This is an optimization exercise on Yosys and OpenROAD, whose aim is small area and a short achievable clock period, not a production implementation.
At most, simulation tests tie the RTL to the original design; equivalence was not proved.
The series may have gaps, and a smaller design here may also do less where the tests do not look.
The RTL of runs 1 to 4, 13 and 14 was laid out without a check of its function.

[flow/design.v]
module lowp5(signal_in, signal_out, time_constant, clock_in, reset, enable);
input enable;
input signed [27:0] signal_in;
input signed [4:0] time_constant;
input clock_in;
input reset;
output signed [27:0] signal_out;
reg [27:0] x1, x2, y1, y2n;
assign signal_out = y1;
wire [27:0] x = signal_in;
wire [28:0] e = {~y2n[27], ~y2n} - {y1[27], y1};
wire t1s, t1c;
bq_ha ut1 (.a(y2n[2]), .b(x2[0]), .s(t1s), .co(t1c));
wire t2s, t2c;
bq_fa ut2 (.a(y2n[0]), .b(x2[1]), .c(x1[0]), .s(t2s), .co(t2c));
wire t3s, t3c;
bq_fa ut3 (.a(~y2n[3]), .b(t1c), .c(t2s), .s(t3s), .co(t3c));
wire t4s, t4c;
bq_fa ut4 (.a(y2n[4]), .b(y2n[1]), .c(x2[2]), .s(t4s), .co(t4c));
wire t5s, t5c;
bq_fa ut5 (.a(x1[1]), .b(x2[0]), .c(y2n[3]), .s(t5s), .co(t5c));
wire t6s, t6c;
bq_fa ut6 (.a(t2c), .b(t4s), .c(t5s), .s(t6s), .co(t6c));
wire t7s, t7c;
bq_fa ut7 (.a(t3c), .b(t6s), .c(x[2]), .s(t7s), .co(t7c));
wire t8s, t8c;
bq_fa ut8 (.a(y1[0]), .b(y2n[5]), .c(y2n[2]), .s(t8s), .co(t8c));
wire t9s, t9c;
bq_fa ut9 (.a(x2[3]), .b(x1[2]), .c(x2[1]), .s(t9s), .co(t9c));
wire t10s, t10c;
bq_fa ut10 (.a(x1[0]), .b(x2[0]), .c(t4c), .s(t10s), .co(t10c));
wire t11s, t11c;
bq_fa ut11 (.a(t5c), .b(t8s), .c(t9s), .s(t11s), .co(t11c));
wire t12s, t12c;
bq_fa ut12 (.a(t6c), .b(t10s), .c(t11s), .s(t12s), .co(t12c));
wire t13s, t13c;
bq_fa ut13 (.a(t12s), .b(x[3]), .c(x[1]), .s(t13s), .co(t13c));
wire t14s, t14c;
bq_ha ut14 (.a(x[0]), .b(t7c), .s(t14s), .co(t14c));
wire t15s, t15c;
bq_fa ut15 (.a(y1[1]), .b(y2n[6]), .c(y2n[3]), .s(t15s), .co(t15c));
wire t16s, t16c;
bq_fa ut16 (.a(x2[4]), .b(x1[3]), .c(x2[2]), .s(t16s), .co(t16c));
wire t17s, t17c;
bq_fa ut17 (.a(x1[1]), .b(x2[1]), .c(x1[0]), .s(t17s), .co(t17c));
wire t18s, t18c;
bq_fa ut18 (.a(t8c), .b(t9c), .c(t15s), .s(t18s), .co(t18c));
wire t19s, t19c;
bq_fa ut19 (.a(t16s), .b(t17s), .c(t10c), .s(t19s), .co(t19c));
wire t20s, t20c;
bq_fa ut20 (.a(t11c), .b(t18s), .c(t19s), .s(t20s), .co(t20c));
wire t21s, t21c;
bq_fa ut21 (.a(t12c), .b(t20s), .c(x[4]), .s(t21s), .co(t21c));
wire t22s, t22c;
bq_fa ut22 (.a(x[2]), .b(x[1]), .c(t13c), .s(t22s), .co(t22c));
wire t23s, t23c;
bq_ha ut23 (.a(t21s), .b(t14c), .s(t23s), .co(t23c));
wire t24s, t24c;
bq_fa ut24 (.a(y1[2]), .b(y2n[7]), .c(y2n[4]), .s(t24s), .co(t24c));
wire t25s, t25c;
bq_fa ut25 (.a(x2[5]), .b(x1[4]), .c(x2[3]), .s(t25s), .co(t25c));
wire t26s, t26c;
bq_fa ut26 (.a(x1[2]), .b(x2[2]), .c(x1[1]), .s(t26s), .co(t26c));
wire t27s, t27c;
bq_fa ut27 (.a(t15c), .b(t16c), .c(t17c), .s(t27s), .co(t27c));
wire t28s, t28c;
bq_fa ut28 (.a(t24s), .b(t25s), .c(t26s), .s(t28s), .co(t28c));
wire t29s, t29c;
bq_fa ut29 (.a(t18c), .b(t27s), .c(t28s), .s(t29s), .co(t29c));
wire t30s, t30c;
bq_fa ut30 (.a(t19c), .b(t29s), .c(t20c), .s(t30s), .co(t30c));
wire t31s, t31c;
bq_fa ut31 (.a(t30s), .b(x[5]), .c(x[3]), .s(t31s), .co(t31c));
wire t32s, t32c;
bq_fa ut32 (.a(x[2]), .b(t21c), .c(t31s), .s(t32s), .co(t32c));
wire t33s, t33c;
bq_ha ut33 (.a(t22c), .b(t32s), .s(t33s), .co(t33c));
wire t34s, t34c;
bq_fa ut34 (.a(y1[3]), .b(y1[0]), .c(y2n[8]), .s(t34s), .co(t34c));
wire t35s, t35c;
bq_fa ut35 (.a(y2n[5]), .b(x2[6]), .c(x1[5]), .s(t35s), .co(t35c));
wire t36s, t36c;
bq_fa ut36 (.a(x2[4]), .b(x1[3]), .c(x2[3]), .s(t36s), .co(t36c));
wire t37s, t37c;
bq_fa ut37 (.a(x1[2]), .b(t24c), .c(t25c), .s(t37s), .co(t37c));
wire t38s, t38c;
bq_fa ut38 (.a(t26c), .b(t34s), .c(t35s), .s(t38s), .co(t38c));
wire t39s, t39c;
bq_fa ut39 (.a(t36s), .b(t27c), .c(t28c), .s(t39s), .co(t39c));
wire t40s, t40c;
bq_fa ut40 (.a(t37s), .b(t38s), .c(t39s), .s(t40s), .co(t40c));
wire t41s, t41c;
bq_fa ut41 (.a(t29c), .b(t40s), .c(t30c), .s(t41s), .co(t41c));
wire t42s, t42c;
bq_fa ut42 (.a(t41s), .b(x[6]), .c(x[4]), .s(t42s), .co(t42c));
wire t43s, t43c;
bq_fa ut43 (.a(x[3]), .b(t31c), .c(t42s), .s(t43s), .co(t43c));
wire t44s, t44c;
bq_ha ut44 (.a(t32c), .b(t43s), .s(t44s), .co(t44c));
wire t45s, t45c;
bq_fa ut45 (.a(y1[1]), .b(y2n[9]), .c(y2n[6]), .s(t45s), .co(t45c));
wire t46s, t46c;
bq_fa ut46 (.a(y2n[0]), .b(x2[7]), .c(x1[6]), .s(t46s), .co(t46c));
wire t47s, t47c;
bq_fa ut47 (.a(x2[5]), .b(x1[4]), .c(x2[4]), .s(t47s), .co(t47c));
wire t48s, t48c;
bq_fa ut48 (.a(x1[3]), .b(~y1[4]), .c(t34c), .s(t48s), .co(t48c));
wire t49s, t49c;
bq_fa ut49 (.a(t35c), .b(t36c), .c(t45s), .s(t49s), .co(t49c));
wire t50s, t50c;
bq_fa ut50 (.a(t46s), .b(t47s), .c(t37c), .s(t50s), .co(t50c));
wire t51s, t51c;
bq_fa ut51 (.a(t38c), .b(t48s), .c(t49s), .s(t51s), .co(t51c));
wire t52s, t52c;
bq_fa ut52 (.a(t39c), .b(t50s), .c(t51s), .s(t52s), .co(t52c));
wire t53s, t53c;
bq_fa ut53 (.a(t40c), .b(t52s), .c(t41c), .s(t53s), .co(t53c));
wire t54s, t54c;
bq_fa ut54 (.a(x[7]), .b(x[5]), .c(x[4]), .s(t54s), .co(t54c));
wire t55s, t55c;
bq_fa ut55 (.a(t53s), .b(t42c), .c(t54s), .s(t55s), .co(t55c));
wire t56s, t56c;
bq_ha ut56 (.a(t43c), .b(t55s), .s(t56s), .co(t56c));
wire t57s, t57c;
bq_fa ut57 (.a(y1[5]), .b(y1[2]), .c(y2n[10]), .s(t57s), .co(t57c));
wire t58s, t58c;
bq_fa ut58 (.a(y2n[7]), .b(y2n[1]), .c(x2[8]), .s(t58s), .co(t58c));
wire t59s, t59c;
bq_fa ut59 (.a(x1[7]), .b(x2[6]), .c(x1[5]), .s(t59s), .co(t59c));
wire t60s, t60c;
bq_fa ut60 (.a(x2[5]), .b(x1[4]), .c(y1[4]), .s(t60s), .co(t60c));
wire t61s, t61c;
bq_fa ut61 (.a(t45c), .b(t46c), .c(t47c), .s(t61s), .co(t61c));
wire t62s, t62c;
bq_fa ut62 (.a(t57s), .b(t58s), .c(t59s), .s(t62s), .co(t62c));
wire t63s, t63c;
bq_fa ut63 (.a(t60s), .b(t48c), .c(t49c), .s(t63s), .co(t63c));
wire t64s, t64c;
bq_fa ut64 (.a(t61s), .b(t62s), .c(t50c), .s(t64s), .co(t64c));
wire t65s, t65c;
bq_fa ut65 (.a(t63s), .b(t51c), .c(t64s), .s(t65s), .co(t65c));
wire t66s, t66c;
bq_fa ut66 (.a(t52c), .b(t65s), .c(x[8]), .s(t66s), .co(t66c));
wire t67s, t67c;
bq_fa ut67 (.a(x[6]), .b(x[5]), .c(t53c), .s(t67s), .co(t67c));
wire t68s, t68c;
bq_fa ut68 (.a(t54c), .b(t66s), .c(t67s), .s(t68s), .co(t68c));
wire t69s, t69c;
bq_ha ut69 (.a(t55c), .b(t56c), .s(t69s), .co(t69c));
wire t70s, t70c;
bq_fa ut70 (.a(y1[6]), .b(y1[3]), .c(y2n[11]), .s(t70s), .co(t70c));
wire t71s, t71c;
bq_fa ut71 (.a(y2n[8]), .b(y2n[2]), .c(x2[9]), .s(t71s), .co(t71c));
wire t72s, t72c;
bq_fa ut72 (.a(x1[8]), .b(x2[7]), .c(x1[6]), .s(t72s), .co(t72c));
wire t73s, t73c;
bq_fa ut73 (.a(x2[6]), .b(x1[5]), .c(t57c), .s(t73s), .co(t73c));
wire t74s, t74c;
bq_fa ut74 (.a(t58c), .b(t59c), .c(t60c), .s(t74s), .co(t74c));
wire t75s, t75c;
bq_fa ut75 (.a(t70s), .b(t71s), .c(t72s), .s(t75s), .co(t75c));
wire t76s, t76c;
bq_fa ut76 (.a(t61c), .b(t62c), .c(t73s), .s(t76s), .co(t76c));
wire t77s, t77c;
bq_fa ut77 (.a(t74s), .b(t75s), .c(t63c), .s(t77s), .co(t77c));
wire t78s, t78c;
bq_fa ut78 (.a(t76s), .b(t64c), .c(t77s), .s(t78s), .co(t78c));
wire t79s, t79c;
bq_fa ut79 (.a(t65c), .b(e[0]), .c(t78s), .s(t79s), .co(t79c));
wire t80s, t80c;
bq_fa ut80 (.a(x[9]), .b(x[7]), .c(x[6]), .s(t80s), .co(t80c));
wire t81s, t81c;
bq_fa ut81 (.a(t79s), .b(t66c), .c(t80s), .s(t81s), .co(t81c));
wire t82s, t82c;
bq_fa ut82 (.a(t67c), .b(t81s), .c(t68c), .s(t82s), .co(t82c));
wire t83s, t83c;
bq_fa ut83 (.a(y1[7]), .b(y1[4]), .c(y2n[12]), .s(t83s), .co(t83c));
wire t84s, t84c;
bq_fa ut84 (.a(y2n[9]), .b(y2n[3]), .c(x2[10]), .s(t84s), .co(t84c));
wire t85s, t85c;
bq_fa ut85 (.a(x1[9]), .b(x2[8]), .c(x1[7]), .s(t85s), .co(t85c));
wire t86s, t86c;
bq_fa ut86 (.a(x2[7]), .b(x1[6]), .c(t70c), .s(t86s), .co(t86c));
wire t87s, t87c;
bq_fa ut87 (.a(t71c), .b(t72c), .c(t83s), .s(t87s), .co(t87c));
wire t88s, t88c;
bq_fa ut88 (.a(t84s), .b(t85s), .c(t73c), .s(t88s), .co(t88c));
wire t89s, t89c;
bq_fa ut89 (.a(t74c), .b(t75c), .c(t86s), .s(t89s), .co(t89c));
wire t90s, t90c;
bq_fa ut90 (.a(t87s), .b(t88s), .c(t76c), .s(t90s), .co(t90c));
wire t91s, t91c;
bq_fa ut91 (.a(t89s), .b(t77c), .c(t90s), .s(t91s), .co(t91c));
wire t92s, t92c;
bq_fa ut92 (.a(e[1]), .b(t78c), .c(t91s), .s(t92s), .co(t92c));
wire t93s, t93c;
bq_fa ut93 (.a(x[10]), .b(x[8]), .c(x[7]), .s(t93s), .co(t93c));
wire t94s, t94c;
bq_fa ut94 (.a(t79c), .b(t92s), .c(t80c), .s(t94s), .co(t94c));
wire t95s, t95c;
bq_fa ut95 (.a(t93s), .b(t81c), .c(t94s), .s(t95s), .co(t95c));
wire t96s, t96c;
bq_fa ut96 (.a(y1[8]), .b(y1[5]), .c(y2n[13]), .s(t96s), .co(t96c));
wire t97s, t97c;
bq_fa ut97 (.a(y2n[10]), .b(y2n[4]), .c(x2[11]), .s(t97s), .co(t97c));
wire t98s, t98c;
bq_fa ut98 (.a(x1[10]), .b(x2[9]), .c(x1[8]), .s(t98s), .co(t98c));
wire t99s, t99c;
bq_fa ut99 (.a(x2[8]), .b(x1[7]), .c(t83c), .s(t99s), .co(t99c));
wire t100s, t100c;
bq_fa ut100 (.a(t84c), .b(t85c), .c(t96s), .s(t100s), .co(t100c));
wire t101s, t101c;
bq_fa ut101 (.a(t97s), .b(t98s), .c(t86c), .s(t101s), .co(t101c));
wire t102s, t102c;
bq_fa ut102 (.a(t87c), .b(t99s), .c(t100s), .s(t102s), .co(t102c));
wire t103s, t103c;
bq_fa ut103 (.a(t88c), .b(t101s), .c(t89c), .s(t103s), .co(t103c));
wire t104s, t104c;
bq_fa ut104 (.a(t102s), .b(t90c), .c(t103s), .s(t104s), .co(t104c));
wire t105s, t105c;
bq_fa ut105 (.a(e[2]), .b(e[0]), .c(t91c), .s(t105s), .co(t105c));
wire t106s, t106c;
bq_fa ut106 (.a(t104s), .b(x[11]), .c(x[9]), .s(t106s), .co(t106c));
wire t107s, t107c;
bq_fa ut107 (.a(x[8]), .b(t92c), .c(t105s), .s(t107s), .co(t107c));
wire t108s, t108c;
bq_fa ut108 (.a(t93c), .b(t106s), .c(t107s), .s(t108s), .co(t108c));
wire t109s, t109c;
bq_ha ut109 (.a(t94c), .b(t108s), .s(t109s), .co(t109c));
wire t110s, t110c;
bq_fa ut110 (.a(y1[9]), .b(y1[6]), .c(y2n[14]), .s(t110s), .co(t110c));
wire t111s, t111c;
bq_fa ut111 (.a(y2n[11]), .b(y2n[5]), .c(x2[12]), .s(t111s), .co(t111c));
wire t112s, t112c;
bq_fa ut112 (.a(x1[11]), .b(x2[10]), .c(x1[9]), .s(t112s), .co(t112c));
wire t113s, t113c;
bq_fa ut113 (.a(x2[9]), .b(x1[8]), .c(t96c), .s(t113s), .co(t113c));
wire t114s, t114c;
bq_fa ut114 (.a(t97c), .b(t98c), .c(t110s), .s(t114s), .co(t114c));
wire t115s, t115c;
bq_fa ut115 (.a(t111s), .b(t112s), .c(t99c), .s(t115s), .co(t115c));
wire t116s, t116c;
bq_fa ut116 (.a(t100c), .b(t113s), .c(t114s), .s(t116s), .co(t116c));
wire t117s, t117c;
bq_fa ut117 (.a(t101c), .b(t115s), .c(t102c), .s(t117s), .co(t117c));
wire t118s, t118c;
bq_fa ut118 (.a(t116s), .b(t103c), .c(t117s), .s(t118s), .co(t118c));
wire t119s, t119c;
bq_fa ut119 (.a(e[3]), .b(e[1]), .c(t104c), .s(t119s), .co(t119c));
wire t120s, t120c;
bq_fa ut120 (.a(t118s), .b(t105c), .c(x[12]), .s(t120s), .co(t120c));
wire t121s, t121c;
bq_fa ut121 (.a(x[10]), .b(x[9]), .c(t119s), .s(t121s), .co(t121c));
wire t122s, t122c;
bq_fa ut122 (.a(t106c), .b(t107c), .c(t120s), .s(t122s), .co(t122c));
wire t123s, t123c;
bq_fa ut123 (.a(t121s), .b(t108c), .c(t122s), .s(t123s), .co(t123c));
wire t124s, t124c;
bq_fa ut124 (.a(y1[10]), .b(y1[7]), .c(y2n[15]), .s(t124s), .co(t124c));
wire t125s, t125c;
bq_fa ut125 (.a(y2n[12]), .b(y2n[6]), .c(x2[13]), .s(t125s), .co(t125c));
wire t126s, t126c;
bq_fa ut126 (.a(x1[12]), .b(x2[11]), .c(x1[10]), .s(t126s), .co(t126c));
wire t127s, t127c;
bq_fa ut127 (.a(x2[10]), .b(x1[9]), .c(t110c), .s(t127s), .co(t127c));
wire t128s, t128c;
bq_fa ut128 (.a(t111c), .b(t112c), .c(t124s), .s(t128s), .co(t128c));
wire t129s, t129c;
bq_fa ut129 (.a(t125s), .b(t126s), .c(t113c), .s(t129s), .co(t129c));
wire t130s, t130c;
bq_fa ut130 (.a(t114c), .b(t127s), .c(t128s), .s(t130s), .co(t130c));
wire t131s, t131c;
bq_fa ut131 (.a(t115c), .b(t129s), .c(t116c), .s(t131s), .co(t131c));
wire t132s, t132c;
bq_fa ut132 (.a(t130s), .b(t117c), .c(t131s), .s(t132s), .co(t132c));
wire t133s, t133c;
bq_fa ut133 (.a(e[4]), .b(e[2]), .c(e[0]), .s(t133s), .co(t133c));
wire t134s, t134c;
bq_fa ut134 (.a(t118c), .b(t132s), .c(t119c), .s(t134s), .co(t134c));
wire t135s, t135c;
bq_fa ut135 (.a(x[13]), .b(x[11]), .c(x[10]), .s(t135s), .co(t135c));
wire t136s, t136c;
bq_fa ut136 (.a(t133s), .b(t120c), .c(t121c), .s(t136s), .co(t136c));
wire t137s, t137c;
bq_fa ut137 (.a(t134s), .b(t135s), .c(t122c), .s(t137s), .co(t137c));
wire t138s, t138c;
bq_ha ut138 (.a(t136s), .b(t123c), .s(t138s), .co(t138c));
wire t139s, t139c;
bq_fa ut139 (.a(y1[11]), .b(y1[8]), .c(y2n[16]), .s(t139s), .co(t139c));
wire t140s, t140c;
bq_fa ut140 (.a(y2n[13]), .b(y2n[7]), .c(x2[14]), .s(t140s), .co(t140c));
wire t141s, t141c;
bq_fa ut141 (.a(x1[13]), .b(x2[12]), .c(x1[11]), .s(t141s), .co(t141c));
wire t142s, t142c;
bq_fa ut142 (.a(x2[11]), .b(x1[10]), .c(t124c), .s(t142s), .co(t142c));
wire t143s, t143c;
bq_fa ut143 (.a(t125c), .b(t126c), .c(t139s), .s(t143s), .co(t143c));
wire t144s, t144c;
bq_fa ut144 (.a(t140s), .b(t141s), .c(t127c), .s(t144s), .co(t144c));
wire t145s, t145c;
bq_fa ut145 (.a(t128c), .b(t142s), .c(t143s), .s(t145s), .co(t145c));
wire t146s, t146c;
bq_fa ut146 (.a(t129c), .b(t144s), .c(t130c), .s(t146s), .co(t146c));
wire t147s, t147c;
bq_fa ut147 (.a(t145s), .b(t131c), .c(t146s), .s(t147s), .co(t147c));
wire t148s, t148c;
bq_fa ut148 (.a(e[5]), .b(e[3]), .c(e[1]), .s(t148s), .co(t148c));
wire t149s, t149c;
bq_fa ut149 (.a(e[0]), .b(t132c), .c(t147s), .s(t149s), .co(t149c));
wire t150s, t150c;
bq_fa ut150 (.a(t133c), .b(x[14]), .c(x[12]), .s(t150s), .co(t150c));
wire t151s, t151c;
bq_fa ut151 (.a(x[11]), .b(t148s), .c(t149s), .s(t151s), .co(t151c));
wire t152s, t152c;
bq_fa ut152 (.a(t134c), .b(t135c), .c(t150s), .s(t152s), .co(t152c));
wire t153s, t153c;
bq_fa ut153 (.a(t151s), .b(t136c), .c(t152s), .s(t153s), .co(t153c));
wire t154s, t154c;
bq_ha ut154 (.a(t137c), .b(t153s), .s(t154s), .co(t154c));
wire t155s, t155c;
bq_fa ut155 (.a(y1[12]), .b(y1[9]), .c(y2n[17]), .s(t155s), .co(t155c));
wire t156s, t156c;
bq_fa ut156 (.a(y2n[14]), .b(y2n[8]), .c(x2[15]), .s(t156s), .co(t156c));
wire t157s, t157c;
bq_fa ut157 (.a(x1[14]), .b(x2[13]), .c(x1[12]), .s(t157s), .co(t157c));
wire t158s, t158c;
bq_fa ut158 (.a(x2[12]), .b(x1[11]), .c(t139c), .s(t158s), .co(t158c));
wire t159s, t159c;
bq_fa ut159 (.a(t140c), .b(t141c), .c(t155s), .s(t159s), .co(t159c));
wire t160s, t160c;
bq_fa ut160 (.a(t156s), .b(t157s), .c(t142c), .s(t160s), .co(t160c));
wire t161s, t161c;
bq_fa ut161 (.a(t143c), .b(t158s), .c(t159s), .s(t161s), .co(t161c));
wire t162s, t162c;
bq_fa ut162 (.a(t144c), .b(t160s), .c(t145c), .s(t162s), .co(t162c));
wire t163s, t163c;
bq_fa ut163 (.a(t161s), .b(t146c), .c(t162s), .s(t163s), .co(t163c));
wire t164s, t164c;
bq_fa ut164 (.a(e[6]), .b(e[4]), .c(e[2]), .s(t164s), .co(t164c));
wire t165s, t165c;
bq_fa ut165 (.a(e[1]), .b(t147c), .c(t163s), .s(t165s), .co(t165c));
wire t166s, t166c;
bq_fa ut166 (.a(t148c), .b(x[15]), .c(x[13]), .s(t166s), .co(t166c));
wire t167s, t167c;
bq_fa ut167 (.a(x[12]), .b(t164s), .c(t149c), .s(t167s), .co(t167c));
wire t168s, t168c;
bq_fa ut168 (.a(t165s), .b(t150c), .c(t166s), .s(t168s), .co(t168c));
wire t169s, t169c;
bq_fa ut169 (.a(t151c), .b(t167s), .c(t152c), .s(t169s), .co(t169c));
wire t170s, t170c;
bq_fa ut170 (.a(t168s), .b(t153c), .c(t169s), .s(t170s), .co(t170c));
wire t171s, t171c;
bq_fa ut171 (.a(y1[13]), .b(y1[10]), .c(y2n[18]), .s(t171s), .co(t171c));
wire t172s, t172c;
bq_fa ut172 (.a(y2n[15]), .b(y2n[9]), .c(x2[16]), .s(t172s), .co(t172c));
wire t173s, t173c;
bq_fa ut173 (.a(x1[15]), .b(x2[14]), .c(x1[13]), .s(t173s), .co(t173c));
wire t174s, t174c;
bq_fa ut174 (.a(x2[13]), .b(x1[12]), .c(t155c), .s(t174s), .co(t174c));
wire t175s, t175c;
bq_fa ut175 (.a(t156c), .b(t157c), .c(t171s), .s(t175s), .co(t175c));
wire t176s, t176c;
bq_fa ut176 (.a(t172s), .b(t173s), .c(t158c), .s(t176s), .co(t176c));
wire t177s, t177c;
bq_fa ut177 (.a(t159c), .b(t174s), .c(t175s), .s(t177s), .co(t177c));
wire t178s, t178c;
bq_fa ut178 (.a(t160c), .b(t176s), .c(t161c), .s(t178s), .co(t178c));
wire t179s, t179c;
bq_fa ut179 (.a(t177s), .b(t162c), .c(t178s), .s(t179s), .co(t179c));
wire t180s, t180c;
bq_fa ut180 (.a(e[7]), .b(e[5]), .c(e[3]), .s(t180s), .co(t180c));
wire t181s, t181c;
bq_fa ut181 (.a(e[2]), .b(e[0]), .c(t163c), .s(t181s), .co(t181c));
wire t182s, t182c;
bq_fa ut182 (.a(t179s), .b(t164c), .c(x[16]), .s(t182s), .co(t182c));
wire t183s, t183c;
bq_fa ut183 (.a(x[14]), .b(x[13]), .c(t180s), .s(t183s), .co(t183c));
wire t184s, t184c;
bq_fa ut184 (.a(t165c), .b(t181s), .c(t166c), .s(t184s), .co(t184c));
wire t185s, t185c;
bq_fa ut185 (.a(t167c), .b(t182s), .c(t183s), .s(t185s), .co(t185c));
wire t186s, t186c;
bq_fa ut186 (.a(t168c), .b(t184s), .c(t185s), .s(t186s), .co(t186c));
wire t187s, t187c;
bq_ha ut187 (.a(t169c), .b(t186s), .s(t187s), .co(t187c));
wire t188s, t188c;
bq_fa ut188 (.a(y1[14]), .b(y1[11]), .c(y2n[19]), .s(t188s), .co(t188c));
wire t189s, t189c;
bq_fa ut189 (.a(y2n[16]), .b(y2n[10]), .c(x2[17]), .s(t189s), .co(t189c));
wire t190s, t190c;
bq_fa ut190 (.a(x1[16]), .b(x2[15]), .c(x1[14]), .s(t190s), .co(t190c));
wire t191s, t191c;
bq_fa ut191 (.a(x2[14]), .b(x1[13]), .c(t171c), .s(t191s), .co(t191c));
wire t192s, t192c;
bq_fa ut192 (.a(t172c), .b(t173c), .c(t188s), .s(t192s), .co(t192c));
wire t193s, t193c;
bq_fa ut193 (.a(t189s), .b(t190s), .c(t174c), .s(t193s), .co(t193c));
wire t194s, t194c;
bq_fa ut194 (.a(t175c), .b(t191s), .c(t192s), .s(t194s), .co(t194c));
wire t195s, t195c;
bq_fa ut195 (.a(t176c), .b(t193s), .c(t177c), .s(t195s), .co(t195c));
wire t196s, t196c;
bq_fa ut196 (.a(t194s), .b(t178c), .c(t195s), .s(t196s), .co(t196c));
wire t197s, t197c;
bq_fa ut197 (.a(e[8]), .b(e[6]), .c(e[4]), .s(t197s), .co(t197c));
wire t198s, t198c;
bq_fa ut198 (.a(e[3]), .b(e[1]), .c(t179c), .s(t198s), .co(t198c));
wire t199s, t199c;
bq_fa ut199 (.a(t196s), .b(t180c), .c(x[17]), .s(t199s), .co(t199c));
wire t200s, t200c;
bq_fa ut200 (.a(x[15]), .b(x[14]), .c(t197s), .s(t200s), .co(t200c));
wire t201s, t201c;
bq_fa ut201 (.a(t181c), .b(t198s), .c(t182c), .s(t201s), .co(t201c));
wire t202s, t202c;
bq_fa ut202 (.a(t183c), .b(t199s), .c(t200s), .s(t202s), .co(t202c));
wire t203s, t203c;
bq_fa ut203 (.a(t184c), .b(t185c), .c(t201s), .s(t203s), .co(t203c));
wire t204s, t204c;
bq_fa ut204 (.a(t202s), .b(t186c), .c(t203s), .s(t204s), .co(t204c));
wire t205s, t205c;
bq_fa ut205 (.a(y1[15]), .b(y1[12]), .c(y2n[20]), .s(t205s), .co(t205c));
wire t206s, t206c;
bq_fa ut206 (.a(y2n[17]), .b(y2n[11]), .c(x2[18]), .s(t206s), .co(t206c));
wire t207s, t207c;
bq_fa ut207 (.a(x1[17]), .b(x2[16]), .c(x1[15]), .s(t207s), .co(t207c));
wire t208s, t208c;
bq_fa ut208 (.a(x2[15]), .b(x1[14]), .c(t188c), .s(t208s), .co(t208c));
wire t209s, t209c;
bq_fa ut209 (.a(t189c), .b(t190c), .c(t205s), .s(t209s), .co(t209c));
wire t210s, t210c;
bq_fa ut210 (.a(t206s), .b(t207s), .c(t191c), .s(t210s), .co(t210c));
wire t211s, t211c;
bq_fa ut211 (.a(t192c), .b(t208s), .c(t209s), .s(t211s), .co(t211c));
wire t212s, t212c;
bq_fa ut212 (.a(t193c), .b(t210s), .c(t194c), .s(t212s), .co(t212c));
wire t213s, t213c;
bq_fa ut213 (.a(t211s), .b(t195c), .c(t212s), .s(t213s), .co(t213c));
wire t214s, t214c;
bq_fa ut214 (.a(e[9]), .b(e[7]), .c(e[5]), .s(t214s), .co(t214c));
wire t215s, t215c;
bq_fa ut215 (.a(e[4]), .b(e[2]), .c(t196c), .s(t215s), .co(t215c));
wire t216s, t216c;
bq_fa ut216 (.a(t213s), .b(t197c), .c(x[18]), .s(t216s), .co(t216c));
wire t217s, t217c;
bq_fa ut217 (.a(x[16]), .b(x[15]), .c(t214s), .s(t217s), .co(t217c));
wire t218s, t218c;
bq_fa ut218 (.a(t198c), .b(t215s), .c(t199c), .s(t218s), .co(t218c));
wire t219s, t219c;
bq_fa ut219 (.a(t200c), .b(t216s), .c(t217s), .s(t219s), .co(t219c));
wire t220s, t220c;
bq_fa ut220 (.a(t201c), .b(t202c), .c(t218s), .s(t220s), .co(t220c));
wire t221s, t221c;
bq_fa ut221 (.a(t219s), .b(t203c), .c(t220s), .s(t221s), .co(t221c));
wire t222s, t222c;
bq_fa ut222 (.a(y1[16]), .b(y1[13]), .c(y2n[21]), .s(t222s), .co(t222c));
wire t223s, t223c;
bq_fa ut223 (.a(y2n[18]), .b(y2n[12]), .c(x2[19]), .s(t223s), .co(t223c));
wire t224s, t224c;
bq_fa ut224 (.a(x1[18]), .b(x2[17]), .c(x1[16]), .s(t224s), .co(t224c));
wire t225s, t225c;
bq_fa ut225 (.a(x2[16]), .b(x1[15]), .c(t205c), .s(t225s), .co(t225c));
wire t226s, t226c;
bq_fa ut226 (.a(t206c), .b(t207c), .c(t222s), .s(t226s), .co(t226c));
wire t227s, t227c;
bq_fa ut227 (.a(t223s), .b(t224s), .c(t208c), .s(t227s), .co(t227c));
wire t228s, t228c;
bq_fa ut228 (.a(t209c), .b(t225s), .c(t226s), .s(t228s), .co(t228c));
wire t229s, t229c;
bq_fa ut229 (.a(t210c), .b(t227s), .c(t211c), .s(t229s), .co(t229c));
wire t230s, t230c;
bq_fa ut230 (.a(t228s), .b(t212c), .c(t229s), .s(t230s), .co(t230c));
wire t231s, t231c;
bq_fa ut231 (.a(e[10]), .b(e[8]), .c(e[6]), .s(t231s), .co(t231c));
wire t232s, t232c;
bq_fa ut232 (.a(e[5]), .b(e[3]), .c(t213c), .s(t232s), .co(t232c));
wire t233s, t233c;
bq_fa ut233 (.a(t230s), .b(t214c), .c(x[19]), .s(t233s), .co(t233c));
wire t234s, t234c;
bq_fa ut234 (.a(x[17]), .b(x[16]), .c(t231s), .s(t234s), .co(t234c));
wire t235s, t235c;
bq_fa ut235 (.a(t215c), .b(t232s), .c(t216c), .s(t235s), .co(t235c));
wire t236s, t236c;
bq_fa ut236 (.a(t217c), .b(t233s), .c(t234s), .s(t236s), .co(t236c));
wire t237s, t237c;
bq_fa ut237 (.a(t218c), .b(t219c), .c(t235s), .s(t237s), .co(t237c));
wire t238s, t238c;
bq_fa ut238 (.a(t236s), .b(t220c), .c(t237s), .s(t238s), .co(t238c));
wire t239s, t239c;
bq_fa ut239 (.a(y1[17]), .b(y1[14]), .c(y2n[22]), .s(t239s), .co(t239c));
wire t240s, t240c;
bq_fa ut240 (.a(y2n[19]), .b(y2n[13]), .c(x2[20]), .s(t240s), .co(t240c));
wire t241s, t241c;
bq_fa ut241 (.a(x1[19]), .b(x2[18]), .c(x1[17]), .s(t241s), .co(t241c));
wire t242s, t242c;
bq_fa ut242 (.a(x2[17]), .b(x1[16]), .c(t222c), .s(t242s), .co(t242c));
wire t243s, t243c;
bq_fa ut243 (.a(t223c), .b(t224c), .c(t239s), .s(t243s), .co(t243c));
wire t244s, t244c;
bq_fa ut244 (.a(t240s), .b(t241s), .c(t225c), .s(t244s), .co(t244c));
wire t245s, t245c;
bq_fa ut245 (.a(t226c), .b(t242s), .c(t243s), .s(t245s), .co(t245c));
wire t246s, t246c;
bq_fa ut246 (.a(t227c), .b(t244s), .c(t228c), .s(t246s), .co(t246c));
wire t247s, t247c;
bq_fa ut247 (.a(t245s), .b(t229c), .c(t246s), .s(t247s), .co(t247c));
wire t248s, t248c;
bq_fa ut248 (.a(e[11]), .b(e[9]), .c(e[7]), .s(t248s), .co(t248c));
wire t249s, t249c;
bq_fa ut249 (.a(e[6]), .b(e[4]), .c(t230c), .s(t249s), .co(t249c));
wire t250s, t250c;
bq_fa ut250 (.a(t247s), .b(t231c), .c(x[20]), .s(t250s), .co(t250c));
wire t251s, t251c;
bq_fa ut251 (.a(x[18]), .b(x[17]), .c(t248s), .s(t251s), .co(t251c));
wire t252s, t252c;
bq_fa ut252 (.a(t232c), .b(t249s), .c(t233c), .s(t252s), .co(t252c));
wire t253s, t253c;
bq_fa ut253 (.a(t234c), .b(t250s), .c(t251s), .s(t253s), .co(t253c));
wire t254s, t254c;
bq_fa ut254 (.a(t235c), .b(t236c), .c(t252s), .s(t254s), .co(t254c));
wire t255s, t255c;
bq_fa ut255 (.a(t253s), .b(t237c), .c(t254s), .s(t255s), .co(t255c));
wire t256s, t256c;
bq_fa ut256 (.a(y1[18]), .b(y1[15]), .c(y2n[23]), .s(t256s), .co(t256c));
wire t257s, t257c;
bq_fa ut257 (.a(y2n[20]), .b(y2n[14]), .c(x2[21]), .s(t257s), .co(t257c));
wire t258s, t258c;
bq_fa ut258 (.a(x1[20]), .b(x2[19]), .c(x1[18]), .s(t258s), .co(t258c));
wire t259s, t259c;
bq_fa ut259 (.a(x2[18]), .b(x1[17]), .c(t239c), .s(t259s), .co(t259c));
wire t260s, t260c;
bq_fa ut260 (.a(t240c), .b(t241c), .c(t256s), .s(t260s), .co(t260c));
wire t261s, t261c;
bq_fa ut261 (.a(t257s), .b(t258s), .c(t242c), .s(t261s), .co(t261c));
wire t262s, t262c;
bq_fa ut262 (.a(t243c), .b(t259s), .c(t260s), .s(t262s), .co(t262c));
wire t263s, t263c;
bq_fa ut263 (.a(t244c), .b(t261s), .c(t245c), .s(t263s), .co(t263c));
wire t264s, t264c;
bq_fa ut264 (.a(t262s), .b(t246c), .c(t263s), .s(t264s), .co(t264c));
wire t265s, t265c;
bq_fa ut265 (.a(e[12]), .b(e[10]), .c(e[8]), .s(t265s), .co(t265c));
wire t266s, t266c;
bq_fa ut266 (.a(e[7]), .b(e[5]), .c(t247c), .s(t266s), .co(t266c));
wire t267s, t267c;
bq_fa ut267 (.a(t264s), .b(t248c), .c(x[21]), .s(t267s), .co(t267c));
wire t268s, t268c;
bq_fa ut268 (.a(x[19]), .b(x[18]), .c(t265s), .s(t268s), .co(t268c));
wire t269s, t269c;
bq_fa ut269 (.a(t249c), .b(t266s), .c(t250c), .s(t269s), .co(t269c));
wire t270s, t270c;
bq_fa ut270 (.a(t251c), .b(t267s), .c(t268s), .s(t270s), .co(t270c));
wire t271s, t271c;
bq_fa ut271 (.a(t252c), .b(t253c), .c(t269s), .s(t271s), .co(t271c));
wire t272s, t272c;
bq_fa ut272 (.a(t270s), .b(t254c), .c(t271s), .s(t272s), .co(t272c));
wire t273s, t273c;
bq_fa ut273 (.a(y1[19]), .b(y1[16]), .c(y2n[24]), .s(t273s), .co(t273c));
wire t274s, t274c;
bq_fa ut274 (.a(y2n[21]), .b(y2n[15]), .c(x2[22]), .s(t274s), .co(t274c));
wire t275s, t275c;
bq_fa ut275 (.a(x1[21]), .b(x2[20]), .c(x1[19]), .s(t275s), .co(t275c));
wire t276s, t276c;
bq_fa ut276 (.a(x2[19]), .b(x1[18]), .c(t256c), .s(t276s), .co(t276c));
wire t277s, t277c;
bq_fa ut277 (.a(t257c), .b(t258c), .c(t273s), .s(t277s), .co(t277c));
wire t278s, t278c;
bq_fa ut278 (.a(t274s), .b(t275s), .c(t259c), .s(t278s), .co(t278c));
wire t279s, t279c;
bq_fa ut279 (.a(t260c), .b(t276s), .c(t277s), .s(t279s), .co(t279c));
wire t280s, t280c;
bq_fa ut280 (.a(t261c), .b(t278s), .c(t262c), .s(t280s), .co(t280c));
wire t281s, t281c;
bq_fa ut281 (.a(t279s), .b(t263c), .c(t280s), .s(t281s), .co(t281c));
wire t282s, t282c;
bq_fa ut282 (.a(e[13]), .b(e[11]), .c(e[9]), .s(t282s), .co(t282c));
wire t283s, t283c;
bq_fa ut283 (.a(e[8]), .b(e[6]), .c(t264c), .s(t283s), .co(t283c));
wire t284s, t284c;
bq_fa ut284 (.a(t281s), .b(t265c), .c(x[22]), .s(t284s), .co(t284c));
wire t285s, t285c;
bq_fa ut285 (.a(x[20]), .b(x[19]), .c(t282s), .s(t285s), .co(t285c));
wire t286s, t286c;
bq_fa ut286 (.a(t266c), .b(t283s), .c(t267c), .s(t286s), .co(t286c));
wire t287s, t287c;
bq_fa ut287 (.a(t268c), .b(t284s), .c(t285s), .s(t287s), .co(t287c));
wire t288s, t288c;
bq_fa ut288 (.a(t269c), .b(t270c), .c(t286s), .s(t288s), .co(t288c));
wire t289s, t289c;
bq_fa ut289 (.a(t287s), .b(t271c), .c(t288s), .s(t289s), .co(t289c));
wire t290s, t290c;
bq_fa ut290 (.a(y1[20]), .b(y1[17]), .c(y2n[25]), .s(t290s), .co(t290c));
wire t291s, t291c;
bq_fa ut291 (.a(y2n[22]), .b(y2n[16]), .c(x2[23]), .s(t291s), .co(t291c));
wire t292s, t292c;
bq_fa ut292 (.a(x1[22]), .b(x2[21]), .c(x1[20]), .s(t292s), .co(t292c));
wire t293s, t293c;
bq_fa ut293 (.a(x2[20]), .b(x1[19]), .c(t273c), .s(t293s), .co(t293c));
wire t294s, t294c;
bq_fa ut294 (.a(t274c), .b(t275c), .c(t290s), .s(t294s), .co(t294c));
wire t295s, t295c;
bq_fa ut295 (.a(t291s), .b(t292s), .c(t276c), .s(t295s), .co(t295c));
wire t296s, t296c;
bq_fa ut296 (.a(t277c), .b(t293s), .c(t294s), .s(t296s), .co(t296c));
wire t297s, t297c;
bq_fa ut297 (.a(t278c), .b(t295s), .c(t279c), .s(t297s), .co(t297c));
wire t298s, t298c;
bq_fa ut298 (.a(t296s), .b(t280c), .c(t297s), .s(t298s), .co(t298c));
wire t299s, t299c;
bq_fa ut299 (.a(e[14]), .b(e[12]), .c(e[10]), .s(t299s), .co(t299c));
wire t300s, t300c;
bq_fa ut300 (.a(e[9]), .b(e[7]), .c(t281c), .s(t300s), .co(t300c));
wire t301s, t301c;
bq_fa ut301 (.a(t298s), .b(t282c), .c(x[23]), .s(t301s), .co(t301c));
wire t302s, t302c;
bq_fa ut302 (.a(x[21]), .b(x[20]), .c(t299s), .s(t302s), .co(t302c));
wire t303s, t303c;
bq_fa ut303 (.a(t283c), .b(t300s), .c(t284c), .s(t303s), .co(t303c));
wire t304s, t304c;
bq_fa ut304 (.a(t285c), .b(t301s), .c(t302s), .s(t304s), .co(t304c));
wire t305s, t305c;
bq_fa ut305 (.a(t286c), .b(t287c), .c(t303s), .s(t305s), .co(t305c));
wire t306s, t306c;
bq_fa ut306 (.a(t304s), .b(t288c), .c(t305s), .s(t306s), .co(t306c));
wire t307s, t307c;
bq_fa ut307 (.a(y1[21]), .b(y1[18]), .c(y2n[26]), .s(t307s), .co(t307c));
wire t308s, t308c;
bq_fa ut308 (.a(y2n[23]), .b(y2n[17]), .c(x2[24]), .s(t308s), .co(t308c));
wire t309s, t309c;
bq_fa ut309 (.a(x1[23]), .b(x2[22]), .c(x1[21]), .s(t309s), .co(t309c));
wire t310s, t310c;
bq_fa ut310 (.a(x2[21]), .b(x1[20]), .c(t290c), .s(t310s), .co(t310c));
wire t311s, t311c;
bq_fa ut311 (.a(t291c), .b(t292c), .c(t307s), .s(t311s), .co(t311c));
wire t312s, t312c;
bq_fa ut312 (.a(t308s), .b(t309s), .c(t293c), .s(t312s), .co(t312c));
wire t313s, t313c;
bq_fa ut313 (.a(t294c), .b(t310s), .c(t311s), .s(t313s), .co(t313c));
wire t314s, t314c;
bq_fa ut314 (.a(t295c), .b(t312s), .c(t296c), .s(t314s), .co(t314c));
wire t315s, t315c;
bq_fa ut315 (.a(t313s), .b(t297c), .c(t314s), .s(t315s), .co(t315c));
wire t316s, t316c;
bq_fa ut316 (.a(e[15]), .b(e[13]), .c(e[11]), .s(t316s), .co(t316c));
wire t317s, t317c;
bq_fa ut317 (.a(e[10]), .b(e[8]), .c(t298c), .s(t317s), .co(t317c));
wire t318s, t318c;
bq_fa ut318 (.a(t315s), .b(t299c), .c(x[24]), .s(t318s), .co(t318c));
wire t319s, t319c;
bq_fa ut319 (.a(x[22]), .b(x[21]), .c(t316s), .s(t319s), .co(t319c));
wire t320s, t320c;
bq_fa ut320 (.a(t300c), .b(t317s), .c(t301c), .s(t320s), .co(t320c));
wire t321s, t321c;
bq_fa ut321 (.a(t302c), .b(t318s), .c(t319s), .s(t321s), .co(t321c));
wire t322s, t322c;
bq_fa ut322 (.a(t303c), .b(t304c), .c(t320s), .s(t322s), .co(t322c));
wire t323s, t323c;
bq_fa ut323 (.a(t321s), .b(t305c), .c(t322s), .s(t323s), .co(t323c));
wire t324s, t324c;
bq_fa ut324 (.a(y1[19]), .b(y2n[24]), .c(y2n[18]), .s(t324s), .co(t324c));
wire t325s, t325c;
bq_fa ut325 (.a(x2[25]), .b(x1[24]), .c(x2[23]), .s(t325s), .co(t325c));
wire t326s, t326c;
bq_fa ut326 (.a(x1[22]), .b(x2[22]), .c(x1[21]), .s(t326s), .co(t326c));
wire t327s, t327c;
bq_fa ut327 (.a(~y2n[27]), .b(~y1[22]), .c(t307c), .s(t327s), .co(t327c));
wire t328s, t328c;
bq_fa ut328 (.a(t308c), .b(t309c), .c(t324s), .s(t328s), .co(t328c));
wire t329s, t329c;
bq_fa ut329 (.a(t325s), .b(t326s), .c(t310c), .s(t329s), .co(t329c));
wire t330s, t330c;
bq_fa ut330 (.a(t311c), .b(t327s), .c(t328s), .s(t330s), .co(t330c));
wire t331s, t331c;
bq_fa ut331 (.a(t312c), .b(t329s), .c(t313c), .s(t331s), .co(t331c));
wire t332s, t332c;
bq_fa ut332 (.a(t330s), .b(t314c), .c(t331s), .s(t332s), .co(t332c));
wire t333s, t333c;
bq_fa ut333 (.a(e[16]), .b(e[14]), .c(e[12]), .s(t333s), .co(t333c));
wire t334s, t334c;
bq_fa ut334 (.a(e[11]), .b(e[9]), .c(t315c), .s(t334s), .co(t334c));
wire t335s, t335c;
bq_fa ut335 (.a(t332s), .b(t316c), .c(x[25]), .s(t335s), .co(t335c));
wire t336s, t336c;
bq_fa ut336 (.a(x[23]), .b(x[22]), .c(t333s), .s(t336s), .co(t336c));
wire t337s, t337c;
bq_fa ut337 (.a(t317c), .b(t334s), .c(t318c), .s(t337s), .co(t337c));
wire t338s, t338c;
bq_fa ut338 (.a(t319c), .b(t335s), .c(t336s), .s(t338s), .co(t338c));
wire t339s, t339c;
bq_fa ut339 (.a(t320c), .b(t321c), .c(t337s), .s(t339s), .co(t339c));
wire t340s, t340c;
bq_fa ut340 (.a(t338s), .b(t322c), .c(t339s), .s(t340s), .co(t340c));
wire t341s, t341c;
bq_fa ut341 (.a(y1[20]), .b(y2n[25]), .c(y2n[19]), .s(t341s), .co(t341c));
wire t342s, t342c;
bq_fa ut342 (.a(x2[26]), .b(x1[25]), .c(x2[24]), .s(t342s), .co(t342c));
wire t343s, t343c;
bq_fa ut343 (.a(x1[23]), .b(x2[23]), .c(x1[22]), .s(t343s), .co(t343c));
wire t344s, t344c;
bq_fa ut344 (.a(y1[22]), .b(~y1[23]), .c(t324c), .s(t344s), .co(t344c));
wire t345s, t345c;
bq_fa ut345 (.a(t325c), .b(t326c), .c(t341s), .s(t345s), .co(t345c));
wire t346s, t346c;
bq_fa ut346 (.a(t342s), .b(t343s), .c(t327c), .s(t346s), .co(t346c));
wire t347s, t347c;
bq_fa ut347 (.a(t328c), .b(t344s), .c(t345s), .s(t347s), .co(t347c));
wire t348s, t348c;
bq_fa ut348 (.a(t329c), .b(t346s), .c(t330c), .s(t348s), .co(t348c));
wire t349s, t349c;
bq_fa ut349 (.a(t347s), .b(t331c), .c(t348s), .s(t349s), .co(t349c));
wire t350s, t350c;
bq_fa ut350 (.a(e[17]), .b(e[15]), .c(e[13]), .s(t350s), .co(t350c));
wire t351s, t351c;
bq_fa ut351 (.a(e[12]), .b(e[10]), .c(t332c), .s(t351s), .co(t351c));
wire t352s, t352c;
bq_fa ut352 (.a(t349s), .b(t333c), .c(x[26]), .s(t352s), .co(t352c));
wire t353s, t353c;
bq_fa ut353 (.a(x[24]), .b(x[23]), .c(t350s), .s(t353s), .co(t353c));
wire t354s, t354c;
bq_fa ut354 (.a(t334c), .b(t351s), .c(t335c), .s(t354s), .co(t354c));
wire t355s, t355c;
bq_fa ut355 (.a(t336c), .b(t352s), .c(t353s), .s(t355s), .co(t355c));
wire t356s, t356c;
bq_fa ut356 (.a(t337c), .b(t338c), .c(t354s), .s(t356s), .co(t356c));
wire t357s, t357c;
bq_fa ut357 (.a(t355s), .b(t339c), .c(t356s), .s(t357s), .co(t357c));
wire t358s, t358c;
bq_fa ut358 (.a(y1[24]), .b(y1[21]), .c(y2n[26]), .s(t358s), .co(t358c));
wire t359s, t359c;
bq_fa ut359 (.a(y2n[20]), .b(y2n[0]), .c(x1[26]), .s(t359s), .co(t359c));
wire t360s, t360c;
bq_fa ut360 (.a(x2[25]), .b(x1[24]), .c(x2[24]), .s(t360s), .co(t360c));
wire t361s, t361c;
bq_fa ut361 (.a(x1[23]), .b(y1[23]), .c(~x2[27]), .s(t361s), .co(t361c));
wire t362s, t362c;
bq_fa ut362 (.a(t341c), .b(t342c), .c(t343c), .s(t362s), .co(t362c));
wire t363s, t363c;
bq_fa ut363 (.a(t358s), .b(t359s), .c(t360s), .s(t363s), .co(t363c));
wire t364s, t364c;
bq_fa ut364 (.a(t361s), .b(t344c), .c(t345c), .s(t364s), .co(t364c));
wire t365s, t365c;
bq_fa ut365 (.a(t362s), .b(t363s), .c(t346c), .s(t365s), .co(t365c));
wire t366s, t366c;
bq_fa ut366 (.a(t364s), .b(t347c), .c(t365s), .s(t366s), .co(t366c));
wire t367s, t367c;
bq_fa ut367 (.a(t348c), .b(e[18]), .c(e[16]), .s(t367s), .co(t367c));
wire t368s, t368c;
bq_fa ut368 (.a(e[14]), .b(e[13]), .c(e[11]), .s(t368s), .co(t368c));
wire t369s, t369c;
bq_fa ut369 (.a(t366s), .b(t349c), .c(t350c), .s(t369s), .co(t369c));
wire t370s, t370c;
bq_fa ut370 (.a(x[25]), .b(x[24]), .c(t367s), .s(t370s), .co(t370c));
wire t371s, t371c;
bq_fa ut371 (.a(t368s), .b(t351c), .c(~x[27]), .s(t371s), .co(t371c));
wire t372s, t372c;
bq_fa ut372 (.a(t352c), .b(t353c), .c(t369s), .s(t372s), .co(t372c));
wire t373s, t373c;
bq_fa ut373 (.a(t370s), .b(t371s), .c(t354c), .s(t373s), .co(t373c));
wire t374s, t374c;
bq_fa ut374 (.a(t355c), .b(t372s), .c(t356c), .s(t374s), .co(t374c));
wire t375s, t375c;
bq_ha ut375 (.a(t373s), .b(t357c), .s(t375s), .co(t375c));
wire t376s, t376c;
bq_fa ut376 (.a(y1[22]), .b(y1[0]), .c(y2n[21]), .s(t376s), .co(t376c));
wire t377s, t377c;
bq_fa ut377 (.a(y2n[1]), .b(x2[26]), .c(x1[25]), .s(t377s), .co(t377c));
wire t378s, t378c;
bq_fa ut378 (.a(x2[25]), .b(x1[24]), .c(~y2n[27]), .s(t378s), .co(t378c));
wire t379s, t379c;
bq_fa ut379 (.a(~x1[27]), .b(~y1[25]), .c(t358c), .s(t379s), .co(t379c));
wire t380s, t380c;
bq_fa ut380 (.a(t359c), .b(t360c), .c(t376s), .s(t380s), .co(t380c));
wire t381s, t381c;
bq_fa ut381 (.a(t377s), .b(t361c), .c(t378s), .s(t381s), .co(t381c));
wire t382s, t382c;
bq_fa ut382 (.a(t362c), .b(t363c), .c(t379s), .s(t382s), .co(t382c));
wire t383s, t383c;
bq_fa ut383 (.a(t380s), .b(t381s), .c(t364c), .s(t383s), .co(t383c));
wire t384s, t384c;
bq_fa ut384 (.a(t382s), .b(t365c), .c(t383s), .s(t384s), .co(t384c));
wire t385s, t385c;
bq_fa ut385 (.a(t366c), .b(e[19]), .c(e[17]), .s(t385s), .co(t385c));
wire t386s, t386c;
bq_fa ut386 (.a(e[15]), .b(e[14]), .c(e[12]), .s(t386s), .co(t386c));
wire t387s, t387c;
bq_fa ut387 (.a(t384s), .b(t367c), .c(t368c), .s(t387s), .co(t387c));
wire t388s, t388c;
bq_fa ut388 (.a(x[26]), .b(x[25]), .c(t385s), .s(t388s), .co(t388c));
wire t389s, t389c;
bq_fa ut389 (.a(t386s), .b(t369c), .c(t370c), .s(t389s), .co(t389c));
wire t390s, t390c;
bq_fa ut390 (.a(t387s), .b(t388s), .c(t371c), .s(t390s), .co(t390c));
wire t391s, t391c;
bq_fa ut391 (.a(t372c), .b(t389s), .c(t390s), .s(t391s), .co(t391c));
wire t392s, t392c;
bq_fa ut392 (.a(t373c), .b(t391s), .c(t374c), .s(t392s), .co(t392c));
wire t393s, t393c;
bq_fa ut393 (.a(y1[26]), .b(y1[23]), .c(y1[1]), .s(t393s), .co(t393c));
wire t394s, t394c;
bq_fa ut394 (.a(y2n[22]), .b(y2n[2]), .c(x1[26]), .s(t394s), .co(t394c));
wire t395s, t395c;
bq_fa ut395 (.a(x2[26]), .b(x1[25]), .c(y1[25]), .s(t395s), .co(t395c));
wire t396s, t396c;
bq_fa ut396 (.a(~x2[27]), .b(t376c), .c(t377c), .s(t396s), .co(t396c));
wire t397s, t397c;
bq_fa ut397 (.a(t393s), .b(t394s), .c(t395s), .s(t397s), .co(t397c));
wire t398s, t398c;
bq_fa ut398 (.a(t378c), .b(t379c), .c(t380c), .s(t398s), .co(t398c));
wire t399s, t399c;
bq_fa ut399 (.a(t396s), .b(t397s), .c(t381c), .s(t399s), .co(t399c));
wire t400s, t400c;
bq_fa ut400 (.a(t382c), .b(t398s), .c(t399s), .s(t400s), .co(t400c));
wire t401s, t401c;
bq_fa ut401 (.a(t383c), .b(t400s), .c(e[20]), .s(t401s), .co(t401c));
wire t402s, t402c;
bq_fa ut402 (.a(e[18]), .b(e[16]), .c(e[15]), .s(t402s), .co(t402c));
wire t403s, t403c;
bq_fa ut403 (.a(e[13]), .b(t384c), .c(t385c), .s(t403s), .co(t403c));
wire t404s, t404c;
bq_fa ut404 (.a(t386c), .b(x[26]), .c(t401s), .s(t404s), .co(t404c));
wire t405s, t405c;
bq_fa ut405 (.a(t402s), .b(~x[27]), .c(t387c), .s(t405s), .co(t405c));
wire t406s, t406c;
bq_fa ut406 (.a(t388c), .b(t403s), .c(t404s), .s(t406s), .co(t406c));
wire t407s, t407c;
bq_fa ut407 (.a(t389c), .b(t405s), .c(t390c), .s(t407s), .co(t407c));
wire t408s, t408c;
bq_fa ut408 (.a(t406s), .b(t391c), .c(t407s), .s(t408s), .co(t408c));
wire t409s, t409c;
bq_fa ut409 (.a(y1[24]), .b(y1[2]), .c(y2n[23]), .s(t409s), .co(t409c));
wire t410s, t410c;
bq_fa ut410 (.a(y2n[3]), .b(x1[26]), .c(~y1[27]), .s(t410s), .co(t410c));
wire t411s, t411c;
bq_fa ut411 (.a(~x1[27]), .b(~x2[27]), .c(t393c), .s(t411s), .co(t411c));
wire t412s, t412c;
bq_fa ut412 (.a(t394c), .b(t395c), .c(t409s), .s(t412s), .co(t412c));
wire t413s, t413c;
bq_fa ut413 (.a(t410s), .b(t396c), .c(t397c), .s(t413s), .co(t413c));
wire t414s, t414c;
bq_fa ut414 (.a(t411s), .b(t412s), .c(t398c), .s(t414s), .co(t414c));
wire t415s, t415c;
bq_fa ut415 (.a(t413s), .b(t399c), .c(t414s), .s(t415s), .co(t415c));
wire t416s, t416c;
bq_fa ut416 (.a(t400c), .b(e[21]), .c(e[19]), .s(t416s), .co(t416c));
wire t417s, t417c;
bq_fa ut417 (.a(e[17]), .b(e[16]), .c(e[14]), .s(t417s), .co(t417c));
wire t418s, t418c;
bq_fa ut418 (.a(t415s), .b(t401c), .c(t402c), .s(t418s), .co(t418c));
wire t419s, t419c;
bq_fa ut419 (.a(t416s), .b(t417s), .c(~x[27]), .s(t419s), .co(t419c));
wire t420s, t420c;
bq_fa ut420 (.a(t403c), .b(t404c), .c(t418s), .s(t420s), .co(t420c));
wire t421s, t421c;
bq_fa ut421 (.a(t419s), .b(t405c), .c(t406c), .s(t421s), .co(t421c));
wire t422s, t422c;
bq_fa ut422 (.a(t420s), .b(t407c), .c(t421s), .s(t422s), .co(t422c));
wire t423s, t423c;
bq_fa ut423 (.a(y1[25]), .b(y1[3]), .c(y2n[24]), .s(t423s), .co(t423c));
wire t424s, t424c;
bq_fa ut424 (.a(y2n[4]), .b(~x1[27]), .c(t409c), .s(t424s), .co(t424c));
wire t425s, t425c;
bq_fa ut425 (.a(t423s), .b(t410c), .c(t411c), .s(t425s), .co(t425c));
wire t426s, t426c;
bq_fa ut426 (.a(t412c), .b(t424s), .c(t413c), .s(t426s), .co(t426c));
wire t427s, t427c;
bq_fa ut427 (.a(t425s), .b(t414c), .c(t426s), .s(t427s), .co(t427c));
wire t428s, t428c;
bq_fa ut428 (.a(e[22]), .b(e[20]), .c(e[18]), .s(t428s), .co(t428c));
wire t429s, t429c;
bq_fa ut429 (.a(e[17]), .b(e[15]), .c(t415c), .s(t429s), .co(t429c));
wire t430s, t430c;
bq_fa ut430 (.a(t427s), .b(t416c), .c(t417c), .s(t430s), .co(t430c));
wire t431s, t431c;
bq_fa ut431 (.a(t428s), .b(t429s), .c(t418c), .s(t431s), .co(t431c));
wire t432s, t432c;
bq_fa ut432 (.a(t430s), .b(t419c), .c(t420c), .s(t432s), .co(t432c));
wire t433s, t433c;
bq_fa ut433 (.a(t431s), .b(t421c), .c(t432s), .s(t433s), .co(t433c));
wire t434s, t434c;
bq_fa ut434 (.a(y1[26]), .b(y1[4]), .c(y2n[25]), .s(t434s), .co(t434c));
wire t435s, t435c;
bq_fa ut435 (.a(y2n[5]), .b(t423c), .c(t434s), .s(t435s), .co(t435c));
wire t436s, t436c;
bq_fa ut436 (.a(t424c), .b(t435s), .c(t425c), .s(t436s), .co(t436c));
wire t437s, t437c;
bq_fa ut437 (.a(t426c), .b(t436s), .c(e[23]), .s(t437s), .co(t437c));
wire t438s, t438c;
bq_fa ut438 (.a(e[21]), .b(e[19]), .c(e[18]), .s(t438s), .co(t438c));
wire t439s, t439c;
bq_fa ut439 (.a(e[16]), .b(t427c), .c(t428c), .s(t439s), .co(t439c));
wire t440s, t440c;
bq_fa ut440 (.a(t429c), .b(t437s), .c(t438s), .s(t440s), .co(t440c));
wire t441s, t441c;
bq_fa ut441 (.a(t430c), .b(t439s), .c(t440s), .s(t441s), .co(t441c));
wire t442s, t442c;
bq_fa ut442 (.a(t431c), .b(t441s), .c(t432c), .s(t442s), .co(t442c));
wire t443s, t443c;
bq_fa ut443 (.a(y1[5]), .b(y2n[26]), .c(y2n[6]), .s(t443s), .co(t443c));
wire t444s, t444c;
bq_fa ut444 (.a(~y1[27]), .b(t434c), .c(t443s), .s(t444s), .co(t444c));
wire t445s, t445c;
bq_fa ut445 (.a(t435c), .b(t444s), .c(t436c), .s(t445s), .co(t445c));
wire t446s, t446c;
bq_fa ut446 (.a(t445s), .b(e[24]), .c(e[22]), .s(t446s), .co(t446c));
wire t447s, t447c;
bq_fa ut447 (.a(e[20]), .b(e[19]), .c(e[17]), .s(t447s), .co(t447c));
wire t448s, t448c;
bq_fa ut448 (.a(t437c), .b(t438c), .c(t446s), .s(t448s), .co(t448c));
wire t449s, t449c;
bq_fa ut449 (.a(t447s), .b(t439c), .c(t440c), .s(t449s), .co(t449c));
wire t450s, t450c;
bq_fa ut450 (.a(t448s), .b(t441c), .c(t449s), .s(t450s), .co(t450c));
wire t451s, t451c;
bq_fa ut451 (.a(y1[6]), .b(y2n[7]), .c(~y2n[27]), .s(t451s), .co(t451c));
wire t452s, t452c;
bq_fa ut452 (.a(t443c), .b(t451s), .c(t444c), .s(t452s), .co(t452c));
wire t453s, t453c;
bq_fa ut453 (.a(t452s), .b(t445c), .c(e[25]), .s(t453s), .co(t453c));
wire t454s, t454c;
bq_fa ut454 (.a(e[23]), .b(e[21]), .c(e[20]), .s(t454s), .co(t454c));
wire t455s, t455c;
bq_fa ut455 (.a(e[18]), .b(t446c), .c(t447c), .s(t455s), .co(t455c));
wire t456s, t456c;
bq_fa ut456 (.a(t453s), .b(t454s), .c(t448c), .s(t456s), .co(t456c));
wire t457s, t457c;
bq_fa ut457 (.a(t455s), .b(t449c), .c(t456s), .s(t457s), .co(t457c));
wire t458s, t458c;
bq_fa ut458 (.a(y2n[8]), .b(~y1[7]), .c(t451c), .s(t458s), .co(t458c));
wire t459s, t459c;
bq_fa ut459 (.a(t458s), .b(t452c), .c(e[26]), .s(t459s), .co(t459c));
wire t460s, t460c;
bq_fa ut460 (.a(e[24]), .b(e[22]), .c(e[21]), .s(t460s), .co(t460c));
wire t461s, t461c;
bq_fa ut461 (.a(e[19]), .b(t453c), .c(t454c), .s(t461s), .co(t461c));
wire t462s, t462c;
bq_fa ut462 (.a(t459s), .b(t460s), .c(t455c), .s(t462s), .co(t462c));
wire t463s, t463c;
bq_fa ut463 (.a(t461s), .b(t456c), .c(t462s), .s(t463s), .co(t463c));
wire t464s, t464c;
bq_fa ut464 (.a(y2n[9]), .b(y1[7]), .c(~y1[8]), .s(t464s), .co(t464c));
wire t465s, t465c;
bq_fa ut465 (.a(t464s), .b(t458c), .c(e[27]), .s(t465s), .co(t465c));
wire t466s, t466c;
bq_fa ut466 (.a(e[25]), .b(e[23]), .c(e[22]), .s(t466s), .co(t466c));
wire t467s, t467c;
bq_fa ut467 (.a(e[20]), .b(t459c), .c(t460c), .s(t467s), .co(t467c));
wire t468s, t468c;
bq_fa ut468 (.a(t465s), .b(t466s), .c(t461c), .s(t468s), .co(t468c));
wire t469s, t469c;
bq_fa ut469 (.a(t467s), .b(t462c), .c(t468s), .s(t469s), .co(t469c));
wire t470s, t470c;
bq_fa ut470 (.a(y1[9]), .b(y2n[10]), .c(y1[8]), .s(t470s), .co(t470c));
wire t471s, t471c;
bq_fa ut471 (.a(t470s), .b(t464c), .c(e[26]), .s(t471s), .co(t471c));
wire t472s, t472c;
bq_fa ut472 (.a(e[24]), .b(e[23]), .c(e[21]), .s(t472s), .co(t472c));
wire t473s, t473c;
bq_fa ut473 (.a(~e[28]), .b(t465c), .c(t466c), .s(t473s), .co(t473c));
wire t474s, t474c;
bq_fa ut474 (.a(t471s), .b(t472s), .c(t467c), .s(t474s), .co(t474c));
wire t475s, t475c;
bq_fa ut475 (.a(t473s), .b(t468c), .c(t474s), .s(t475s), .co(t475c));
wire t476s, t476c;
bq_fa ut476 (.a(y2n[11]), .b(~y1[10]), .c(t470c), .s(t476s), .co(t476c));
wire t477s, t477c;
bq_fa ut477 (.a(t476s), .b(e[27]), .c(e[25]), .s(t477s), .co(t477c));
wire t478s, t478c;
bq_fa ut478 (.a(e[24]), .b(e[22]), .c(t471c), .s(t478s), .co(t478c));
wire t479s, t479c;
bq_fa ut479 (.a(t472c), .b(t477s), .c(t473c), .s(t479s), .co(t479c));
wire t480s, t480c;
bq_fa ut480 (.a(t478s), .b(t474c), .c(t479s), .s(t480s), .co(t480c));
wire t481s, t481c;
bq_fa ut481 (.a(y1[11]), .b(y2n[12]), .c(y1[10]), .s(t481s), .co(t481c));
wire t482s, t482c;
bq_fa ut482 (.a(t481s), .b(t476c), .c(e[26]), .s(t482s), .co(t482c));
wire t483s, t483c;
bq_fa ut483 (.a(e[25]), .b(e[23]), .c(~e[28]), .s(t483s), .co(t483c));
wire t484s, t484c;
bq_fa ut484 (.a(t477c), .b(t482s), .c(t483s), .s(t484s), .co(t484c));
wire t485s, t485c;
bq_fa ut485 (.a(t478c), .b(t484s), .c(t479c), .s(t485s), .co(t485c));
wire t486s, t486c;
bq_fa ut486 (.a(y2n[13]), .b(~y1[12]), .c(t481c), .s(t486s), .co(t486c));
wire t487s, t487c;
bq_fa ut487 (.a(t486s), .b(e[27]), .c(e[26]), .s(t487s), .co(t487c));
wire t488s, t488c;
bq_fa ut488 (.a(e[24]), .b(t482c), .c(t487s), .s(t488s), .co(t488c));
wire t489s, t489c;
bq_fa ut489 (.a(t483c), .b(t488s), .c(t484c), .s(t489s), .co(t489c));
wire t490s, t490c;
bq_fa ut490 (.a(y1[13]), .b(y2n[14]), .c(y1[12]), .s(t490s), .co(t490c));
wire t491s, t491c;
bq_fa ut491 (.a(t490s), .b(t486c), .c(e[27]), .s(t491s), .co(t491c));
wire t492s, t492c;
bq_fa ut492 (.a(e[25]), .b(~e[28]), .c(t487c), .s(t492s), .co(t492c));
wire t493s, t493c;
bq_fa ut493 (.a(t491s), .b(t488c), .c(t492s), .s(t493s), .co(t493c));
wire t494s, t494c;
bq_fa ut494 (.a(y1[14]), .b(y2n[15]), .c(t490c), .s(t494s), .co(t494c));
wire t495s, t495c;
bq_fa ut495 (.a(t494s), .b(e[26]), .c(~e[28]), .s(t495s), .co(t495c));
wire t496s, t496c;
bq_fa ut496 (.a(t491c), .b(t495s), .c(t492c), .s(t496s), .co(t496c));
wire t497s, t497c;
bq_fa ut497 (.a(y2n[16]), .b(~y1[15]), .c(t494c), .s(t497s), .co(t497c));
wire t498s, t498c;
bq_fa ut498 (.a(t497s), .b(e[27]), .c(t495c), .s(t498s), .co(t498c));
wire t499s, t499c;
bq_fa ut499 (.a(y1[16]), .b(y2n[17]), .c(y1[15]), .s(t499s), .co(t499c));
wire t500s, t500c;
bq_fa ut500 (.a(t499s), .b(t497c), .c(~e[28]), .s(t500s), .co(t500c));
wire t501s, t501c;
bq_fa ut501 (.a(y2n[18]), .b(~y1[17]), .c(t499c), .s(t501s), .co(t501c));
wire t502s, t502c;
bq_fa ut502 (.a(y2n[19]), .b(y1[17]), .c(~y1[18]), .s(t502s), .co(t502c));
wire t503s, t503c;
bq_fa ut503 (.a(y2n[20]), .b(y1[18]), .c(~y1[19]), .s(t503s), .co(t503c));
wire t504s, t504c;
bq_fa ut504 (.a(y2n[21]), .b(y1[19]), .c(~y1[20]), .s(t504s), .co(t504c));
wire t505s, t505c;
bq_fa ut505 (.a(y2n[22]), .b(y1[20]), .c(~y1[21]), .s(t505s), .co(t505c));
wire t506s, t506c;
bq_fa ut506 (.a(y2n[23]), .b(y1[21]), .c(~y1[22]), .s(t506s), .co(t506c));
wire t507s, t507c;
bq_fa ut507 (.a(y2n[24]), .b(y1[22]), .c(~y1[23]), .s(t507s), .co(t507c));
wire t508s, t508c;
bq_fa ut508 (.a(y2n[25]), .b(y1[23]), .c(~y1[24]), .s(t508s), .co(t508c));
wire t509s, t509c;
bq_fa ut509 (.a(y2n[26]), .b(y1[24]), .c(~y1[25]), .s(t509s), .co(t509c));
wire t510s, t510c;
bq_fa ut510 (.a(y1[26]), .b(y1[25]), .c(~y2n[27]), .s(t510s), .co(t510c));
wire [59:0] ra = {1'b1, ~y1[27], t509c, t508c, t507c, t506c, t505c, t504c, t503c, t502c, t501c, t500c, t498c, t496c, t493c, t489c, t485c, t480c, t475c, t469c, t463c, t457c, t450c, t442c, t433c, t422c, t408c, t392c, t375c, t374s, t340c, t323c, t306c, t289c, t272c, t255c, t238c, t221c, t204c, t187c, t170c, t154c, t138c, t137s, t109c, t95c, t82c, t69c, t68s, t44c, t33c, t23c, t22s, t13s, x[0], x[1], x[0], y2n[1], ~y2n[0], 1'b0};
wire [59:0] rb = {1'b0, t510c, t510s, t509s, t508s, t507s, t506s, t505s, t504s, t503s, t502s, t501s, t500s, t498s, t496s, t493s, t489s, t485s, t480s, t475s, t469s, t463s, t457s, t450s, t442s, t433s, t422s, t408s, t392s, t375s, t357s, t340s, t323s, t306s, t289s, t272s, t255s, t238s, t221s, t204s, t187s, t170s, t154s, t138s, t123s, t109s, t95s, t82s, t69s, t56s, t44s, t33s, t23s, t14s, t7s, t3s, t1s, y2n[0], 1'b0, 1'b0};
wire [59:0] m = ra + rb;
wire [27:0] ynew = {m[59], m[56:30]};
always @(posedge clock_in) begin
  if (reset) begin
    x1 <= signal_in; x2 <= signal_in; y1 <= signal_in; y2n <= ~signal_in;
  end else if (enable) begin
    x1 <= x; x2 <= x1; y1 <= ynew; y2n <= ~y1;
  end
end
endmodule
module bq_fa(input a, input b, input c, output s, output co);
assign s = a ^ b ^ c;
assign co = (a & b) | (a & c) | (b & c);
endmodule
module bq_ha(input a, input b, output s, output co);
assign s = a ^ b;
assign co = a & b;
endmodule
[flow/constraint.sdc]
create_clock -name core_clock -period 15.0 [get_ports {clock_in}]
set_input_delay 3.0000 -clock core_clock [delete_from_list [all_inputs] [get_ports {clock_in}]]
set_output_delay 3.0000 -clock core_clock [all_outputs]
set_load 0.01 [all_outputs]
[flow/run.sh]
#!/bin/bash
# synth_recipe.tcl (not shown) runs the flow's synth.tcl, then flattens the netlist and writes it again
# the make line also repeats each setting of config.mk as NAME=value (left out here)
make -C /OpenROAD-flow-scripts/flow DESIGN_CONFIG=/design/flow/config.mk WORK_HOME=/design/flow/orfs CLKGATE_MAP_FILE= SYNTH_SCRIPT=/design/flow/synth_recipe.tcl finish
[flow/config.mk]
export PLATFORM = sky130hd
export DESIGN_NAME = lowp5
export DESIGN_NICKNAME = lowp5
export VERILOG_FILES = /design/flow/design.v
export SDC_FILE = /design/flow/constraint.sdc
export NUM_CORES = 4
export LEC_CHECK = 0
export CAP_MARGIN = 20
export CORE_MARGIN = 2
export CORE_UTILIZATION = 40
export SETUP_SLACK_MARGIN = 5
export SLEW_MARGIN = 20
export SYNTH_HIERARCHICAL = 1
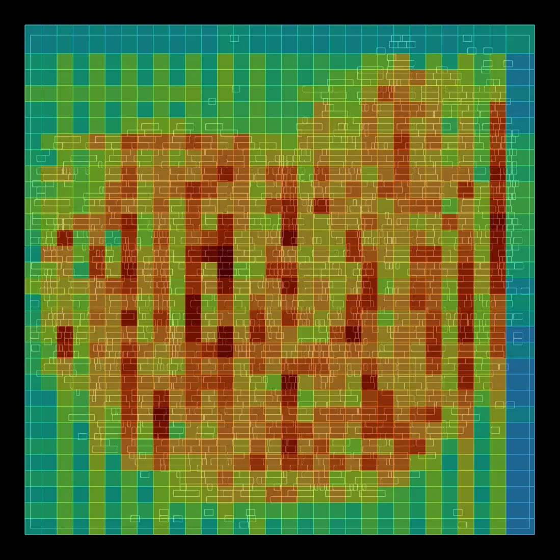
(run_1/congestion.png)
post-DR wirelength/cell: 25.37 um
post-layout util: 44.24%
met3 usage: 4.241%
busiest grt layer: met2

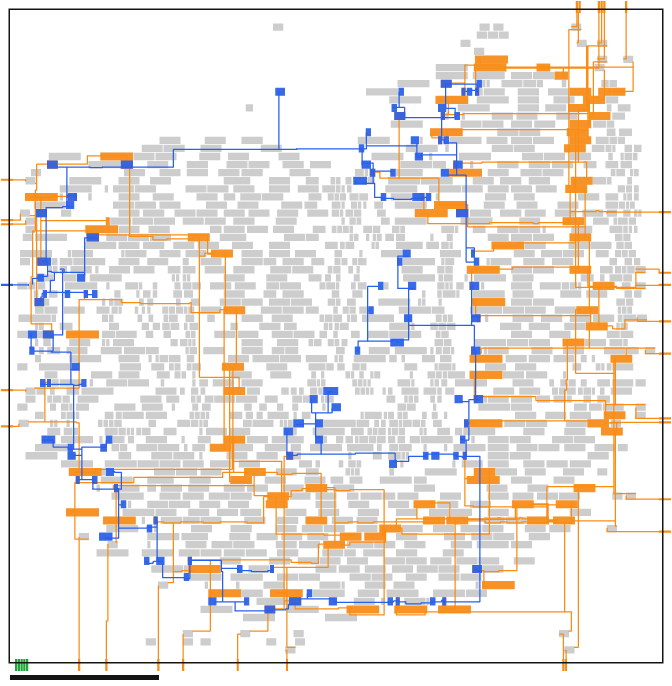
(run_1/io_fan.png)
The bar under the picture is 50 um long.
time_constant: in green, bits 5, direction input, end cells 0, buffers 0. signal_in: in orange, bits 28, direction input, end cells 118, buffers 28, wire 3890 um. reset: in blue, bits 1, direction input, end cells 124, buffers 2, wire 1230 um.
# IOs: 64
Port Buffers: 58

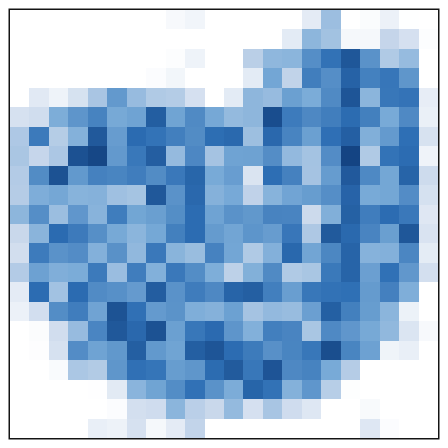
(run_1/cell_density.png)
22 x 22 tiles, from white (low) to dark blue (high), 0 to 100% covered.
12% of the tiles are over 75% full. The fullest tile reaches 92%. The emptiest ninth of the die: upper left.
Core Area: 45580 sq um
Starting Density: 40.67%

==> flow_summary.toml, run 1 <==
[final_layout]
nNetsFinal = 2078
drive_above_1_share_pct = 3.375
finalInstanceArea_sq_um = 20160

[flow_run]
drv_cap = 0

[sta]
period_needed_ps = 9216
finalHoldViolations = 0
slew_viol_final = 0

[critical_path]
cp.depth = 25
worstSetupPathType = "reg2reg"
crit_slowest_cell = "edfxtp_1"
start_kind = "register"

[clocking]
clock_sinks = 112
clockBufferDepth = 2
cts_tree = "yes"
cts_max_level = 3
cts.clk_slew.worst_paths_ps = 100

[placed_design]
dp_hpwl_um = 44300

[global_route]
grt_max_degree = 76

[synth]
synth_seq_cells = 112
ys_seq_area_share_pct = 18.14
synthesis.area_sq_um = 18540
synthTopCellsByArea = "fa_1 (54%), edfxtp_1 (18%), ha_1 (6.5%), a21o_1 (2.1%), o21ai_0 (2.0%)"
synth_edf_count = 112

[outcome]
status = "finished clean"
run 1: registers in the layout (all words and copies together) (netlist names):
register	cells
x2	28
y2n	28
y1	28
x1	28
run 1: per-stage QoR:
step / worst slack [ps] / utilization (%)
floorplan: 7721 / -
global placement: 5893 / 43.52
detailed placement: 5910 / 43.54
CTS: 5885 / 44.20
global route: 5292 / 44.24
finish: 5784 / 44.24
run 1: metal layers:
metal  up-vias  wire, um
met5         -        10
met4         2      1612
met3        99      3295
met2       395     25560
met1      6225     21580
li1       4930         -
run 1: cell usage after synthesis (6+ instances only):
cell type and count:
and3_1 7, a21oi_1 62, nor2_1 42, ha_1 96, a211oi_1 7, nand2b_1 9, edfxtp_1 112, nand4_1 14
inv_1 94, nor3_1 12, mux2i_1 7, o21ai_1 9, xnor2_1 25, a31oi_1 9, fa_1 499, o21a_1 33
o211ai_1 6, nor2b_1 12, a21o_1 51, nand2_1 62, clkbuf_1 24, xor2_1 19, o21ai_0 75, nand3_1 19
run 1: layout make-up:
class                           instances  share of cell area [%]
Inverter                               94                   1.750
Tap cell                              600                   3.723
Sequential cell                       112                   16.68
Clock buffer                            9                   1.117
Timing Repair Buffer                   68                   3.239
Clock inverter                          7                  0.3910
Multi-Input combinational cell       1162                   73.10
run 1: worst min path at each step:
stage | from | to | slack, ps | cells past startpoint
final | x1[27] | x2[27] | 740 | 2
after global routing | x1[27] | x2[27] | 800 | 2
after CTS | x1[27] | x2[27] | 750 | 2
after detailed placement | x1[27] | x2[27] | 730 | 2
after global placement | x1[27] | x2[27] | 710 | 2
after floorplan | x1[27] | x2[27] | 640 | 2
run 1: cell families (layout without fill, tap and decap cells):
kind of cell             Yosys count  after routing  share of synthesized area [%]
adder cells (fa/ha/maj)          595            595                          60.37
AO/OA/AOI/OAI                    310            310                          10.98
AND/OR/NAND/NOR                  202            202                          5.326
buffers and inverters            122            178                          2.484
flip-flops                       112            112                          18.14
XOR/XNOR                          44             44                          2.079
multiplexers                      11             11                         0.6210
run 1: modules after synthesis, one instance, submodules excluded:
module  cells  cell area (sq um)  flip-flops and latches
lowp5     886               8417                     112
bq_ha       1              12.51                       0
bq_fa       1              20.02                       0
==> run_1/wires.png <==
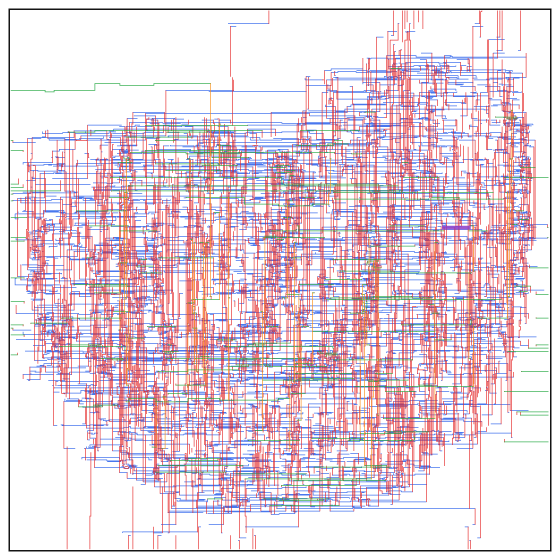

## Run 2: files that changed since run 1, shown whole
removed: flow/run.sh
==> flow/design.v <==
module lowp5(signal_in, signal_out, time_constant, clock_in, reset, enable);
input enable;
input signed [27:0] signal_in;
input signed [4:0] time_constant;
input clock_in;
input reset;
output signed [27:0] signal_out;
reg [27:0] x1, y1, y2n;
reg [29:0] r;
assign signal_out = y1;
wire [27:0] x = signal_in;
wire [28:0] e = {~y2n[27], ~y2n} - {y1[27], y1};
wire t1s, t1c;
bq_ha ut1 (.a(y2n[2]), .b(r[0]), .s(t1s), .co(t1c));
wire t2s, t2c;
bq_fa ut2 (.a(y2n[0]), .b(r[1]), .c(~y2n[3]), .s(t2s), .co(t2c));
wire t3s, t3c;
bq_ha ut3 (.a(t1c), .b(t2s), .s(t3s), .co(t3c));
wire t4s, t4c;
bq_fa ut4 (.a(y2n[4]), .b(y2n[1]), .c(r[2]), .s(t4s), .co(t4c));
wire t5s, t5c;
bq_fa ut5 (.a(r[0]), .b(y2n[3]), .c(t4s), .s(t5s), .co(t5c));
wire t6s, t6c;
bq_fa ut6 (.a(t2c), .b(t3c), .c(t5s), .s(t6s), .co(t6c));
wire t7s, t7c;
bq_ha ut7 (.a(t6s), .b(x[2]), .s(t7s), .co(t7c));
wire t8s, t8c;
bq_fa ut8 (.a(y1[0]), .b(y2n[5]), .c(y2n[2]), .s(t8s), .co(t8c));
wire t9s, t9c;
bq_fa ut9 (.a(r[3]), .b(r[1]), .c(r[0]), .s(t9s), .co(t9c));
wire t10s, t10c;
bq_fa ut10 (.a(t4c), .b(t8s), .c(t9s), .s(t10s), .co(t10c));
wire t11s, t11c;
bq_fa ut11 (.a(t5c), .b(t10s), .c(t6c), .s(t11s), .co(t11c));
wire t12s, t12c;
bq_fa ut12 (.a(t11s), .b(x[3]), .c(x[1]), .s(t12s), .co(t12c));
wire t13s, t13c;
bq_ha ut13 (.a(x[0]), .b(t7c), .s(t13s), .co(t13c));
wire t14s, t14c;
bq_fa ut14 (.a(y1[1]), .b(y2n[6]), .c(y2n[3]), .s(t14s), .co(t14c));
wire t15s, t15c;
bq_fa ut15 (.a(r[4]), .b(r[2]), .c(r[1]), .s(t15s), .co(t15c));
wire t16s, t16c;
bq_fa ut16 (.a(t8c), .b(t9c), .c(t14s), .s(t16s), .co(t16c));
wire t17s, t17c;
bq_fa ut17 (.a(t15s), .b(t10c), .c(t16s), .s(t17s), .co(t17c));
wire t18s, t18c;
bq_fa ut18 (.a(t17s), .b(t11c), .c(x[4]), .s(t18s), .co(t18c));
wire t19s, t19c;
bq_fa ut19 (.a(x[2]), .b(x[1]), .c(t12c), .s(t19s), .co(t19c));
wire t20s, t20c;
bq_ha ut20 (.a(t18s), .b(t13c), .s(t20s), .co(t20c));
wire t21s, t21c;
bq_fa ut21 (.a(y1[2]), .b(y2n[7]), .c(y2n[4]), .s(t21s), .co(t21c));
wire t22s, t22c;
bq_fa ut22 (.a(r[5]), .b(r[3]), .c(r[2]), .s(t22s), .co(t22c));
wire t23s, t23c;
bq_fa ut23 (.a(t14c), .b(t15c), .c(t21s), .s(t23s), .co(t23c));
wire t24s, t24c;
bq_fa ut24 (.a(t22s), .b(t16c), .c(t23s), .s(t24s), .co(t24c));
wire t25s, t25c;
bq_fa ut25 (.a(t17c), .b(t24s), .c(x[5]), .s(t25s), .co(t25c));
wire t26s, t26c;
bq_fa ut26 (.a(x[3]), .b(x[2]), .c(t18c), .s(t26s), .co(t26c));
wire t27s, t27c;
bq_fa ut27 (.a(t25s), .b(t20c), .c(t19c), .s(t27s), .co(t27c));
wire t28s, t28c;
bq_fa ut28 (.a(y1[3]), .b(y1[0]), .c(y2n[8]), .s(t28s), .co(t28c));
wire t29s, t29c;
bq_fa ut29 (.a(y2n[5]), .b(r[6]), .c(r[4]), .s(t29s), .co(t29c));
wire t30s, t30c;
bq_fa ut30 (.a(r[3]), .b(t21c), .c(t22c), .s(t30s), .co(t30c));
wire t31s, t31c;
bq_fa ut31 (.a(t28s), .b(t29s), .c(t23c), .s(t31s), .co(t31c));
wire t32s, t32c;
bq_fa ut32 (.a(t30s), .b(t31s), .c(t24c), .s(t32s), .co(t32c));
wire t33s, t33c;
bq_fa ut33 (.a(t32s), .b(x[6]), .c(x[4]), .s(t33s), .co(t33c));
wire t34s, t34c;
bq_fa ut34 (.a(x[3]), .b(t25c), .c(t33s), .s(t34s), .co(t34c));
wire t35s, t35c;
bq_ha ut35 (.a(t26c), .b(t34s), .s(t35s), .co(t35c));
wire t36s, t36c;
bq_fa ut36 (.a(y1[1]), .b(y2n[9]), .c(y2n[6]), .s(t36s), .co(t36c));
wire t37s, t37c;
bq_fa ut37 (.a(y2n[0]), .b(r[7]), .c(r[5]), .s(t37s), .co(t37c));
wire t38s, t38c;
bq_fa ut38 (.a(r[4]), .b(~y1[4]), .c(t28c), .s(t38s), .co(t38c));
wire t39s, t39c;
bq_fa ut39 (.a(t29c), .b(t36s), .c(t37s), .s(t39s), .co(t39c));
wire t40s, t40c;
bq_fa ut40 (.a(t30c), .b(t38s), .c(t39s), .s(t40s), .co(t40c));
wire t41s, t41c;
bq_fa ut41 (.a(t31c), .b(t40s), .c(t32c), .s(t41s), .co(t41c));
wire t42s, t42c;
bq_fa ut42 (.a(t41s), .b(x[7]), .c(x[5]), .s(t42s), .co(t42c));
wire t43s, t43c;
bq_fa ut43 (.a(x[4]), .b(t33c), .c(t42s), .s(t43s), .co(t43c));
wire t44s, t44c;
bq_ha ut44 (.a(t34c), .b(t43s), .s(t44s), .co(t44c));
wire t45s, t45c;
bq_fa ut45 (.a(y1[5]), .b(y1[2]), .c(y2n[10]), .s(t45s), .co(t45c));
wire t46s, t46c;
bq_fa ut46 (.a(y2n[7]), .b(y2n[1]), .c(r[8]), .s(t46s), .co(t46c));
wire t47s, t47c;
bq_fa ut47 (.a(r[6]), .b(r[5]), .c(y1[4]), .s(t47s), .co(t47c));
wire t48s, t48c;
bq_fa ut48 (.a(t36c), .b(t37c), .c(t45s), .s(t48s), .co(t48c));
wire t49s, t49c;
bq_fa ut49 (.a(t46s), .b(t47s), .c(t38c), .s(t49s), .co(t49c));
wire t50s, t50c;
bq_fa ut50 (.a(t39c), .b(t48s), .c(t49s), .s(t50s), .co(t50c));
wire t51s, t51c;
bq_fa ut51 (.a(t40c), .b(t50s), .c(t41c), .s(t51s), .co(t51c));
wire t52s, t52c;
bq_fa ut52 (.a(x[8]), .b(x[6]), .c(x[5]), .s(t52s), .co(t52c));
wire t53s, t53c;
bq_fa ut53 (.a(t51s), .b(t42c), .c(t52s), .s(t53s), .co(t53c));
wire t54s, t54c;
bq_ha ut54 (.a(t43c), .b(t53s), .s(t54s), .co(t54c));
wire t55s, t55c;
bq_fa ut55 (.a(y1[6]), .b(y1[3]), .c(y2n[11]), .s(t55s), .co(t55c));
wire t56s, t56c;
bq_fa ut56 (.a(y2n[8]), .b(y2n[2]), .c(r[9]), .s(t56s), .co(t56c));
wire t57s, t57c;
bq_fa ut57 (.a(r[7]), .b(r[6]), .c(t45c), .s(t57s), .co(t57c));
wire t58s, t58c;
bq_fa ut58 (.a(t46c), .b(t47c), .c(t55s), .s(t58s), .co(t58c));
wire t59s, t59c;
bq_fa ut59 (.a(t56s), .b(t48c), .c(t57s), .s(t59s), .co(t59c));
wire t60s, t60c;
bq_fa ut60 (.a(t58s), .b(t49c), .c(t59s), .s(t60s), .co(t60c));
wire t61s, t61c;
bq_fa ut61 (.a(t50c), .b(t60s), .c(e[0]), .s(t61s), .co(t61c));
wire t62s, t62c;
bq_fa ut62 (.a(t51c), .b(x[9]), .c(x[7]), .s(t62s), .co(t62c));
wire t63s, t63c;
bq_fa ut63 (.a(x[6]), .b(t61s), .c(t52c), .s(t63s), .co(t63c));
wire t64s, t64c;
bq_fa ut64 (.a(t62s), .b(t53c), .c(t63s), .s(t64s), .co(t64c));
wire t65s, t65c;
bq_fa ut65 (.a(y1[7]), .b(y1[4]), .c(y2n[12]), .s(t65s), .co(t65c));
wire t66s, t66c;
bq_fa ut66 (.a(y2n[9]), .b(y2n[3]), .c(r[10]), .s(t66s), .co(t66c));
wire t67s, t67c;
bq_fa ut67 (.a(r[8]), .b(r[7]), .c(t55c), .s(t67s), .co(t67c));
wire t68s, t68c;
bq_fa ut68 (.a(t56c), .b(t65s), .c(t66s), .s(t68s), .co(t68c));
wire t69s, t69c;
bq_fa ut69 (.a(t57c), .b(t58c), .c(t67s), .s(t69s), .co(t69c));
wire t70s, t70c;
bq_fa ut70 (.a(t68s), .b(t59c), .c(t69s), .s(t70s), .co(t70c));
wire t71s, t71c;
bq_fa ut71 (.a(t60c), .b(t70s), .c(e[1]), .s(t71s), .co(t71c));
wire t72s, t72c;
bq_fa ut72 (.a(t61c), .b(x[10]), .c(x[8]), .s(t72s), .co(t72c));
wire t73s, t73c;
bq_fa ut73 (.a(x[7]), .b(t71s), .c(t62c), .s(t73s), .co(t73c));
wire t74s, t74c;
bq_fa ut74 (.a(t72s), .b(t63c), .c(t73s), .s(t74s), .co(t74c));
wire t75s, t75c;
bq_fa ut75 (.a(y1[8]), .b(y1[5]), .c(y2n[13]), .s(t75s), .co(t75c));
wire t76s, t76c;
bq_fa ut76 (.a(y2n[10]), .b(y2n[4]), .c(r[11]), .s(t76s), .co(t76c));
wire t77s, t77c;
bq_fa ut77 (.a(r[9]), .b(r[8]), .c(t65c), .s(t77s), .co(t77c));
wire t78s, t78c;
bq_fa ut78 (.a(t66c), .b(t75s), .c(t76s), .s(t78s), .co(t78c));
wire t79s, t79c;
bq_fa ut79 (.a(t67c), .b(t68c), .c(t77s), .s(t79s), .co(t79c));
wire t80s, t80c;
bq_fa ut80 (.a(t78s), .b(t69c), .c(t79s), .s(t80s), .co(t80c));
wire t81s, t81c;
bq_fa ut81 (.a(t70c), .b(t80s), .c(e[2]), .s(t81s), .co(t81c));
wire t82s, t82c;
bq_fa ut82 (.a(e[0]), .b(t71c), .c(x[11]), .s(t82s), .co(t82c));
wire t83s, t83c;
bq_fa ut83 (.a(x[9]), .b(x[8]), .c(t81s), .s(t83s), .co(t83c));
wire t84s, t84c;
bq_fa ut84 (.a(t72c), .b(t82s), .c(t83s), .s(t84s), .co(t84c));
wire t85s, t85c;
bq_ha ut85 (.a(t73c), .b(t84s), .s(t85s), .co(t85c));
wire t86s, t86c;
bq_fa ut86 (.a(y1[9]), .b(y1[6]), .c(y2n[14]), .s(t86s), .co(t86c));
wire t87s, t87c;
bq_fa ut87 (.a(y2n[11]), .b(y2n[5]), .c(r[12]), .s(t87s), .co(t87c));
wire t88s, t88c;
bq_fa ut88 (.a(r[10]), .b(r[9]), .c(t75c), .s(t88s), .co(t88c));
wire t89s, t89c;
bq_fa ut89 (.a(t76c), .b(t86s), .c(t87s), .s(t89s), .co(t89c));
wire t90s, t90c;
bq_fa ut90 (.a(t77c), .b(t78c), .c(t88s), .s(t90s), .co(t90c));
wire t91s, t91c;
bq_fa ut91 (.a(t89s), .b(t79c), .c(t90s), .s(t91s), .co(t91c));
wire t92s, t92c;
bq_fa ut92 (.a(t80c), .b(t91s), .c(e[3]), .s(t92s), .co(t92c));
wire t93s, t93c;
bq_fa ut93 (.a(e[1]), .b(t81c), .c(x[12]), .s(t93s), .co(t93c));
wire t94s, t94c;
bq_fa ut94 (.a(x[10]), .b(x[9]), .c(t92s), .s(t94s), .co(t94c));
wire t95s, t95c;
bq_fa ut95 (.a(t82c), .b(t83c), .c(t93s), .s(t95s), .co(t95c));
wire t96s, t96c;
bq_fa ut96 (.a(t94s), .b(t84c), .c(t95s), .s(t96s), .co(t96c));
wire t97s, t97c;
bq_fa ut97 (.a(y1[10]), .b(y1[7]), .c(y2n[15]), .s(t97s), .co(t97c));
wire t98s, t98c;
bq_fa ut98 (.a(y2n[12]), .b(y2n[6]), .c(r[13]), .s(t98s), .co(t98c));
wire t99s, t99c;
bq_fa ut99 (.a(r[11]), .b(r[10]), .c(t86c), .s(t99s), .co(t99c));
wire t100s, t100c;
bq_fa ut100 (.a(t87c), .b(t97s), .c(t98s), .s(t100s), .co(t100c));
wire t101s, t101c;
bq_fa ut101 (.a(t88c), .b(t89c), .c(t99s), .s(t101s), .co(t101c));
wire t102s, t102c;
bq_fa ut102 (.a(t100s), .b(t90c), .c(t101s), .s(t102s), .co(t102c));
wire t103s, t103c;
bq_fa ut103 (.a(t91c), .b(t102s), .c(e[4]), .s(t103s), .co(t103c));
wire t104s, t104c;
bq_fa ut104 (.a(e[2]), .b(e[0]), .c(t92c), .s(t104s), .co(t104c));
wire t105s, t105c;
bq_fa ut105 (.a(x[13]), .b(x[11]), .c(x[10]), .s(t105s), .co(t105c));
wire t106s, t106c;
bq_fa ut106 (.a(t103s), .b(t93c), .c(t94c), .s(t106s), .co(t106c));
wire t107s, t107c;
bq_fa ut107 (.a(t104s), .b(t105s), .c(t95c), .s(t107s), .co(t107c));
wire t108s, t108c;
bq_ha ut108 (.a(t106s), .b(t96c), .s(t108s), .co(t108c));
wire t109s, t109c;
bq_fa ut109 (.a(y1[11]), .b(y1[8]), .c(y2n[16]), .s(t109s), .co(t109c));
wire t110s, t110c;
bq_fa ut110 (.a(y2n[13]), .b(y2n[7]), .c(r[14]), .s(t110s), .co(t110c));
wire t111s, t111c;
bq_fa ut111 (.a(r[12]), .b(r[11]), .c(t97c), .s(t111s), .co(t111c));
wire t112s, t112c;
bq_fa ut112 (.a(t98c), .b(t109s), .c(t110s), .s(t112s), .co(t112c));
wire t113s, t113c;
bq_fa ut113 (.a(t99c), .b(t100c), .c(t111s), .s(t113s), .co(t113c));
wire t114s, t114c;
bq_fa ut114 (.a(t112s), .b(t101c), .c(t113s), .s(t114s), .co(t114c));
wire t115s, t115c;
bq_fa ut115 (.a(t102c), .b(t114s), .c(e[5]), .s(t115s), .co(t115c));
wire t116s, t116c;
bq_fa ut116 (.a(e[3]), .b(e[1]), .c(e[0]), .s(t116s), .co(t116c));
wire t117s, t117c;
bq_fa ut117 (.a(t103c), .b(x[14]), .c(x[12]), .s(t117s), .co(t117c));
wire t118s, t118c;
bq_fa ut118 (.a(x[11]), .b(t115s), .c(t116s), .s(t118s), .co(t118c));
wire t119s, t119c;
bq_fa ut119 (.a(t104c), .b(t105c), .c(t117s), .s(t119s), .co(t119c));
wire t120s, t120c;
bq_fa ut120 (.a(t118s), .b(t106c), .c(t119s), .s(t120s), .co(t120c));
wire t121s, t121c;
bq_ha ut121 (.a(t107c), .b(t120s), .s(t121s), .co(t121c));
wire t122s, t122c;
bq_fa ut122 (.a(y1[12]), .b(y1[9]), .c(y2n[17]), .s(t122s), .co(t122c));
wire t123s, t123c;
bq_fa ut123 (.a(y2n[14]), .b(y2n[8]), .c(r[15]), .s(t123s), .co(t123c));
wire t124s, t124c;
bq_fa ut124 (.a(r[13]), .b(r[12]), .c(t109c), .s(t124s), .co(t124c));
wire t125s, t125c;
bq_fa ut125 (.a(t110c), .b(t122s), .c(t123s), .s(t125s), .co(t125c));
wire t126s, t126c;
bq_fa ut126 (.a(t111c), .b(t112c), .c(t124s), .s(t126s), .co(t126c));
wire t127s, t127c;
bq_fa ut127 (.a(t125s), .b(t113c), .c(t126s), .s(t127s), .co(t127c));
wire t128s, t128c;
bq_fa ut128 (.a(t114c), .b(t127s), .c(e[6]), .s(t128s), .co(t128c));
wire t129s, t129c;
bq_fa ut129 (.a(e[4]), .b(e[2]), .c(e[1]), .s(t129s), .co(t129c));
wire t130s, t130c;
bq_fa ut130 (.a(t115c), .b(t116c), .c(x[15]), .s(t130s), .co(t130c));
wire t131s, t131c;
bq_fa ut131 (.a(x[13]), .b(x[12]), .c(t128s), .s(t131s), .co(t131c));
wire t132s, t132c;
bq_fa ut132 (.a(t129s), .b(t117c), .c(t118c), .s(t132s), .co(t132c));
wire t133s, t133c;
bq_fa ut133 (.a(t130s), .b(t131s), .c(t119c), .s(t133s), .co(t133c));
wire t134s, t134c;
bq_fa ut134 (.a(t132s), .b(t120c), .c(t133s), .s(t134s), .co(t134c));
wire t135s, t135c;
bq_fa ut135 (.a(y1[13]), .b(y1[10]), .c(y2n[18]), .s(t135s), .co(t135c));
wire t136s, t136c;
bq_fa ut136 (.a(y2n[15]), .b(y2n[9]), .c(r[16]), .s(t136s), .co(t136c));
wire t137s, t137c;
bq_fa ut137 (.a(r[14]), .b(r[13]), .c(t122c), .s(t137s), .co(t137c));
wire t138s, t138c;
bq_fa ut138 (.a(t123c), .b(t135s), .c(t136s), .s(t138s), .co(t138c));
wire t139s, t139c;
bq_fa ut139 (.a(t124c), .b(t125c), .c(t137s), .s(t139s), .co(t139c));
wire t140s, t140c;
bq_fa ut140 (.a(t138s), .b(t126c), .c(t139s), .s(t140s), .co(t140c));
wire t141s, t141c;
bq_fa ut141 (.a(t127c), .b(t140s), .c(e[7]), .s(t141s), .co(t141c));
wire t142s, t142c;
bq_fa ut142 (.a(e[5]), .b(e[3]), .c(e[2]), .s(t142s), .co(t142c));
wire t143s, t143c;
bq_fa ut143 (.a(e[0]), .b(t128c), .c(t129c), .s(t143s), .co(t143c));
wire t144s, t144c;
bq_fa ut144 (.a(x[16]), .b(x[14]), .c(x[13]), .s(t144s), .co(t144c));
wire t145s, t145c;
bq_fa ut145 (.a(t141s), .b(t142s), .c(t130c), .s(t145s), .co(t145c));
wire t146s, t146c;
bq_fa ut146 (.a(t131c), .b(t143s), .c(t144s), .s(t146s), .co(t146c));
wire t147s, t147c;
bq_fa ut147 (.a(t132c), .b(t145s), .c(t146s), .s(t147s), .co(t147c));
wire t148s, t148c;
bq_ha ut148 (.a(t133c), .b(t147s), .s(t148s), .co(t148c));
wire t149s, t149c;
bq_fa ut149 (.a(y1[14]), .b(y1[11]), .c(y2n[19]), .s(t149s), .co(t149c));
wire t150s, t150c;
bq_fa ut150 (.a(y2n[16]), .b(y2n[10]), .c(r[17]), .s(t150s), .co(t150c));
wire t151s, t151c;
bq_fa ut151 (.a(r[15]), .b(r[14]), .c(t135c), .s(t151s), .co(t151c));
wire t152s, t152c;
bq_fa ut152 (.a(t136c), .b(t149s), .c(t150s), .s(t152s), .co(t152c));
wire t153s, t153c;
bq_fa ut153 (.a(t137c), .b(t138c), .c(t151s), .s(t153s), .co(t153c));
wire t154s, t154c;
bq_fa ut154 (.a(t152s), .b(t139c), .c(t153s), .s(t154s), .co(t154c));
wire t155s, t155c;
bq_fa ut155 (.a(t140c), .b(t154s), .c(e[8]), .s(t155s), .co(t155c));
wire t156s, t156c;
bq_fa ut156 (.a(e[6]), .b(e[4]), .c(e[3]), .s(t156s), .co(t156c));
wire t157s, t157c;
bq_fa ut157 (.a(e[1]), .b(t141c), .c(t142c), .s(t157s), .co(t157c));
wire t158s, t158c;
bq_fa ut158 (.a(x[17]), .b(x[15]), .c(x[14]), .s(t158s), .co(t158c));
wire t159s, t159c;
bq_fa ut159 (.a(t155s), .b(t156s), .c(t143c), .s(t159s), .co(t159c));
wire t160s, t160c;
bq_fa ut160 (.a(t144c), .b(t157s), .c(t158s), .s(t160s), .co(t160c));
wire t161s, t161c;
bq_fa ut161 (.a(t145c), .b(t159s), .c(t146c), .s(t161s), .co(t161c));
wire t162s, t162c;
bq_fa ut162 (.a(t160s), .b(t147c), .c(t161s), .s(t162s), .co(t162c));
wire t163s, t163c;
bq_fa ut163 (.a(y1[15]), .b(y1[12]), .c(y2n[20]), .s(t163s), .co(t163c));
wire t164s, t164c;
bq_fa ut164 (.a(y2n[17]), .b(y2n[11]), .c(r[18]), .s(t164s), .co(t164c));
wire t165s, t165c;
bq_fa ut165 (.a(r[16]), .b(r[15]), .c(t149c), .s(t165s), .co(t165c));
wire t166s, t166c;
bq_fa ut166 (.a(t150c), .b(t163s), .c(t164s), .s(t166s), .co(t166c));
wire t167s, t167c;
bq_fa ut167 (.a(t151c), .b(t152c), .c(t165s), .s(t167s), .co(t167c));
wire t168s, t168c;
bq_fa ut168 (.a(t166s), .b(t153c), .c(t167s), .s(t168s), .co(t168c));
wire t169s, t169c;
bq_fa ut169 (.a(t154c), .b(t168s), .c(e[9]), .s(t169s), .co(t169c));
wire t170s, t170c;
bq_fa ut170 (.a(e[7]), .b(e[5]), .c(e[4]), .s(t170s), .co(t170c));
wire t171s, t171c;
bq_fa ut171 (.a(e[2]), .b(t155c), .c(t156c), .s(t171s), .co(t171c));
wire t172s, t172c;
bq_fa ut172 (.a(x[18]), .b(x[16]), .c(x[15]), .s(t172s), .co(t172c));
wire t173s, t173c;
bq_fa ut173 (.a(t169s), .b(t170s), .c(t157c), .s(t173s), .co(t173c));
wire t174s, t174c;
bq_fa ut174 (.a(t158c), .b(t171s), .c(t172s), .s(t174s), .co(t174c));
wire t175s, t175c;
bq_fa ut175 (.a(t159c), .b(t173s), .c(t160c), .s(t175s), .co(t175c));
wire t176s, t176c;
bq_fa ut176 (.a(t174s), .b(t161c), .c(t175s), .s(t176s), .co(t176c));
wire t177s, t177c;
bq_fa ut177 (.a(y1[16]), .b(y1[13]), .c(y2n[21]), .s(t177s), .co(t177c));
wire t178s, t178c;
bq_fa ut178 (.a(y2n[18]), .b(y2n[12]), .c(r[19]), .s(t178s), .co(t178c));
wire t179s, t179c;
bq_fa ut179 (.a(r[17]), .b(r[16]), .c(t163c), .s(t179s), .co(t179c));
wire t180s, t180c;
bq_fa ut180 (.a(t164c), .b(t177s), .c(t178s), .s(t180s), .co(t180c));
wire t181s, t181c;
bq_fa ut181 (.a(t165c), .b(t166c), .c(t179s), .s(t181s), .co(t181c));
wire t182s, t182c;
bq_fa ut182 (.a(t180s), .b(t167c), .c(t181s), .s(t182s), .co(t182c));
wire t183s, t183c;
bq_fa ut183 (.a(t168c), .b(t182s), .c(e[10]), .s(t183s), .co(t183c));
wire t184s, t184c;
bq_fa ut184 (.a(e[8]), .b(e[6]), .c(e[5]), .s(t184s), .co(t184c));
wire t185s, t185c;
bq_fa ut185 (.a(e[3]), .b(t169c), .c(t170c), .s(t185s), .co(t185c));
wire t186s, t186c;
bq_fa ut186 (.a(x[19]), .b(x[17]), .c(x[16]), .s(t186s), .co(t186c));
wire t187s, t187c;
bq_fa ut187 (.a(t183s), .b(t184s), .c(t171c), .s(t187s), .co(t187c));
wire t188s, t188c;
bq_fa ut188 (.a(t172c), .b(t185s), .c(t186s), .s(t188s), .co(t188c));
wire t189s, t189c;
bq_fa ut189 (.a(t173c), .b(t187s), .c(t174c), .s(t189s), .co(t189c));
wire t190s, t190c;
bq_fa ut190 (.a(t188s), .b(t175c), .c(t189s), .s(t190s), .co(t190c));
wire t191s, t191c;
bq_fa ut191 (.a(y1[17]), .b(y1[14]), .c(y2n[22]), .s(t191s), .co(t191c));
wire t192s, t192c;
bq_fa ut192 (.a(y2n[19]), .b(y2n[13]), .c(r[20]), .s(t192s), .co(t192c));
wire t193s, t193c;
bq_fa ut193 (.a(r[18]), .b(r[17]), .c(t177c), .s(t193s), .co(t193c));
wire t194s, t194c;
bq_fa ut194 (.a(t178c), .b(t191s), .c(t192s), .s(t194s), .co(t194c));
wire t195s, t195c;
bq_fa ut195 (.a(t179c), .b(t180c), .c(t193s), .s(t195s), .co(t195c));
wire t196s, t196c;
bq_fa ut196 (.a(t194s), .b(t181c), .c(t195s), .s(t196s), .co(t196c));
wire t197s, t197c;
bq_fa ut197 (.a(t182c), .b(t196s), .c(e[11]), .s(t197s), .co(t197c));
wire t198s, t198c;
bq_fa ut198 (.a(e[9]), .b(e[7]), .c(e[6]), .s(t198s), .co(t198c));
wire t199s, t199c;
bq_fa ut199 (.a(e[4]), .b(t183c), .c(t184c), .s(t199s), .co(t199c));
wire t200s, t200c;
bq_fa ut200 (.a(x[20]), .b(x[18]), .c(x[17]), .s(t200s), .co(t200c));
wire t201s, t201c;
bq_fa ut201 (.a(t197s), .b(t198s), .c(t185c), .s(t201s), .co(t201c));
wire t202s, t202c;
bq_fa ut202 (.a(t186c), .b(t199s), .c(t200s), .s(t202s), .co(t202c));
wire t203s, t203c;
bq_fa ut203 (.a(t187c), .b(t201s), .c(t188c), .s(t203s), .co(t203c));
wire t204s, t204c;
bq_fa ut204 (.a(t202s), .b(t189c), .c(t203s), .s(t204s), .co(t204c));
wire t205s, t205c;
bq_fa ut205 (.a(y1[18]), .b(y1[15]), .c(y2n[23]), .s(t205s), .co(t205c));
wire t206s, t206c;
bq_fa ut206 (.a(y2n[20]), .b(y2n[14]), .c(r[21]), .s(t206s), .co(t206c));
wire t207s, t207c;
bq_fa ut207 (.a(r[19]), .b(r[18]), .c(t191c), .s(t207s), .co(t207c));
wire t208s, t208c;
bq_fa ut208 (.a(t192c), .b(t205s), .c(t206s), .s(t208s), .co(t208c));
wire t209s, t209c;
bq_fa ut209 (.a(t193c), .b(t194c), .c(t207s), .s(t209s), .co(t209c));
wire t210s, t210c;
bq_fa ut210 (.a(t208s), .b(t195c), .c(t209s), .s(t210s), .co(t210c));
wire t211s, t211c;
bq_fa ut211 (.a(t196c), .b(t210s), .c(e[12]), .s(t211s), .co(t211c));
wire t212s, t212c;
bq_fa ut212 (.a(e[10]), .b(e[8]), .c(e[7]), .s(t212s), .co(t212c));
wire t213s, t213c;
bq_fa ut213 (.a(e[5]), .b(t197c), .c(t198c), .s(t213s), .co(t213c));
wire t214s, t214c;
bq_fa ut214 (.a(x[21]), .b(x[19]), .c(x[18]), .s(t214s), .co(t214c));
wire t215s, t215c;
bq_fa ut215 (.a(t211s), .b(t212s), .c(t199c), .s(t215s), .co(t215c));
wire t216s, t216c;
bq_fa ut216 (.a(t200c), .b(t213s), .c(t214s), .s(t216s), .co(t216c));
wire t217s, t217c;
bq_fa ut217 (.a(t201c), .b(t215s), .c(t202c), .s(t217s), .co(t217c));
wire t218s, t218c;
bq_fa ut218 (.a(t216s), .b(t203c), .c(t217s), .s(t218s), .co(t218c));
wire t219s, t219c;
bq_fa ut219 (.a(y1[19]), .b(y1[16]), .c(y2n[24]), .s(t219s), .co(t219c));
wire t220s, t220c;
bq_fa ut220 (.a(y2n[21]), .b(y2n[15]), .c(r[22]), .s(t220s), .co(t220c));
wire t221s, t221c;
bq_fa ut221 (.a(r[20]), .b(r[19]), .c(t205c), .s(t221s), .co(t221c));
wire t222s, t222c;
bq_fa ut222 (.a(t206c), .b(t219s), .c(t220s), .s(t222s), .co(t222c));
wire t223s, t223c;
bq_fa ut223 (.a(t207c), .b(t208c), .c(t221s), .s(t223s), .co(t223c));
wire t224s, t224c;
bq_fa ut224 (.a(t222s), .b(t209c), .c(t223s), .s(t224s), .co(t224c));
wire t225s, t225c;
bq_fa ut225 (.a(t210c), .b(t224s), .c(e[13]), .s(t225s), .co(t225c));
wire t226s, t226c;
bq_fa ut226 (.a(e[11]), .b(e[9]), .c(e[8]), .s(t226s), .co(t226c));
wire t227s, t227c;
bq_fa ut227 (.a(e[6]), .b(t211c), .c(t212c), .s(t227s), .co(t227c));
wire t228s, t228c;
bq_fa ut228 (.a(x[22]), .b(x[20]), .c(x[19]), .s(t228s), .co(t228c));
wire t229s, t229c;
bq_fa ut229 (.a(t225s), .b(t226s), .c(t213c), .s(t229s), .co(t229c));
wire t230s, t230c;
bq_fa ut230 (.a(t214c), .b(t227s), .c(t228s), .s(t230s), .co(t230c));
wire t231s, t231c;
bq_fa ut231 (.a(t215c), .b(t229s), .c(t216c), .s(t231s), .co(t231c));
wire t232s, t232c;
bq_fa ut232 (.a(t230s), .b(t217c), .c(t231s), .s(t232s), .co(t232c));
wire t233s, t233c;
bq_fa ut233 (.a(y1[20]), .b(y1[17]), .c(y2n[25]), .s(t233s), .co(t233c));
wire t234s, t234c;
bq_fa ut234 (.a(y2n[22]), .b(y2n[16]), .c(r[23]), .s(t234s), .co(t234c));
wire t235s, t235c;
bq_fa ut235 (.a(r[21]), .b(r[20]), .c(t219c), .s(t235s), .co(t235c));
wire t236s, t236c;
bq_fa ut236 (.a(t220c), .b(t233s), .c(t234s), .s(t236s), .co(t236c));
wire t237s, t237c;
bq_fa ut237 (.a(t221c), .b(t222c), .c(t235s), .s(t237s), .co(t237c));
wire t238s, t238c;
bq_fa ut238 (.a(t236s), .b(t223c), .c(t237s), .s(t238s), .co(t238c));
wire t239s, t239c;
bq_fa ut239 (.a(t224c), .b(t238s), .c(e[14]), .s(t239s), .co(t239c));
wire t240s, t240c;
bq_fa ut240 (.a(e[12]), .b(e[10]), .c(e[9]), .s(t240s), .co(t240c));
wire t241s, t241c;
bq_fa ut241 (.a(e[7]), .b(t225c), .c(t226c), .s(t241s), .co(t241c));
wire t242s, t242c;
bq_fa ut242 (.a(x[23]), .b(x[21]), .c(x[20]), .s(t242s), .co(t242c));
wire t243s, t243c;
bq_fa ut243 (.a(t239s), .b(t240s), .c(t227c), .s(t243s), .co(t243c));
wire t244s, t244c;
bq_fa ut244 (.a(t228c), .b(t241s), .c(t242s), .s(t244s), .co(t244c));
wire t245s, t245c;
bq_fa ut245 (.a(t229c), .b(t243s), .c(t230c), .s(t245s), .co(t245c));
wire t246s, t246c;
bq_fa ut246 (.a(t244s), .b(t231c), .c(t245s), .s(t246s), .co(t246c));
wire t247s, t247c;
bq_fa ut247 (.a(y1[21]), .b(y1[18]), .c(y2n[26]), .s(t247s), .co(t247c));
wire t248s, t248c;
bq_fa ut248 (.a(y2n[23]), .b(y2n[17]), .c(r[24]), .s(t248s), .co(t248c));
wire t249s, t249c;
bq_fa ut249 (.a(r[22]), .b(r[21]), .c(t233c), .s(t249s), .co(t249c));
wire t250s, t250c;
bq_fa ut250 (.a(t234c), .b(t247s), .c(t248s), .s(t250s), .co(t250c));
wire t251s, t251c;
bq_fa ut251 (.a(t235c), .b(t236c), .c(t249s), .s(t251s), .co(t251c));
wire t252s, t252c;
bq_fa ut252 (.a(t250s), .b(t237c), .c(t251s), .s(t252s), .co(t252c));
wire t253s, t253c;
bq_fa ut253 (.a(t238c), .b(t252s), .c(e[15]), .s(t253s), .co(t253c));
wire t254s, t254c;
bq_fa ut254 (.a(e[13]), .b(e[11]), .c(e[10]), .s(t254s), .co(t254c));
wire t255s, t255c;
bq_fa ut255 (.a(e[8]), .b(t239c), .c(t240c), .s(t255s), .co(t255c));
wire t256s, t256c;
bq_fa ut256 (.a(x[24]), .b(x[22]), .c(x[21]), .s(t256s), .co(t256c));
wire t257s, t257c;
bq_fa ut257 (.a(t253s), .b(t254s), .c(t241c), .s(t257s), .co(t257c));
wire t258s, t258c;
bq_fa ut258 (.a(t242c), .b(t255s), .c(t256s), .s(t258s), .co(t258c));
wire t259s, t259c;
bq_fa ut259 (.a(t243c), .b(t257s), .c(t244c), .s(t259s), .co(t259c));
wire t260s, t260c;
bq_fa ut260 (.a(t258s), .b(t245c), .c(t259s), .s(t260s), .co(t260c));
wire t261s, t261c;
bq_fa ut261 (.a(y1[19]), .b(y2n[24]), .c(y2n[18]), .s(t261s), .co(t261c));
wire t262s, t262c;
bq_fa ut262 (.a(r[25]), .b(r[23]), .c(r[22]), .s(t262s), .co(t262c));
wire t263s, t263c;
bq_fa ut263 (.a(~y2n[27]), .b(~y1[22]), .c(t247c), .s(t263s), .co(t263c));
wire t264s, t264c;
bq_fa ut264 (.a(t248c), .b(t261s), .c(t262s), .s(t264s), .co(t264c));
wire t265s, t265c;
bq_fa ut265 (.a(t249c), .b(t250c), .c(t263s), .s(t265s), .co(t265c));
wire t266s, t266c;
bq_fa ut266 (.a(t264s), .b(t251c), .c(t265s), .s(t266s), .co(t266c));
wire t267s, t267c;
bq_fa ut267 (.a(t252c), .b(t266s), .c(e[16]), .s(t267s), .co(t267c));
wire t268s, t268c;
bq_fa ut268 (.a(e[14]), .b(e[12]), .c(e[11]), .s(t268s), .co(t268c));
wire t269s, t269c;
bq_fa ut269 (.a(e[9]), .b(t253c), .c(t254c), .s(t269s), .co(t269c));
wire t270s, t270c;
bq_fa ut270 (.a(x[25]), .b(x[23]), .c(x[22]), .s(t270s), .co(t270c));
wire t271s, t271c;
bq_fa ut271 (.a(t267s), .b(t268s), .c(t255c), .s(t271s), .co(t271c));
wire t272s, t272c;
bq_fa ut272 (.a(t256c), .b(t269s), .c(t270s), .s(t272s), .co(t272c));
wire t273s, t273c;
bq_fa ut273 (.a(t257c), .b(t271s), .c(t258c), .s(t273s), .co(t273c));
wire t274s, t274c;
bq_fa ut274 (.a(t272s), .b(t259c), .c(t273s), .s(t274s), .co(t274c));
wire t275s, t275c;
bq_fa ut275 (.a(y1[20]), .b(y2n[25]), .c(y2n[19]), .s(t275s), .co(t275c));
wire t276s, t276c;
bq_fa ut276 (.a(r[26]), .b(r[24]), .c(r[23]), .s(t276s), .co(t276c));
wire t277s, t277c;
bq_fa ut277 (.a(y1[22]), .b(~y1[23]), .c(t261c), .s(t277s), .co(t277c));
wire t278s, t278c;
bq_fa ut278 (.a(t262c), .b(t275s), .c(t276s), .s(t278s), .co(t278c));
wire t279s, t279c;
bq_fa ut279 (.a(t263c), .b(t264c), .c(t277s), .s(t279s), .co(t279c));
wire t280s, t280c;
bq_fa ut280 (.a(t278s), .b(t265c), .c(t279s), .s(t280s), .co(t280c));
wire t281s, t281c;
bq_fa ut281 (.a(t266c), .b(t280s), .c(e[17]), .s(t281s), .co(t281c));
wire t282s, t282c;
bq_fa ut282 (.a(e[15]), .b(e[13]), .c(e[12]), .s(t282s), .co(t282c));
wire t283s, t283c;
bq_fa ut283 (.a(e[10]), .b(t267c), .c(t268c), .s(t283s), .co(t283c));
wire t284s, t284c;
bq_fa ut284 (.a(x[26]), .b(x[24]), .c(x[23]), .s(t284s), .co(t284c));
wire t285s, t285c;
bq_fa ut285 (.a(t281s), .b(t282s), .c(t269c), .s(t285s), .co(t285c));
wire t286s, t286c;
bq_fa ut286 (.a(t270c), .b(t283s), .c(t284s), .s(t286s), .co(t286c));
wire t287s, t287c;
bq_fa ut287 (.a(t271c), .b(t285s), .c(t272c), .s(t287s), .co(t287c));
wire t288s, t288c;
bq_fa ut288 (.a(t286s), .b(t273c), .c(t287s), .s(t288s), .co(t288c));
wire t289s, t289c;
bq_fa ut289 (.a(y1[21]), .b(y2n[26]), .c(y2n[20]), .s(t289s), .co(t289c));
wire t290s, t290c;
bq_fa ut290 (.a(y2n[0]), .b(r[27]), .c(r[25]), .s(t290s), .co(t290c));
wire t291s, t291c;
bq_fa ut291 (.a(r[24]), .b(y1[23]), .c(~y1[24]), .s(t291s), .co(t291c));
wire t292s, t292c;
bq_fa ut292 (.a(t275c), .b(t276c), .c(t289s), .s(t292s), .co(t292c));
wire t293s, t293c;
bq_fa ut293 (.a(t290s), .b(t291s), .c(t277c), .s(t293s), .co(t293c));
wire t294s, t294c;
bq_fa ut294 (.a(t278c), .b(t292s), .c(t293s), .s(t294s), .co(t294c));
wire t295s, t295c;
bq_fa ut295 (.a(t279c), .b(t294s), .c(t280c), .s(t295s), .co(t295c));
wire t296s, t296c;
bq_fa ut296 (.a(e[18]), .b(e[16]), .c(e[14]), .s(t296s), .co(t296c));
wire t297s, t297c;
bq_fa ut297 (.a(e[13]), .b(e[11]), .c(t295s), .s(t297s), .co(t297c));
wire t298s, t298c;
bq_fa ut298 (.a(t281c), .b(t282c), .c(x[25]), .s(t298s), .co(t298c));
wire t299s, t299c;
bq_fa ut299 (.a(x[24]), .b(t296s), .c(t297s), .s(t299s), .co(t299c));
wire t300s, t300c;
bq_fa ut300 (.a(~x[27]), .b(t283c), .c(t284c), .s(t300s), .co(t300c));
wire t301s, t301c;
bq_fa ut301 (.a(t298s), .b(t299s), .c(t285c), .s(t301s), .co(t301c));
wire t302s, t302c;
bq_fa ut302 (.a(t286c), .b(t300s), .c(t301s), .s(t302s), .co(t302c));
wire t303s, t303c;
bq_ha ut303 (.a(t287c), .b(t302s), .s(t303s), .co(t303c));
wire t304s, t304c;
bq_fa ut304 (.a(y1[25]), .b(y1[22]), .c(y1[0]), .s(t304s), .co(t304c));
wire t305s, t305c;
bq_fa ut305 (.a(y2n[21]), .b(y2n[1]), .c(r[28]), .s(t305s), .co(t305c));
wire t306s, t306c;
bq_fa ut306 (.a(r[26]), .b(r[25]), .c(y1[24]), .s(t306s), .co(t306c));
wire t307s, t307c;
bq_fa ut307 (.a(~y2n[27]), .b(t289c), .c(t290c), .s(t307s), .co(t307c));
wire t308s, t308c;
bq_fa ut308 (.a(t304s), .b(t305s), .c(t306s), .s(t308s), .co(t308c));
wire t309s, t309c;
bq_fa ut309 (.a(t291c), .b(t292c), .c(t307s), .s(t309s), .co(t309c));
wire t310s, t310c;
bq_fa ut310 (.a(t308s), .b(t293c), .c(t309s), .s(t310s), .co(t310c));
wire t311s, t311c;
bq_fa ut311 (.a(t294c), .b(t310s), .c(e[19]), .s(t311s), .co(t311c));
wire t312s, t312c;
bq_fa ut312 (.a(e[17]), .b(e[15]), .c(e[14]), .s(t312s), .co(t312c));
wire t313s, t313c;
bq_fa ut313 (.a(e[12]), .b(t295c), .c(t296c), .s(t313s), .co(t313c));
wire t314s, t314c;
bq_fa ut314 (.a(x[26]), .b(x[25]), .c(t311s), .s(t314s), .co(t314c));
wire t315s, t315c;
bq_fa ut315 (.a(t312s), .b(t297c), .c(t298c), .s(t315s), .co(t315c));
wire t316s, t316c;
bq_fa ut316 (.a(t313s), .b(t299c), .c(t314s), .s(t316s), .co(t316c));
wire t317s, t317c;
bq_fa ut317 (.a(t300c), .b(t315s), .c(t316s), .s(t317s), .co(t317c));
wire t318s, t318c;
bq_fa ut318 (.a(t301c), .b(t317s), .c(t302c), .s(t318s), .co(t318c));
wire t319s, t319c;
bq_fa ut319 (.a(y1[23]), .b(y1[1]), .c(y2n[22]), .s(t319s), .co(t319c));
wire t320s, t320c;
bq_fa ut320 (.a(y2n[2]), .b(r[27]), .c(r[26]), .s(t320s), .co(t320c));
wire t321s, t321c;
bq_fa ut321 (.a(~r[29]), .b(~y1[26]), .c(t304c), .s(t321s), .co(t321c));
wire t322s, t322c;
bq_fa ut322 (.a(t305c), .b(t306c), .c(t319s), .s(t322s), .co(t322c));
wire t323s, t323c;
bq_fa ut323 (.a(t320s), .b(t307c), .c(t308c), .s(t323s), .co(t323c));
wire t324s, t324c;
bq_fa ut324 (.a(t321s), .b(t322s), .c(t309c), .s(t324s), .co(t324c));
wire t325s, t325c;
bq_fa ut325 (.a(t323s), .b(t310c), .c(t324s), .s(t325s), .co(t325c));
wire t326s, t326c;
bq_fa ut326 (.a(e[20]), .b(e[18]), .c(e[16]), .s(t326s), .co(t326c));
wire t327s, t327c;
bq_fa ut327 (.a(e[15]), .b(e[13]), .c(t325s), .s(t327s), .co(t327c));
wire t328s, t328c;
bq_fa ut328 (.a(t311c), .b(t312c), .c(x[26]), .s(t328s), .co(t328c));
wire t329s, t329c;
bq_fa ut329 (.a(t326s), .b(t327s), .c(~x[27]), .s(t329s), .co(t329c));
wire t330s, t330c;
bq_fa ut330 (.a(t313c), .b(t314c), .c(t328s), .s(t330s), .co(t330c));
wire t331s, t331c;
bq_fa ut331 (.a(t329s), .b(t315c), .c(t316c), .s(t331s), .co(t331c));
wire t332s, t332c;
bq_fa ut332 (.a(t330s), .b(t317c), .c(t331s), .s(t332s), .co(t332c));
wire t333s, t333c;
bq_fa ut333 (.a(y1[24]), .b(y1[2]), .c(y2n[23]), .s(t333s), .co(t333c));
wire t334s, t334c;
bq_fa ut334 (.a(y2n[3]), .b(r[28]), .c(r[27]), .s(t334s), .co(t334c));
wire t335s, t335c;
bq_fa ut335 (.a(y1[26]), .b(~y1[27]), .c(t319c), .s(t335s), .co(t335c));
wire t336s, t336c;
bq_fa ut336 (.a(t320c), .b(t333s), .c(t334s), .s(t336s), .co(t336c));
wire t337s, t337c;
bq_fa ut337 (.a(t321c), .b(t322c), .c(t335s), .s(t337s), .co(t337c));
wire t338s, t338c;
bq_fa ut338 (.a(t336s), .b(t323c), .c(t337s), .s(t338s), .co(t338c));
wire t339s, t339c;
bq_fa ut339 (.a(t324c), .b(t338s), .c(e[21]), .s(t339s), .co(t339c));
wire t340s, t340c;
bq_fa ut340 (.a(e[19]), .b(e[17]), .c(e[16]), .s(t340s), .co(t340c));
wire t341s, t341c;
bq_fa ut341 (.a(e[14]), .b(t325c), .c(t326c), .s(t341s), .co(t341c));
wire t342s, t342c;
bq_fa ut342 (.a(t339s), .b(t340s), .c(t327c), .s(t342s), .co(t342c));
wire t343s, t343c;
bq_fa ut343 (.a(~x[27]), .b(t328c), .c(t341s), .s(t343s), .co(t343c));
wire t344s, t344c;
bq_fa ut344 (.a(t342s), .b(t329c), .c(t330c), .s(t344s), .co(t344c));
wire t345s, t345c;
bq_fa ut345 (.a(t343s), .b(t331c), .c(t344s), .s(t345s), .co(t345c));
wire t346s, t346c;
bq_fa ut346 (.a(y1[3]), .b(y2n[24]), .c(y2n[4]), .s(t346s), .co(t346c));
wire t347s, t347c;
bq_fa ut347 (.a(r[28]), .b(~r[29]), .c(~y1[25]), .s(t347s), .co(t347c));
wire t348s, t348c;
bq_fa ut348 (.a(t333c), .b(t334c), .c(t346s), .s(t348s), .co(t348c));
wire t349s, t349c;
bq_fa ut349 (.a(t347s), .b(t335c), .c(t336c), .s(t349s), .co(t349c));
wire t350s, t350c;
bq_fa ut350 (.a(t348s), .b(t337c), .c(t349s), .s(t350s), .co(t350c));
wire t351s, t351c;
bq_fa ut351 (.a(t338c), .b(t350s), .c(e[22]), .s(t351s), .co(t351c));
wire t352s, t352c;
bq_fa ut352 (.a(e[20]), .b(e[18]), .c(e[17]), .s(t352s), .co(t352c));
wire t353s, t353c;
bq_fa ut353 (.a(e[15]), .b(t339c), .c(t340c), .s(t353s), .co(t353c));
wire t354s, t354c;
bq_fa ut354 (.a(t351s), .b(t352s), .c(t341c), .s(t354s), .co(t354c));
wire t355s, t355c;
bq_fa ut355 (.a(t353s), .b(t342c), .c(t343c), .s(t355s), .co(t355c));
wire t356s, t356c;
bq_fa ut356 (.a(t354s), .b(t344c), .c(t355s), .s(t356s), .co(t356c));
wire t357s, t357c;
bq_fa ut357 (.a(y1[4]), .b(y2n[25]), .c(y2n[5]), .s(t357s), .co(t357c));
wire t358s, t358c;
bq_fa ut358 (.a(y1[25]), .b(~r[29]), .c(~y1[26]), .s(t358s), .co(t358c));
wire t359s, t359c;
bq_fa ut359 (.a(t346c), .b(t357s), .c(t347c), .s(t359s), .co(t359c));
wire t360s, t360c;
bq_fa ut360 (.a(t358s), .b(t348c), .c(t359s), .s(t360s), .co(t360c));
wire t361s, t361c;
bq_fa ut361 (.a(t349c), .b(t360s), .c(t350c), .s(t361s), .co(t361c));
wire t362s, t362c;
bq_fa ut362 (.a(e[23]), .b(e[21]), .c(e[19]), .s(t362s), .co(t362c));
wire t363s, t363c;
bq_fa ut363 (.a(e[18]), .b(e[16]), .c(t361s), .s(t363s), .co(t363c));
wire t364s, t364c;
bq_fa ut364 (.a(t351c), .b(t352c), .c(t362s), .s(t364s), .co(t364c));
wire t365s, t365c;
bq_fa ut365 (.a(t363s), .b(t353c), .c(t364s), .s(t365s), .co(t365c));
wire t366s, t366c;
bq_fa ut366 (.a(t354c), .b(t365s), .c(t355c), .s(t366s), .co(t366c));
wire t367s, t367c;
bq_fa ut367 (.a(y2n[26]), .b(y2n[6]), .c(y1[26]), .s(t367s), .co(t367c));
wire t368s, t368c;
bq_fa ut368 (.a(~y1[27]), .b(~y1[5]), .c(t357c), .s(t368s), .co(t368c));
wire t369s, t369c;
bq_fa ut369 (.a(t367s), .b(t358c), .c(t368s), .s(t369s), .co(t369c));
wire t370s, t370c;
bq_fa ut370 (.a(t359c), .b(t369s), .c(t360c), .s(t370s), .co(t370c));
wire t371s, t371c;
bq_fa ut371 (.a(t370s), .b(e[24]), .c(e[22]), .s(t371s), .co(t371c));
wire t372s, t372c;
bq_fa ut372 (.a(e[20]), .b(e[19]), .c(e[17]), .s(t372s), .co(t372c));
wire t373s, t373c;
bq_fa ut373 (.a(t361c), .b(t362c), .c(t363c), .s(t373s), .co(t373c));
wire t374s, t374c;
bq_fa ut374 (.a(t371s), .b(t372s), .c(t364c), .s(t374s), .co(t374c));
wire t375s, t375c;
bq_fa ut375 (.a(t373s), .b(t365c), .c(t374s), .s(t375s), .co(t375c));
wire t376s, t376c;
bq_fa ut376 (.a(y2n[7]), .b(y1[5]), .c(~y2n[27]), .s(t376s), .co(t376c));
wire t377s, t377c;
bq_fa ut377 (.a(~y1[6]), .b(t367c), .c(t376s), .s(t377s), .co(t377c));
wire t378s, t378c;
bq_fa ut378 (.a(t368c), .b(t377s), .c(t369c), .s(t378s), .co(t378c));
wire t379s, t379c;
bq_fa ut379 (.a(t378s), .b(t370c), .c(e[25]), .s(t379s), .co(t379c));
wire t380s, t380c;
bq_fa ut380 (.a(e[23]), .b(e[21]), .c(e[20]), .s(t380s), .co(t380c));
wire t381s, t381c;
bq_fa ut381 (.a(e[18]), .b(t371c), .c(t372c), .s(t381s), .co(t381c));
wire t382s, t382c;
bq_fa ut382 (.a(t379s), .b(t380s), .c(t373c), .s(t382s), .co(t382c));
wire t383s, t383c;
bq_fa ut383 (.a(t381s), .b(t374c), .c(t382s), .s(t383s), .co(t383c));
wire t384s, t384c;
bq_fa ut384 (.a(y1[7]), .b(y2n[8]), .c(y1[6]), .s(t384s), .co(t384c));
wire t385s, t385c;
bq_fa ut385 (.a(t384s), .b(t376c), .c(t377c), .s(t385s), .co(t385c));
wire t386s, t386c;
bq_fa ut386 (.a(t385s), .b(t378c), .c(e[26]), .s(t386s), .co(t386c));
wire t387s, t387c;
bq_fa ut387 (.a(e[24]), .b(e[22]), .c(e[21]), .s(t387s), .co(t387c));
wire t388s, t388c;
bq_fa ut388 (.a(e[19]), .b(t379c), .c(t380c), .s(t388s), .co(t388c));
wire t389s, t389c;
bq_fa ut389 (.a(t386s), .b(t387s), .c(t381c), .s(t389s), .co(t389c));
wire t390s, t390c;
bq_fa ut390 (.a(t388s), .b(t382c), .c(t389s), .s(t390s), .co(t390c));
wire t391s, t391c;
bq_fa ut391 (.a(y2n[9]), .b(~y1[8]), .c(t384c), .s(t391s), .co(t391c));
wire t392s, t392c;
bq_fa ut392 (.a(t391s), .b(t385c), .c(e[27]), .s(t392s), .co(t392c));
wire t393s, t393c;
bq_fa ut393 (.a(e[25]), .b(e[23]), .c(e[22]), .s(t393s), .co(t393c));
wire t394s, t394c;
bq_fa ut394 (.a(e[20]), .b(t386c), .c(t387c), .s(t394s), .co(t394c));
wire t395s, t395c;
bq_fa ut395 (.a(t392s), .b(t393s), .c(t388c), .s(t395s), .co(t395c));
wire t396s, t396c;
bq_fa ut396 (.a(t394s), .b(t389c), .c(t395s), .s(t396s), .co(t396c));
wire t397s, t397c;
bq_fa ut397 (.a(y1[9]), .b(y2n[10]), .c(y1[8]), .s(t397s), .co(t397c));
wire t398s, t398c;
bq_fa ut398 (.a(t397s), .b(t391c), .c(e[26]), .s(t398s), .co(t398c));
wire t399s, t399c;
bq_fa ut399 (.a(e[24]), .b(e[23]), .c(e[21]), .s(t399s), .co(t399c));
wire t400s, t400c;
bq_fa ut400 (.a(~e[28]), .b(t392c), .c(t393c), .s(t400s), .co(t400c));
wire t401s, t401c;
bq_fa ut401 (.a(t398s), .b(t399s), .c(t394c), .s(t401s), .co(t401c));
wire t402s, t402c;
bq_fa ut402 (.a(t400s), .b(t395c), .c(t401s), .s(t402s), .co(t402c));
wire t403s, t403c;
bq_fa ut403 (.a(y2n[11]), .b(~y1[10]), .c(t397c), .s(t403s), .co(t403c));
wire t404s, t404c;
bq_fa ut404 (.a(t403s), .b(e[27]), .c(e[25]), .s(t404s), .co(t404c));
wire t405s, t405c;
bq_fa ut405 (.a(e[24]), .b(e[22]), .c(t398c), .s(t405s), .co(t405c));
wire t406s, t406c;
bq_fa ut406 (.a(t399c), .b(t404s), .c(t400c), .s(t406s), .co(t406c));
wire t407s, t407c;
bq_fa ut407 (.a(t405s), .b(t401c), .c(t406s), .s(t407s), .co(t407c));
wire t408s, t408c;
bq_fa ut408 (.a(y1[11]), .b(y2n[12]), .c(y1[10]), .s(t408s), .co(t408c));
wire t409s, t409c;
bq_fa ut409 (.a(t408s), .b(t403c), .c(e[26]), .s(t409s), .co(t409c));
wire t410s, t410c;
bq_fa ut410 (.a(e[25]), .b(e[23]), .c(~e[28]), .s(t410s), .co(t410c));
wire t411s, t411c;
bq_fa ut411 (.a(t404c), .b(t409s), .c(t410s), .s(t411s), .co(t411c));
wire t412s, t412c;
bq_fa ut412 (.a(t405c), .b(t411s), .c(t406c), .s(t412s), .co(t412c));
wire t413s, t413c;
bq_fa ut413 (.a(y2n[13]), .b(~y1[12]), .c(t408c), .s(t413s), .co(t413c));
wire t414s, t414c;
bq_fa ut414 (.a(t413s), .b(e[27]), .c(e[26]), .s(t414s), .co(t414c));
wire t415s, t415c;
bq_fa ut415 (.a(e[24]), .b(t409c), .c(t414s), .s(t415s), .co(t415c));
wire t416s, t416c;
bq_fa ut416 (.a(t410c), .b(t415s), .c(t411c), .s(t416s), .co(t416c));
wire t417s, t417c;
bq_fa ut417 (.a(y1[13]), .b(y2n[14]), .c(y1[12]), .s(t417s), .co(t417c));
wire t418s, t418c;
bq_fa ut418 (.a(t417s), .b(t413c), .c(e[27]), .s(t418s), .co(t418c));
wire t419s, t419c;
bq_fa ut419 (.a(e[25]), .b(~e[28]), .c(t414c), .s(t419s), .co(t419c));
wire t420s, t420c;
bq_fa ut420 (.a(t418s), .b(t415c), .c(t419s), .s(t420s), .co(t420c));
wire t421s, t421c;
bq_fa ut421 (.a(y1[14]), .b(y2n[15]), .c(t417c), .s(t421s), .co(t421c));
wire t422s, t422c;
bq_fa ut422 (.a(t421s), .b(e[26]), .c(~e[28]), .s(t422s), .co(t422c));
wire t423s, t423c;
bq_fa ut423 (.a(t418c), .b(t422s), .c(t419c), .s(t423s), .co(t423c));
wire t424s, t424c;
bq_fa ut424 (.a(y2n[16]), .b(~y1[15]), .c(t421c), .s(t424s), .co(t424c));
wire t425s, t425c;
bq_fa ut425 (.a(t424s), .b(e[27]), .c(t422c), .s(t425s), .co(t425c));
wire t426s, t426c;
bq_fa ut426 (.a(y1[16]), .b(y2n[17]), .c(y1[15]), .s(t426s), .co(t426c));
wire t427s, t427c;
bq_fa ut427 (.a(t426s), .b(t424c), .c(~e[28]), .s(t427s), .co(t427c));
wire t428s, t428c;
bq_fa ut428 (.a(y2n[18]), .b(~y1[17]), .c(t426c), .s(t428s), .co(t428c));
wire t429s, t429c;
bq_fa ut429 (.a(y2n[19]), .b(y1[17]), .c(~y1[18]), .s(t429s), .co(t429c));
wire t430s, t430c;
bq_fa ut430 (.a(y2n[20]), .b(y1[18]), .c(~y1[19]), .s(t430s), .co(t430c));
wire t431s, t431c;
bq_fa ut431 (.a(y2n[21]), .b(y1[19]), .c(~y1[20]), .s(t431s), .co(t431c));
wire t432s, t432c;
bq_fa ut432 (.a(y2n[22]), .b(y1[20]), .c(~y1[21]), .s(t432s), .co(t432c));
wire t433s, t433c;
bq_fa ut433 (.a(y2n[23]), .b(y1[21]), .c(~y1[22]), .s(t433s), .co(t433c));
wire t434s, t434c;
bq_fa ut434 (.a(y2n[24]), .b(y1[22]), .c(~y1[23]), .s(t434s), .co(t434c));
wire t435s, t435c;
bq_fa ut435 (.a(y2n[25]), .b(y1[23]), .c(~y1[24]), .s(t435s), .co(t435c));
wire t436s, t436c;
bq_fa ut436 (.a(y2n[26]), .b(y1[24]), .c(~y1[25]), .s(t436s), .co(t436c));
wire t437s, t437c;
bq_fa ut437 (.a(y1[26]), .b(y1[25]), .c(~y2n[27]), .s(t437s), .co(t437c));
wire [59:0] ra = {1'b1, ~y1[27], t436c, t435c, t434c, t433c, t432c, t431c, t430c, t429c, t428c, t427c, t425c, t423c, t420c, t416c, t412c, t407c, t402c, t396c, t390c, t383c, t375c, t366c, t356c, t345c, t332c, t318c, t303c, t288c, t274c, t260c, t246c, t232c, t218c, t204c, t190c, t176c, t162c, t148c, t134c, t121c, t108c, t107s, t85c, t74c, t64c, t54c, t44c, t35c, t27c, t26s, t19s, t12s, x[0], x[1], x[0], y2n[1], ~y2n[0], 1'b0};
wire [59:0] rb = {1'b0, t437c, t437s, t436s, t435s, t434s, t433s, t432s, t431s, t430s, t429s, t428s, t427s, t425s, t423s, t420s, t416s, t412s, t407s, t402s, t396s, t390s, t383s, t375s, t366s, t356s, t345s, t332s, t318s, t303s, t288s, t274s, t260s, t246s, t232s, t218s, t204s, t190s, t176s, t162s, t148s, t134s, t121s, t108s, t96s, t85s, t74s, t64s, t54s, t44s, t35s, t27s, t20s, t13s, t7s, t3s, t1s, y2n[0], 1'b0, 1'b0};
wire [59:0] m = ra + rb;
wire [27:0] ynew = {m[59], m[56:30]};
wire [27:0] xm = reset ? x : x1;
wire [29:0] rnext = {x[27], x, 1'b0} + {{2{xm[27]}}, xm};
always @(posedge clock_in) begin
  if (reset | enable) r <= rnext;
  if (reset) begin
    x1 <= signal_in; y1 <= signal_in; y2n <= ~signal_in;
  end else if (enable) begin
    x1 <= x; y1 <= ynew; y2n <= ~y1;
  end
end
endmodule
module bq_fa(input a, input b, input c, output s, output co);
assign s = a ^ b ^ c;
assign co = (a & b) | (a & c) | (b & c);
endmodule
module bq_ha(input a, input b, output s, output co);
assign s = a ^ b;
assign co = a & b;
endmodule
==> flow/flow/run.sh <==
#!/bin/bash
set -euo pipefail
MARGIN=$(cat flow/margin.txt 2>/dev/null || echo 5)
bash standard.sh \
  "BUFFER_PORTS_ARGS=-buffer_cell sky130_fd_sc_hd__buf_2" \
  "SETUP_SLACK_MARGIN=$MARGIN" \
  finish > flow_make.log 2>&1
==> flow/flow/margin.txt <==
7
==> flow/standard.sh <==
#!/bin/bash
# synth_recipe.tcl (not shown) runs the flow's synth.tcl, then flattens the netlist and writes it again
# the make line also repeats each setting of config.mk as NAME=value (left out here)
make -C /OpenROAD-flow-scripts/flow DESIGN_CONFIG=/design/flow/config.mk WORK_HOME=/design/flow/orfs CLKGATE_MAP_FILE= SYNTH_SCRIPT=/design/flow/synth_recipe.tcl "${@:-finish}"
==> flow/config.mk <==
export PLATFORM = sky130hd
export DESIGN_NAME = lowp5
export DESIGN_NICKNAME = lowp5
export VERILOG_FILES = /design/flow/design.v
export SDC_FILE = /design/flow/constraint.sdc
export NUM_CORES = 4
export LEC_CHECK = 0
export CAP_MARGIN = 20
export CORE_MARGIN = 2
export CORE_UTILIZATION = 40
export SLEW_MARGIN = 20
export SYNTH_HIERARCHICAL = 1
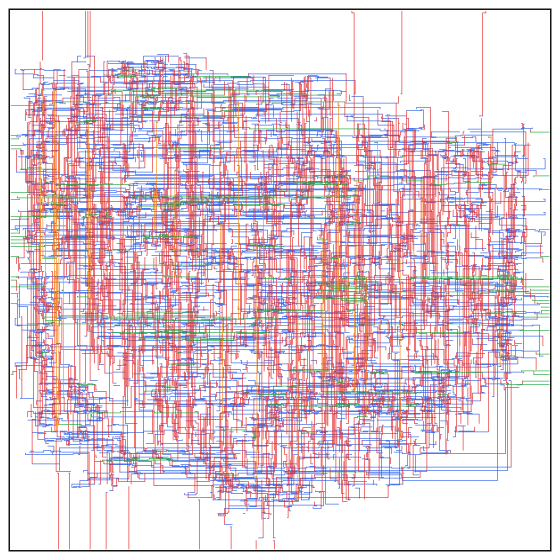
(run_2/wires.png)
metal 1: in blue, wire length 23.4 mm. metal 4: in orange, wire length 1920 um. metal 2: in red, wire length 26.2 mm. metal 3: in green, wire length 3620 um.
Routed WL: 55180 um
post-DR wirelength/cell: 24.51 um
Vias: 12830

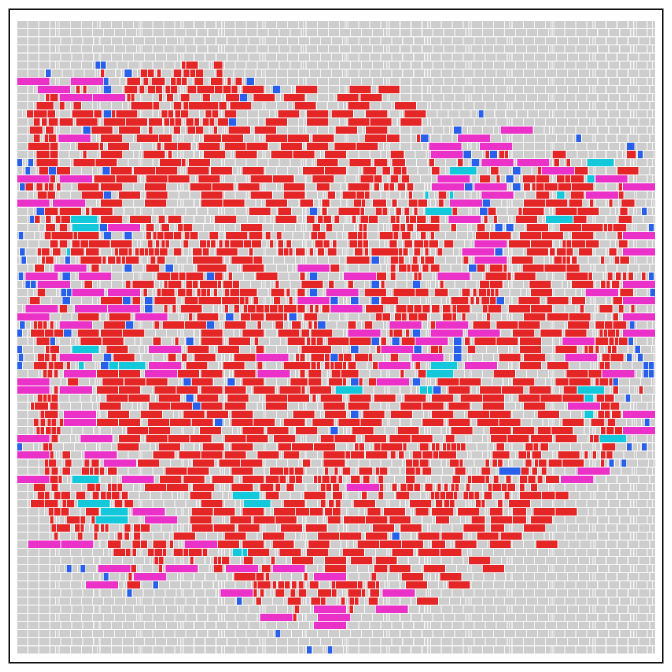
(run_2/placement_by_type.png)
Fill, decap, tap and diode cells in grey.
flops: in magenta, cells 114. clock drivers and dummy loads: in cyan, cells 32. combinational and other logic: in red, cells 1368. other buffers and delay cells: in blue, cells 136.
post-layout util: 45.94%
Core Area: 45380 sq um
Design Area, Final: 20850 sq um
row cnt: 78
sequential share of cell area: 16.42%

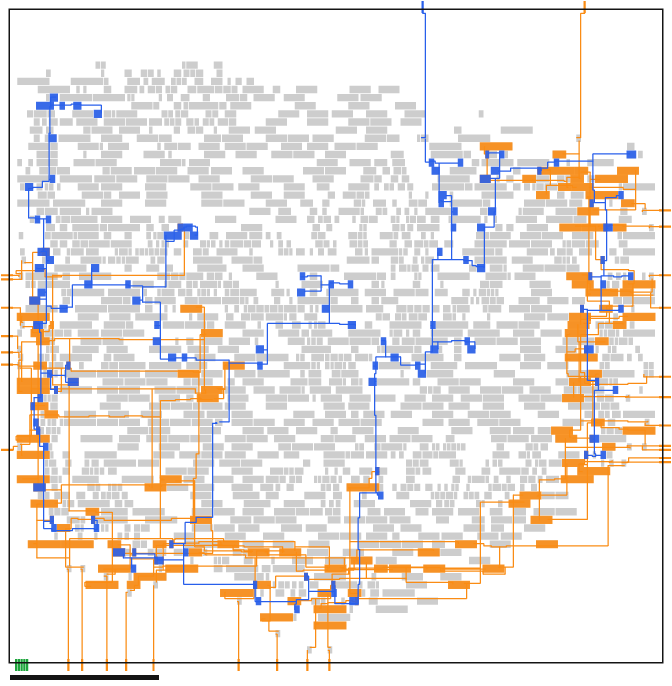
(run_2/io_fan.png)
The bar under the picture is 50 um long.
signal_in: in orange, bits 28, direction input, end cells 134, buffers 28, wire 3360 um. time_constant: in green, bits 5, direction input, end cells 0, buffers 0. reset: in blue, bits 1, direction input, end cells 118, buffers 2, wire 1280 um.

==> run 2 against run 1 <==
Net effect: still clean on timing, DRC and antenna; highest routed layer is now met4; utilization increased by 1.7 points; non-clock buffer count increased by 68; fmax increased by 18%; die area decreased by 0.80%; clock skew decreased by 4.1 ps; synthesized cell count increased by 8.0%; global-route usage increased by 1.3 points.
==> flow_summary.toml, run 2 <==
[outcome]
status = "finished clean"

[clocking]
cts_tree = "yes"
cts_max_level = 4
cts.clk_slew.worst_paths_ps = 60
clockBufferDepth = 2

[placed_design]
numPortBuffers = 58

[floorplan]
initial_core_util_pct = 40.52
pin_count = 64

[synth]
synthesis.area_sq_um = 18390
synth_most_common_cell = "fa_1"
synthTopCellsByCount = "fa_1 (426), ha_1 (125), edfxtp_1 (114), inv_1 (109), a21oi_1 (90)"
synthTopCellsByArea = "fa_1 (46%), edfxtp_1 (19%), ha_1 (8.5%), a21oi_1 (2.4%), inv_1 (2.2%)"
ys_seq_area_share_pct = 18.62

[sta]
finalHoldViolations = 0
slew_viol_final = 0
period_needed_ps = 7791

[hold_path]
holdPathStages = 2
hold_end = "r[0]"

[critical_path]
worstSetupPathType = "reg2reg"

[global_route]
global_route.usage.met3_pct = 4.885
grt_max_degree = 66

[final_layout]
drive_above_1_share_pct = 13.76
largest_reg_flops = 30
regMostFlops = "r"
## run 2: modules after synthesis, one instance, submodules excluded
| module | cells | flip-flops and latches | times used |
|---|---|---|---|
| bq_fa | 1 | 0 | 424 |
| lowp5 | 1070 | 114 | 1 |
| bq_ha | 1 | 0 | 13 |
## run 2: cells by family after synthesis
group / share of synthesized area, %
buffers and inverters: 2.749
muxes: 0.4083
DFF: 18.62
adders and majority gates: 54.89
xor gates and xnor gates: 3.096
and+or+nand+nor: 6.962
AOI/OAI and AO/OA: 13.28
## run 2: stage by stage
step | setup slack [ps] | instances
6_report | 7209 | 2251
3_3_place_gp | 5802 | 2148
3_5_place_dp | 5709 | 2148
4_1_cts | 7002 | 2194
2_1_floorplan | 7762 | 1507
5_1_grt | 6996 | 2250
## run 2: worst max-delay path: cells and delay by family (launching register included)
kind,cells,cell delay [ps]
DFF,1,480
and+or+nand+nor,2,570
adders and majority gates,11,5230
AOI/OAI and AO/OA,6,1240
## run 2: area by class of cell
type | count | area [sq um]
clock buffer | 17 | 425.4
sequential | 114 | 3423
inverter | 109 | 409.1
timing repair buffer | 136 | 890.9
fill | 4166 | 24530
antenna | 1 | 2.502
clock inverter | 15 | 143.9
multi-input combinational | 1259 | 14800
tap | 600 | 750.7
## run 2: timing repair
item,CTS,global route
endpoints found under the setup margin,28,25
pin swaps,3,9
buffers inserted,14,55
gates resized for setup,27,30
## run 2: layer usage
layer / vias up / share of wire, %
met3: 87 / 6.6
met1: 6708 / 42
met2: 482 / 48
met5: - / 0
met4: 0 / 3.5
li1: 5552 / -
## run 2: how the worst max path moves through the flow
stage	start	end	slack, ps	cells past startpoint
floorplan	y1[0]	y1[26]	7760	28
global placement	y1[1]	y1[20]	5800	25
detailed placement	y1[1]	y1[20]	5710	25
CTS	y1[0]	y1[27]	7000	27
global route	y1[0]	y1[27]	7000	29
finish	y1[18]	y1[26]	7210	19
==> run_2/congestion.png <==
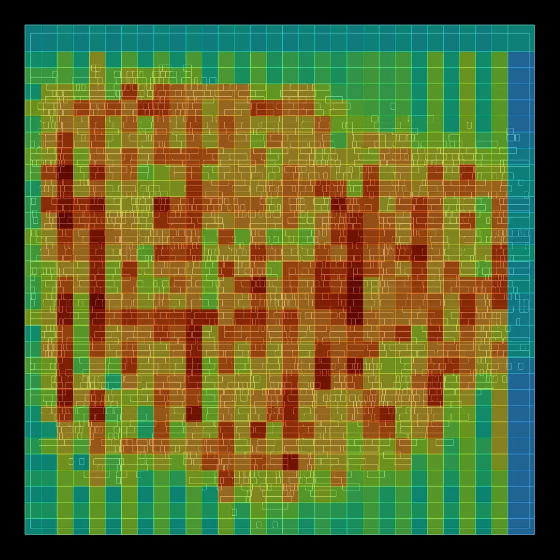

## Run 3: what changed since run 2
==> flow/flow/margin.txt (replaced) <==
9
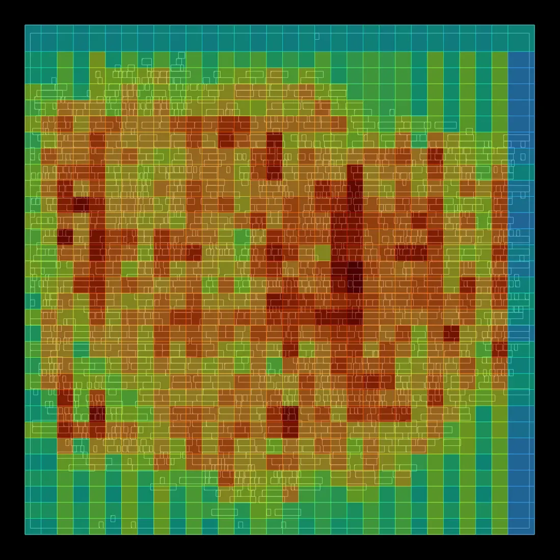
(run_3/congestion.png)
Tot GR Track Use: 25.32%
post-DR wirelength/cell: 24.67 um

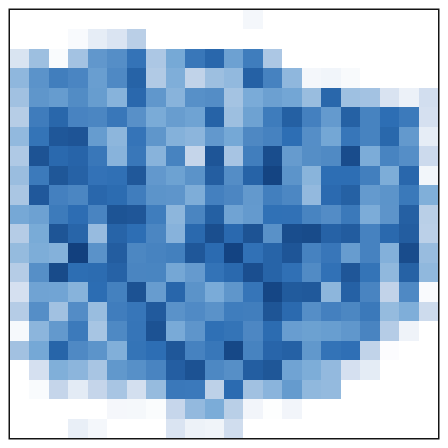
(run_3/cell_density.png)
22 x 22 tiles, from white (low) to dark blue (high), 0 to 100% covered.
The mean over all tiles is 46%. 19% of the tiles are nearly empty. The fullest tile reaches 93%.
Starting Density: 40.52%
post-layout util: 50.04%

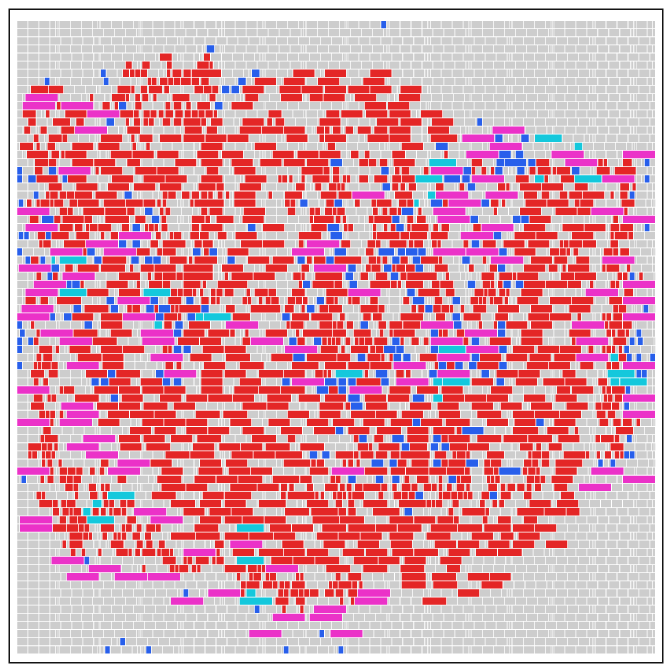
(run_3/placement_by_type.png)
Fill, decap, tap and diode cells in grey.
sequential share of cell area: 15.08%
Design Area, Final: 22710 sq um

==> run 3 against run 2 <==
Net effect: still clean on timing, DRC and antenna; register-to-register slack improved by 340 ps; via count increased by 3.7%; clock skew decreased by 4.2 ps; sequential cell count unchanged; utilization increased by 4.1 points; clock-buffer cell count increased by 1; critical path depth increased by 4; worst hold slack improved by 57 ps; final cell count increased by 4.1%; first-iteration DRC count increased by 7.2%; synthesized area unchanged.
==> flow_summary.toml, run 3 <==
[sta]
worst_slack_ps = 7549
finalHoldViolations = 0
period_needed_ps = 7451
slew_viol_final = 0

[synth]
ys_seq_area_share_pct = 18.62
synth_seq_cells = 114
synth_edf_count = 114
synth_top_family_by_area = "adder cells"
muxShareOfSynthArea_pct = 0.4083
synthTopCellsByCount = "fa_1 (426), ha_1 (125), edfxtp_1 (114), inv_1 (109), a21oi_1 (90)"
synthesis.area_sq_um = 18390
synthAdderAreaFrac_pct = 54.89
synth-simple-area-share_pct = 6.962
synth_most_common_cell = "fa_1"

[floorplan]
pin_count = 64
num_rows = 78

[outcome]
status = "finished clean"

[final_layout]
antenna_cells = 0
regMostFlops = "r"
layout_commonest_cell = "fa_1"
largest_reg_flops = 30
fillerInstances = 3970

[flow_run]
drv_cap = 0

[placed_design]
post-place-ws_ps = 6415

[clocking]
cts.clk_slew.worst_paths_ps = 60
clock_sinks = 114
clockBufferDepth = 2
cts_tree = "yes"

[routing]
num_vias = 13300
drc_errors = 0
drt-total-wl_um = 57830

[critical_path]
end_kind = "register"
start_kind = "register"
worstSetupPathType = "reg2reg"
[run 3: cell counts after synthesis]
No cell type changed its count.
[run 3: kinds of logic (layout without fill, tap and decap cells)]
logic type / Yosys count / after routing
xor+xnor: 65 / 65
flops: 114 / 114
buf+inv: 134 / 371
mux: 7 / 7
fa+ha+maj: 551 / 551
simple gates: 255 / 255
compound gates: 381 / 381
[run 3: metrics by stage]
stage	hold WS, ps	area [sq um]
global placement	577.7	19710
CTS	613.3	22070
finish	654.4	22710
floorplan	548.7	18720
global route	689.1	22710
detailed placement	601.2	19720
[run 3: per-module statistics from Yosys (local to each module, per instance)]
module  area (sq um)  flip-flops and latches  cells inside  times used
lowp5           9736                     114          1070           1
bq_fa          20.02                       0             1         424
bq_ha          12.51                       0             1          13
[run 3: worst paths after layout]
check	from	end	depth (start not counted)
worst min-delay path	x1[0]	r[0]	2
worst min register to register	x1[0]	r[0]	2
worst max-delay path	r[25]	y1[23]	23
worst max register to register	r[25]	y1[23]	23
[run 3: repair_timing]
| item | CTS | global route |
|---|---|---|
| pin swaps | 73 | 67 |
| setup endpoints to repair | 31 | 33 |
| gates resized for setup | 173 | 66 |
| hold buffers | 0 | 0 |
| setup buffers | 121 | 44 |
[run 3: layer usage]
metal	vias up	routed length [um]	GRT usage [%]
met5	-	0	0
met4	0	2252	9.252
met3	116	3471	4.927
met2	487	27770	41.29
met1	6967	24340	33.62
li1	5732	-	-
[run 3: layout make-up]
class | count | area [sq um] | share of cell area, %
clock buffer | 18 | 429.2 | 1.890
clock inverter | 14 | 132.6 | 0.5841
inverter | 109 | 409.1 | 1.802
multi-input combinational | 1259 | 15840 | 69.75
sequential | 114 | 3423 | 15.08
tap | 600 | 750.7 | 3.306
timing repair buffer | 230 | 1723 | 7.588
[run 3: critical path, stage by stage (launching register included)]
cell	delay [ps]
edfxtp_1	420
buf_4	160
fa_1	500
fa_2	350
fa_1	490
fa_2	380
fa_1	550
fa_1	450
fa_2	540
fa_1	440
fa_2	580
ha_4	210
ha_4	280
nand4_1	160
nor2_1	170
o31ai_2	100
a211oi_2	320
a21oi_2	60
buf_6	140
o31ai_4	310
buf_6	170
a31oi_4	100
xor2_2	230
o21ai_1	70
==> run_3/io_fan.png <==
The bar under the picture is 50 um long.
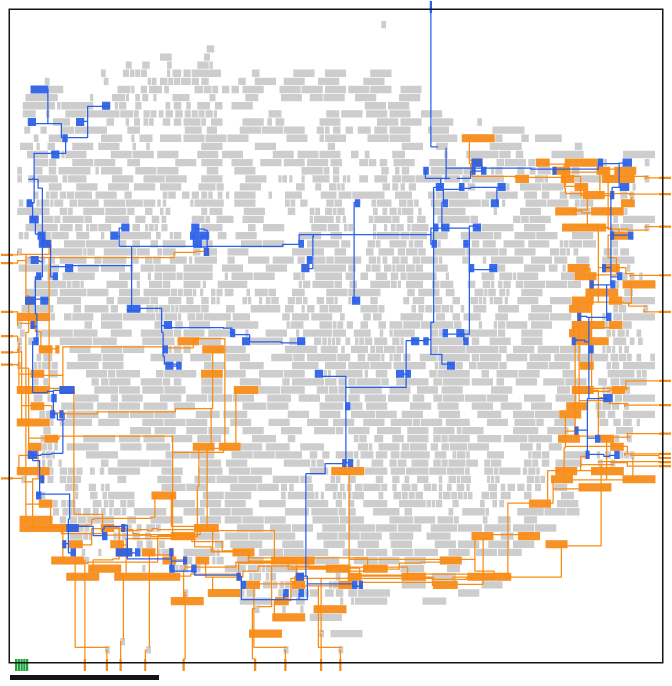

## Run 4: what changed since run 3
==> flow/flow/margin.txt (replaced) <==
7
--- a/flow/config.mk
+++ b/flow/config.mk
@@ -9,4 +9,5 @@
 export CORE_MARGIN = 2
 export CORE_UTILIZATION = 40
+export CTS_BUF_LIST = sky130_fd_sc_hd__clkbuf_4 sky130_fd_sc_hd__clkbuf_8
 export SLEW_MARGIN = 20
 export SYNTH_HIERARCHICAL = 1
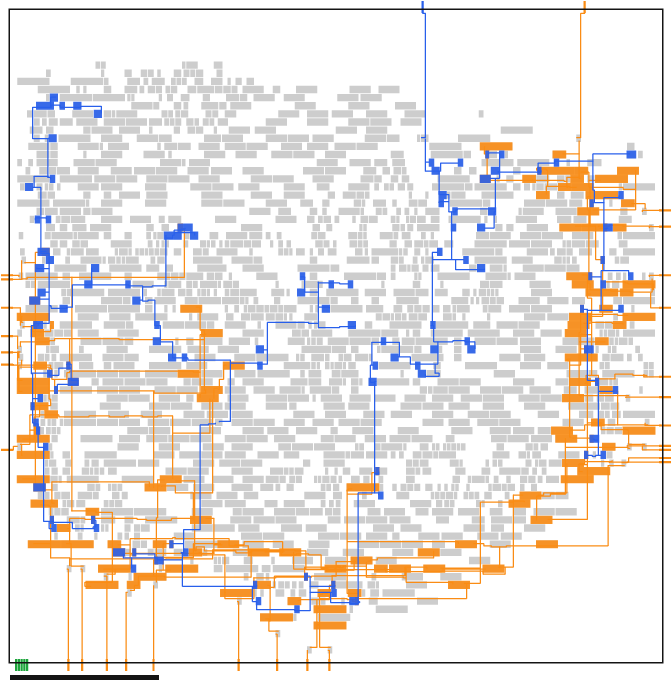
(run_4/io_fan.png)
The bar under the picture is 50 um long.

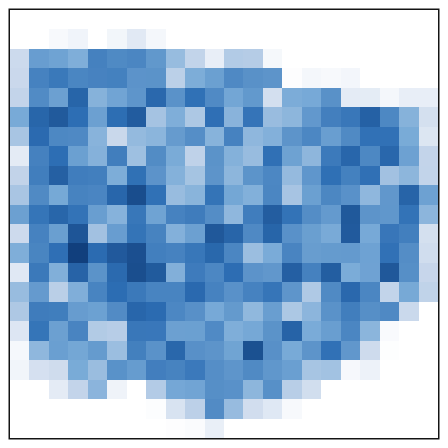
(run_4/cell_density.png)
22 x 22 tiles, from white (low) to dark blue (high), 0 to 100% covered.
8.9% of the tiles are over 75% full. 22% of the tiles are nearly empty. The mean over all tiles is 42%. The fullest tile reaches 94%.
post-layout util: 45.46%

==> run 4 against run 3 <==
Net effect: critical path depth decreased by 3; sequential cell count unchanged; first-iteration DRC count decreased by 10%; critical path type unchanged.
==> flow_summary.toml, run 4 <==
[outcome]
status = "finished clean"

[global_route]
grt_max_degree = 66
grt_pass1_vias = 13570
met2_usage_pct = 38.73
busiest_layer = "met2"
global_route.usage.met3_pct = 4.899
use_met1_pct = 32.49

[synth]
ys_seq_area_share_pct = 18.62
synth_most_common_cell = "fa_1"
synthTopCellsByCount = "fa_1 (426), ha_1 (125), edfxtp_1 (114), inv_1 (109), a21oi_1 (90)"
synthesis.area_sq_um = 18390
synthTopCellsByArea = "fa_1 (46%), edfxtp_1 (19%), ha_1 (8.5%), a21oi_1 (2.4%), inv_1 (2.2%)"

[critical_path]
crit_chain = "fa_1 -> fa_1 -> fa_1 -> fa_1 -> fa_1 -> fa_1 -> fa_1 -> fa_1 -> fa_1 -> ha_1 -> nand2_1 -> nor4_2 -> nand4_1 -> nor4b_2 -> nor3_4 -> o31ai_4 -> buf_4 -> a31o_2 -> nor2b_1 -> o41ai_2"
critPathMaxStageDelay_ps = 600
start_kind = "register"
worstSetupPathType = "reg2reg"
crit_top_cell = "fa_1"
end_kind = "register"

[floorplan]
initial_core_util_pct = 40.52
num_rows = 78
core_region_area_sq_um = 45380

[clocking]
clock_sinks = 114
cts_max_level = 4
clockBufferDepth = 2
cts.clk_slew.worst_paths_ps = 90

[final_layout]
layout_commonest_cell = "fa_1"
drive_above_1_share_pct = 13.65
regMostFlops = "r"
largest_reg_flops = 30

[routing]
drt-total-wl_um = 54850
drc_errors = 0

[sta]
slew_viol_final = 0
finalHoldViolations = 0
period_needed_ps = 7761

[placed_design]
placed_cells = 2148
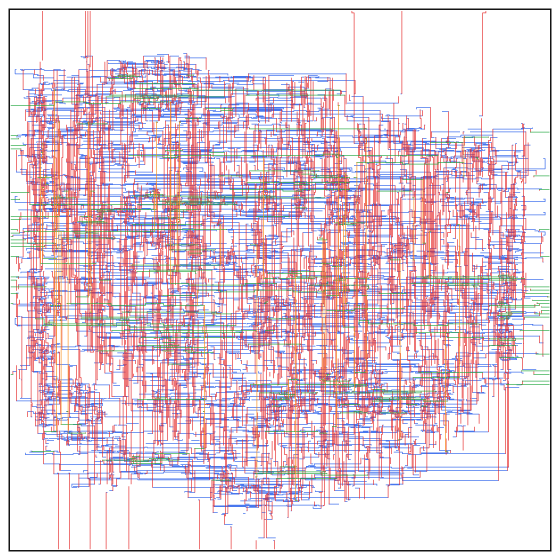
(run_4/wires.png)
metal 2: in red, wire length 26.1 mm. metal 3: in green, wire length 3580 um. metal 1: in blue, wire length 23.2 mm. metal 4: in orange, wire length 1970 um.
Vias: 12820
Tot GR Track Use: 24.20%
post-DR wirelength/cell: 24.39 um

run 4: cell counts after synthesis:
No cell type changed its count.
run 4: per-module statistics from Yosys (local to each module, per instance):
module | copies in the design | cell area, sq um
bq_fa | 424 | 20.02
lowp5 | 1 | 9736
bq_ha | 13 | 12.51
run 4: final cells by class:
class	instances	area, sq um
diodes	1	2.502
clock buffers	17	234.0
clock inverters	15	143.9
fillers	4193	24750
inverters	109	409.1
multi-input cells	1259	14790
flip-flops and latches	114	3423
well taps	600	750.7
repair buffers	134	875.8
run 4: timing repair:
| action | 4_1_cts | 5_1_grt |
|---|---|---|
| gates resized for setup | 26 | 30 |
| setup endpoints to repair | 28 | 25 |
| pin swaps | 3 | 7 |
| setup buffers | 14 | 53 |
run 4: cell families (layout without fill, tap and decap cells):
family	count (synthesis)	count (layout)	synth area share [%]
AO/OA/AOI/OAI	381	381	13.28
XOR/XNOR	65	65	3.096
adder cells (fa/ha/maj)	551	551	54.89
buffers and inverters	134	275	2.749
flip-flops	114	114	18.62
multiplexers	7	7	0.4083
other	0	1	0
AND/OR/NAND/NOR	255	255	6.962
run 4: metrics by stage:
step / hold WS [ps] / area (sq um) / setup WS (ps)
after floorplan: 548.7 / 18390 / 7762
after global placement: 568.9 / 19400 / 5802
after detailed placement: 599.7 / 19400 / 5709
after CTS: 604.5 / 20070 / 7004
after global routing: 678.9 / 20630 / 6993
final: 592.3 / 20630 / 7239
run 4: layer usage:
layer	vias to the layer above	wire [um]
li1	5547	-
met3	87	3578
met2	482	26100
met4	0	1969
met1	6703	23210
met5	-	0
run 4: path summary, 6_finish.rpt:
| path | startpoint | end | slack, ps | cells after the start |
|---|---|---|---|---|
| hold reg to reg | x1[0] | r[0] | 590 | 2 |
| setup / recovery | y2n[15] | y1[27] | 7240 | 20 |
| hold / removal | x1[0] | r[0] | 590 | 2 |
| setup reg to reg | y2n[15] | y1[27] | 7240 | 20 |
run 4: critical path, delay by kind of cell, from the launching register on:
kind / cells / cell delay, ps
simple gates: 6 / 1460
flops: 1 / 600
buf+inv: 1 / 190
fa+ha+maj: 10 / 4720
compound gates: 3 / 520
==> run_4/congestion.png <==
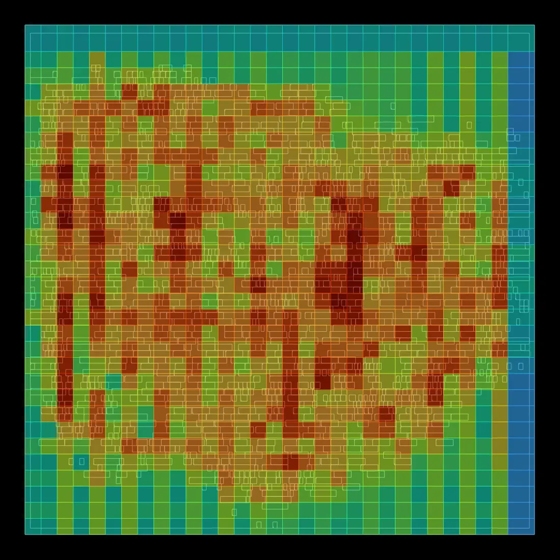

==> run 5: too many edits to list; what changed since run 4 <==
flow/design.v: 909 -> 1831 lines; modules unchanged: 2
  lowp5: edited, 901 -> 925 lines
  bq_m_x: new, 3 lines
  bq_m_a: new, 3 lines
  bq_m_c: new, 453 lines
  bq_m_s: new, 3 lines
  bq_e_x: new, 3 lines
  bq_e_a: new, 3 lines
  bq_e_c: new, 204 lines
  bq_e_s: new, 3 lines
  bq_r_x: new, 3 lines
  bq_r_a: new, 3 lines
  bq_r_c: new, 214 lines
  bq_r_s: new, 3 lines
==> module bq_r_c as of run 5 <==
module bq_r_c(input [58:0] i, output [26:0] c);
wire w1 = i[30] & i[29];
wire w2 = i[32] & i[1];
wire w3 = i[2] | w2;
wire w4 = i[32] & i[31];
wire w5 = i[31] & i[0];
wire w6 = i[1] | w5;
wire w7 = i[31] & w1;
wire w8 = w4 & i[0];
wire w9 = w3 | w8;
wire w10 = w4 & w1;
wire w11 = i[34] & i[3];
wire w12 = i[4] | w11;
wire w13 = i[34] & i[33];
wire w14 = i[36] & i[5];
wire w15 = i[6] | w14;
wire w16 = i[36] & i[35];
wire w17 = i[35] & w12;
wire w18 = i[5] | w17;
wire w19 = i[35] & w13;
wire w20 = w16 & w12;
wire w21 = w15 | w20;
wire w22 = w16 & w13;
wire w23 = i[33] & w9;
wire w24 = i[3] | w23;
wire w25 = i[33] & w10;
wire w26 = w13 & w9;
wire w27 = w12 | w26;
wire w28 = w13 & w10;
wire w29 = w19 & w9;
wire w30 = w18 | w29;
wire w31 = w19 & w10;
wire w32 = w22 & w9;
wire w33 = w21 | w32;
wire w34 = w22 & w10;
wire w35 = i[38] & i[7];
wire w36 = i[8] | w35;
wire w37 = i[38] & i[37];
wire w38 = i[40] & i[9];
wire w39 = i[10] | w38;
wire w40 = i[40] & i[39];
wire w41 = i[39] & w36;
wire w42 = i[9] | w41;
wire w43 = i[39] & w37;
wire w44 = w40 & w36;
wire w45 = w39 | w44;
wire w46 = w40 & w37;
wire w47 = i[42] & i[11];
wire w48 = i[12] | w47;
wire w49 = i[42] & i[41];
wire w50 = i[43] & w48;
wire w51 = i[13] | w50;
wire w52 = i[43] & w49;
wire w53 = i[41] & w45;
wire w54 = i[11] | w53;
wire w55 = i[41] & w46;
wire w56 = w49 & w45;
wire w57 = w48 | w56;
wire w58 = w49 & w46;
wire w59 = w52 & w45;
wire w60 = w51 | w59;
wire w61 = w52 & w46;
wire w62 = i[37] & w33;
wire w63 = i[7] | w62;
wire w64 = i[37] & w34;
wire w65 = w37 & w33;
wire w66 = w36 | w65;
wire w67 = w37 & w34;
wire w68 = w43 & w33;
wire w69 = w42 | w68;
wire w70 = w43 & w34;
wire w71 = w46 & w33;
wire w72 = w45 | w71;
wire w73 = w46 & w34;
wire w74 = w55 & w33;
wire w75 = w54 | w74;
wire w76 = w55 & w34;
wire w77 = w58 & w33;
wire w78 = w57 | w77;
wire w79 = w58 & w34;
wire w80 = w61 & w33;
wire w81 = w60 | w80;
wire w82 = w61 & w34;
wire w83 = i[45] & i[14];
wire w84 = i[15] | w83;
wire w85 = i[45] & i[44];
wire w86 = i[47] & i[16];
wire w87 = i[17] | w86;
wire w88 = i[47] & i[46];
wire w89 = i[46] & w84;
wire w90 = i[16] | w89;
wire w91 = i[46] & w85;
wire w92 = w88 & w84;
wire w93 = w87 | w92;
wire w94 = w88 & w85;
wire w95 = i[49] & i[18];
wire w96 = i[19] | w95;
wire w97 = i[49] & i[48];
wire w98 = i[51] & i[20];
wire w99 = i[21] | w98;
wire w100 = i[51] & i[50];
wire w101 = i[50] & w96;
wire w102 = i[20] | w101;
wire w103 = i[50] & w97;
wire w104 = w100 & w96;
wire w105 = w99 | w104;
wire w106 = w100 & w97;
wire w107 = i[48] & w93;
wire w108 = i[18] | w107;
wire w109 = i[48] & w94;
wire w110 = w97 & w93;
wire w111 = w96 | w110;
wire w112 = w97 & w94;
wire w113 = w103 & w93;
wire w114 = w102 | w113;
wire w115 = w103 & w94;
wire w116 = w106 & w93;
wire w117 = w105 | w116;
wire w118 = w106 & w94;
wire w119 = i[53] & i[22];
wire w120 = i[23] | w119;
wire w121 = i[53] & i[52];
wire w122 = i[55] & i[24];
wire w123 = i[25] | w122;
wire w124 = i[55] & i[54];
wire w125 = i[54] & w120;
wire w126 = i[24] | w125;
wire w127 = i[54] & w121;
wire w128 = w124 & w120;
wire w129 = w123 | w128;
wire w130 = w124 & w121;
wire w131 = i[57] & i[26];
wire w132 = i[27] | w131;
wire w133 = i[57] & i[56];
wire w134 = i[58] & w132;
wire w135 = i[28] | w134;
wire w136 = i[58] & w133;
wire w137 = i[56] & w129;
wire w138 = i[26] | w137;
wire w139 = i[56] & w130;
wire w140 = w133 & w129;
wire w141 = w132 | w140;
wire w142 = w133 & w130;
wire w143 = w136 & w129;
wire w144 = w135 | w143;
wire w145 = w136 & w130;
wire w146 = i[52] & w117;
wire w147 = i[22] | w146;
wire w148 = i[52] & w118;
wire w149 = w121 & w117;
wire w150 = w120 | w149;
wire w151 = w121 & w118;
wire w152 = w127 & w117;
wire w153 = w126 | w152;
wire w154 = w127 & w118;
wire w155 = w130 & w117;
wire w156 = w129 | w155;
wire w157 = w130 & w118;
wire w158 = w139 & w117;
wire w159 = w138 | w158;
wire w160 = w139 & w118;
wire w161 = w142 & w117;
wire w162 = w141 | w161;
wire w163 = w142 & w118;
wire w164 = w145 & w117;
wire w165 = w144 | w164;
wire w166 = w145 & w118;
wire w167 = i[44] & w81;
wire w168 = i[14] | w167;
wire w169 = i[44] & w82;
wire w170 = w85 & w81;
wire w171 = w84 | w170;
wire w172 = w85 & w82;
wire w173 = w91 & w81;
wire w174 = w90 | w173;
wire w175 = w91 & w82;
wire w176 = w94 & w81;
wire w177 = w93 | w176;
wire w178 = w94 & w82;
wire w179 = w109 & w81;
wire w180 = w108 | w179;
wire w181 = w109 & w82;
wire w182 = w112 & w81;
wire w183 = w111 | w182;
wire w184 = w112 & w82;
wire w185 = w115 & w81;
wire w186 = w114 | w185;
wire w187 = w115 & w82;
wire w188 = w118 & w81;
wire w189 = w117 | w188;
wire w190 = w118 & w82;
wire w191 = w148 & w81;
wire w192 = w147 | w191;
wire w193 = w148 & w82;
wire w194 = w151 & w81;
wire w195 = w150 | w194;
wire w196 = w151 & w82;
wire w197 = w154 & w81;
wire w198 = w153 | w197;
wire w199 = w154 & w82;
wire w200 = w157 & w81;
wire w201 = w156 | w200;
wire w202 = w157 & w82;
wire w203 = w160 & w81;
wire w204 = w159 | w203;
wire w205 = w160 & w82;
wire w206 = w163 & w81;
wire w207 = w162 | w206;
wire w208 = w163 & w82;
wire w209 = w166 & w81;
wire w210 = w165 | w209;
wire w211 = w166 & w82;
assign c = {w207, w204, w201, w198, w195, w192, w189, w186, w183, w180, w177, w174, w171, w168, w81, w78, w75, w72, w69, w66, w63, w33, w30, w27, w24, w9, w6};
endmodule
==> module bq_m_s as of run 5 <==
module bq_m_s(input [27:0] a, input [27:0] b, output [27:0] y);
assign y = (a ^ b);
endmodule
==> module bq_r_a as of run 5 <==
module bq_r_a(input [28:0] a, input [28:0] b, output [28:0] y);
assign y = a & b;
endmodule
==> module bq_r_s as of run 5 <==
module bq_r_s(input [27:0] a, input [27:0] b, output [27:0] y);
assign y = (a ^ b);
endmodule
==> module bq_m_a as of run 5 <==
module bq_m_a(input [56:0] a, input [56:0] b, output [56:0] y);
assign y = a & b;
endmodule
==> module bq_e_c as of run 5 <==
module bq_e_c(input [57:0] i, output [26:0] c);
wire w1 = i[30] & i[0];
wire w2 = i[1] | w1;
wire w3 = i[30] & i[29];
wire w4 = i[32] & i[2];
wire w5 = i[3] | w4;
wire w6 = i[32] & i[31];
wire w7 = i[31] & w2;
wire w8 = i[2] | w7;
wire w9 = i[31] & w3;
wire w10 = w6 & w2;
wire w11 = w5 | w10;
wire w12 = w6 & w3;
wire w13 = i[34] & i[4];
wire w14 = i[5] | w13;
wire w15 = i[34] & i[33];
wire w16 = i[36] & i[6];
wire w17 = i[7] | w16;
wire w18 = i[36] & i[35];
wire w19 = i[35] & w14;
wire w20 = i[6] | w19;
wire w21 = i[35] & w15;
wire w22 = w18 & w14;
wire w23 = w17 | w22;
wire w24 = w18 & w15;
wire w25 = i[33] & w11;
wire w26 = i[4] | w25;
wire w27 = i[33] & w12;
wire w28 = w15 & w11;
wire w29 = w14 | w28;
wire w30 = w15 & w12;
wire w31 = w21 & w11;
wire w32 = w20 | w31;
wire w33 = w21 & w12;
wire w34 = w24 & w11;
wire w35 = w23 | w34;
wire w36 = w24 & w12;
wire w37 = i[38] & i[8];
wire w38 = i[9] | w37;
wire w39 = i[38] & i[37];
wire w40 = i[40] & i[10];
wire w41 = i[11] | w40;
wire w42 = i[40] & i[39];
wire w43 = i[39] & w38;
wire w44 = i[10] | w43;
wire w45 = i[39] & w39;
wire w46 = w42 & w38;
wire w47 = w41 | w46;
wire w48 = w42 & w39;
wire w49 = i[42] & i[12];
wire w50 = i[13] | w49;
wire w51 = i[42] & i[41];
wire w52 = i[43] & w50;
wire w53 = i[14] | w52;
wire w54 = i[43] & w51;
wire w55 = i[41] & w47;
wire w56 = i[12] | w55;
wire w57 = i[41] & w48;
wire w58 = w51 & w47;
wire w59 = w50 | w58;
wire w60 = w51 & w48;
wire w61 = w54 & w47;
wire w62 = w53 | w61;
wire w63 = w54 & w48;
wire w64 = i[37] & w35;
wire w65 = i[8] | w64;
wire w66 = i[37] & w36;
wire w67 = w39 & w35;
wire w68 = w38 | w67;
wire w69 = w39 & w36;
wire w70 = w45 & w35;
wire w71 = w44 | w70;
wire w72 = w45 & w36;
wire w73 = w48 & w35;
wire w74 = w47 | w73;
wire w75 = w48 & w36;
wire w76 = w57 & w35;
wire w77 = w56 | w76;
wire w78 = w57 & w36;
wire w79 = w60 & w35;
wire w80 = w59 | w79;
wire w81 = w60 & w36;
wire w82 = w63 & w35;
wire w83 = w62 | w82;
wire w84 = w63 & w36;
wire w85 = i[45] & i[15];
wire w86 = i[16] | w85;
wire w87 = i[45] & i[44];
wire w88 = i[47] & i[17];
wire w89 = i[18] | w88;
wire w90 = i[47] & i[46];
wire w91 = i[46] & w86;
wire w92 = i[17] | w91;
wire w93 = i[46] & w87;
wire w94 = w90 & w86;
wire w95 = w89 | w94;
wire w96 = w90 & w87;
wire w97 = i[49] & i[19];
wire w98 = i[20] | w97;
wire w99 = i[49] & i[48];
wire w100 = i[50] & w98;
wire w101 = i[21] | w100;
wire w102 = i[50] & w99;
wire w103 = i[48] & w95;
wire w104 = i[19] | w103;
wire w105 = i[48] & w96;
wire w106 = w99 & w95;
wire w107 = w98 | w106;
wire w108 = w99 & w96;
wire w109 = w102 & w95;
wire w110 = w101 | w109;
wire w111 = w102 & w96;
wire w112 = i[52] & i[22];
wire w113 = i[23] | w112;
wire w114 = i[52] & i[51];
wire w115 = i[54] & i[24];
wire w116 = i[25] | w115;
wire w117 = i[54] & i[53];
wire w118 = i[53] & w113;
wire w119 = i[24] | w118;
wire w120 = i[53] & w114;
wire w121 = w117 & w113;
wire w122 = w116 | w121;
wire w123 = w117 & w114;
wire w124 = i[56] & i[26];
wire w125 = i[27] | w124;
wire w126 = i[56] & i[55];
wire w127 = i[57] & w125;
wire w128 = i[28] | w127;
wire w129 = i[57] & w126;
wire w130 = i[55] & w122;
wire w131 = i[26] | w130;
wire w132 = i[55] & w123;
wire w133 = w126 & w122;
wire w134 = w125 | w133;
wire w135 = w126 & w123;
wire w136 = w129 & w122;
wire w137 = w128 | w136;
wire w138 = w129 & w123;
wire w139 = i[51] & w110;
wire w140 = i[22] | w139;
wire w141 = i[51] & w111;
wire w142 = w114 & w110;
wire w143 = w113 | w142;
wire w144 = w114 & w111;
wire w145 = w120 & w110;
wire w146 = w119 | w145;
wire w147 = w120 & w111;
wire w148 = w123 & w110;
wire w149 = w122 | w148;
wire w150 = w123 & w111;
wire w151 = w132 & w110;
wire w152 = w131 | w151;
wire w153 = w132 & w111;
wire w154 = w135 & w110;
wire w155 = w134 | w154;
wire w156 = w135 & w111;
wire w157 = w138 & w110;
wire w158 = w137 | w157;
wire w159 = w138 & w111;
wire w160 = i[44] & w83;
wire w161 = i[15] | w160;
wire w162 = i[44] & w84;
wire w163 = w87 & w83;
wire w164 = w86 | w163;
wire w165 = w87 & w84;
wire w166 = w93 & w83;
wire w167 = w92 | w166;
wire w168 = w93 & w84;
wire w169 = w96 & w83;
wire w170 = w95 | w169;
wire w171 = w96 & w84;
wire w172 = w105 & w83;
wire w173 = w104 | w172;
wire w174 = w105 & w84;
wire w175 = w108 & w83;
wire w176 = w107 | w175;
wire w177 = w108 & w84;
wire w178 = w111 & w83;
wire w179 = w110 | w178;
wire w180 = w111 & w84;
wire w181 = w141 & w83;
wire w182 = w140 | w181;
wire w183 = w141 & w84;
wire w184 = w144 & w83;
wire w185 = w143 | w184;
wire w186 = w144 & w84;
wire w187 = w147 & w83;
wire w188 = w146 | w187;
wire w189 = w147 & w84;
wire w190 = w150 & w83;
wire w191 = w149 | w190;
wire w192 = w150 & w84;
wire w193 = w153 & w83;
wire w194 = w152 | w193;
wire w195 = w153 & w84;
wire w196 = w156 & w83;
wire w197 = w155 | w196;
wire w198 = w156 & w84;
wire w199 = w159 & w83;
wire w200 = w158 | w199;
wire w201 = w159 & w84;
assign c = {w197, w194, w191, w188, w185, w182, w179, w176, w173, w170, w167, w164, w161, w83, w80, w77, w74, w71, w68, w65, w35, w32, w29, w26, w11, w8, w2};
endmodule
==> module bq_e_x as of run 5 <==
module bq_e_x(input [28:0] a, input [28:0] b, output [28:0] y);
assign y = a ^ b;
endmodule
==> module bq_e_a as of run 5 <==
module bq_e_a(input [28:0] a, input [28:0] b, output [28:0] y);
assign y = a & b;
endmodule
==> module bq_r_x as of run 5 <==
module bq_r_x(input [28:0] a, input [28:0] b, output [28:0] y);
assign y = a ^ b;
endmodule
==> module bq_m_x as of run 5 <==
module bq_m_x(input [56:0] a, input [56:0] b, output [56:0] y);
assign y = a ^ b;
endmodule
==> module bq_e_s as of run 5 <==
module bq_e_s(input [27:0] a, input [27:0] b, output [27:0] y);
assign y = ~(a ^ b);
endmodule
--- a/flow/config.mk
+++ b/flow/config.mk
@@ -9,5 +9,4 @@
 export CORE_MARGIN = 2
 export CORE_UTILIZATION = 40
-export CTS_BUF_LIST = sky130_fd_sc_hd__clkbuf_4 sky130_fd_sc_hd__clkbuf_8
 export SLEW_MARGIN = 20
 export SYNTH_HIERARCHICAL = 1
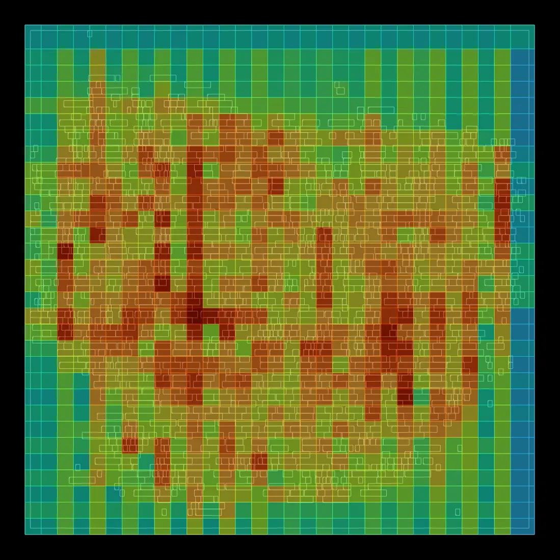
(run_5/congestion.png)
met3 usage: 3.494%
Tot GR Track Use: 20.36%
post-DR wirelength/cell: 21.95 um
GR Util met2: 33.28%
met1 GRT Util: 27.87%

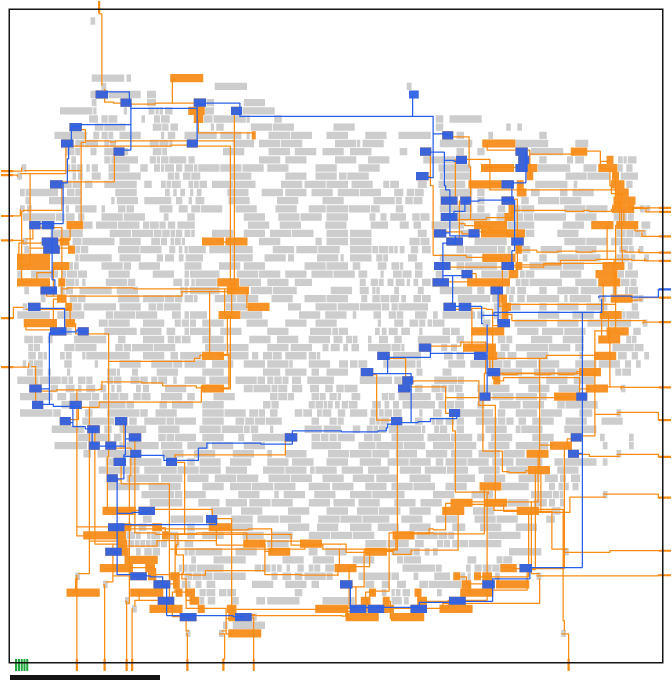
(run_5/io_fan.png)
The bar under the picture is 50 um long.

==> run 5 against run 4 <==
Net effect: still clean; die area decreased by 1.1%; setup slack improved by 31 ps; utilization decreased by 0.30 points; critical path type unchanged; largest cell class unchanged.
==> flow_summary.toml, run 5 <==
[outcome]
status = "finished clean"

[synth]
syn_avg_cell_area_sq_um = 13.34
synthesis.area_sq_um = 18180
yosys_warnings = 7

[sta]
slew_viol_final = 0
finalHoldViolations = 0
worst_slack_ps = 7271
period_needed_ps = 7729

[placed_design]
place.gp.congestion = 0.8741
post-place-ws_ps = 6598
dp_hpwl_um = 36090
numPortBuffers = 58

[routing]
drc_errors = 0
dr.pass1.iters = 5
drt-total-wl_um = 45590
num_vias = 10850

[global_route]
busiest_layer = "met2"
grt_pass1_vias = 11600
grt_max_degree = 66

[final_layout]
largest_reg_flops = 30
nNetsFinal = 1938
antenna_cells = 0
drive_above_1_share_pct = 21.33
layout_commonest_cell = "fa_1"
regMostFlops = "r"

[clocking]
clockBufferDepth = 2
cts_tree = "yes"
cts.clk_slew.worst_paths_ps = 60
clock_sinks = 114
postCtsHoldBufs = 0
cts_inserted_buffers = 17
cts_max_level = 4

[critical_path]
worstSetupPathType = "reg2reg"
end_kind = "register"
start_kind = "register"
worstPathArrival_ps = 7940

[floorplan]
pin_count = 64
num_rows = 78
core_region_area_sq_um = 45090
die-area_sq_um = 47170
die_y_um = 217.2

[flow_run]
drv_cap = 0
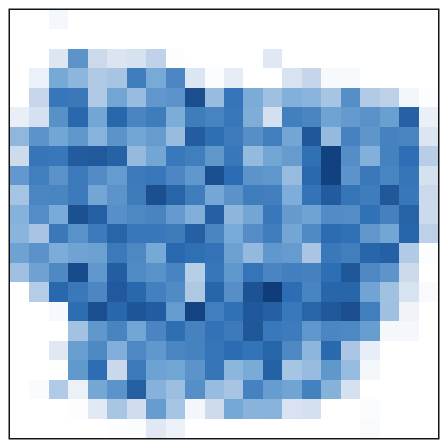
(run_5/cell_density.png)
22 x 22 tiles, from white (low) to dark blue (high), 0 to 100% covered.
post-layout util: 45.17%
Starting Density: 40.32%

==> run 5: critical path, cell delays in order (launching register included) <==
cell,delay [ps]
edfxtp_1,460
buf_4,220
fa_1,450
fa_1,450
fa_1,530
fa_1,430
fa_1,430
fa_1,510
fa_1,430
fa_1,510
fa_1,440
xor2_1,190
a21oi_1,180
o21ai_1,130
a221oi_2,400
a31oi_1,170
a2111o_1,420
a21bo_1,210
a21o_1,220
a31o_1,230
xor2_1,180
mux2_2,280
==> run 5: cell type report <==
type	count	area, sq um
Clock inverter	12	212.7
Multi-Input combinational cell	1119	14180
Fill cell	4134	24720
Clock buffer	19	432.9
Inverter	38	142.6
Timing Repair Buffer	175	1221
Sequential cell	114	3423
Tap cell	600	750.7
==> run 5: worst paths after layout <==
check	end	cells past startpoint	slack, ps	from
worst min-delay path	r[0]	1	560	x1[0]
worst min register to register	r[0]	1	560	x1[0]
worst max-delay path	y1[7]	21	7270	y2n[16]
worst max register to register	y1[7]	21	7270	y2n[16]
==> run 5: per-layer routing <==
| metal | routed length (um) | up-vias | share of wire, % |
|---|---|---|---|
| met1 | 20130 | 5847 | 44 |
| met3 | 2119 | 42 | 4.6 |
| met5 | 0 | - | 0 |
| met2 | 22470 | 246 | 49 |
| met4 | 881 | 0 | 1.9 |
| li1 | - | 4711 | - |
==> run 5: timing repair <==
item | 4_1_cts | 5_1_grt
gates resized for setup | 8 | 22
setup endpoints to repair | 14 | 21
buffers inserted | 27 | 81
pin swaps | 0 | 4
==> run 5: per-stage QoR <==
stage,cells,hold WS [ps],instance area (sq um)
after floorplan,1363,524.8,18180
after global placement,1937,538.0,18590
after detailed placement,1938,538.1,18600
after CTS,1996,554.1,19510
after global routing,2077,559.1,20360
final,2077,555.6,20360
==> run_5/placement_by_type.png <==
Fill, decap, tap and diode cells in grey.
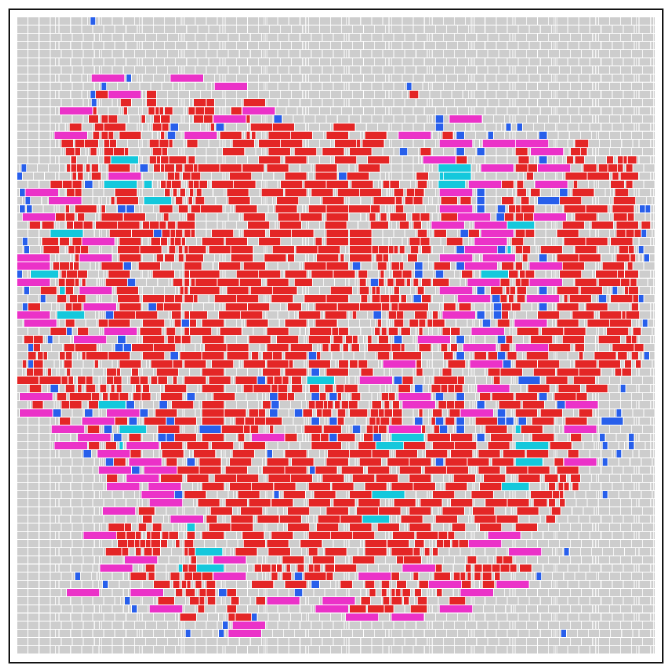

## Run 6: what changed since run 5
--- a/flow/config.mk
+++ b/flow/config.mk
@@ -8,5 +8,6 @@
 export CAP_MARGIN = 20
 export CORE_MARGIN = 2
-export CORE_UTILIZATION = 40
+export CORE_UTILIZATION = 60
+export CTS_BUF_LIST = sky130_fd_sc_hd__clkbuf_4 sky130_fd_sc_hd__clkbuf_8
 export SLEW_MARGIN = 20
 export SYNTH_HIERARCHICAL = 1
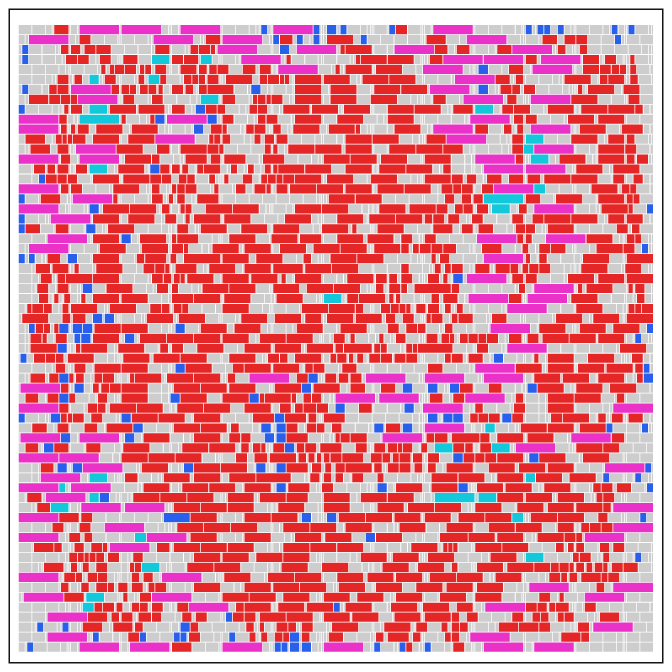
(run_6/placement_by_type.png)
Fill, decap, tap and diode cells in grey.
Design Area, Final: 19510 sq um
Core Area: 29720 sq um
sequential share of cell area: 17.55%
post-layout util: 65.65%
row cnt: 63

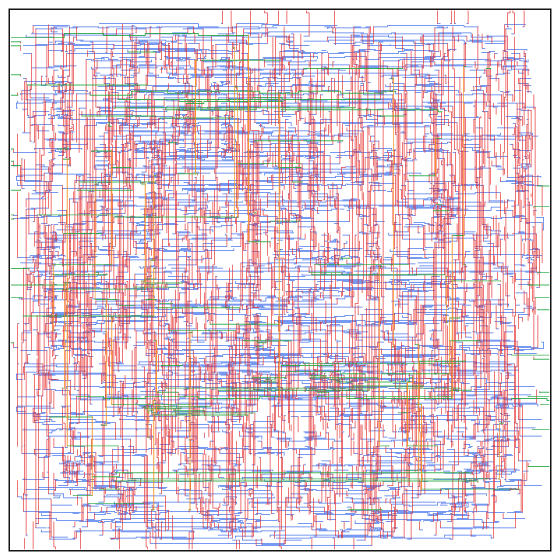
(run_6/wires.png)
metal 1: in blue, wire length 18400 um. metal 2: in red, wire length 21.4 mm. metal 4: in orange, wire length 1260 um. metal 3: in green, wire length 2580 um.
Vias: 10620
post-DR wirelength/cell: 23.83 um
Tot GR Track Use: 29.92%

==> run 6 against run 5 <==
Net effect: die area decreased by 33%; wire length decreased by 4.4%; final cell count decreased by 12%; critical path type unchanged; critical endpoint is now y1[22]; highest routed layer unchanged.
==> flow_summary.toml, run 6 <==
[routing]
drtAntennaViolNets = 0
routed.top_layer = "met4"
met2WireLength_um = 21360
drc_errors = 0
wl_met3_um = 2576
wl_met1_um = 18380
dr.pass1.iters = 5

[critical_path]
reg2reg_slack_ps = 7220
worstPathArrival_ps = 8040
r2r_start = "y2n[18]"
worstSetupPathType = "reg2reg"
worstRegToRegCells = 22
r2r-end = "y1[22]"
end_kind = "register"
start_kind = "register"

[placed_design]
dp_hpwl_um = 34440
placed_area_sq_um = 18310
place.gp.congestion = 0.8810
numPortBuffers = 58

[floorplan]
die-area_sq_um = 31710
die_y_um = 178.1
pin_count = 64
chipWidth_um = 178.1

[sta]
finalHoldViolations = 0
hold_slack_ps = 551.5
period_needed_ps = 7785
slew_viol_final = 0

[clocking]
clockBufferDepth = 2
cts_tree = "yes"
cts_max_level = 4
cts.clk_slew.worst_paths_ps = 70
clock_sinks = 114

[synth]
synthesis.area_sq_um = 18180
syn_avg_cell_area_sq_um = 13.34
yosys_warnings = 7

[hold_path]
hold_end = "r[0]"
holdPathStages = 1

[final_layout]
regMostFlops = "r"
antenna_cells = 0
drive_above_1_share_pct = 19.33
largest_reg_flops = 30
layout_commonest_cell = "fa_1"
nNetsFinal = 1898

[global_route]
grt_max_degree = 61
grt_pass1_wl_um = 67140
grt_pass1_vias = 11500

[flow_run]
drv_cap = 0

[outcome]
status = "finished clean"
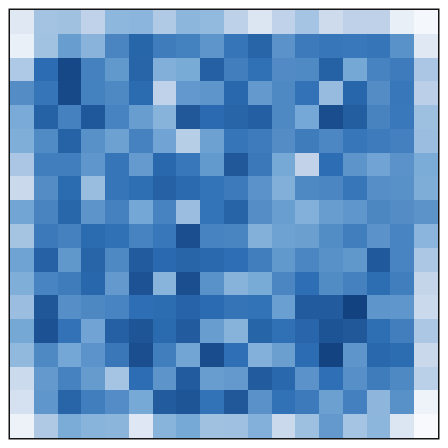
(run_6/cell_density.png)
18 x 18 tiles, from white (low) to dark blue (high), 0 to 100% covered.
Starting Density: 61.18%

-- run 6: layer usage --
metal	GRT usage, %	vias up
li1	-	4632
met1	40.24	5638
met2	48.27	279
met3	7.204	73
met4	10.14	0
met5	0	-
-- run 6: worst max-delay path by stage --
stage	from	to	slack, ps	cells past startpoint
floorplan	y1[19]	y1[27]	7490	22
global placement	y2n[9]	y1[25]	6690	23
detailed placement	y2n[3]	y1[26]	6600	23
CTS	y2n[18]	y1[27]	7030	21
global route	y1[8]	y1[22]	6960	24
finish	y2n[18]	y1[22]	7220	22
-- run 6: layout make-up --
class | instances | area [sq um]
fillers | 2255 | 10210
well taps | 390 | 488.0
multi-input cells | 1119 | 14150
clock buffers | 17 | 234.0
flip-flops and latches | 114 | 3423
clock inverters | 15 | 185.2
inverters | 38 | 142.6
repair buffers | 135 | 883.3
-- run 6: repair_timing --
action,in CTS,in global routing
pin swaps,0,4
hold buffers,0,0
setup buffers,32,41
endpoints found under the setup margin,15,19
resized for setup,13,15
-- run 6: critical path, cell delays in order (launching register included) --
cell and delay, ps:
edfxtp_1 500, buf_4 200, fa_1 450, fa_1 460, fa_1 540, fa_1 440, fa_1 430, fa_1 500
fa_1 460, fa_1 470, fa_1 570, xor2_1 260, nand4_1 130, buf_4 170, nor4_4 340, a21boi_2 260
o21ai_2 120, a2bb2oi_4 240, buf_4 180, o31ai_2 290, a21o_1 180, xor2_1 70, mux2_2 270
-- run 6: per-stage QoR --
step	setup slack (ps)	instances
floorplan	7490	1363
global placement	6686	1723
detailed placement	6603	1723
CTS	7025	1787
global route	6964	1828
finish	7215	1828
==> run_6/io_fan.png <==
The bar under the picture is 50 um long.
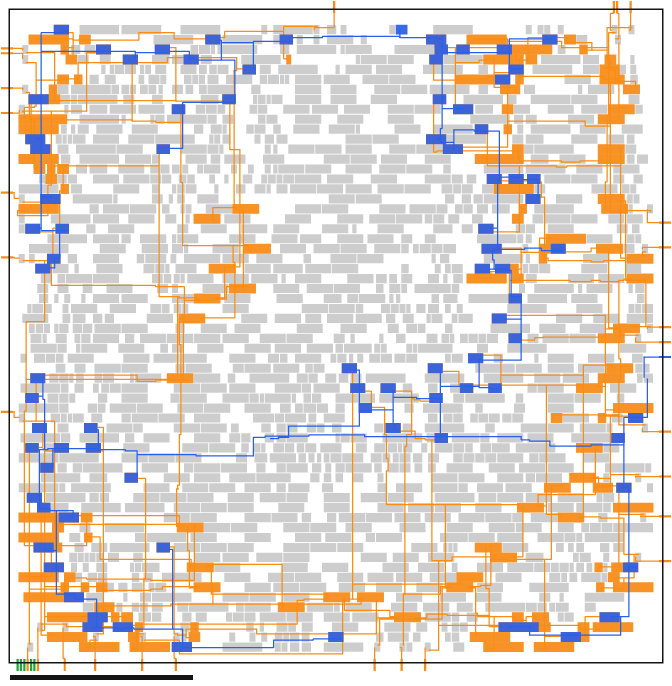

## Run 7: what changed since run 6
==> flow/flow/margin.txt (replaced) <==
7.5
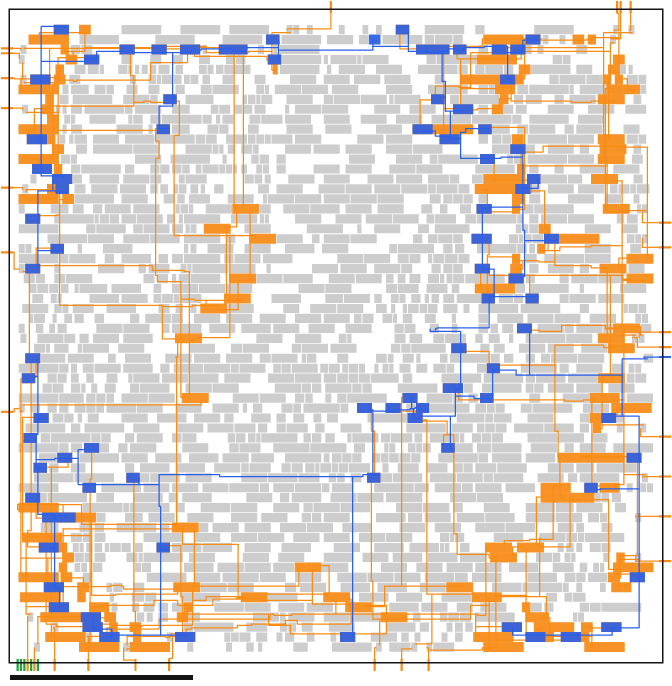
(run_7/io_fan.png)
The bar under the picture is 50 um long.
reset: in blue, bits 1, direction input, end cells 85, buffers 2, wire 1130 um. signal_in: in orange, bits 28, direction input, end cells 216, buffers 28, wire 4610 um. time_constant: in green, bits 5, direction input, end cells 0, buffers 0.

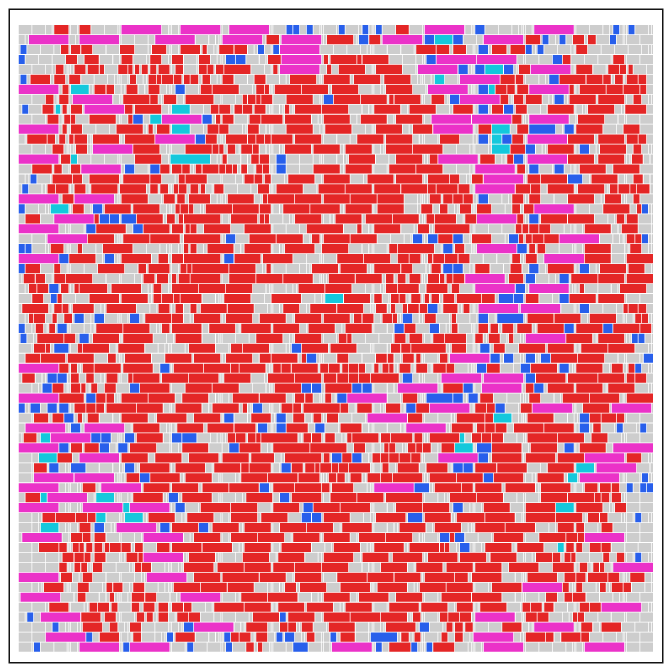
(run_7/placement_by_type.png)
Fill, decap, tap and diode cells in grey.
flops: in magenta, cells 114. combinational and other logic: in red, cells 1157. clock drivers and dummy loads: in cyan, cells 31. other buffers and delay cells: in blue, cells 225.
post-layout util: 70.09%
Design Area, Final: 20830 sq um
sequential share of cell area: 16.44%

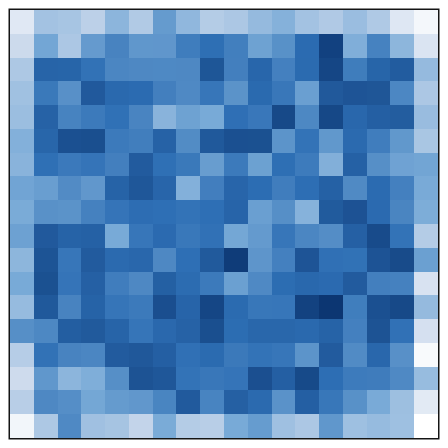
(run_7/cell_density.png)
18 x 18 tiles, from white (low) to dark blue (high), 0 to 100% covered.
The mean over all tiles is 64%. 0.30% of the tiles are nearly empty. 32% of the tiles are over 75% full. The fullest tile reaches 97%.

==> run 7 against run 6 <==
Net effect: critical endpoint is now y1[14]; setup slack better by 280 ps; clock-buffer cell count up 2.
==> flow_summary.toml, run 7 <==
[clocking]
postCtsHoldBufs = 0
cts_inserted_buffers = 17
cts.clk_slew.worst_paths_ps = 100
clock_sinks = 114
cts_max_level = 4
cts_tree = "yes"

[sta]
finalHoldViolations = 0
worst_slack_ps = 7498

[critical_path]
crit_top_cell = "fa_2"
r2r_start = "y1[14]"
end_kind = "register"
worstPathArrival_ps = 7780
worstSetupPathType = "reg2reg"
crit_slowest_cell = "fa_2"
worstRegToRegCells = 23
r2r-end = "y1[14]"
critPathMaxStageDelay_ps = 620
crit_chain = "buf_12 -> fa_2 -> fa_2 -> fa_1 -> fa_1 -> fa_2 -> fa_2 -> fa_1 -> fa_1 -> fa_2 -> xor2_4 -> nand4_1 -> buf_6 -> buf_4 -> nor3_2 -> nand2_1 -> nand3_2 -> o21ai_4 -> o31a_1 -> o31ai_4 -> a21o_1 -> xor2_1 -> mux2_2"

[routing]
drt-total-wl_um = 46310
num_vias = 11170

[synth]
yosys_warnings = 7
synthesis.area_sq_um = 18180

[placed_design]
placed_cells = 1723
post-place-ws_ps = 6667
dp_hpwl_um = 34740
numPortBuffers = 58

[hold_path]
holdPathStages = 1
hold_end = "r[0]"
min_from = "x1[0]"

[floorplan]
die-area_sq_um = 31710
core_region_area_sq_um = 29720
initial_core_util_pct = 61.18
pin_count = 64
num_rows = 63
die_y_um = 178.1
chipWidth_um = 178.1

[final_layout]
nNetsFinal = 1988
regMostFlops = "r"
largest_reg_flops = 30

[flow_run]
drv_cap = 0

[outcome]
status = "finished clean"
-- run 7: worst max-delay path by stage --
stage          slack (ps)  cells past startpoint  endpoint   start
2_1_floorplan        7560                     22    y1[25]  y1[19]
3_3_place_gp         6730                     23    y1[25]  y2n[9]
3_5_place_dp         6670                     23    y1[26]  y2n[9]
4_1_cts              7440                     21    y1[14]  y1[14]
5_1_grt              7290                     23    y1[14]  y1[14]
6_report             7500                     23    y1[14]  y1[14]
-- run 7: timing repair --
action                                  4_1_cts  5_1_grt
pin swaps                                    35       69
endpoints found under the setup margin       25       23
setup buffers                                96       67
resized for setup                            55      126
-- run 7: layout make-up --
cell class | instances | area [sq um]
multi-input cells | 1119 | 14800
fillers | 2114 | 8890
flip-flops and latches | 114 | 3423
repair buffers | 225 | 1634
well taps | 390 | 488.0
clock buffers | 19 | 249.0
inverters | 38 | 142.6
clock inverters | 12 | 93.84
-- run 7: layer usage --
layer	vias up	global-route usage, %	share of wire, %
met2	284	50.47	51
li1	4796	-	-
met5	-	0	0
met3	65	6.053	5.1
met1	6026	41.13	41
met4	0	12.74	2.9
-- run 7: per-stage QoR --
stage | utilization [%] | hold slack, ps
4_1_cts | 66.40 | 559.9
2_1_floorplan | - | 524.8
6_report | 70.09 | 554.5
5_1_grt | 70.09 | 566.7
3_5_place_dp | 61.60 | 538.7
3_3_place_gp | 61.60 | 531.8
-- run 7: critical path: cells and delay by family, from the launching register on --
| family | cells | cell delay (ps) |
|---|---|---|
| flip-flops | 1 | 420 |
| XOR/XNOR | 2 | 300 |
| buffers and inverters | 3 | 440 |
| AO/OA/AOI/OAI | 4 | 930 |
| multiplexers | 1 | 290 |
| adder cells (fa/ha/maj) | 9 | 4300 |
| AND/OR/NAND/NOR | 4 | 550 |
==> run_7/congestion.png <==
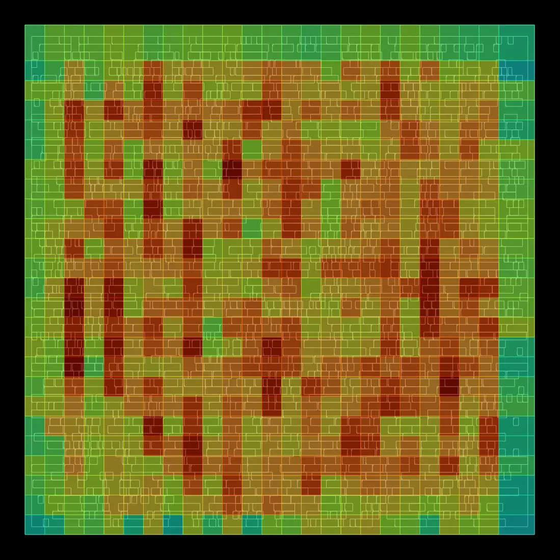

## Run 8: what changed since run 7
==> flow/flow/margin.txt (replaced) <==
7
--- a/flow/config.mk
+++ b/flow/config.mk
@@ -6,4 +6,5 @@
 export NUM_CORES = 4
 export LEC_CHECK = 0
+export ABC_AREA = 1
 export CAP_MARGIN = 20
 export CORE_MARGIN = 2
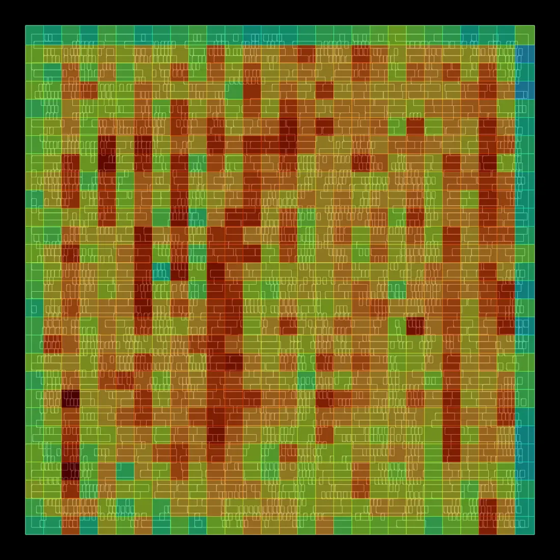
(run_8/congestion.png)
Tot GR Track Use: 30.55%
GR Util met2: 53.23%
post-DR wirelength/cell: 16.35 um

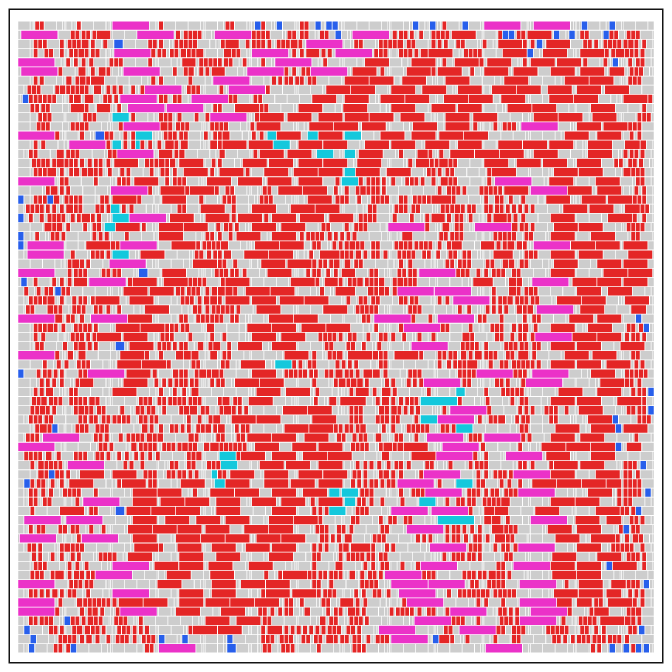
(run_8/placement_by_type.png)
Fill, decap, tap and diode cells in grey.
post-layout util: 62.39%
Design Area, Final: 22140 sq um
sequential share of cell area: 15.46%
Core Area: 35480 sq um

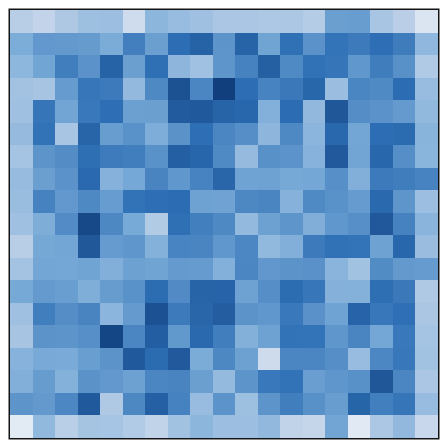
(run_8/cell_density.png)
19 x 19 tiles, from white (low) to dark blue (high), 0 to 100% covered.
The fullest tile reaches 94%. The mean over all tiles is 57%. 14% of the tiles are over 75% full.
Starting Density: 60.85%

==> run 8 against run 7 <==
Net effect: wire length increased by 16%; synthesized cell count increased by 110%; clock skew decreased by 8.3 ps; first-iteration DRC count increased by 47%; final area increased by 6.3%; global-route usage decreased by 0.40 points; non-clock buffer count decreased by 161; fmax decreased by 0.73%; register-to-register slack got worse by 60 ps; sequential cell count unchanged.
==> flow_summary.toml, run 8 <==
[routing]
dr.pass1.iters = 7
drt-total-wl_um = 53580
num_vias = 16090
drtAntennaViolNets = 0
drc_errors = 0

[final_layout]
regMostFlops = "r"
fillerInstances = 3244
largest_reg_flops = 30
nNetsFinal = 3277
layout_commonest_cell = "nand2_1"
antenna_cells = 0
area_growth_pct = 2.527
drive_above_1_share_pct = 7.135

[synth]
synthesis.area_sq_um = 21590
yosys_warnings = 7
syn_avg_cell_area_sq_um = 7.649

[clocking]
cts_max_level = 4
clock_sinks = 114
cts_tree = "yes"
cts_inserted_buffers = 17
cts.clk_slew.worst_paths_ps = 80
clockBufferDepth = 2

[critical_path]
start_kind = "register"
worstRegToRegCells = 27
worstPathArrival_ps = 7770
worstSetupPathType = "reg2reg"
end_kind = "register"

[sta]
worst_slack_ps = 7443
final.setup.tns_ps = 0
finalHoldViolations = 0
rsz0062_at_grt = "no"
period_needed_ps = 7557
slew_viol_final = 0

[floorplan]
chipWidth_um = 193.7
num_rows = 69
die_y_um = 193.7
die-area_sq_um = 37520

[placed_design]
post-place-ws_ps = 7169
dp_hpwl_um = 43990
place.gp.congestion = 0.9580
numPortBuffers = 58

[flow_run]
drv_cap = 0

[hold_path]
holdPathStages = 2

[outcome]
status = "finished clean"

[global_route]
grt_max_degree = 68
grt_pass1_wl_um = 87850
grt_pass1_vias = 16590
==> run 8: layout make-up <==
class                           count  area [sq um]  share of cell area [%]
Multi-Input combinational cell   1900         14750                   66.65
Inverter                          707          2654                   11.99
Clock buffer                       18         241.5                   1.091
Clock inverter                     14         152.6                  0.6895
Tap cell                          461         576.8                   2.606
Sequential cell                   114          3423                   15.46
Timing Repair Buffer               64         335.3                   1.515
==> run 8: path summary, 6_finish.rpt <==
path                 from      to  slack, ps
setup / recovery  y2n[18]  y1[18]       7440
hold reg to reg     x1[0]    r[0]        560
setup reg to reg  y2n[18]  y1[18]       7440
hold / removal      x1[0]    r[0]        560
==> run 8: timing repair <==
action                     in CTS  in global routing
hold buffers                    0                  0
resized for setup               0                  1
setup endpoints to repair       0                 12
buffers inserted                0                  3
==> run 8: routing by layer <==
metal | part of all wire, % | global-route usage (%) | up-vias
li1 | - | - | 7924
met1 | 42 | 39.72 | 7720
met2 | 50 | 53.23 | 356
met3 | 4.5 | 3.670 | 87
met4 | 3.3 | 10.66 | 0
met5 | 0 | 0 | -
==> run 8: metrics by stage <==
step / utilization (%) / cells / hold slack, ps / cell area (sq um)
floorplan: - / 2824 / 487.4 / 21600
global placement: 61.19 / 3243 / 503.5 / 21710
detailed placement: 61.19 / 3243 / 532.4 / 21710
CTS: 62.30 / 3275 / 553.6 / 22110
global route: 62.39 / 3278 / 602.5 / 22140
finish: 62.39 / 3278 / 563.2 / 22140
==> run 8: worst max-delay path, cell delays in order, from the launching register on <==
cell      delay, ps
edfxtp_1        700
fa_1            550
fa_1            450
fa_1            510
fa_1            390
fa_1            560
fa_1            440
fa_1            410
fa_1            530
fa_1            440
fa_1            610
nand2_1          70
nand2_1         130
nand2_1          70
nand2_1         110
nand2_1          60
nand2_1         120
nand2_1          80
nand2_2         150
nand2_1          90
nand2_2         310
a21boi_0        150
nand2_1         110
inv_1            50
nand2_1          50
nand2_1          50
nand2_1          50
nand2_1          50
==> run_8/io_fan.png <==
The bar under the picture is 50 um long.
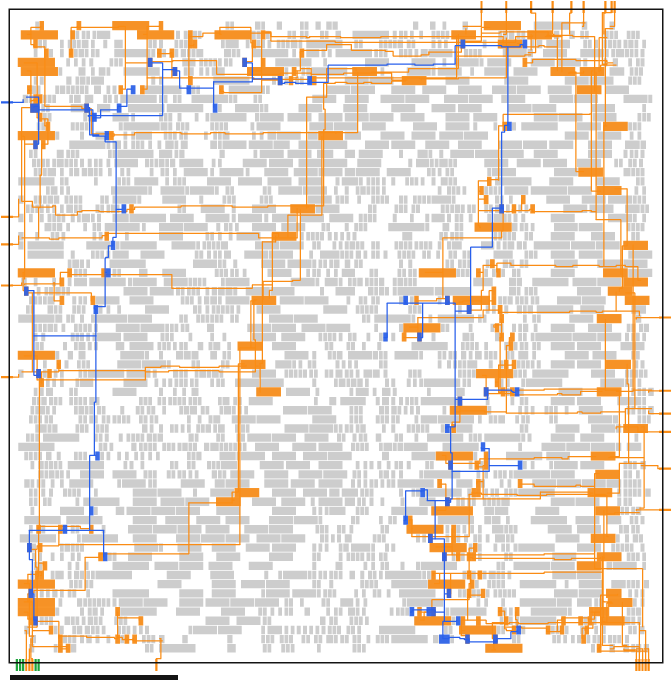

## Run 9: what changed since run 8
--- a/flow/config.mk
+++ b/flow/config.mk
@@ -6,8 +6,7 @@
 export NUM_CORES = 4
 export LEC_CHECK = 0
-export ABC_AREA = 1
 export CAP_MARGIN = 20
 export CORE_MARGIN = 2
-export CORE_UTILIZATION = 60
+export CORE_UTILIZATION = 70
 export CTS_BUF_LIST = sky130_fd_sc_hd__clkbuf_4 sky130_fd_sc_hd__clkbuf_8
 export SLEW_MARGIN = 20
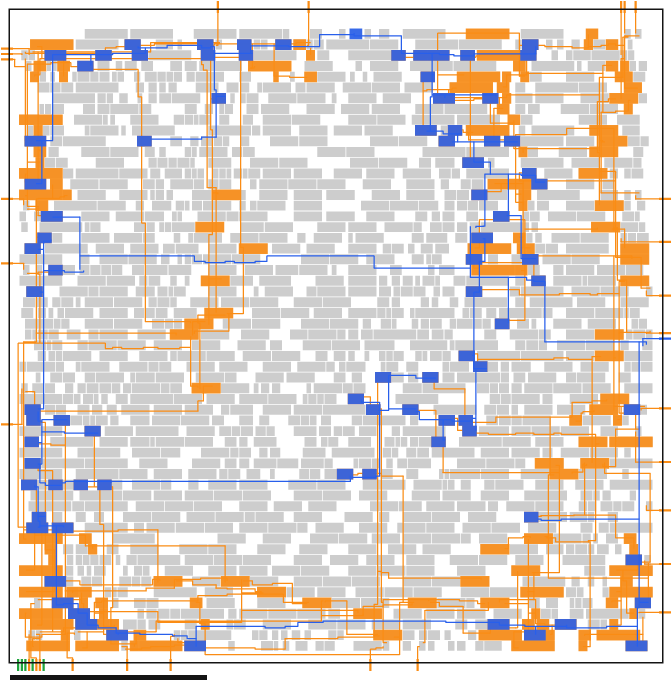
(run_9/io_fan.png)
The bar under the picture is 50 um long.
signal_in: in orange, bits 28, direction input, end cells 216, buffers 28, wire 4290 um. time_constant: in green, bits 5, direction input, end cells 0, buffers 0. reset: in blue, bits 1, direction input, end cells 85, buffers 3, wire 1230 um.

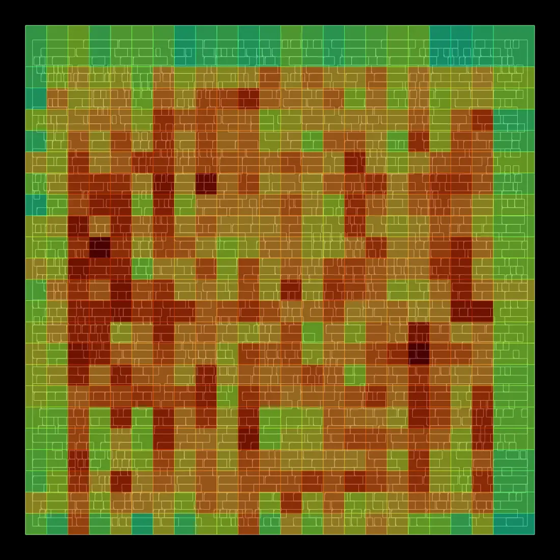
(run_9/congestion.png)
Tot GR Track Use: 33.96%
post-DR wirelength/cell: 24.53 um
post-layout util: 75.87%

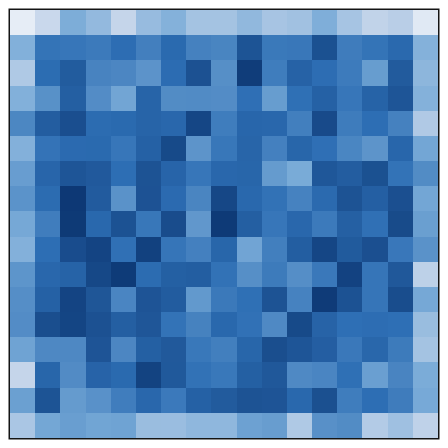
(run_9/cell_density.png)
17 x 17 tiles, from white (low) to dark blue (high), 0 to 100% covered.
The fullest tile reaches 97%. 44% of the tiles are over 75% full. The mean over all tiles is 69%.
Core Area: 25330 sq um
Starting Density: 71.79%

==> run 9 against run 8 <==
Net effect: die area fell by 27%; final area fell by 13%; still clean on timing, DRC and antenna; global-route usage is 3.4 points higher.
==> flow_summary.toml, run 9 <==
[outcome]
status = "finished clean"

[placed_design]
placed_area_sq_um = 18220
dp_hpwl_um = 33760
place.gp.congestion = 0.8867
post-place-ws_ps = 6708

[final_layout]
largest_reg_flops = 30
area_growth_pct = 5.685
regMostFlops = "r"
nNetsFinal = 1876

[critical_path]
worstRegToRegCells = 21
r2r_start = "y2n[24]"
reg2reg_slack_ps = 7170
worstSetupEndpoint = "y1[27]"
worstSetupPathType = "reg2reg"
end_kind = "register"

[routing]
drc_errors = 0
drt-total-wl_um = 42830

[floorplan]
die-area_sq_um = 27280
pin_count = 64
num_rows = 58

[clocking]
clock_sinks = 114

[flow_run]
drv_cap = 0

[hold_path]
min_from = "x1[0]"

[synth]
synthesis.area_sq_um = 18180

[global_route]
grt_max_degree = 62
grt_pass1_wl_um = 65670

[sta]
final.setup.tns_ps = 0
rsz0062_at_grt = "yes"
finalHoldViolations = 0
[run 9: area by class of cell]
cell class | instances | area, sq um
tap | 330 | 412.9
clock inverter | 14 | 163.9
fill | 1710 | 6112
timing repair buffer | 113 | 705.7
sequential | 114 | 3423
inverter | 38 | 142.6
multi-input combinational | 1119 | 14120
clock buffer | 18 | 241.5
[run 9: per-stage QoR]
step / hold WS [ps] / utilization, %
6_report: 566.5 / 75.87
5_1_grt: 595.5 / 75.87
4_1_cts: 566.3 / 74.13
3_5_place_dp: 546.8 / 71.92
3_3_place_gp: 530.5 / 71.92
2_1_floorplan: 524.8 / -
[run 9: worst max-delay path, stage by stage (launching register included)]
cell and delay, ps:
edfxtp_1 510, fa_1 470, fa_1 430, fa_1 550, fa_1 460, fa_1 550, fa_1 440, fa_1 400
fa_1 530, fa_1 440, fa_2 640, xor2_4 240, a21oi_1 100, o21ai_1 170, a221oi_2 100, o21a_1 210
o21ai_2 210, a2bb2oi_4 140, o21ba_2 330, o31ai_2 290, xor2_1 110, mux2_2 260
[run 9: how the worst min path moves through the flow]
stage / cells past startpoint / endpoint / slack, ps
5_1_grt: 1 / r[0] / 600
3_5_place_dp: 1 / r[0] / 550
2_1_floorplan: 1 / r[0] / 520
6_report: 1 / r[0] / 570
3_3_place_gp: 1 / r[0] / 530
4_1_cts: 1 / r[0] / 570
[run 9: routing by layer]
metal | GRT usage [%] | wire length, um | vias up
li1 | - | - | 4593
met4 | 11.07 | 1282 | 0
met1 | 46.00 | 17180 | 5685
met3 | 7.093 | 2932 | 70
met2 | 55.87 | 21440 | 402
met5 | 0 | 0 | -
[run 9: what timing repair did]
action	in CTS	in global routing
pin swaps	0	4
endpoints found under the setup margin	12	20
buffers inserted	14	38
resized for setup	6	20
==> run_9/wires.png <==
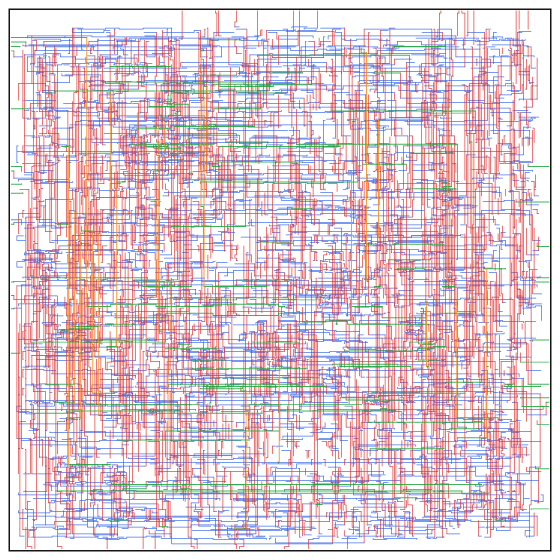

## Run 10: what changed since run 9
==> flow/flow/margin.txt (replaced) <==
6.5
--- a/flow/config.mk
+++ b/flow/config.mk
@@ -8,5 +8,5 @@
 export CAP_MARGIN = 20
 export CORE_MARGIN = 2
-export CORE_UTILIZATION = 70
+export CORE_UTILIZATION = 65
 export CTS_BUF_LIST = sky130_fd_sc_hd__clkbuf_4 sky130_fd_sc_hd__clkbuf_8
 export SLEW_MARGIN = 20
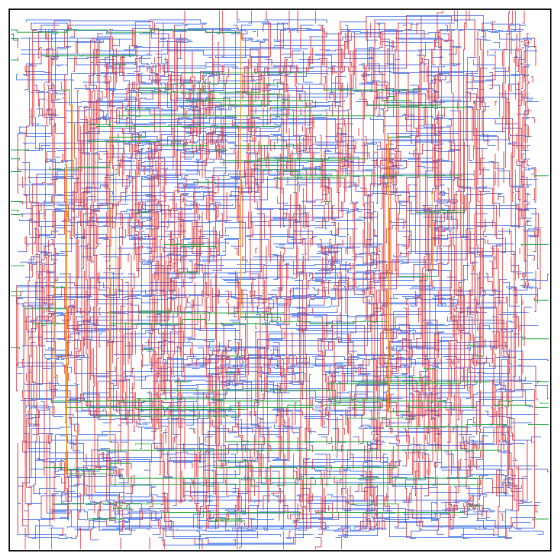
(run_10/wires.png)
post-DR wirelength/cell: 23.99 um
Routed WL: 41820 um

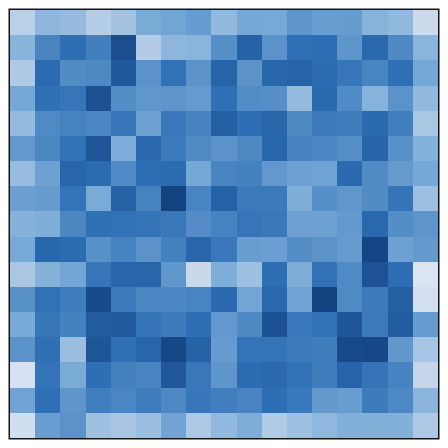
(run_10/cell_density.png)
17 x 17 tiles, from white (low) to dark blue (high), 0 to 100% covered.
post-layout util: 67.85%
Starting Density: 65.80%
Core Area: 27630 sq um

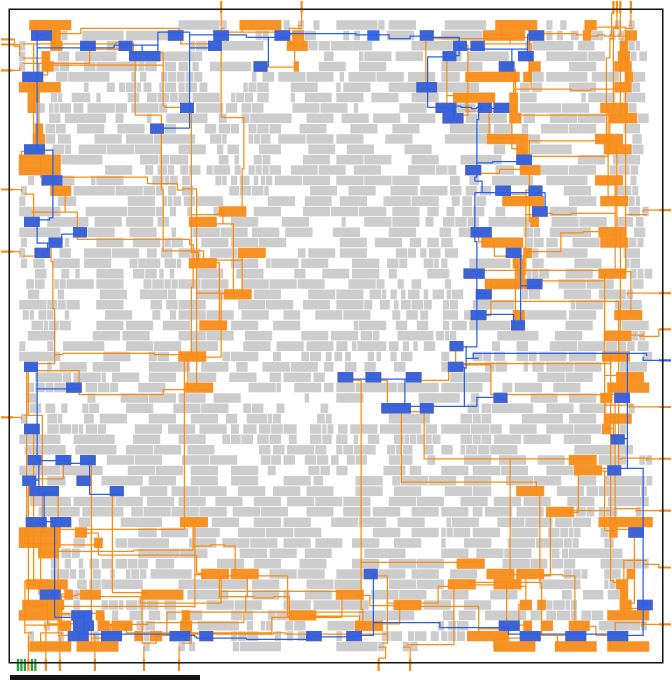
(run_10/io_fan.png)
The bar under the picture is 50 um long.
time_constant: in green, bits 5, direction input, end cells 0, buffers 0. reset: in blue, bits 1, direction input, end cells 85, buffers 2, wire 1020 um. signal_in: in orange, bits 28, direction input, end cells 216, buffers 28, wire 4270 um.

==> run 10 against run 9 <==
Net effect: die area grew 7.5%; clock skew shrank 10 ps.
==> flow_summary.toml, run 10 <==
[final_layout]
largest_reg_flops = 30
final_cell_count_no_fill = 1743
nNetsFinal = 1825
fillerInstances = 2070
area_growth_pct = 3.104
antenna_cells = 0

[clocking]
clockBufferDepth = 2
cts_resized = 0
clock_sinks = 114
cts_max_level = 4

[critical_path]
crit_chain = "fa_1 -> fa_1 -> fa_1 -> fa_1 -> fa_1 -> fa_1 -> fa_1 -> fa_1 -> fa_1 -> fa_1 -> xor2_2 -> a21oi_1 -> o21ai_1 -> a221oi_1 -> o21a_1 -> o21ai_1 -> a2bb2oi_4 -> o21ba_2 -> o21ai_1 -> xor2_1 -> mux2_2"
worstPathArrival_ps = 8430
end_kind = "register"
crit_slowest_cell = "edfxtp_1"
worstSetupPathType = "reg2reg"
cp-startpoint = "y2n[24]"
crit_top_cell = "fa_1"

[placed_design]
numPortBuffers = 58
placed_cells = 1710

[outcome]
status = "finished clean"

[synth]
synthesis.area_sq_um = 18180

[floorplan]
pin_count = 64

[routing]
drtAntennaViolNets = 0
dr.pass1.iters = 6
drc_errors = 0

[global_route]
grt_pass1_vias = 11280
grt_max_degree = 62
## run 10: per-stage QoR
| stage | hold slack (ps) | cell area (sq um) | setup WS, ps | util (%) |
|---|---|---|---|---|
| finish | 557.4 | 18750 | 6823 | 67.85 |
| global route | 586.6 | 18750 | 6536 | 67.85 |
| CTS | 556.0 | 18680 | 6648 | 67.62 |
| detailed placement | 534.5 | 18280 | 6688 | 66.15 |
| global placement | 532.5 | 18280 | 6724 | 66.15 |
| floorplan | 524.8 | 18180 | 7490 | - |
## run 10: final cells by class
class / instances / area, sq um / area share [%]
Clock inverter: 14 / 163.9 / 0.8744
Inverter: 38 / 142.6 / 0.7609
Sequential cell: 114 / 3423 / 18.26
Tap cell: 378 / 473.0 / 2.523
Clock buffer: 18 / 241.5 / 1.288
Timing Repair Buffer: 62 / 322.8 / 1.722
Multi-Input combinational cell: 1119 / 13980 / 74.57
## run 10: final timing paths
path,endpoint,slack (ps),cells past startpoint
setup reg to reg,y1[25],6820,21
hold / removal,r[0],560,1
hold reg to reg,r[0],560,1
setup / recovery,y1[25],6820,21
## run 10: per-layer routing
| metal | vias to the layer above | track usage (%) | wire length (um) |
|---|---|---|---|
| li1 | 4478 | - | - |
| met1 | 5525 | 42.32 | 17390 |
| met2 | 247 | 52.26 | 21210 |
| met3 | 30 | 7.455 | 2530 |
| met4 | 0 | 7.885 | 695 |
| met5 | - | 0 | 0 |
==> run_10/congestion.png <==
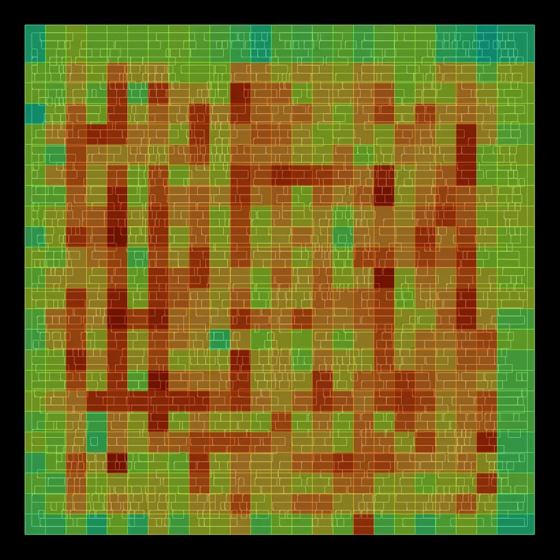

## Run 11: what changed since run 10
--- a/flow/design.v
+++ b/flow/design.v
@@ -936,5 +936,5 @@
 endmodule
 module bq_m_a(input [56:0] a, input [56:0] b, output [56:0] y);
-assign y = a & b;
+assign y = (a & b);
 endmodule
 module bq_m_c(input [115:0] i, output [27:0] c);
@@ -1398,5 +1398,5 @@
 endmodule
 module bq_e_a(input [28:0] a, input [28:0] b, output [28:0] y);
-assign y = a & b;
+assign y = (a & b);
 endmodule
 module bq_e_c(input [57:0] i, output [26:0] c);
@@ -1611,5 +1611,5 @@
 endmodule
 module bq_r_a(input [28:0] a, input [28:0] b, output [28:0] y);
-assign y = a & b;
+assign y = (a & b);
 endmodule
 module bq_r_c(input [58:0] i, output [26:0] c);
==> flow/flow/margin.txt (replaced) <==
7
--- a/flow/config.mk
+++ b/flow/config.mk
@@ -8,6 +8,7 @@
 export CAP_MARGIN = 20
 export CORE_MARGIN = 2
-export CORE_UTILIZATION = 65
+export CORE_UTILIZATION = 60
 export CTS_BUF_LIST = sky130_fd_sc_hd__clkbuf_4 sky130_fd_sc_hd__clkbuf_8
 export SLEW_MARGIN = 20
 export SYNTH_HIERARCHICAL = 1
+export TNS_END_PERCENT = 20
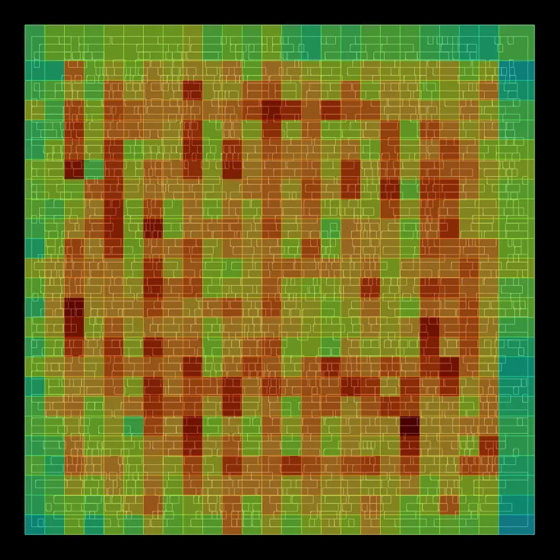
(run_11/congestion.png)
Tot GR Track Use: 29.89%
met1 GRT Util: 40.18%
post-DR wirelength/cell: 23.84 um

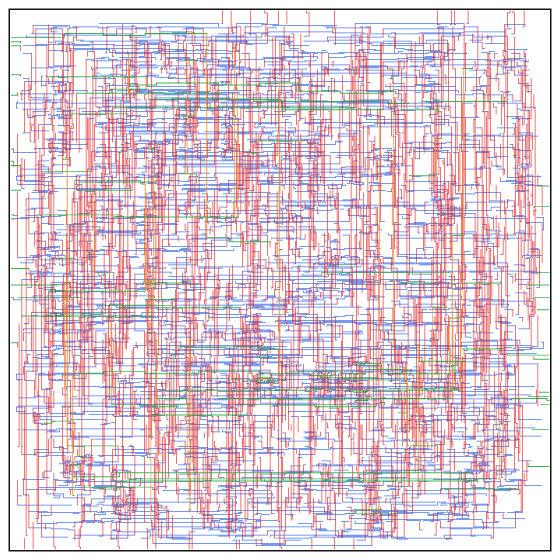
(run_11/wires.png)
Vias: 10610
Routed WL: 43530 um

==> run 11 against run 10 <==
Net effect: synthesized area unchanged; synthesized cell count did not move; register-to-register slack better by 390 ps; sequential cell count stayed put; sequential share of layout area fell by 0.68 points; utilization down 2.3 points; wire length increased by 4.1%; final area increased by 3.9%; critical path type unchanged; critical endpoint is now y1[26].
==> flow_summary.toml, run 11 <==
[floorplan]
chipWidth_um = 178.1
num_rows = 63
die-area_sq_um = 31710
pin_count = 64
die_y_um = 178.1

[global_route]
grt_pass1_vias = 11490

[clocking]
cts_inserted_buffers = 17
cts_max_level = 4
clock_sinks = 114
postCtsHoldBufs = 0

[critical_path]
critPathMaxStageDelay_ps = 560
r2r_start = "y1[19]"
worstPathArrival_ps = 8040
cp-startpoint = "y1[19]"
crit_slowest_cell = "fa_1"
crit_family = "adder cells"
cp_num_buf_inv = 0

[final_layout]
regMostFlops = "r"
finalInstanceArea_sq_um = 19470
nNetsFinal = 1896

[synth]
yosys_warnings = 7

[placed_design]
placed_area_sq_um = 18310
place.gp.congestion = 0.8810

[outcome]
status = "finished clean"

[flow_run]
drv_cap = 0

[sta]
slew_viol_final = 0
rsz0062_at_grt = "yes"
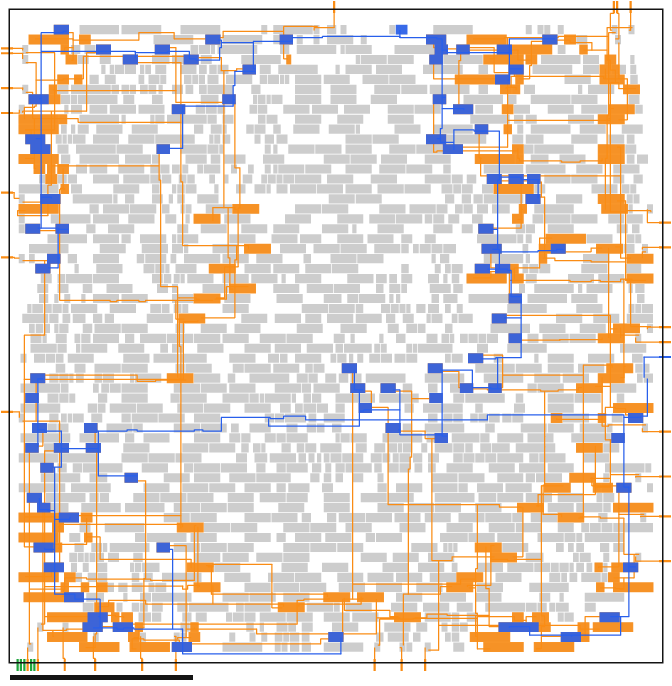
(run_11/io_fan.png)
The bar under the picture is 50 um long.
reset: in blue, bits 1, direction input, end cells 85, buffers 2, wire 1160 um. signal_in: in orange, bits 28, direction input, end cells 216, buffers 28, wire 4520 um. time_constant: in green, bits 5, direction input, end cells 0, buffers 0.

[run 11: how the worst min path moves through the flow]
stage	slack, ps	from	end
detailed placement	540	x1[0]	r[0]
global placement	530	x1[0]	r[0]
floorplan	520	x1[0]	r[0]
global route	570	x1[0]	r[0]
CTS	560	x1[0]	r[0]
finish	550	x1[0]	r[0]
[run 11: per-layer routing]
| metal | global-route usage (%) | up-vias | part of all wire, % |
|---|---|---|---|
| met4 | 9.734 | 0 | 2.8 |
| met2 | 48.42 | 261 | 49 |
| met5 | 0 | - | 0 |
| met1 | 40.18 | 5654 | 43 |
| li1 | - | 4623 | - |
| met3 | 7.182 | 69 | 5.3 |
[run 11: metrics by stage]
stage | setup WS [ps] | std cells | utilization (%) | hold WS (ps)
after CTS | 6992 | 1784 | 64.06 | 555.1
after global placement | 6686 | 1723 | 61.58 | 531.0
after global routing | 6887 | 1826 | 65.53 | 568.8
after floorplan | 7490 | 1363 | - | 524.8
final | 7210 | 1826 | 65.53 | 551.2
after detailed placement | 6603 | 1723 | 61.60 | 537.7
[run 11: what timing repair did]
item / 4_1_cts / 5_1_grt
gates cloned: 0 / 0
endpoints found under the hold margin: 0 / 0
setup endpoints to repair: 15 / 19
gates resized for setup: 12 / 13
setup buffers: 29 / 42
pin swaps: 0 / 4
[run 11: area by class of cell]
| class | count | area (sq um) |
|---|---|---|
| Fill cell | 2267 | 10240 |
| Clock inverter | 15 | 185.2 |
| Inverter | 38 | 142.6 |
| Multi-Input combinational cell | 1119 | 14130 |
| Tap cell | 390 | 488.0 |
| Timing Repair Buffer | 133 | 868.3 |
| Sequential cell | 114 | 3423 |
| Clock buffer | 17 | 234.0 |
## Run 12: what changed since run 11
--- a/flow/config.mk
+++ b/flow/config.mk
@@ -12,3 +12,2 @@
 export SLEW_MARGIN = 20
 export SYNTH_HIERARCHICAL = 1
-export TNS_END_PERCENT = 20
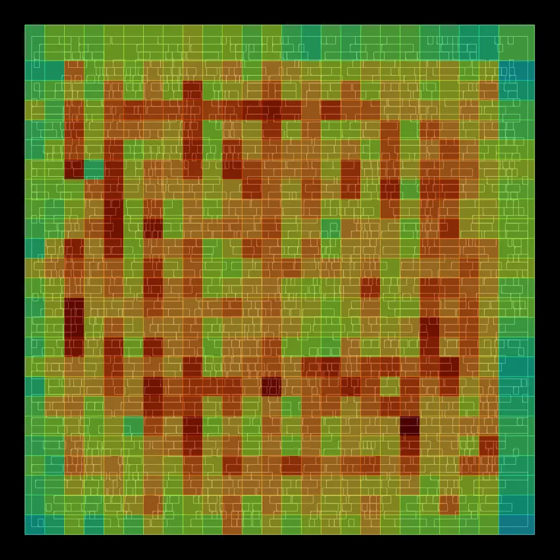
(run_12/congestion.png)
GR Util met2: 48.27%
post-layout util: 65.65%
met3 usage: 7.204%

==> run 12 against run 11 <==
Net effect: critical path type unchanged; register-to-register slack barely moved; highest routed layer unchanged; fmax barely moved; first-iteration DRC count fell by 1.8%; clock-buffer cell count did not move; sequential share of layout area barely moved.
==> flow_summary.toml, run 12 <==
[outcome]
status = "finished clean"

[flow_run]
drv_cap = 0

[placed_design]
numPortBuffers = 58
dp_hpwl_um = 34440
post-place-ws_ps = 6603

[routing]
drt-total-wl_um = 43570
drtAntennaViolNets = 0
num_vias = 10620
drc_errors = 0

[final_layout]
drive_above_1_share_pct = 19.33
layout_commonest_cell = "fa_1"
largest_reg_flops = 30
nNetsFinal = 1898
regMostFlops = "r"
antenna_cells = 0

[critical_path]
crit_top_cell = "fa_1"
crit_slowest_cell = "fa_1"
worstSetupPathType = "reg2reg"
start_kind = "register"
end_kind = "register"

[sta]
finalHoldViolations = 0
final.setup.tns_ps = 0
hold_slack_ps = 551.5
slew_viol_final = 0

[global_route]
grt_max_degree = 61
grt_pass1_vias = 11500
grt_pass1_wl_um = 67140

[floorplan]
die_y_um = 178.1
num_rows = 63
pin_count = 64
chipWidth_um = 178.1

[synth]
syn_avg_cell_area_sq_um = 13.34
yosys_warnings = 7

[clocking]
cts_max_level = 4
cts_tree = "yes"
clock_sinks = 114
==> run 12: changes by cell type in the layout (fill, tap and decap cells not counted), sizes merged <==
cell / change
buf: +2
==> run 12: repair_timing <==
item | 4_1_cts | 5_1_grt
setup buffers | 32 | 41
pin swaps | 0 | 4
gates resized for setup | 13 | 15
hold buffers | 0 | 0
setup endpoints to repair | 15 | 19
hold endpoints to repair | 0 | 0
==> run 12: path summary, 6_finish.rpt <==
check | start | to | slack [ps] | cells past startpoint
max | y2n[18] | y1[22] | 7220 | 22
min | x1[0] | r[0] | 550 | 1
max reg2reg | y2n[18] | y1[22] | 7220 | 22
min reg2reg | x1[0] | r[0] | 550 | 1
==> run 12: critical path, delay by kind of cell, from the launching register on <==
family	cells	cell delay (ps)
simple gates	2	470
compound gates	5	1090
buf+inv	3	550
fa+ha+maj	9	4320
mux	1	270
flops	1	500
xor+xnor	2	330
==> run 12: cell type report <==
cell class	count	area, sq um	share of cell area (%)
clock inverters	15	185.2	0.9492
multi-input cells	1119	14150	72.54
flip-flops and latches	114	3423	17.55
repair buffers	135	883.3	4.528
well taps	390	488.0	2.501
clock buffers	17	234.0	1.199
inverters	38	142.6	0.7311
==> run 12: stage by stage <==
stage	utilization, %	cells	cell area, sq um
2_1_floorplan	-	1363	18180
3_5_place_dp	61.60	1723	18310
6_report	65.65	1828	19510
4_1_cts	64.16	1787	19070
5_1_grt	65.65	1828	19510
3_3_place_gp	61.58	1723	18300
==> run 12: metal layers <==
metal | GRT usage (%) | vias up | part of all wire, % | wire, um
met5 | 0 | - | 0 | 0
met4 | 10.14 | 0 | 2.9 | 1260
met3 | 7.204 | 73 | 5.9 | 2576
met2 | 48.27 | 279 | 49 | 21360
met1 | 40.24 | 5638 | 42 | 18380
li1 | - | 4632 | - | -
## Run 13: what changed since run 12
--- a/flow/design.v
+++ b/flow/design.v
@@ -75,5 +75,5 @@
 bq_fa ut31 (.a(t28s), .b(t29s), .c(t23c), .s(t31s), .co(t31c));
 wire t32s, t32c;
-bq_fa ut32 (.a(t30s), .b(t31s), .c(t24c), .s(t32s), .co(t32c));
+bq_fa ut32 (.a(t30s), .b(t24c), .c(t31s), .s(t32s), .co(t32c));
 wire t33s, t33c;
 bq_fa ut33 (.a(t32s), .b(x[6]), .c(x[4]), .s(t33s), .co(t33c));
@@ -135,7 +135,7 @@
 bq_fa ut61 (.a(t50c), .b(t60s), .c(e[0]), .s(t61s), .co(t61c));
 wire t62s, t62c;
-bq_fa ut62 (.a(t51c), .b(x[9]), .c(x[7]), .s(t62s), .co(t62c));
+bq_fa ut62 (.a(x[9]), .b(x[7]), .c(x[6]), .s(t62s), .co(t62c));
 wire t63s, t63c;
-bq_fa ut63 (.a(x[6]), .b(t61s), .c(t52c), .s(t63s), .co(t63c));
+bq_fa ut63 (.a(t61s), .b(t51c), .c(t52c), .s(t63s), .co(t63c));
 wire t64s, t64c;
 bq_fa ut64 (.a(t62s), .b(t53c), .c(t63s), .s(t64s), .co(t64c));
@@ -599,7 +599,7 @@
 bq_fa ut293 (.a(t290s), .b(t291s), .c(t277c), .s(t293s), .co(t293c));
 wire t294s, t294c;
-bq_fa ut294 (.a(t278c), .b(t292s), .c(t293s), .s(t294s), .co(t294c));
+bq_fa ut294 (.a(t278c), .b(t292s), .c(t279c), .s(t294s), .co(t294c));
 wire t295s, t295c;
-bq_fa ut295 (.a(t279c), .b(t294s), .c(t280c), .s(t295s), .co(t295c));
+bq_fa ut295 (.a(t293s), .b(t280c), .c(t294s), .s(t295s), .co(t295c));
 wire t296s, t296c;
 bq_fa ut296 (.a(e[18]), .b(e[16]), .c(e[14]), .s(t296s), .co(t296c));
@@ -609,7 +609,7 @@
 bq_fa ut298 (.a(t281c), .b(t282c), .c(x[25]), .s(t298s), .co(t298c));
 wire t299s, t299c;
-bq_fa ut299 (.a(x[24]), .b(t296s), .c(t297s), .s(t299s), .co(t299c));
+bq_fa ut299 (.a(x[24]), .b(t296s), .c(~x[27]), .s(t299s), .co(t299c));
 wire t300s, t300c;
-bq_fa ut300 (.a(~x[27]), .b(t283c), .c(t284c), .s(t300s), .co(t300c));
+bq_fa ut300 (.a(t283c), .b(t297s), .c(t284c), .s(t300s), .co(t300c));
 wire t301s, t301c;
 bq_fa ut301 (.a(t298s), .b(t299s), .c(t285c), .s(t301s), .co(t301c));
@@ -643,5 +643,5 @@
 bq_fa ut315 (.a(t312s), .b(t297c), .c(t298c), .s(t315s), .co(t315c));
 wire t316s, t316c;
-bq_fa ut316 (.a(t313s), .b(t299c), .c(t314s), .s(t316s), .co(t316c));
+bq_fa ut316 (.a(t313s), .b(t314s), .c(t299c), .s(t316s), .co(t316c));
 wire t317s, t317c;
 bq_fa ut317 (.a(t300c), .b(t315s), .c(t316s), .s(t317s), .co(t317c));
@@ -669,9 +669,9 @@
 bq_fa ut328 (.a(t311c), .b(t312c), .c(x[26]), .s(t328s), .co(t328c));
 wire t329s, t329c;
-bq_fa ut329 (.a(t326s), .b(t327s), .c(~x[27]), .s(t329s), .co(t329c));
+bq_fa ut329 (.a(t326s), .b(~x[27]), .c(t313c), .s(t329s), .co(t329c));
 wire t330s, t330c;
-bq_fa ut330 (.a(t313c), .b(t314c), .c(t328s), .s(t330s), .co(t330c));
+bq_fa ut330 (.a(t327s), .b(t314c), .c(t328s), .s(t330s), .co(t330c));
 wire t331s, t331c;
-bq_fa ut331 (.a(t329s), .b(t315c), .c(t316c), .s(t331s), .co(t331c));
+bq_fa ut331 (.a(t315c), .b(t329s), .c(t316c), .s(t331s), .co(t331c));
 wire t332s, t332c;
 bq_fa ut332 (.a(t330s), .b(t317c), .c(t331s), .s(t332s), .co(t332c));
@@ -695,7 +695,7 @@
 bq_fa ut341 (.a(e[14]), .b(t325c), .c(t326c), .s(t341s), .co(t341c));
 wire t342s, t342c;
-bq_fa ut342 (.a(t339s), .b(t340s), .c(t327c), .s(t342s), .co(t342c));
+bq_fa ut342 (.a(t339s), .b(t340s), .c(~x[27]), .s(t342s), .co(t342c));
 wire t343s, t343c;
-bq_fa ut343 (.a(~x[27]), .b(t328c), .c(t341s), .s(t343s), .co(t343c));
+bq_fa ut343 (.a(t327c), .b(t328c), .c(t341s), .s(t343s), .co(t343c));
 wire t344s, t344c;
 bq_fa ut344 (.a(t342s), .b(t329c), .c(t330c), .s(t344s), .co(t344c));
@@ -741,5 +741,5 @@
 bq_fa ut364 (.a(t351c), .b(t352c), .c(t362s), .s(t364s), .co(t364c));
 wire t365s, t365c;
-bq_fa ut365 (.a(t363s), .b(t353c), .c(t364s), .s(t365s), .co(t365c));
+bq_fa ut365 (.a(t353c), .b(t363s), .c(t364s), .s(t365s), .co(t365c));
 wire t366s, t366c;
 bq_fa ut366 (.a(t354c), .b(t365s), .c(t355c), .s(t366s), .co(t366c));
@@ -753,11 +753,11 @@
 bq_fa ut370 (.a(t359c), .b(t369s), .c(t360c), .s(t370s), .co(t370c));
 wire t371s, t371c;
-bq_fa ut371 (.a(t370s), .b(e[24]), .c(e[22]), .s(t371s), .co(t371c));
+bq_fa ut371 (.a(e[24]), .b(e[22]), .c(e[20]), .s(t371s), .co(t371c));
 wire t372s, t372c;
-bq_fa ut372 (.a(e[20]), .b(e[19]), .c(e[17]), .s(t372s), .co(t372c));
+bq_fa ut372 (.a(e[19]), .b(e[17]), .c(t370s), .s(t372s), .co(t372c));
 wire t373s, t373c;
-bq_fa ut373 (.a(t361c), .b(t362c), .c(t363c), .s(t373s), .co(t373c));
+bq_fa ut373 (.a(t361c), .b(t362c), .c(t371s), .s(t373s), .co(t373c));
 wire t374s, t374c;
-bq_fa ut374 (.a(t371s), .b(t372s), .c(t364c), .s(t374s), .co(t374c));
+bq_fa ut374 (.a(t372s), .b(t363c), .c(t364c), .s(t374s), .co(t374c));
 wire t375s, t375c;
 bq_fa ut375 (.a(t373s), .b(t365c), .c(t374s), .s(t375s), .co(t375c));
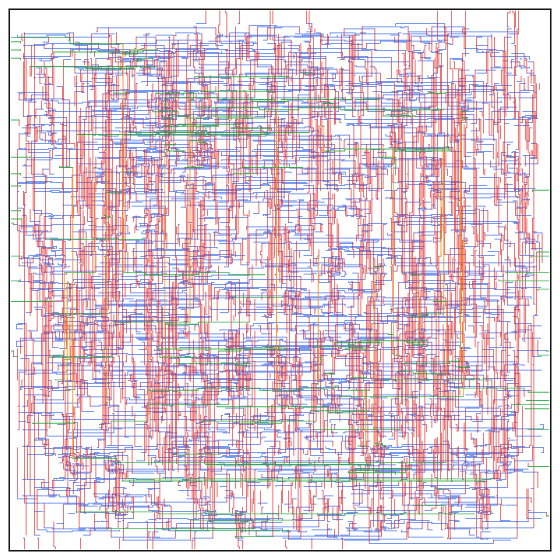
(run_13/wires.png)
post-DR wirelength/cell: 23.87 um
Vias: 10840
Tot GR Track Use: 30.24%
Routed WL: 44330 um

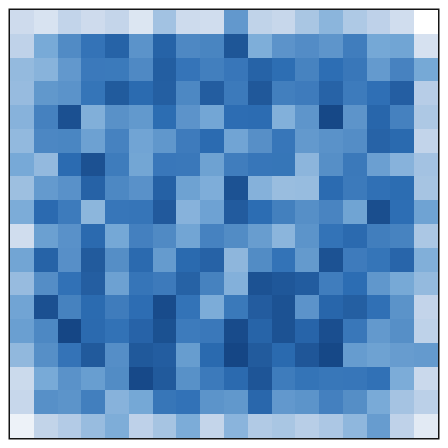
(run_13/cell_density.png)
18 x 18 tiles, from white (low) to dark blue (high), 0 to 100% covered.
0.30% of the tiles are nearly empty. The fullest tile reaches 91%. 25% of the tiles are over 75% full. The mean over all tiles is 61%.
Core Area: 29720 sq um
Starting Density: 61.18%

==> run 13 against run 12 <==
Net effect: first-iteration DRC count rose by 23%; final area rose by 0.94%; utilization rose by 0.62 points; via count rose by 2.0%; synthesized area stayed put; worst hold slack gained 4.3 ps; sequential cell count unchanged.
==> flow_summary.toml, run 13 <==
[final_layout]
antenna_cells = 0
fillerInstances = 2299
regMostFlops = "r"
area_growth_pct = 8.313
largest_reg_flops = 30
drive_above_1_share_pct = 20.65
nNetsFinal = 1927

[global_route]
grt_pass1_vias = 11910
met2_usage_pct = 50.94
grt_max_degree = 60
use_met1_pct = 40.51
grt_pass1_wl_um = 68410

[synth]
syn_avg_cell_area_sq_um = 13.34
yosys_warnings = 7
synthesis.area_sq_um = 18180

[outcome]
status = "finished clean"

[sta]
finalHoldViolations = 0
hold_slack_ps = 555.8
period_needed_ps = 7774
slew_viol_final = 0

[routing]
dr.pass1.iters = 5
drtAntennaViolNets = 0
drc_errors = 0

[critical_path]
worstPathArrival_ps = 7980
end_kind = "register"
worstSetupPathType = "reg2reg"
start_kind = "register"

[clocking]
cts_max_level = 4
cts.clk_slew.worst_paths_ps = 70
cts_tree = "yes"
clock_sinks = 114

[floorplan]
die_y_um = 178.1
num_rows = 63
die-area_sq_um = 31710
pin_count = 64
chipWidth_um = 178.1

[placed_design]
placed_area_sq_um = 18310
place.gp.congestion = 0.8759
numPortBuffers = 58
dp_hpwl_um = 35250

[flow_run]
drv_cap = 0
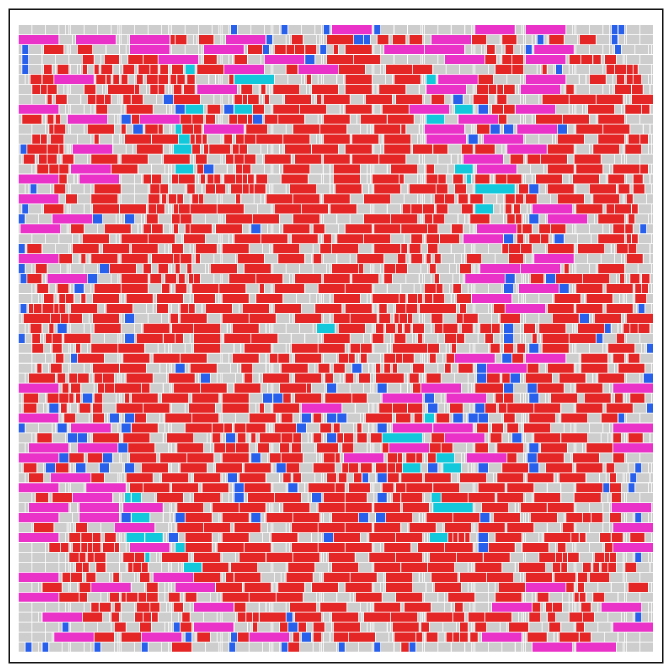
(run_13/placement_by_type.png)
Fill, decap, tap and diode cells in grey.
post-layout util: 66.27%
Design Area, Final: 19690 sq um

==> run 13: changes by cell type in the layout (fill, tap and decap cells not counted), sizes merged <==
| cell | previous run | this run |
|---|---|---|
| clkbuf | 17 | 21 |
| buf | 135 | 164 |
| inv | 40 | 38 |
| bufinv | 3 | 4 |
| clkinvlp | 5 | 2 |
==> run 13: critical path, cell delays in order (launching register included) <==
cell and delay (ps):
edfxtp_1 500, fa_1 510, fa_1 470, fa_1 530, fa_1 450, fa_1 450
fa_1 460, fa_1 490, fa_1 460, fa_1 580, xor2_1 270, nand3_2 260
nor4_4 430, a21boi_2 250, o21ai_2 120, a2bb2oi_4 240, o21ba_2 320, o31ai_1 340
xor2_1 110, mux2_2 270
==> run 13: worst paths after layout <==
| check | slack (ps) | from | cells past startpoint | end |
|---|---|---|---|---|
| max reg2reg | 7230 | y2n[20] | 19 | y1[27] |
| min reg2reg | 560 | x1[0] | 1 | r[0] |
| max | 7230 | y2n[20] | 19 | y1[27] |
| min | 560 | x1[0] | 1 | r[0] |
==> run 13: per-layer routing <==
layer	wire length (um)	share of wire, %
met1	18300	41
met2	22430	51
met3	2551	5.8
met4	1051	2.4
met5	0	0
==> run 13: cell type report <==
cell class | count | area (sq um) | area share [%]
clock buffer | 21 | 264.0 | 1.341
clock inverter | 11 | 161.4 | 0.8196
inverter | 38 | 142.6 | 0.7243
multi-input combinational | 1119 | 14130 | 71.74
sequential | 114 | 3423 | 17.38
tap | 390 | 488.0 | 2.478
timing repair buffer | 164 | 1086 | 5.515
==> run 13: timing repair <==
action	4_1_cts	5_1_grt
buffers inserted	22	78
pin swaps	0	6
resized for setup	12	14
endpoints found under the setup margin	14	18
hold buffers	0	0
==> run 13: stage by stage <==
stage	std cells	worst slack [ps]
3_5_place_dp	1725	6658
4_1_cts	1779	7004
5_1_grt	1857	6960
6_report	1857	7226
2_1_floorplan	1363	7644
3_3_place_gp	1724	6769
==> run_13/congestion.png <==
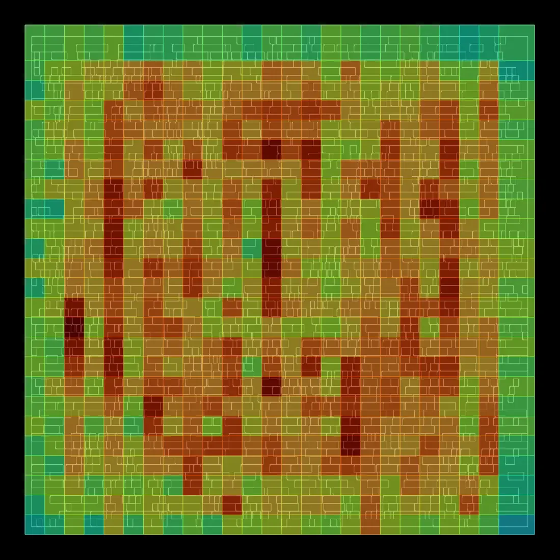

--- run 14: outline of the changes from run 13 ---
flow/design.v: 1831 -> 1830 lines; modules unchanged: 13
  lowp5: edited, 925 -> 924 lines
  bq_m_s: edited, 3 -> 3 lines
==> module bq_m_s as of run 14 <==
module bq_m_s(input [27:0] a, input [27:0] b, input [27:0] v, input r, output [27:0] y);
assign y = (r ? v : a) ^ (b & {28{~r}});
endmodule
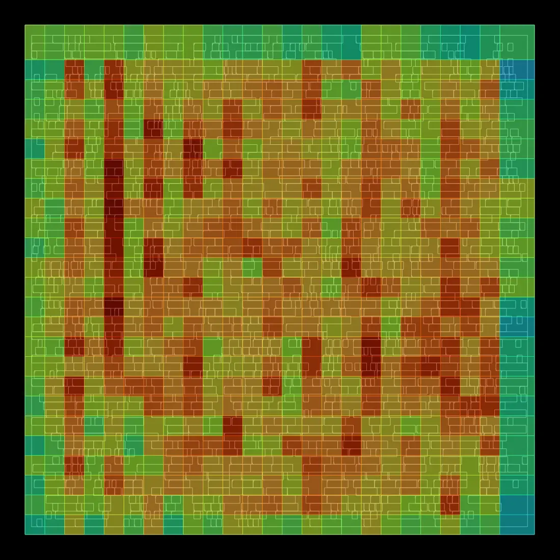
(run_14/congestion.png)
met3 usage: 6.213%
post-DR wirelength/cell: 23.48 um
met1 GRT Util: 39.89%
GR Util met2: 49.79%
Tot GR Track Use: 29.80%

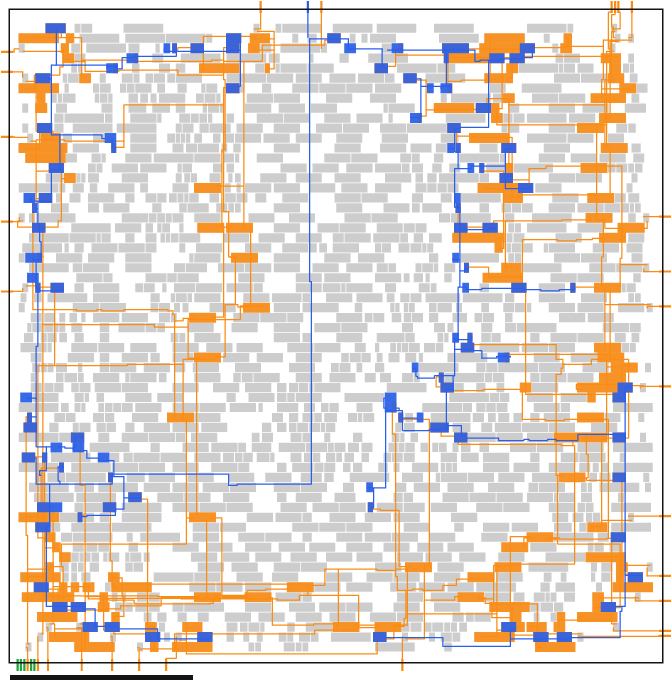
(run_14/io_fan.png)
The bar under the picture is 50 um long.

==> run 14 against run 13 <==
Net effect: still clean on timing, DRC and antenna; clock-buffer cell count fell by 1; global-route usage shrank 0.44 points; non-clock buffer count shrank 29; wire length shrank 1.7%; sequential share of layout area up 0.34 points; via count fell by 0.75%; setup slack improved by 20 ps; clock skew increased by 8.3 ps; fmax is 0.26% higher; final area decreased by 1.9%; worst hold slack improved by 1.3 ps; critical endpoint unchanged; highest routed layer unchanged.
==> flow_summary.toml, run 14 <==
[floorplan]
die-area_sq_um = 31580
die_y_um = 177.7
chipWidth_um = 177.7
pin_count = 64

[final_layout]
area_growth_pct = 6.677
largest_reg_flops = 30
antenna_cells = 0
regMostFlops = "r"

[clocking]
cts_tree = "yes"
cts.clk_slew.worst_paths_ps = 80
postCtsHoldBufs = 0
clockBufferDepth = 2
cts_inserted_buffers = 17
clock_sinks = 114

[routing]
num_vias = 10750
drtAntennaViolNets = 0
dr.pass1.iters = 5
drc_errors = 0

[sta]
period_needed_ps = 7755
finalHoldViolations = 0
slew_viol_final = 0
hold_slack_ps = 557.1
final.setup.tns_ps = 0

[synth]
synthesis.area_sq_um = 18100
syn_avg_cell_area_sq_um = 13.00

[placed_design]
dp_hpwl_um = 35170
numPortBuffers = 58
place.gp.congestion = 0.8954

[outcome]
status = "finished clean"

[critical_path]
start_kind = "register"
critPathMaxStageDelay_ps = 620
end_kind = "register"
crit_top_cell = "fa_1"
crit_chain = "fa_1 -> fa_1 -> fa_1 -> fa_1 -> fa_1 -> fa_1 -> fa_1 -> fa_1 -> fa_1 -> fa_2 -> xor2_4 -> a21oi_1 -> o21ai_1 -> a221oi_2 -> o21a_1 -> o21ai_2 -> a2bb2oi_4 -> o21ba_2 -> o31ai_2 -> xnor2_1 -> o21ai_0"
worstPathArrival_ps = 7960
worstSetupPathType = "reg2reg"

[global_route]
grt_pass1_wl_um = 67290
grt_pass1_vias = 11590
grt_max_degree = 63

[flow_run]
drv_cap = 0
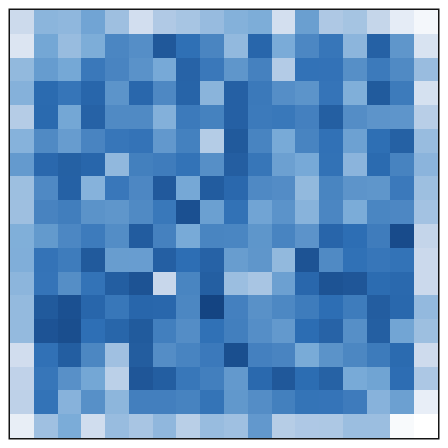
(run_14/cell_density.png)
18 x 18 tiles, from white (low) to dark blue (high), 0 to 100% covered.
21% of the tiles are over 75% full. The fullest tile reaches 92%. 0.30% of the tiles are nearly empty. The mean over all tiles is 60%.
Core Area: 29640 sq um
post-layout util: 65.16%
Starting Density: 61.08%

## run 14: per-stage QoR
stage                     utilization, %  instance area, sq um  setup WS [ps]  cells
after floorplan                        -                 18100           7616   1393
after global placement             61.45                 18210           6772   1754
after detailed placement           61.45                 18210           6695   1754
after CTS                          62.93                 18650           6920   1788
after global routing               65.16                 19310           6965   1856
final                              65.16                 19310           7245   1856
## run 14: critical path, delay by kind of cell (launching register included)
kind | cells | cell delay [ps]
xor+xnor | 2 | 360
compound gates | 9 | 1650
fa+ha+maj | 10 | 4930
flops | 1 | 530
## run 14: routing by layer
metal	share of wire (%)	vias up	track usage, %
met5	0	-	0
li1	-	4707	-
met4	1.7	0	8.333
met3	4.9	50	6.213
met1	42	5746	39.89
met2	51	251	49.79
## run 14: what timing repair did
action / 4_1_cts / 5_1_grt
setup endpoints to repair: 9 / 20
gates resized for setup: 3 / 18
pin swaps: 0 / 3
cloned: 0 / 0
buffers inserted: 2 / 67
## run 14: cell type report
class | instances | area (sq um)
multi-input cells | 1147 | 13990
fillers | 2333 | 10330
flip-flops and latches | 114 | 3423
repair buffers | 135 | 870.8
well taps | 390 | 488.0
clock buffers | 20 | 256.5
inverters | 38 | 142.6
clock inverters | 12 | 140.1
## run 14: worst paths after layout
| check | to | slack, ps | cells after the start |
|---|---|---|---|
| hold / removal | r[0] | 560 | 1 |
| hold reg to reg | r[0] | 560 | 1 |
| setup reg to reg | y1[27] | 7250 | 21 |
| setup / recovery | y1[27] | 7250 | 21 |

==> layout pictures side by side <==
Wiring by layer.
(a)
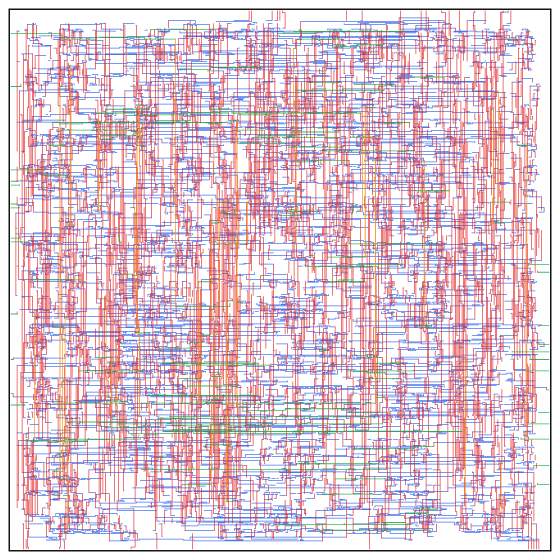
(b)
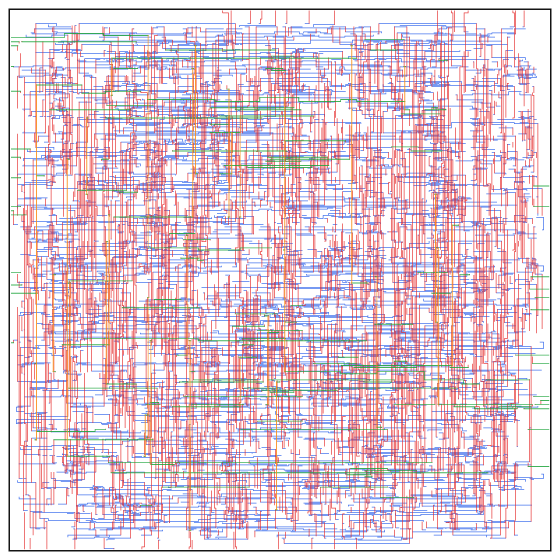
(c)
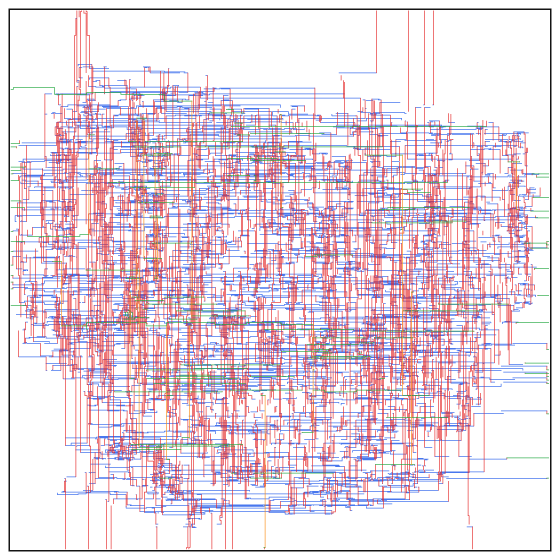
(d)
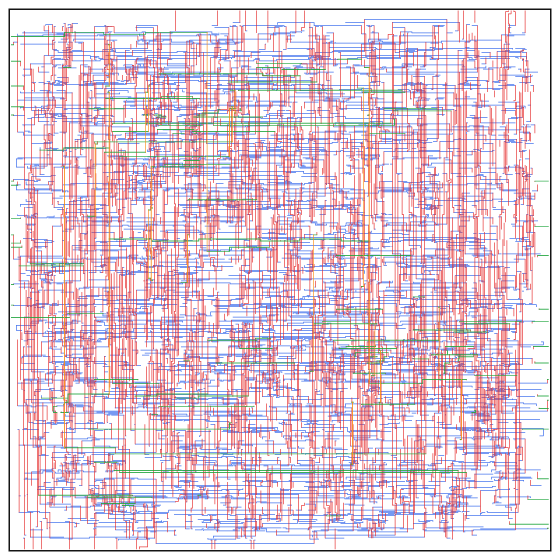
(e)
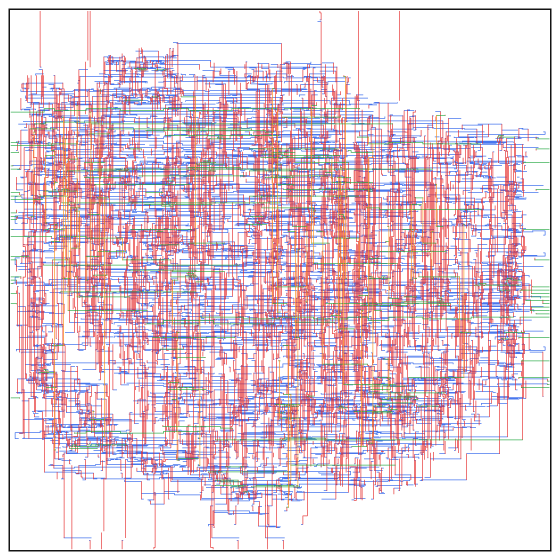
(d) comes from run 14.
(e) comes from run 3.
(c) comes from run 5.
(a) comes from run 8.
(b) comes from run 7.

Key to (d):
metal 2: in red, wire length 22.4 mm. metal 3: in green, wire length 2130 um. metal 4: in orange, wire length 757 um. metal 1: in blue, wire length 18300 um.


==> notes/layouts.md <==
Pictures saved along the way, in no particular order.

Cell classes on the final placement.
Fill, decap, tap and diode cells in grey.
picture 1
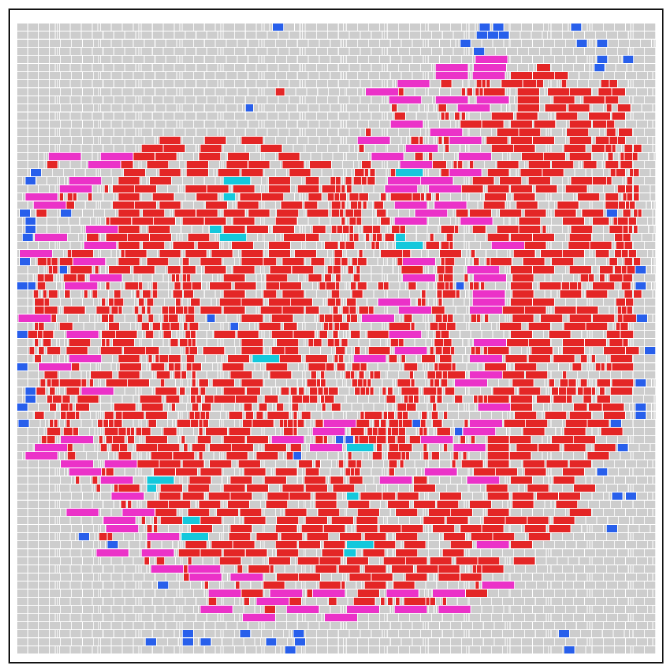
picture 2
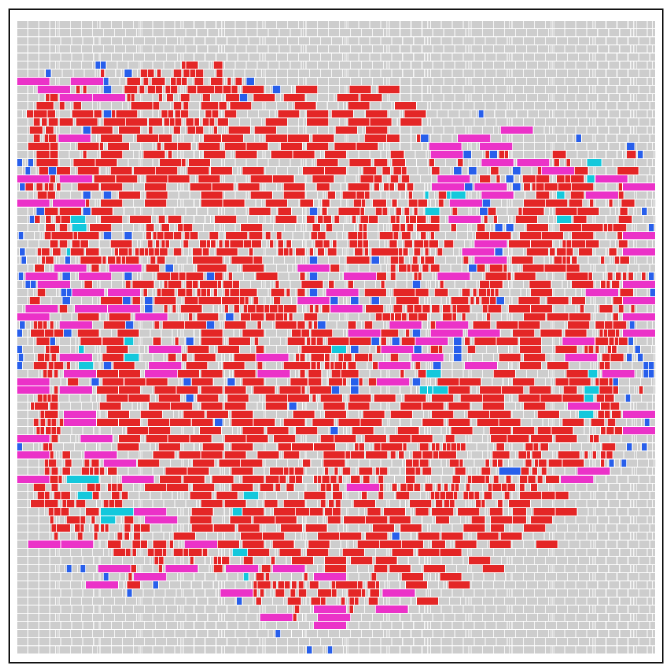
picture 3
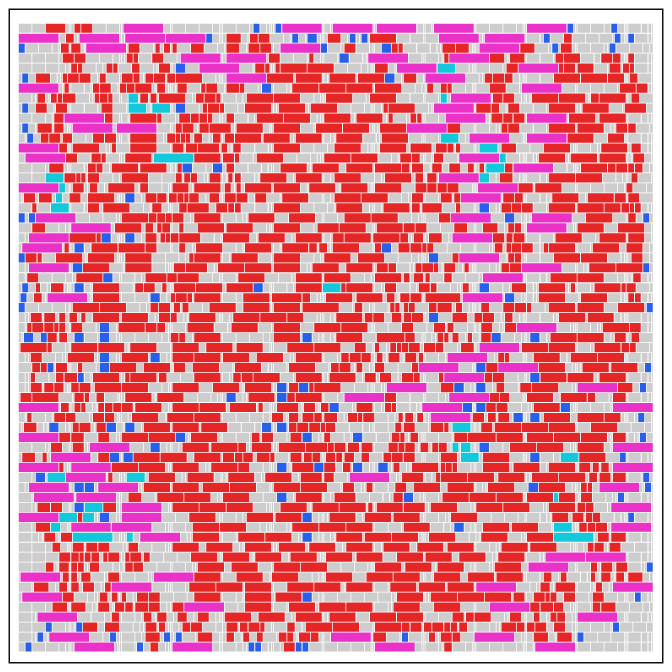
- picture 3 = run 14
- picture 1 = run 1
- picture 2 = run 4

Key to picture 1:
combinational and other logic: in red, cells 1256. clock drivers and dummy loads: in cyan, cells 16. other buffers and delay cells: in blue, cells 68. flops: in magenta, cells 112.

-- what the ideal ports hide --
No port has a modelled driver above. Below, the same layouts with a new extraction and two added sets of constraints.
Step 1, drivers: a clkbuf_16 drives clock_in and a buf_2 each remaining input, both assumed.
Step 2 also shifts input and output timing later by t, the mid clock arrival at the registers, as if the neighbouring blocks saw the same clock.
a / b / c = no drivers / after step 1 / after step 2; a / b = the first two.
run	t (ns)	slack for setup (ns)	worst hold slack (ns)	worst register clock-pin slew, ns	pins driven straight from the clock port
run 1	0.430	5.784 / 5.784 / 5.784	0.738 / 0.738 / 0.738	0.10 / 0.10	1
run 2	0.505	7.209 / 7.209 / 7.114	0.597 / 0.597 / 0.597	0.07 / 0.07	1
run 3	0.516	7.549 / 7.549 / 7.411	0.654 / 0.654 / 0.654	0.07 / 0.07	1
run 4	0.551	7.239 / 7.239 / 7.074	0.592 / 0.592 / 0.592	0.10 / 0.10	1
run 5	0.511	7.271 / 7.271 / 6.956	0.556 / 0.556 / 0.556	0.06 / 0.06	1
run 6	0.555	7.215 / 7.215 / 6.972	0.551 / 0.551 / 0.551	0.09 / 0.09	1
run 7	0.544	7.498 / 7.498 / 6.996	0.554 / 0.554 / 0.554	0.10 / 0.10	1
run 8	0.515	7.443 / 7.443 / 7.443	0.563 / 0.563 / 0.563	0.10 / 0.10	1
run 9	0.496	7.171 / 7.171 / 7.060	0.566 / 0.566 / 0.566	0.10 / 0.10	1
run 10	0.544	6.823 / 6.823 / 6.823	0.557 / 0.557 / 0.557	0.09 / 0.09	1
run 11	0.548	7.210 / 7.210 / 7.012	0.551 / 0.551 / 0.551	0.09 / 0.09	1
run 12	0.555	7.215 / 7.215 / 6.972	0.551 / 0.551 / 0.551	0.09 / 0.09	1
run 13	0.510	7.226 / 7.226 / 6.872	0.556 / 0.556 / 0.556	0.09 / 0.09	1
run 14	0.528	7.245 / 7.245 / 7.090	0.557 / 0.557 / 0.557	0.09 / 0.09	1
After both steps setup and hold are still met in every run listed. For run 7, which loses most, drivers alone change the setup slack by 0.000 ns; drivers and shift together by -0.502 ns.
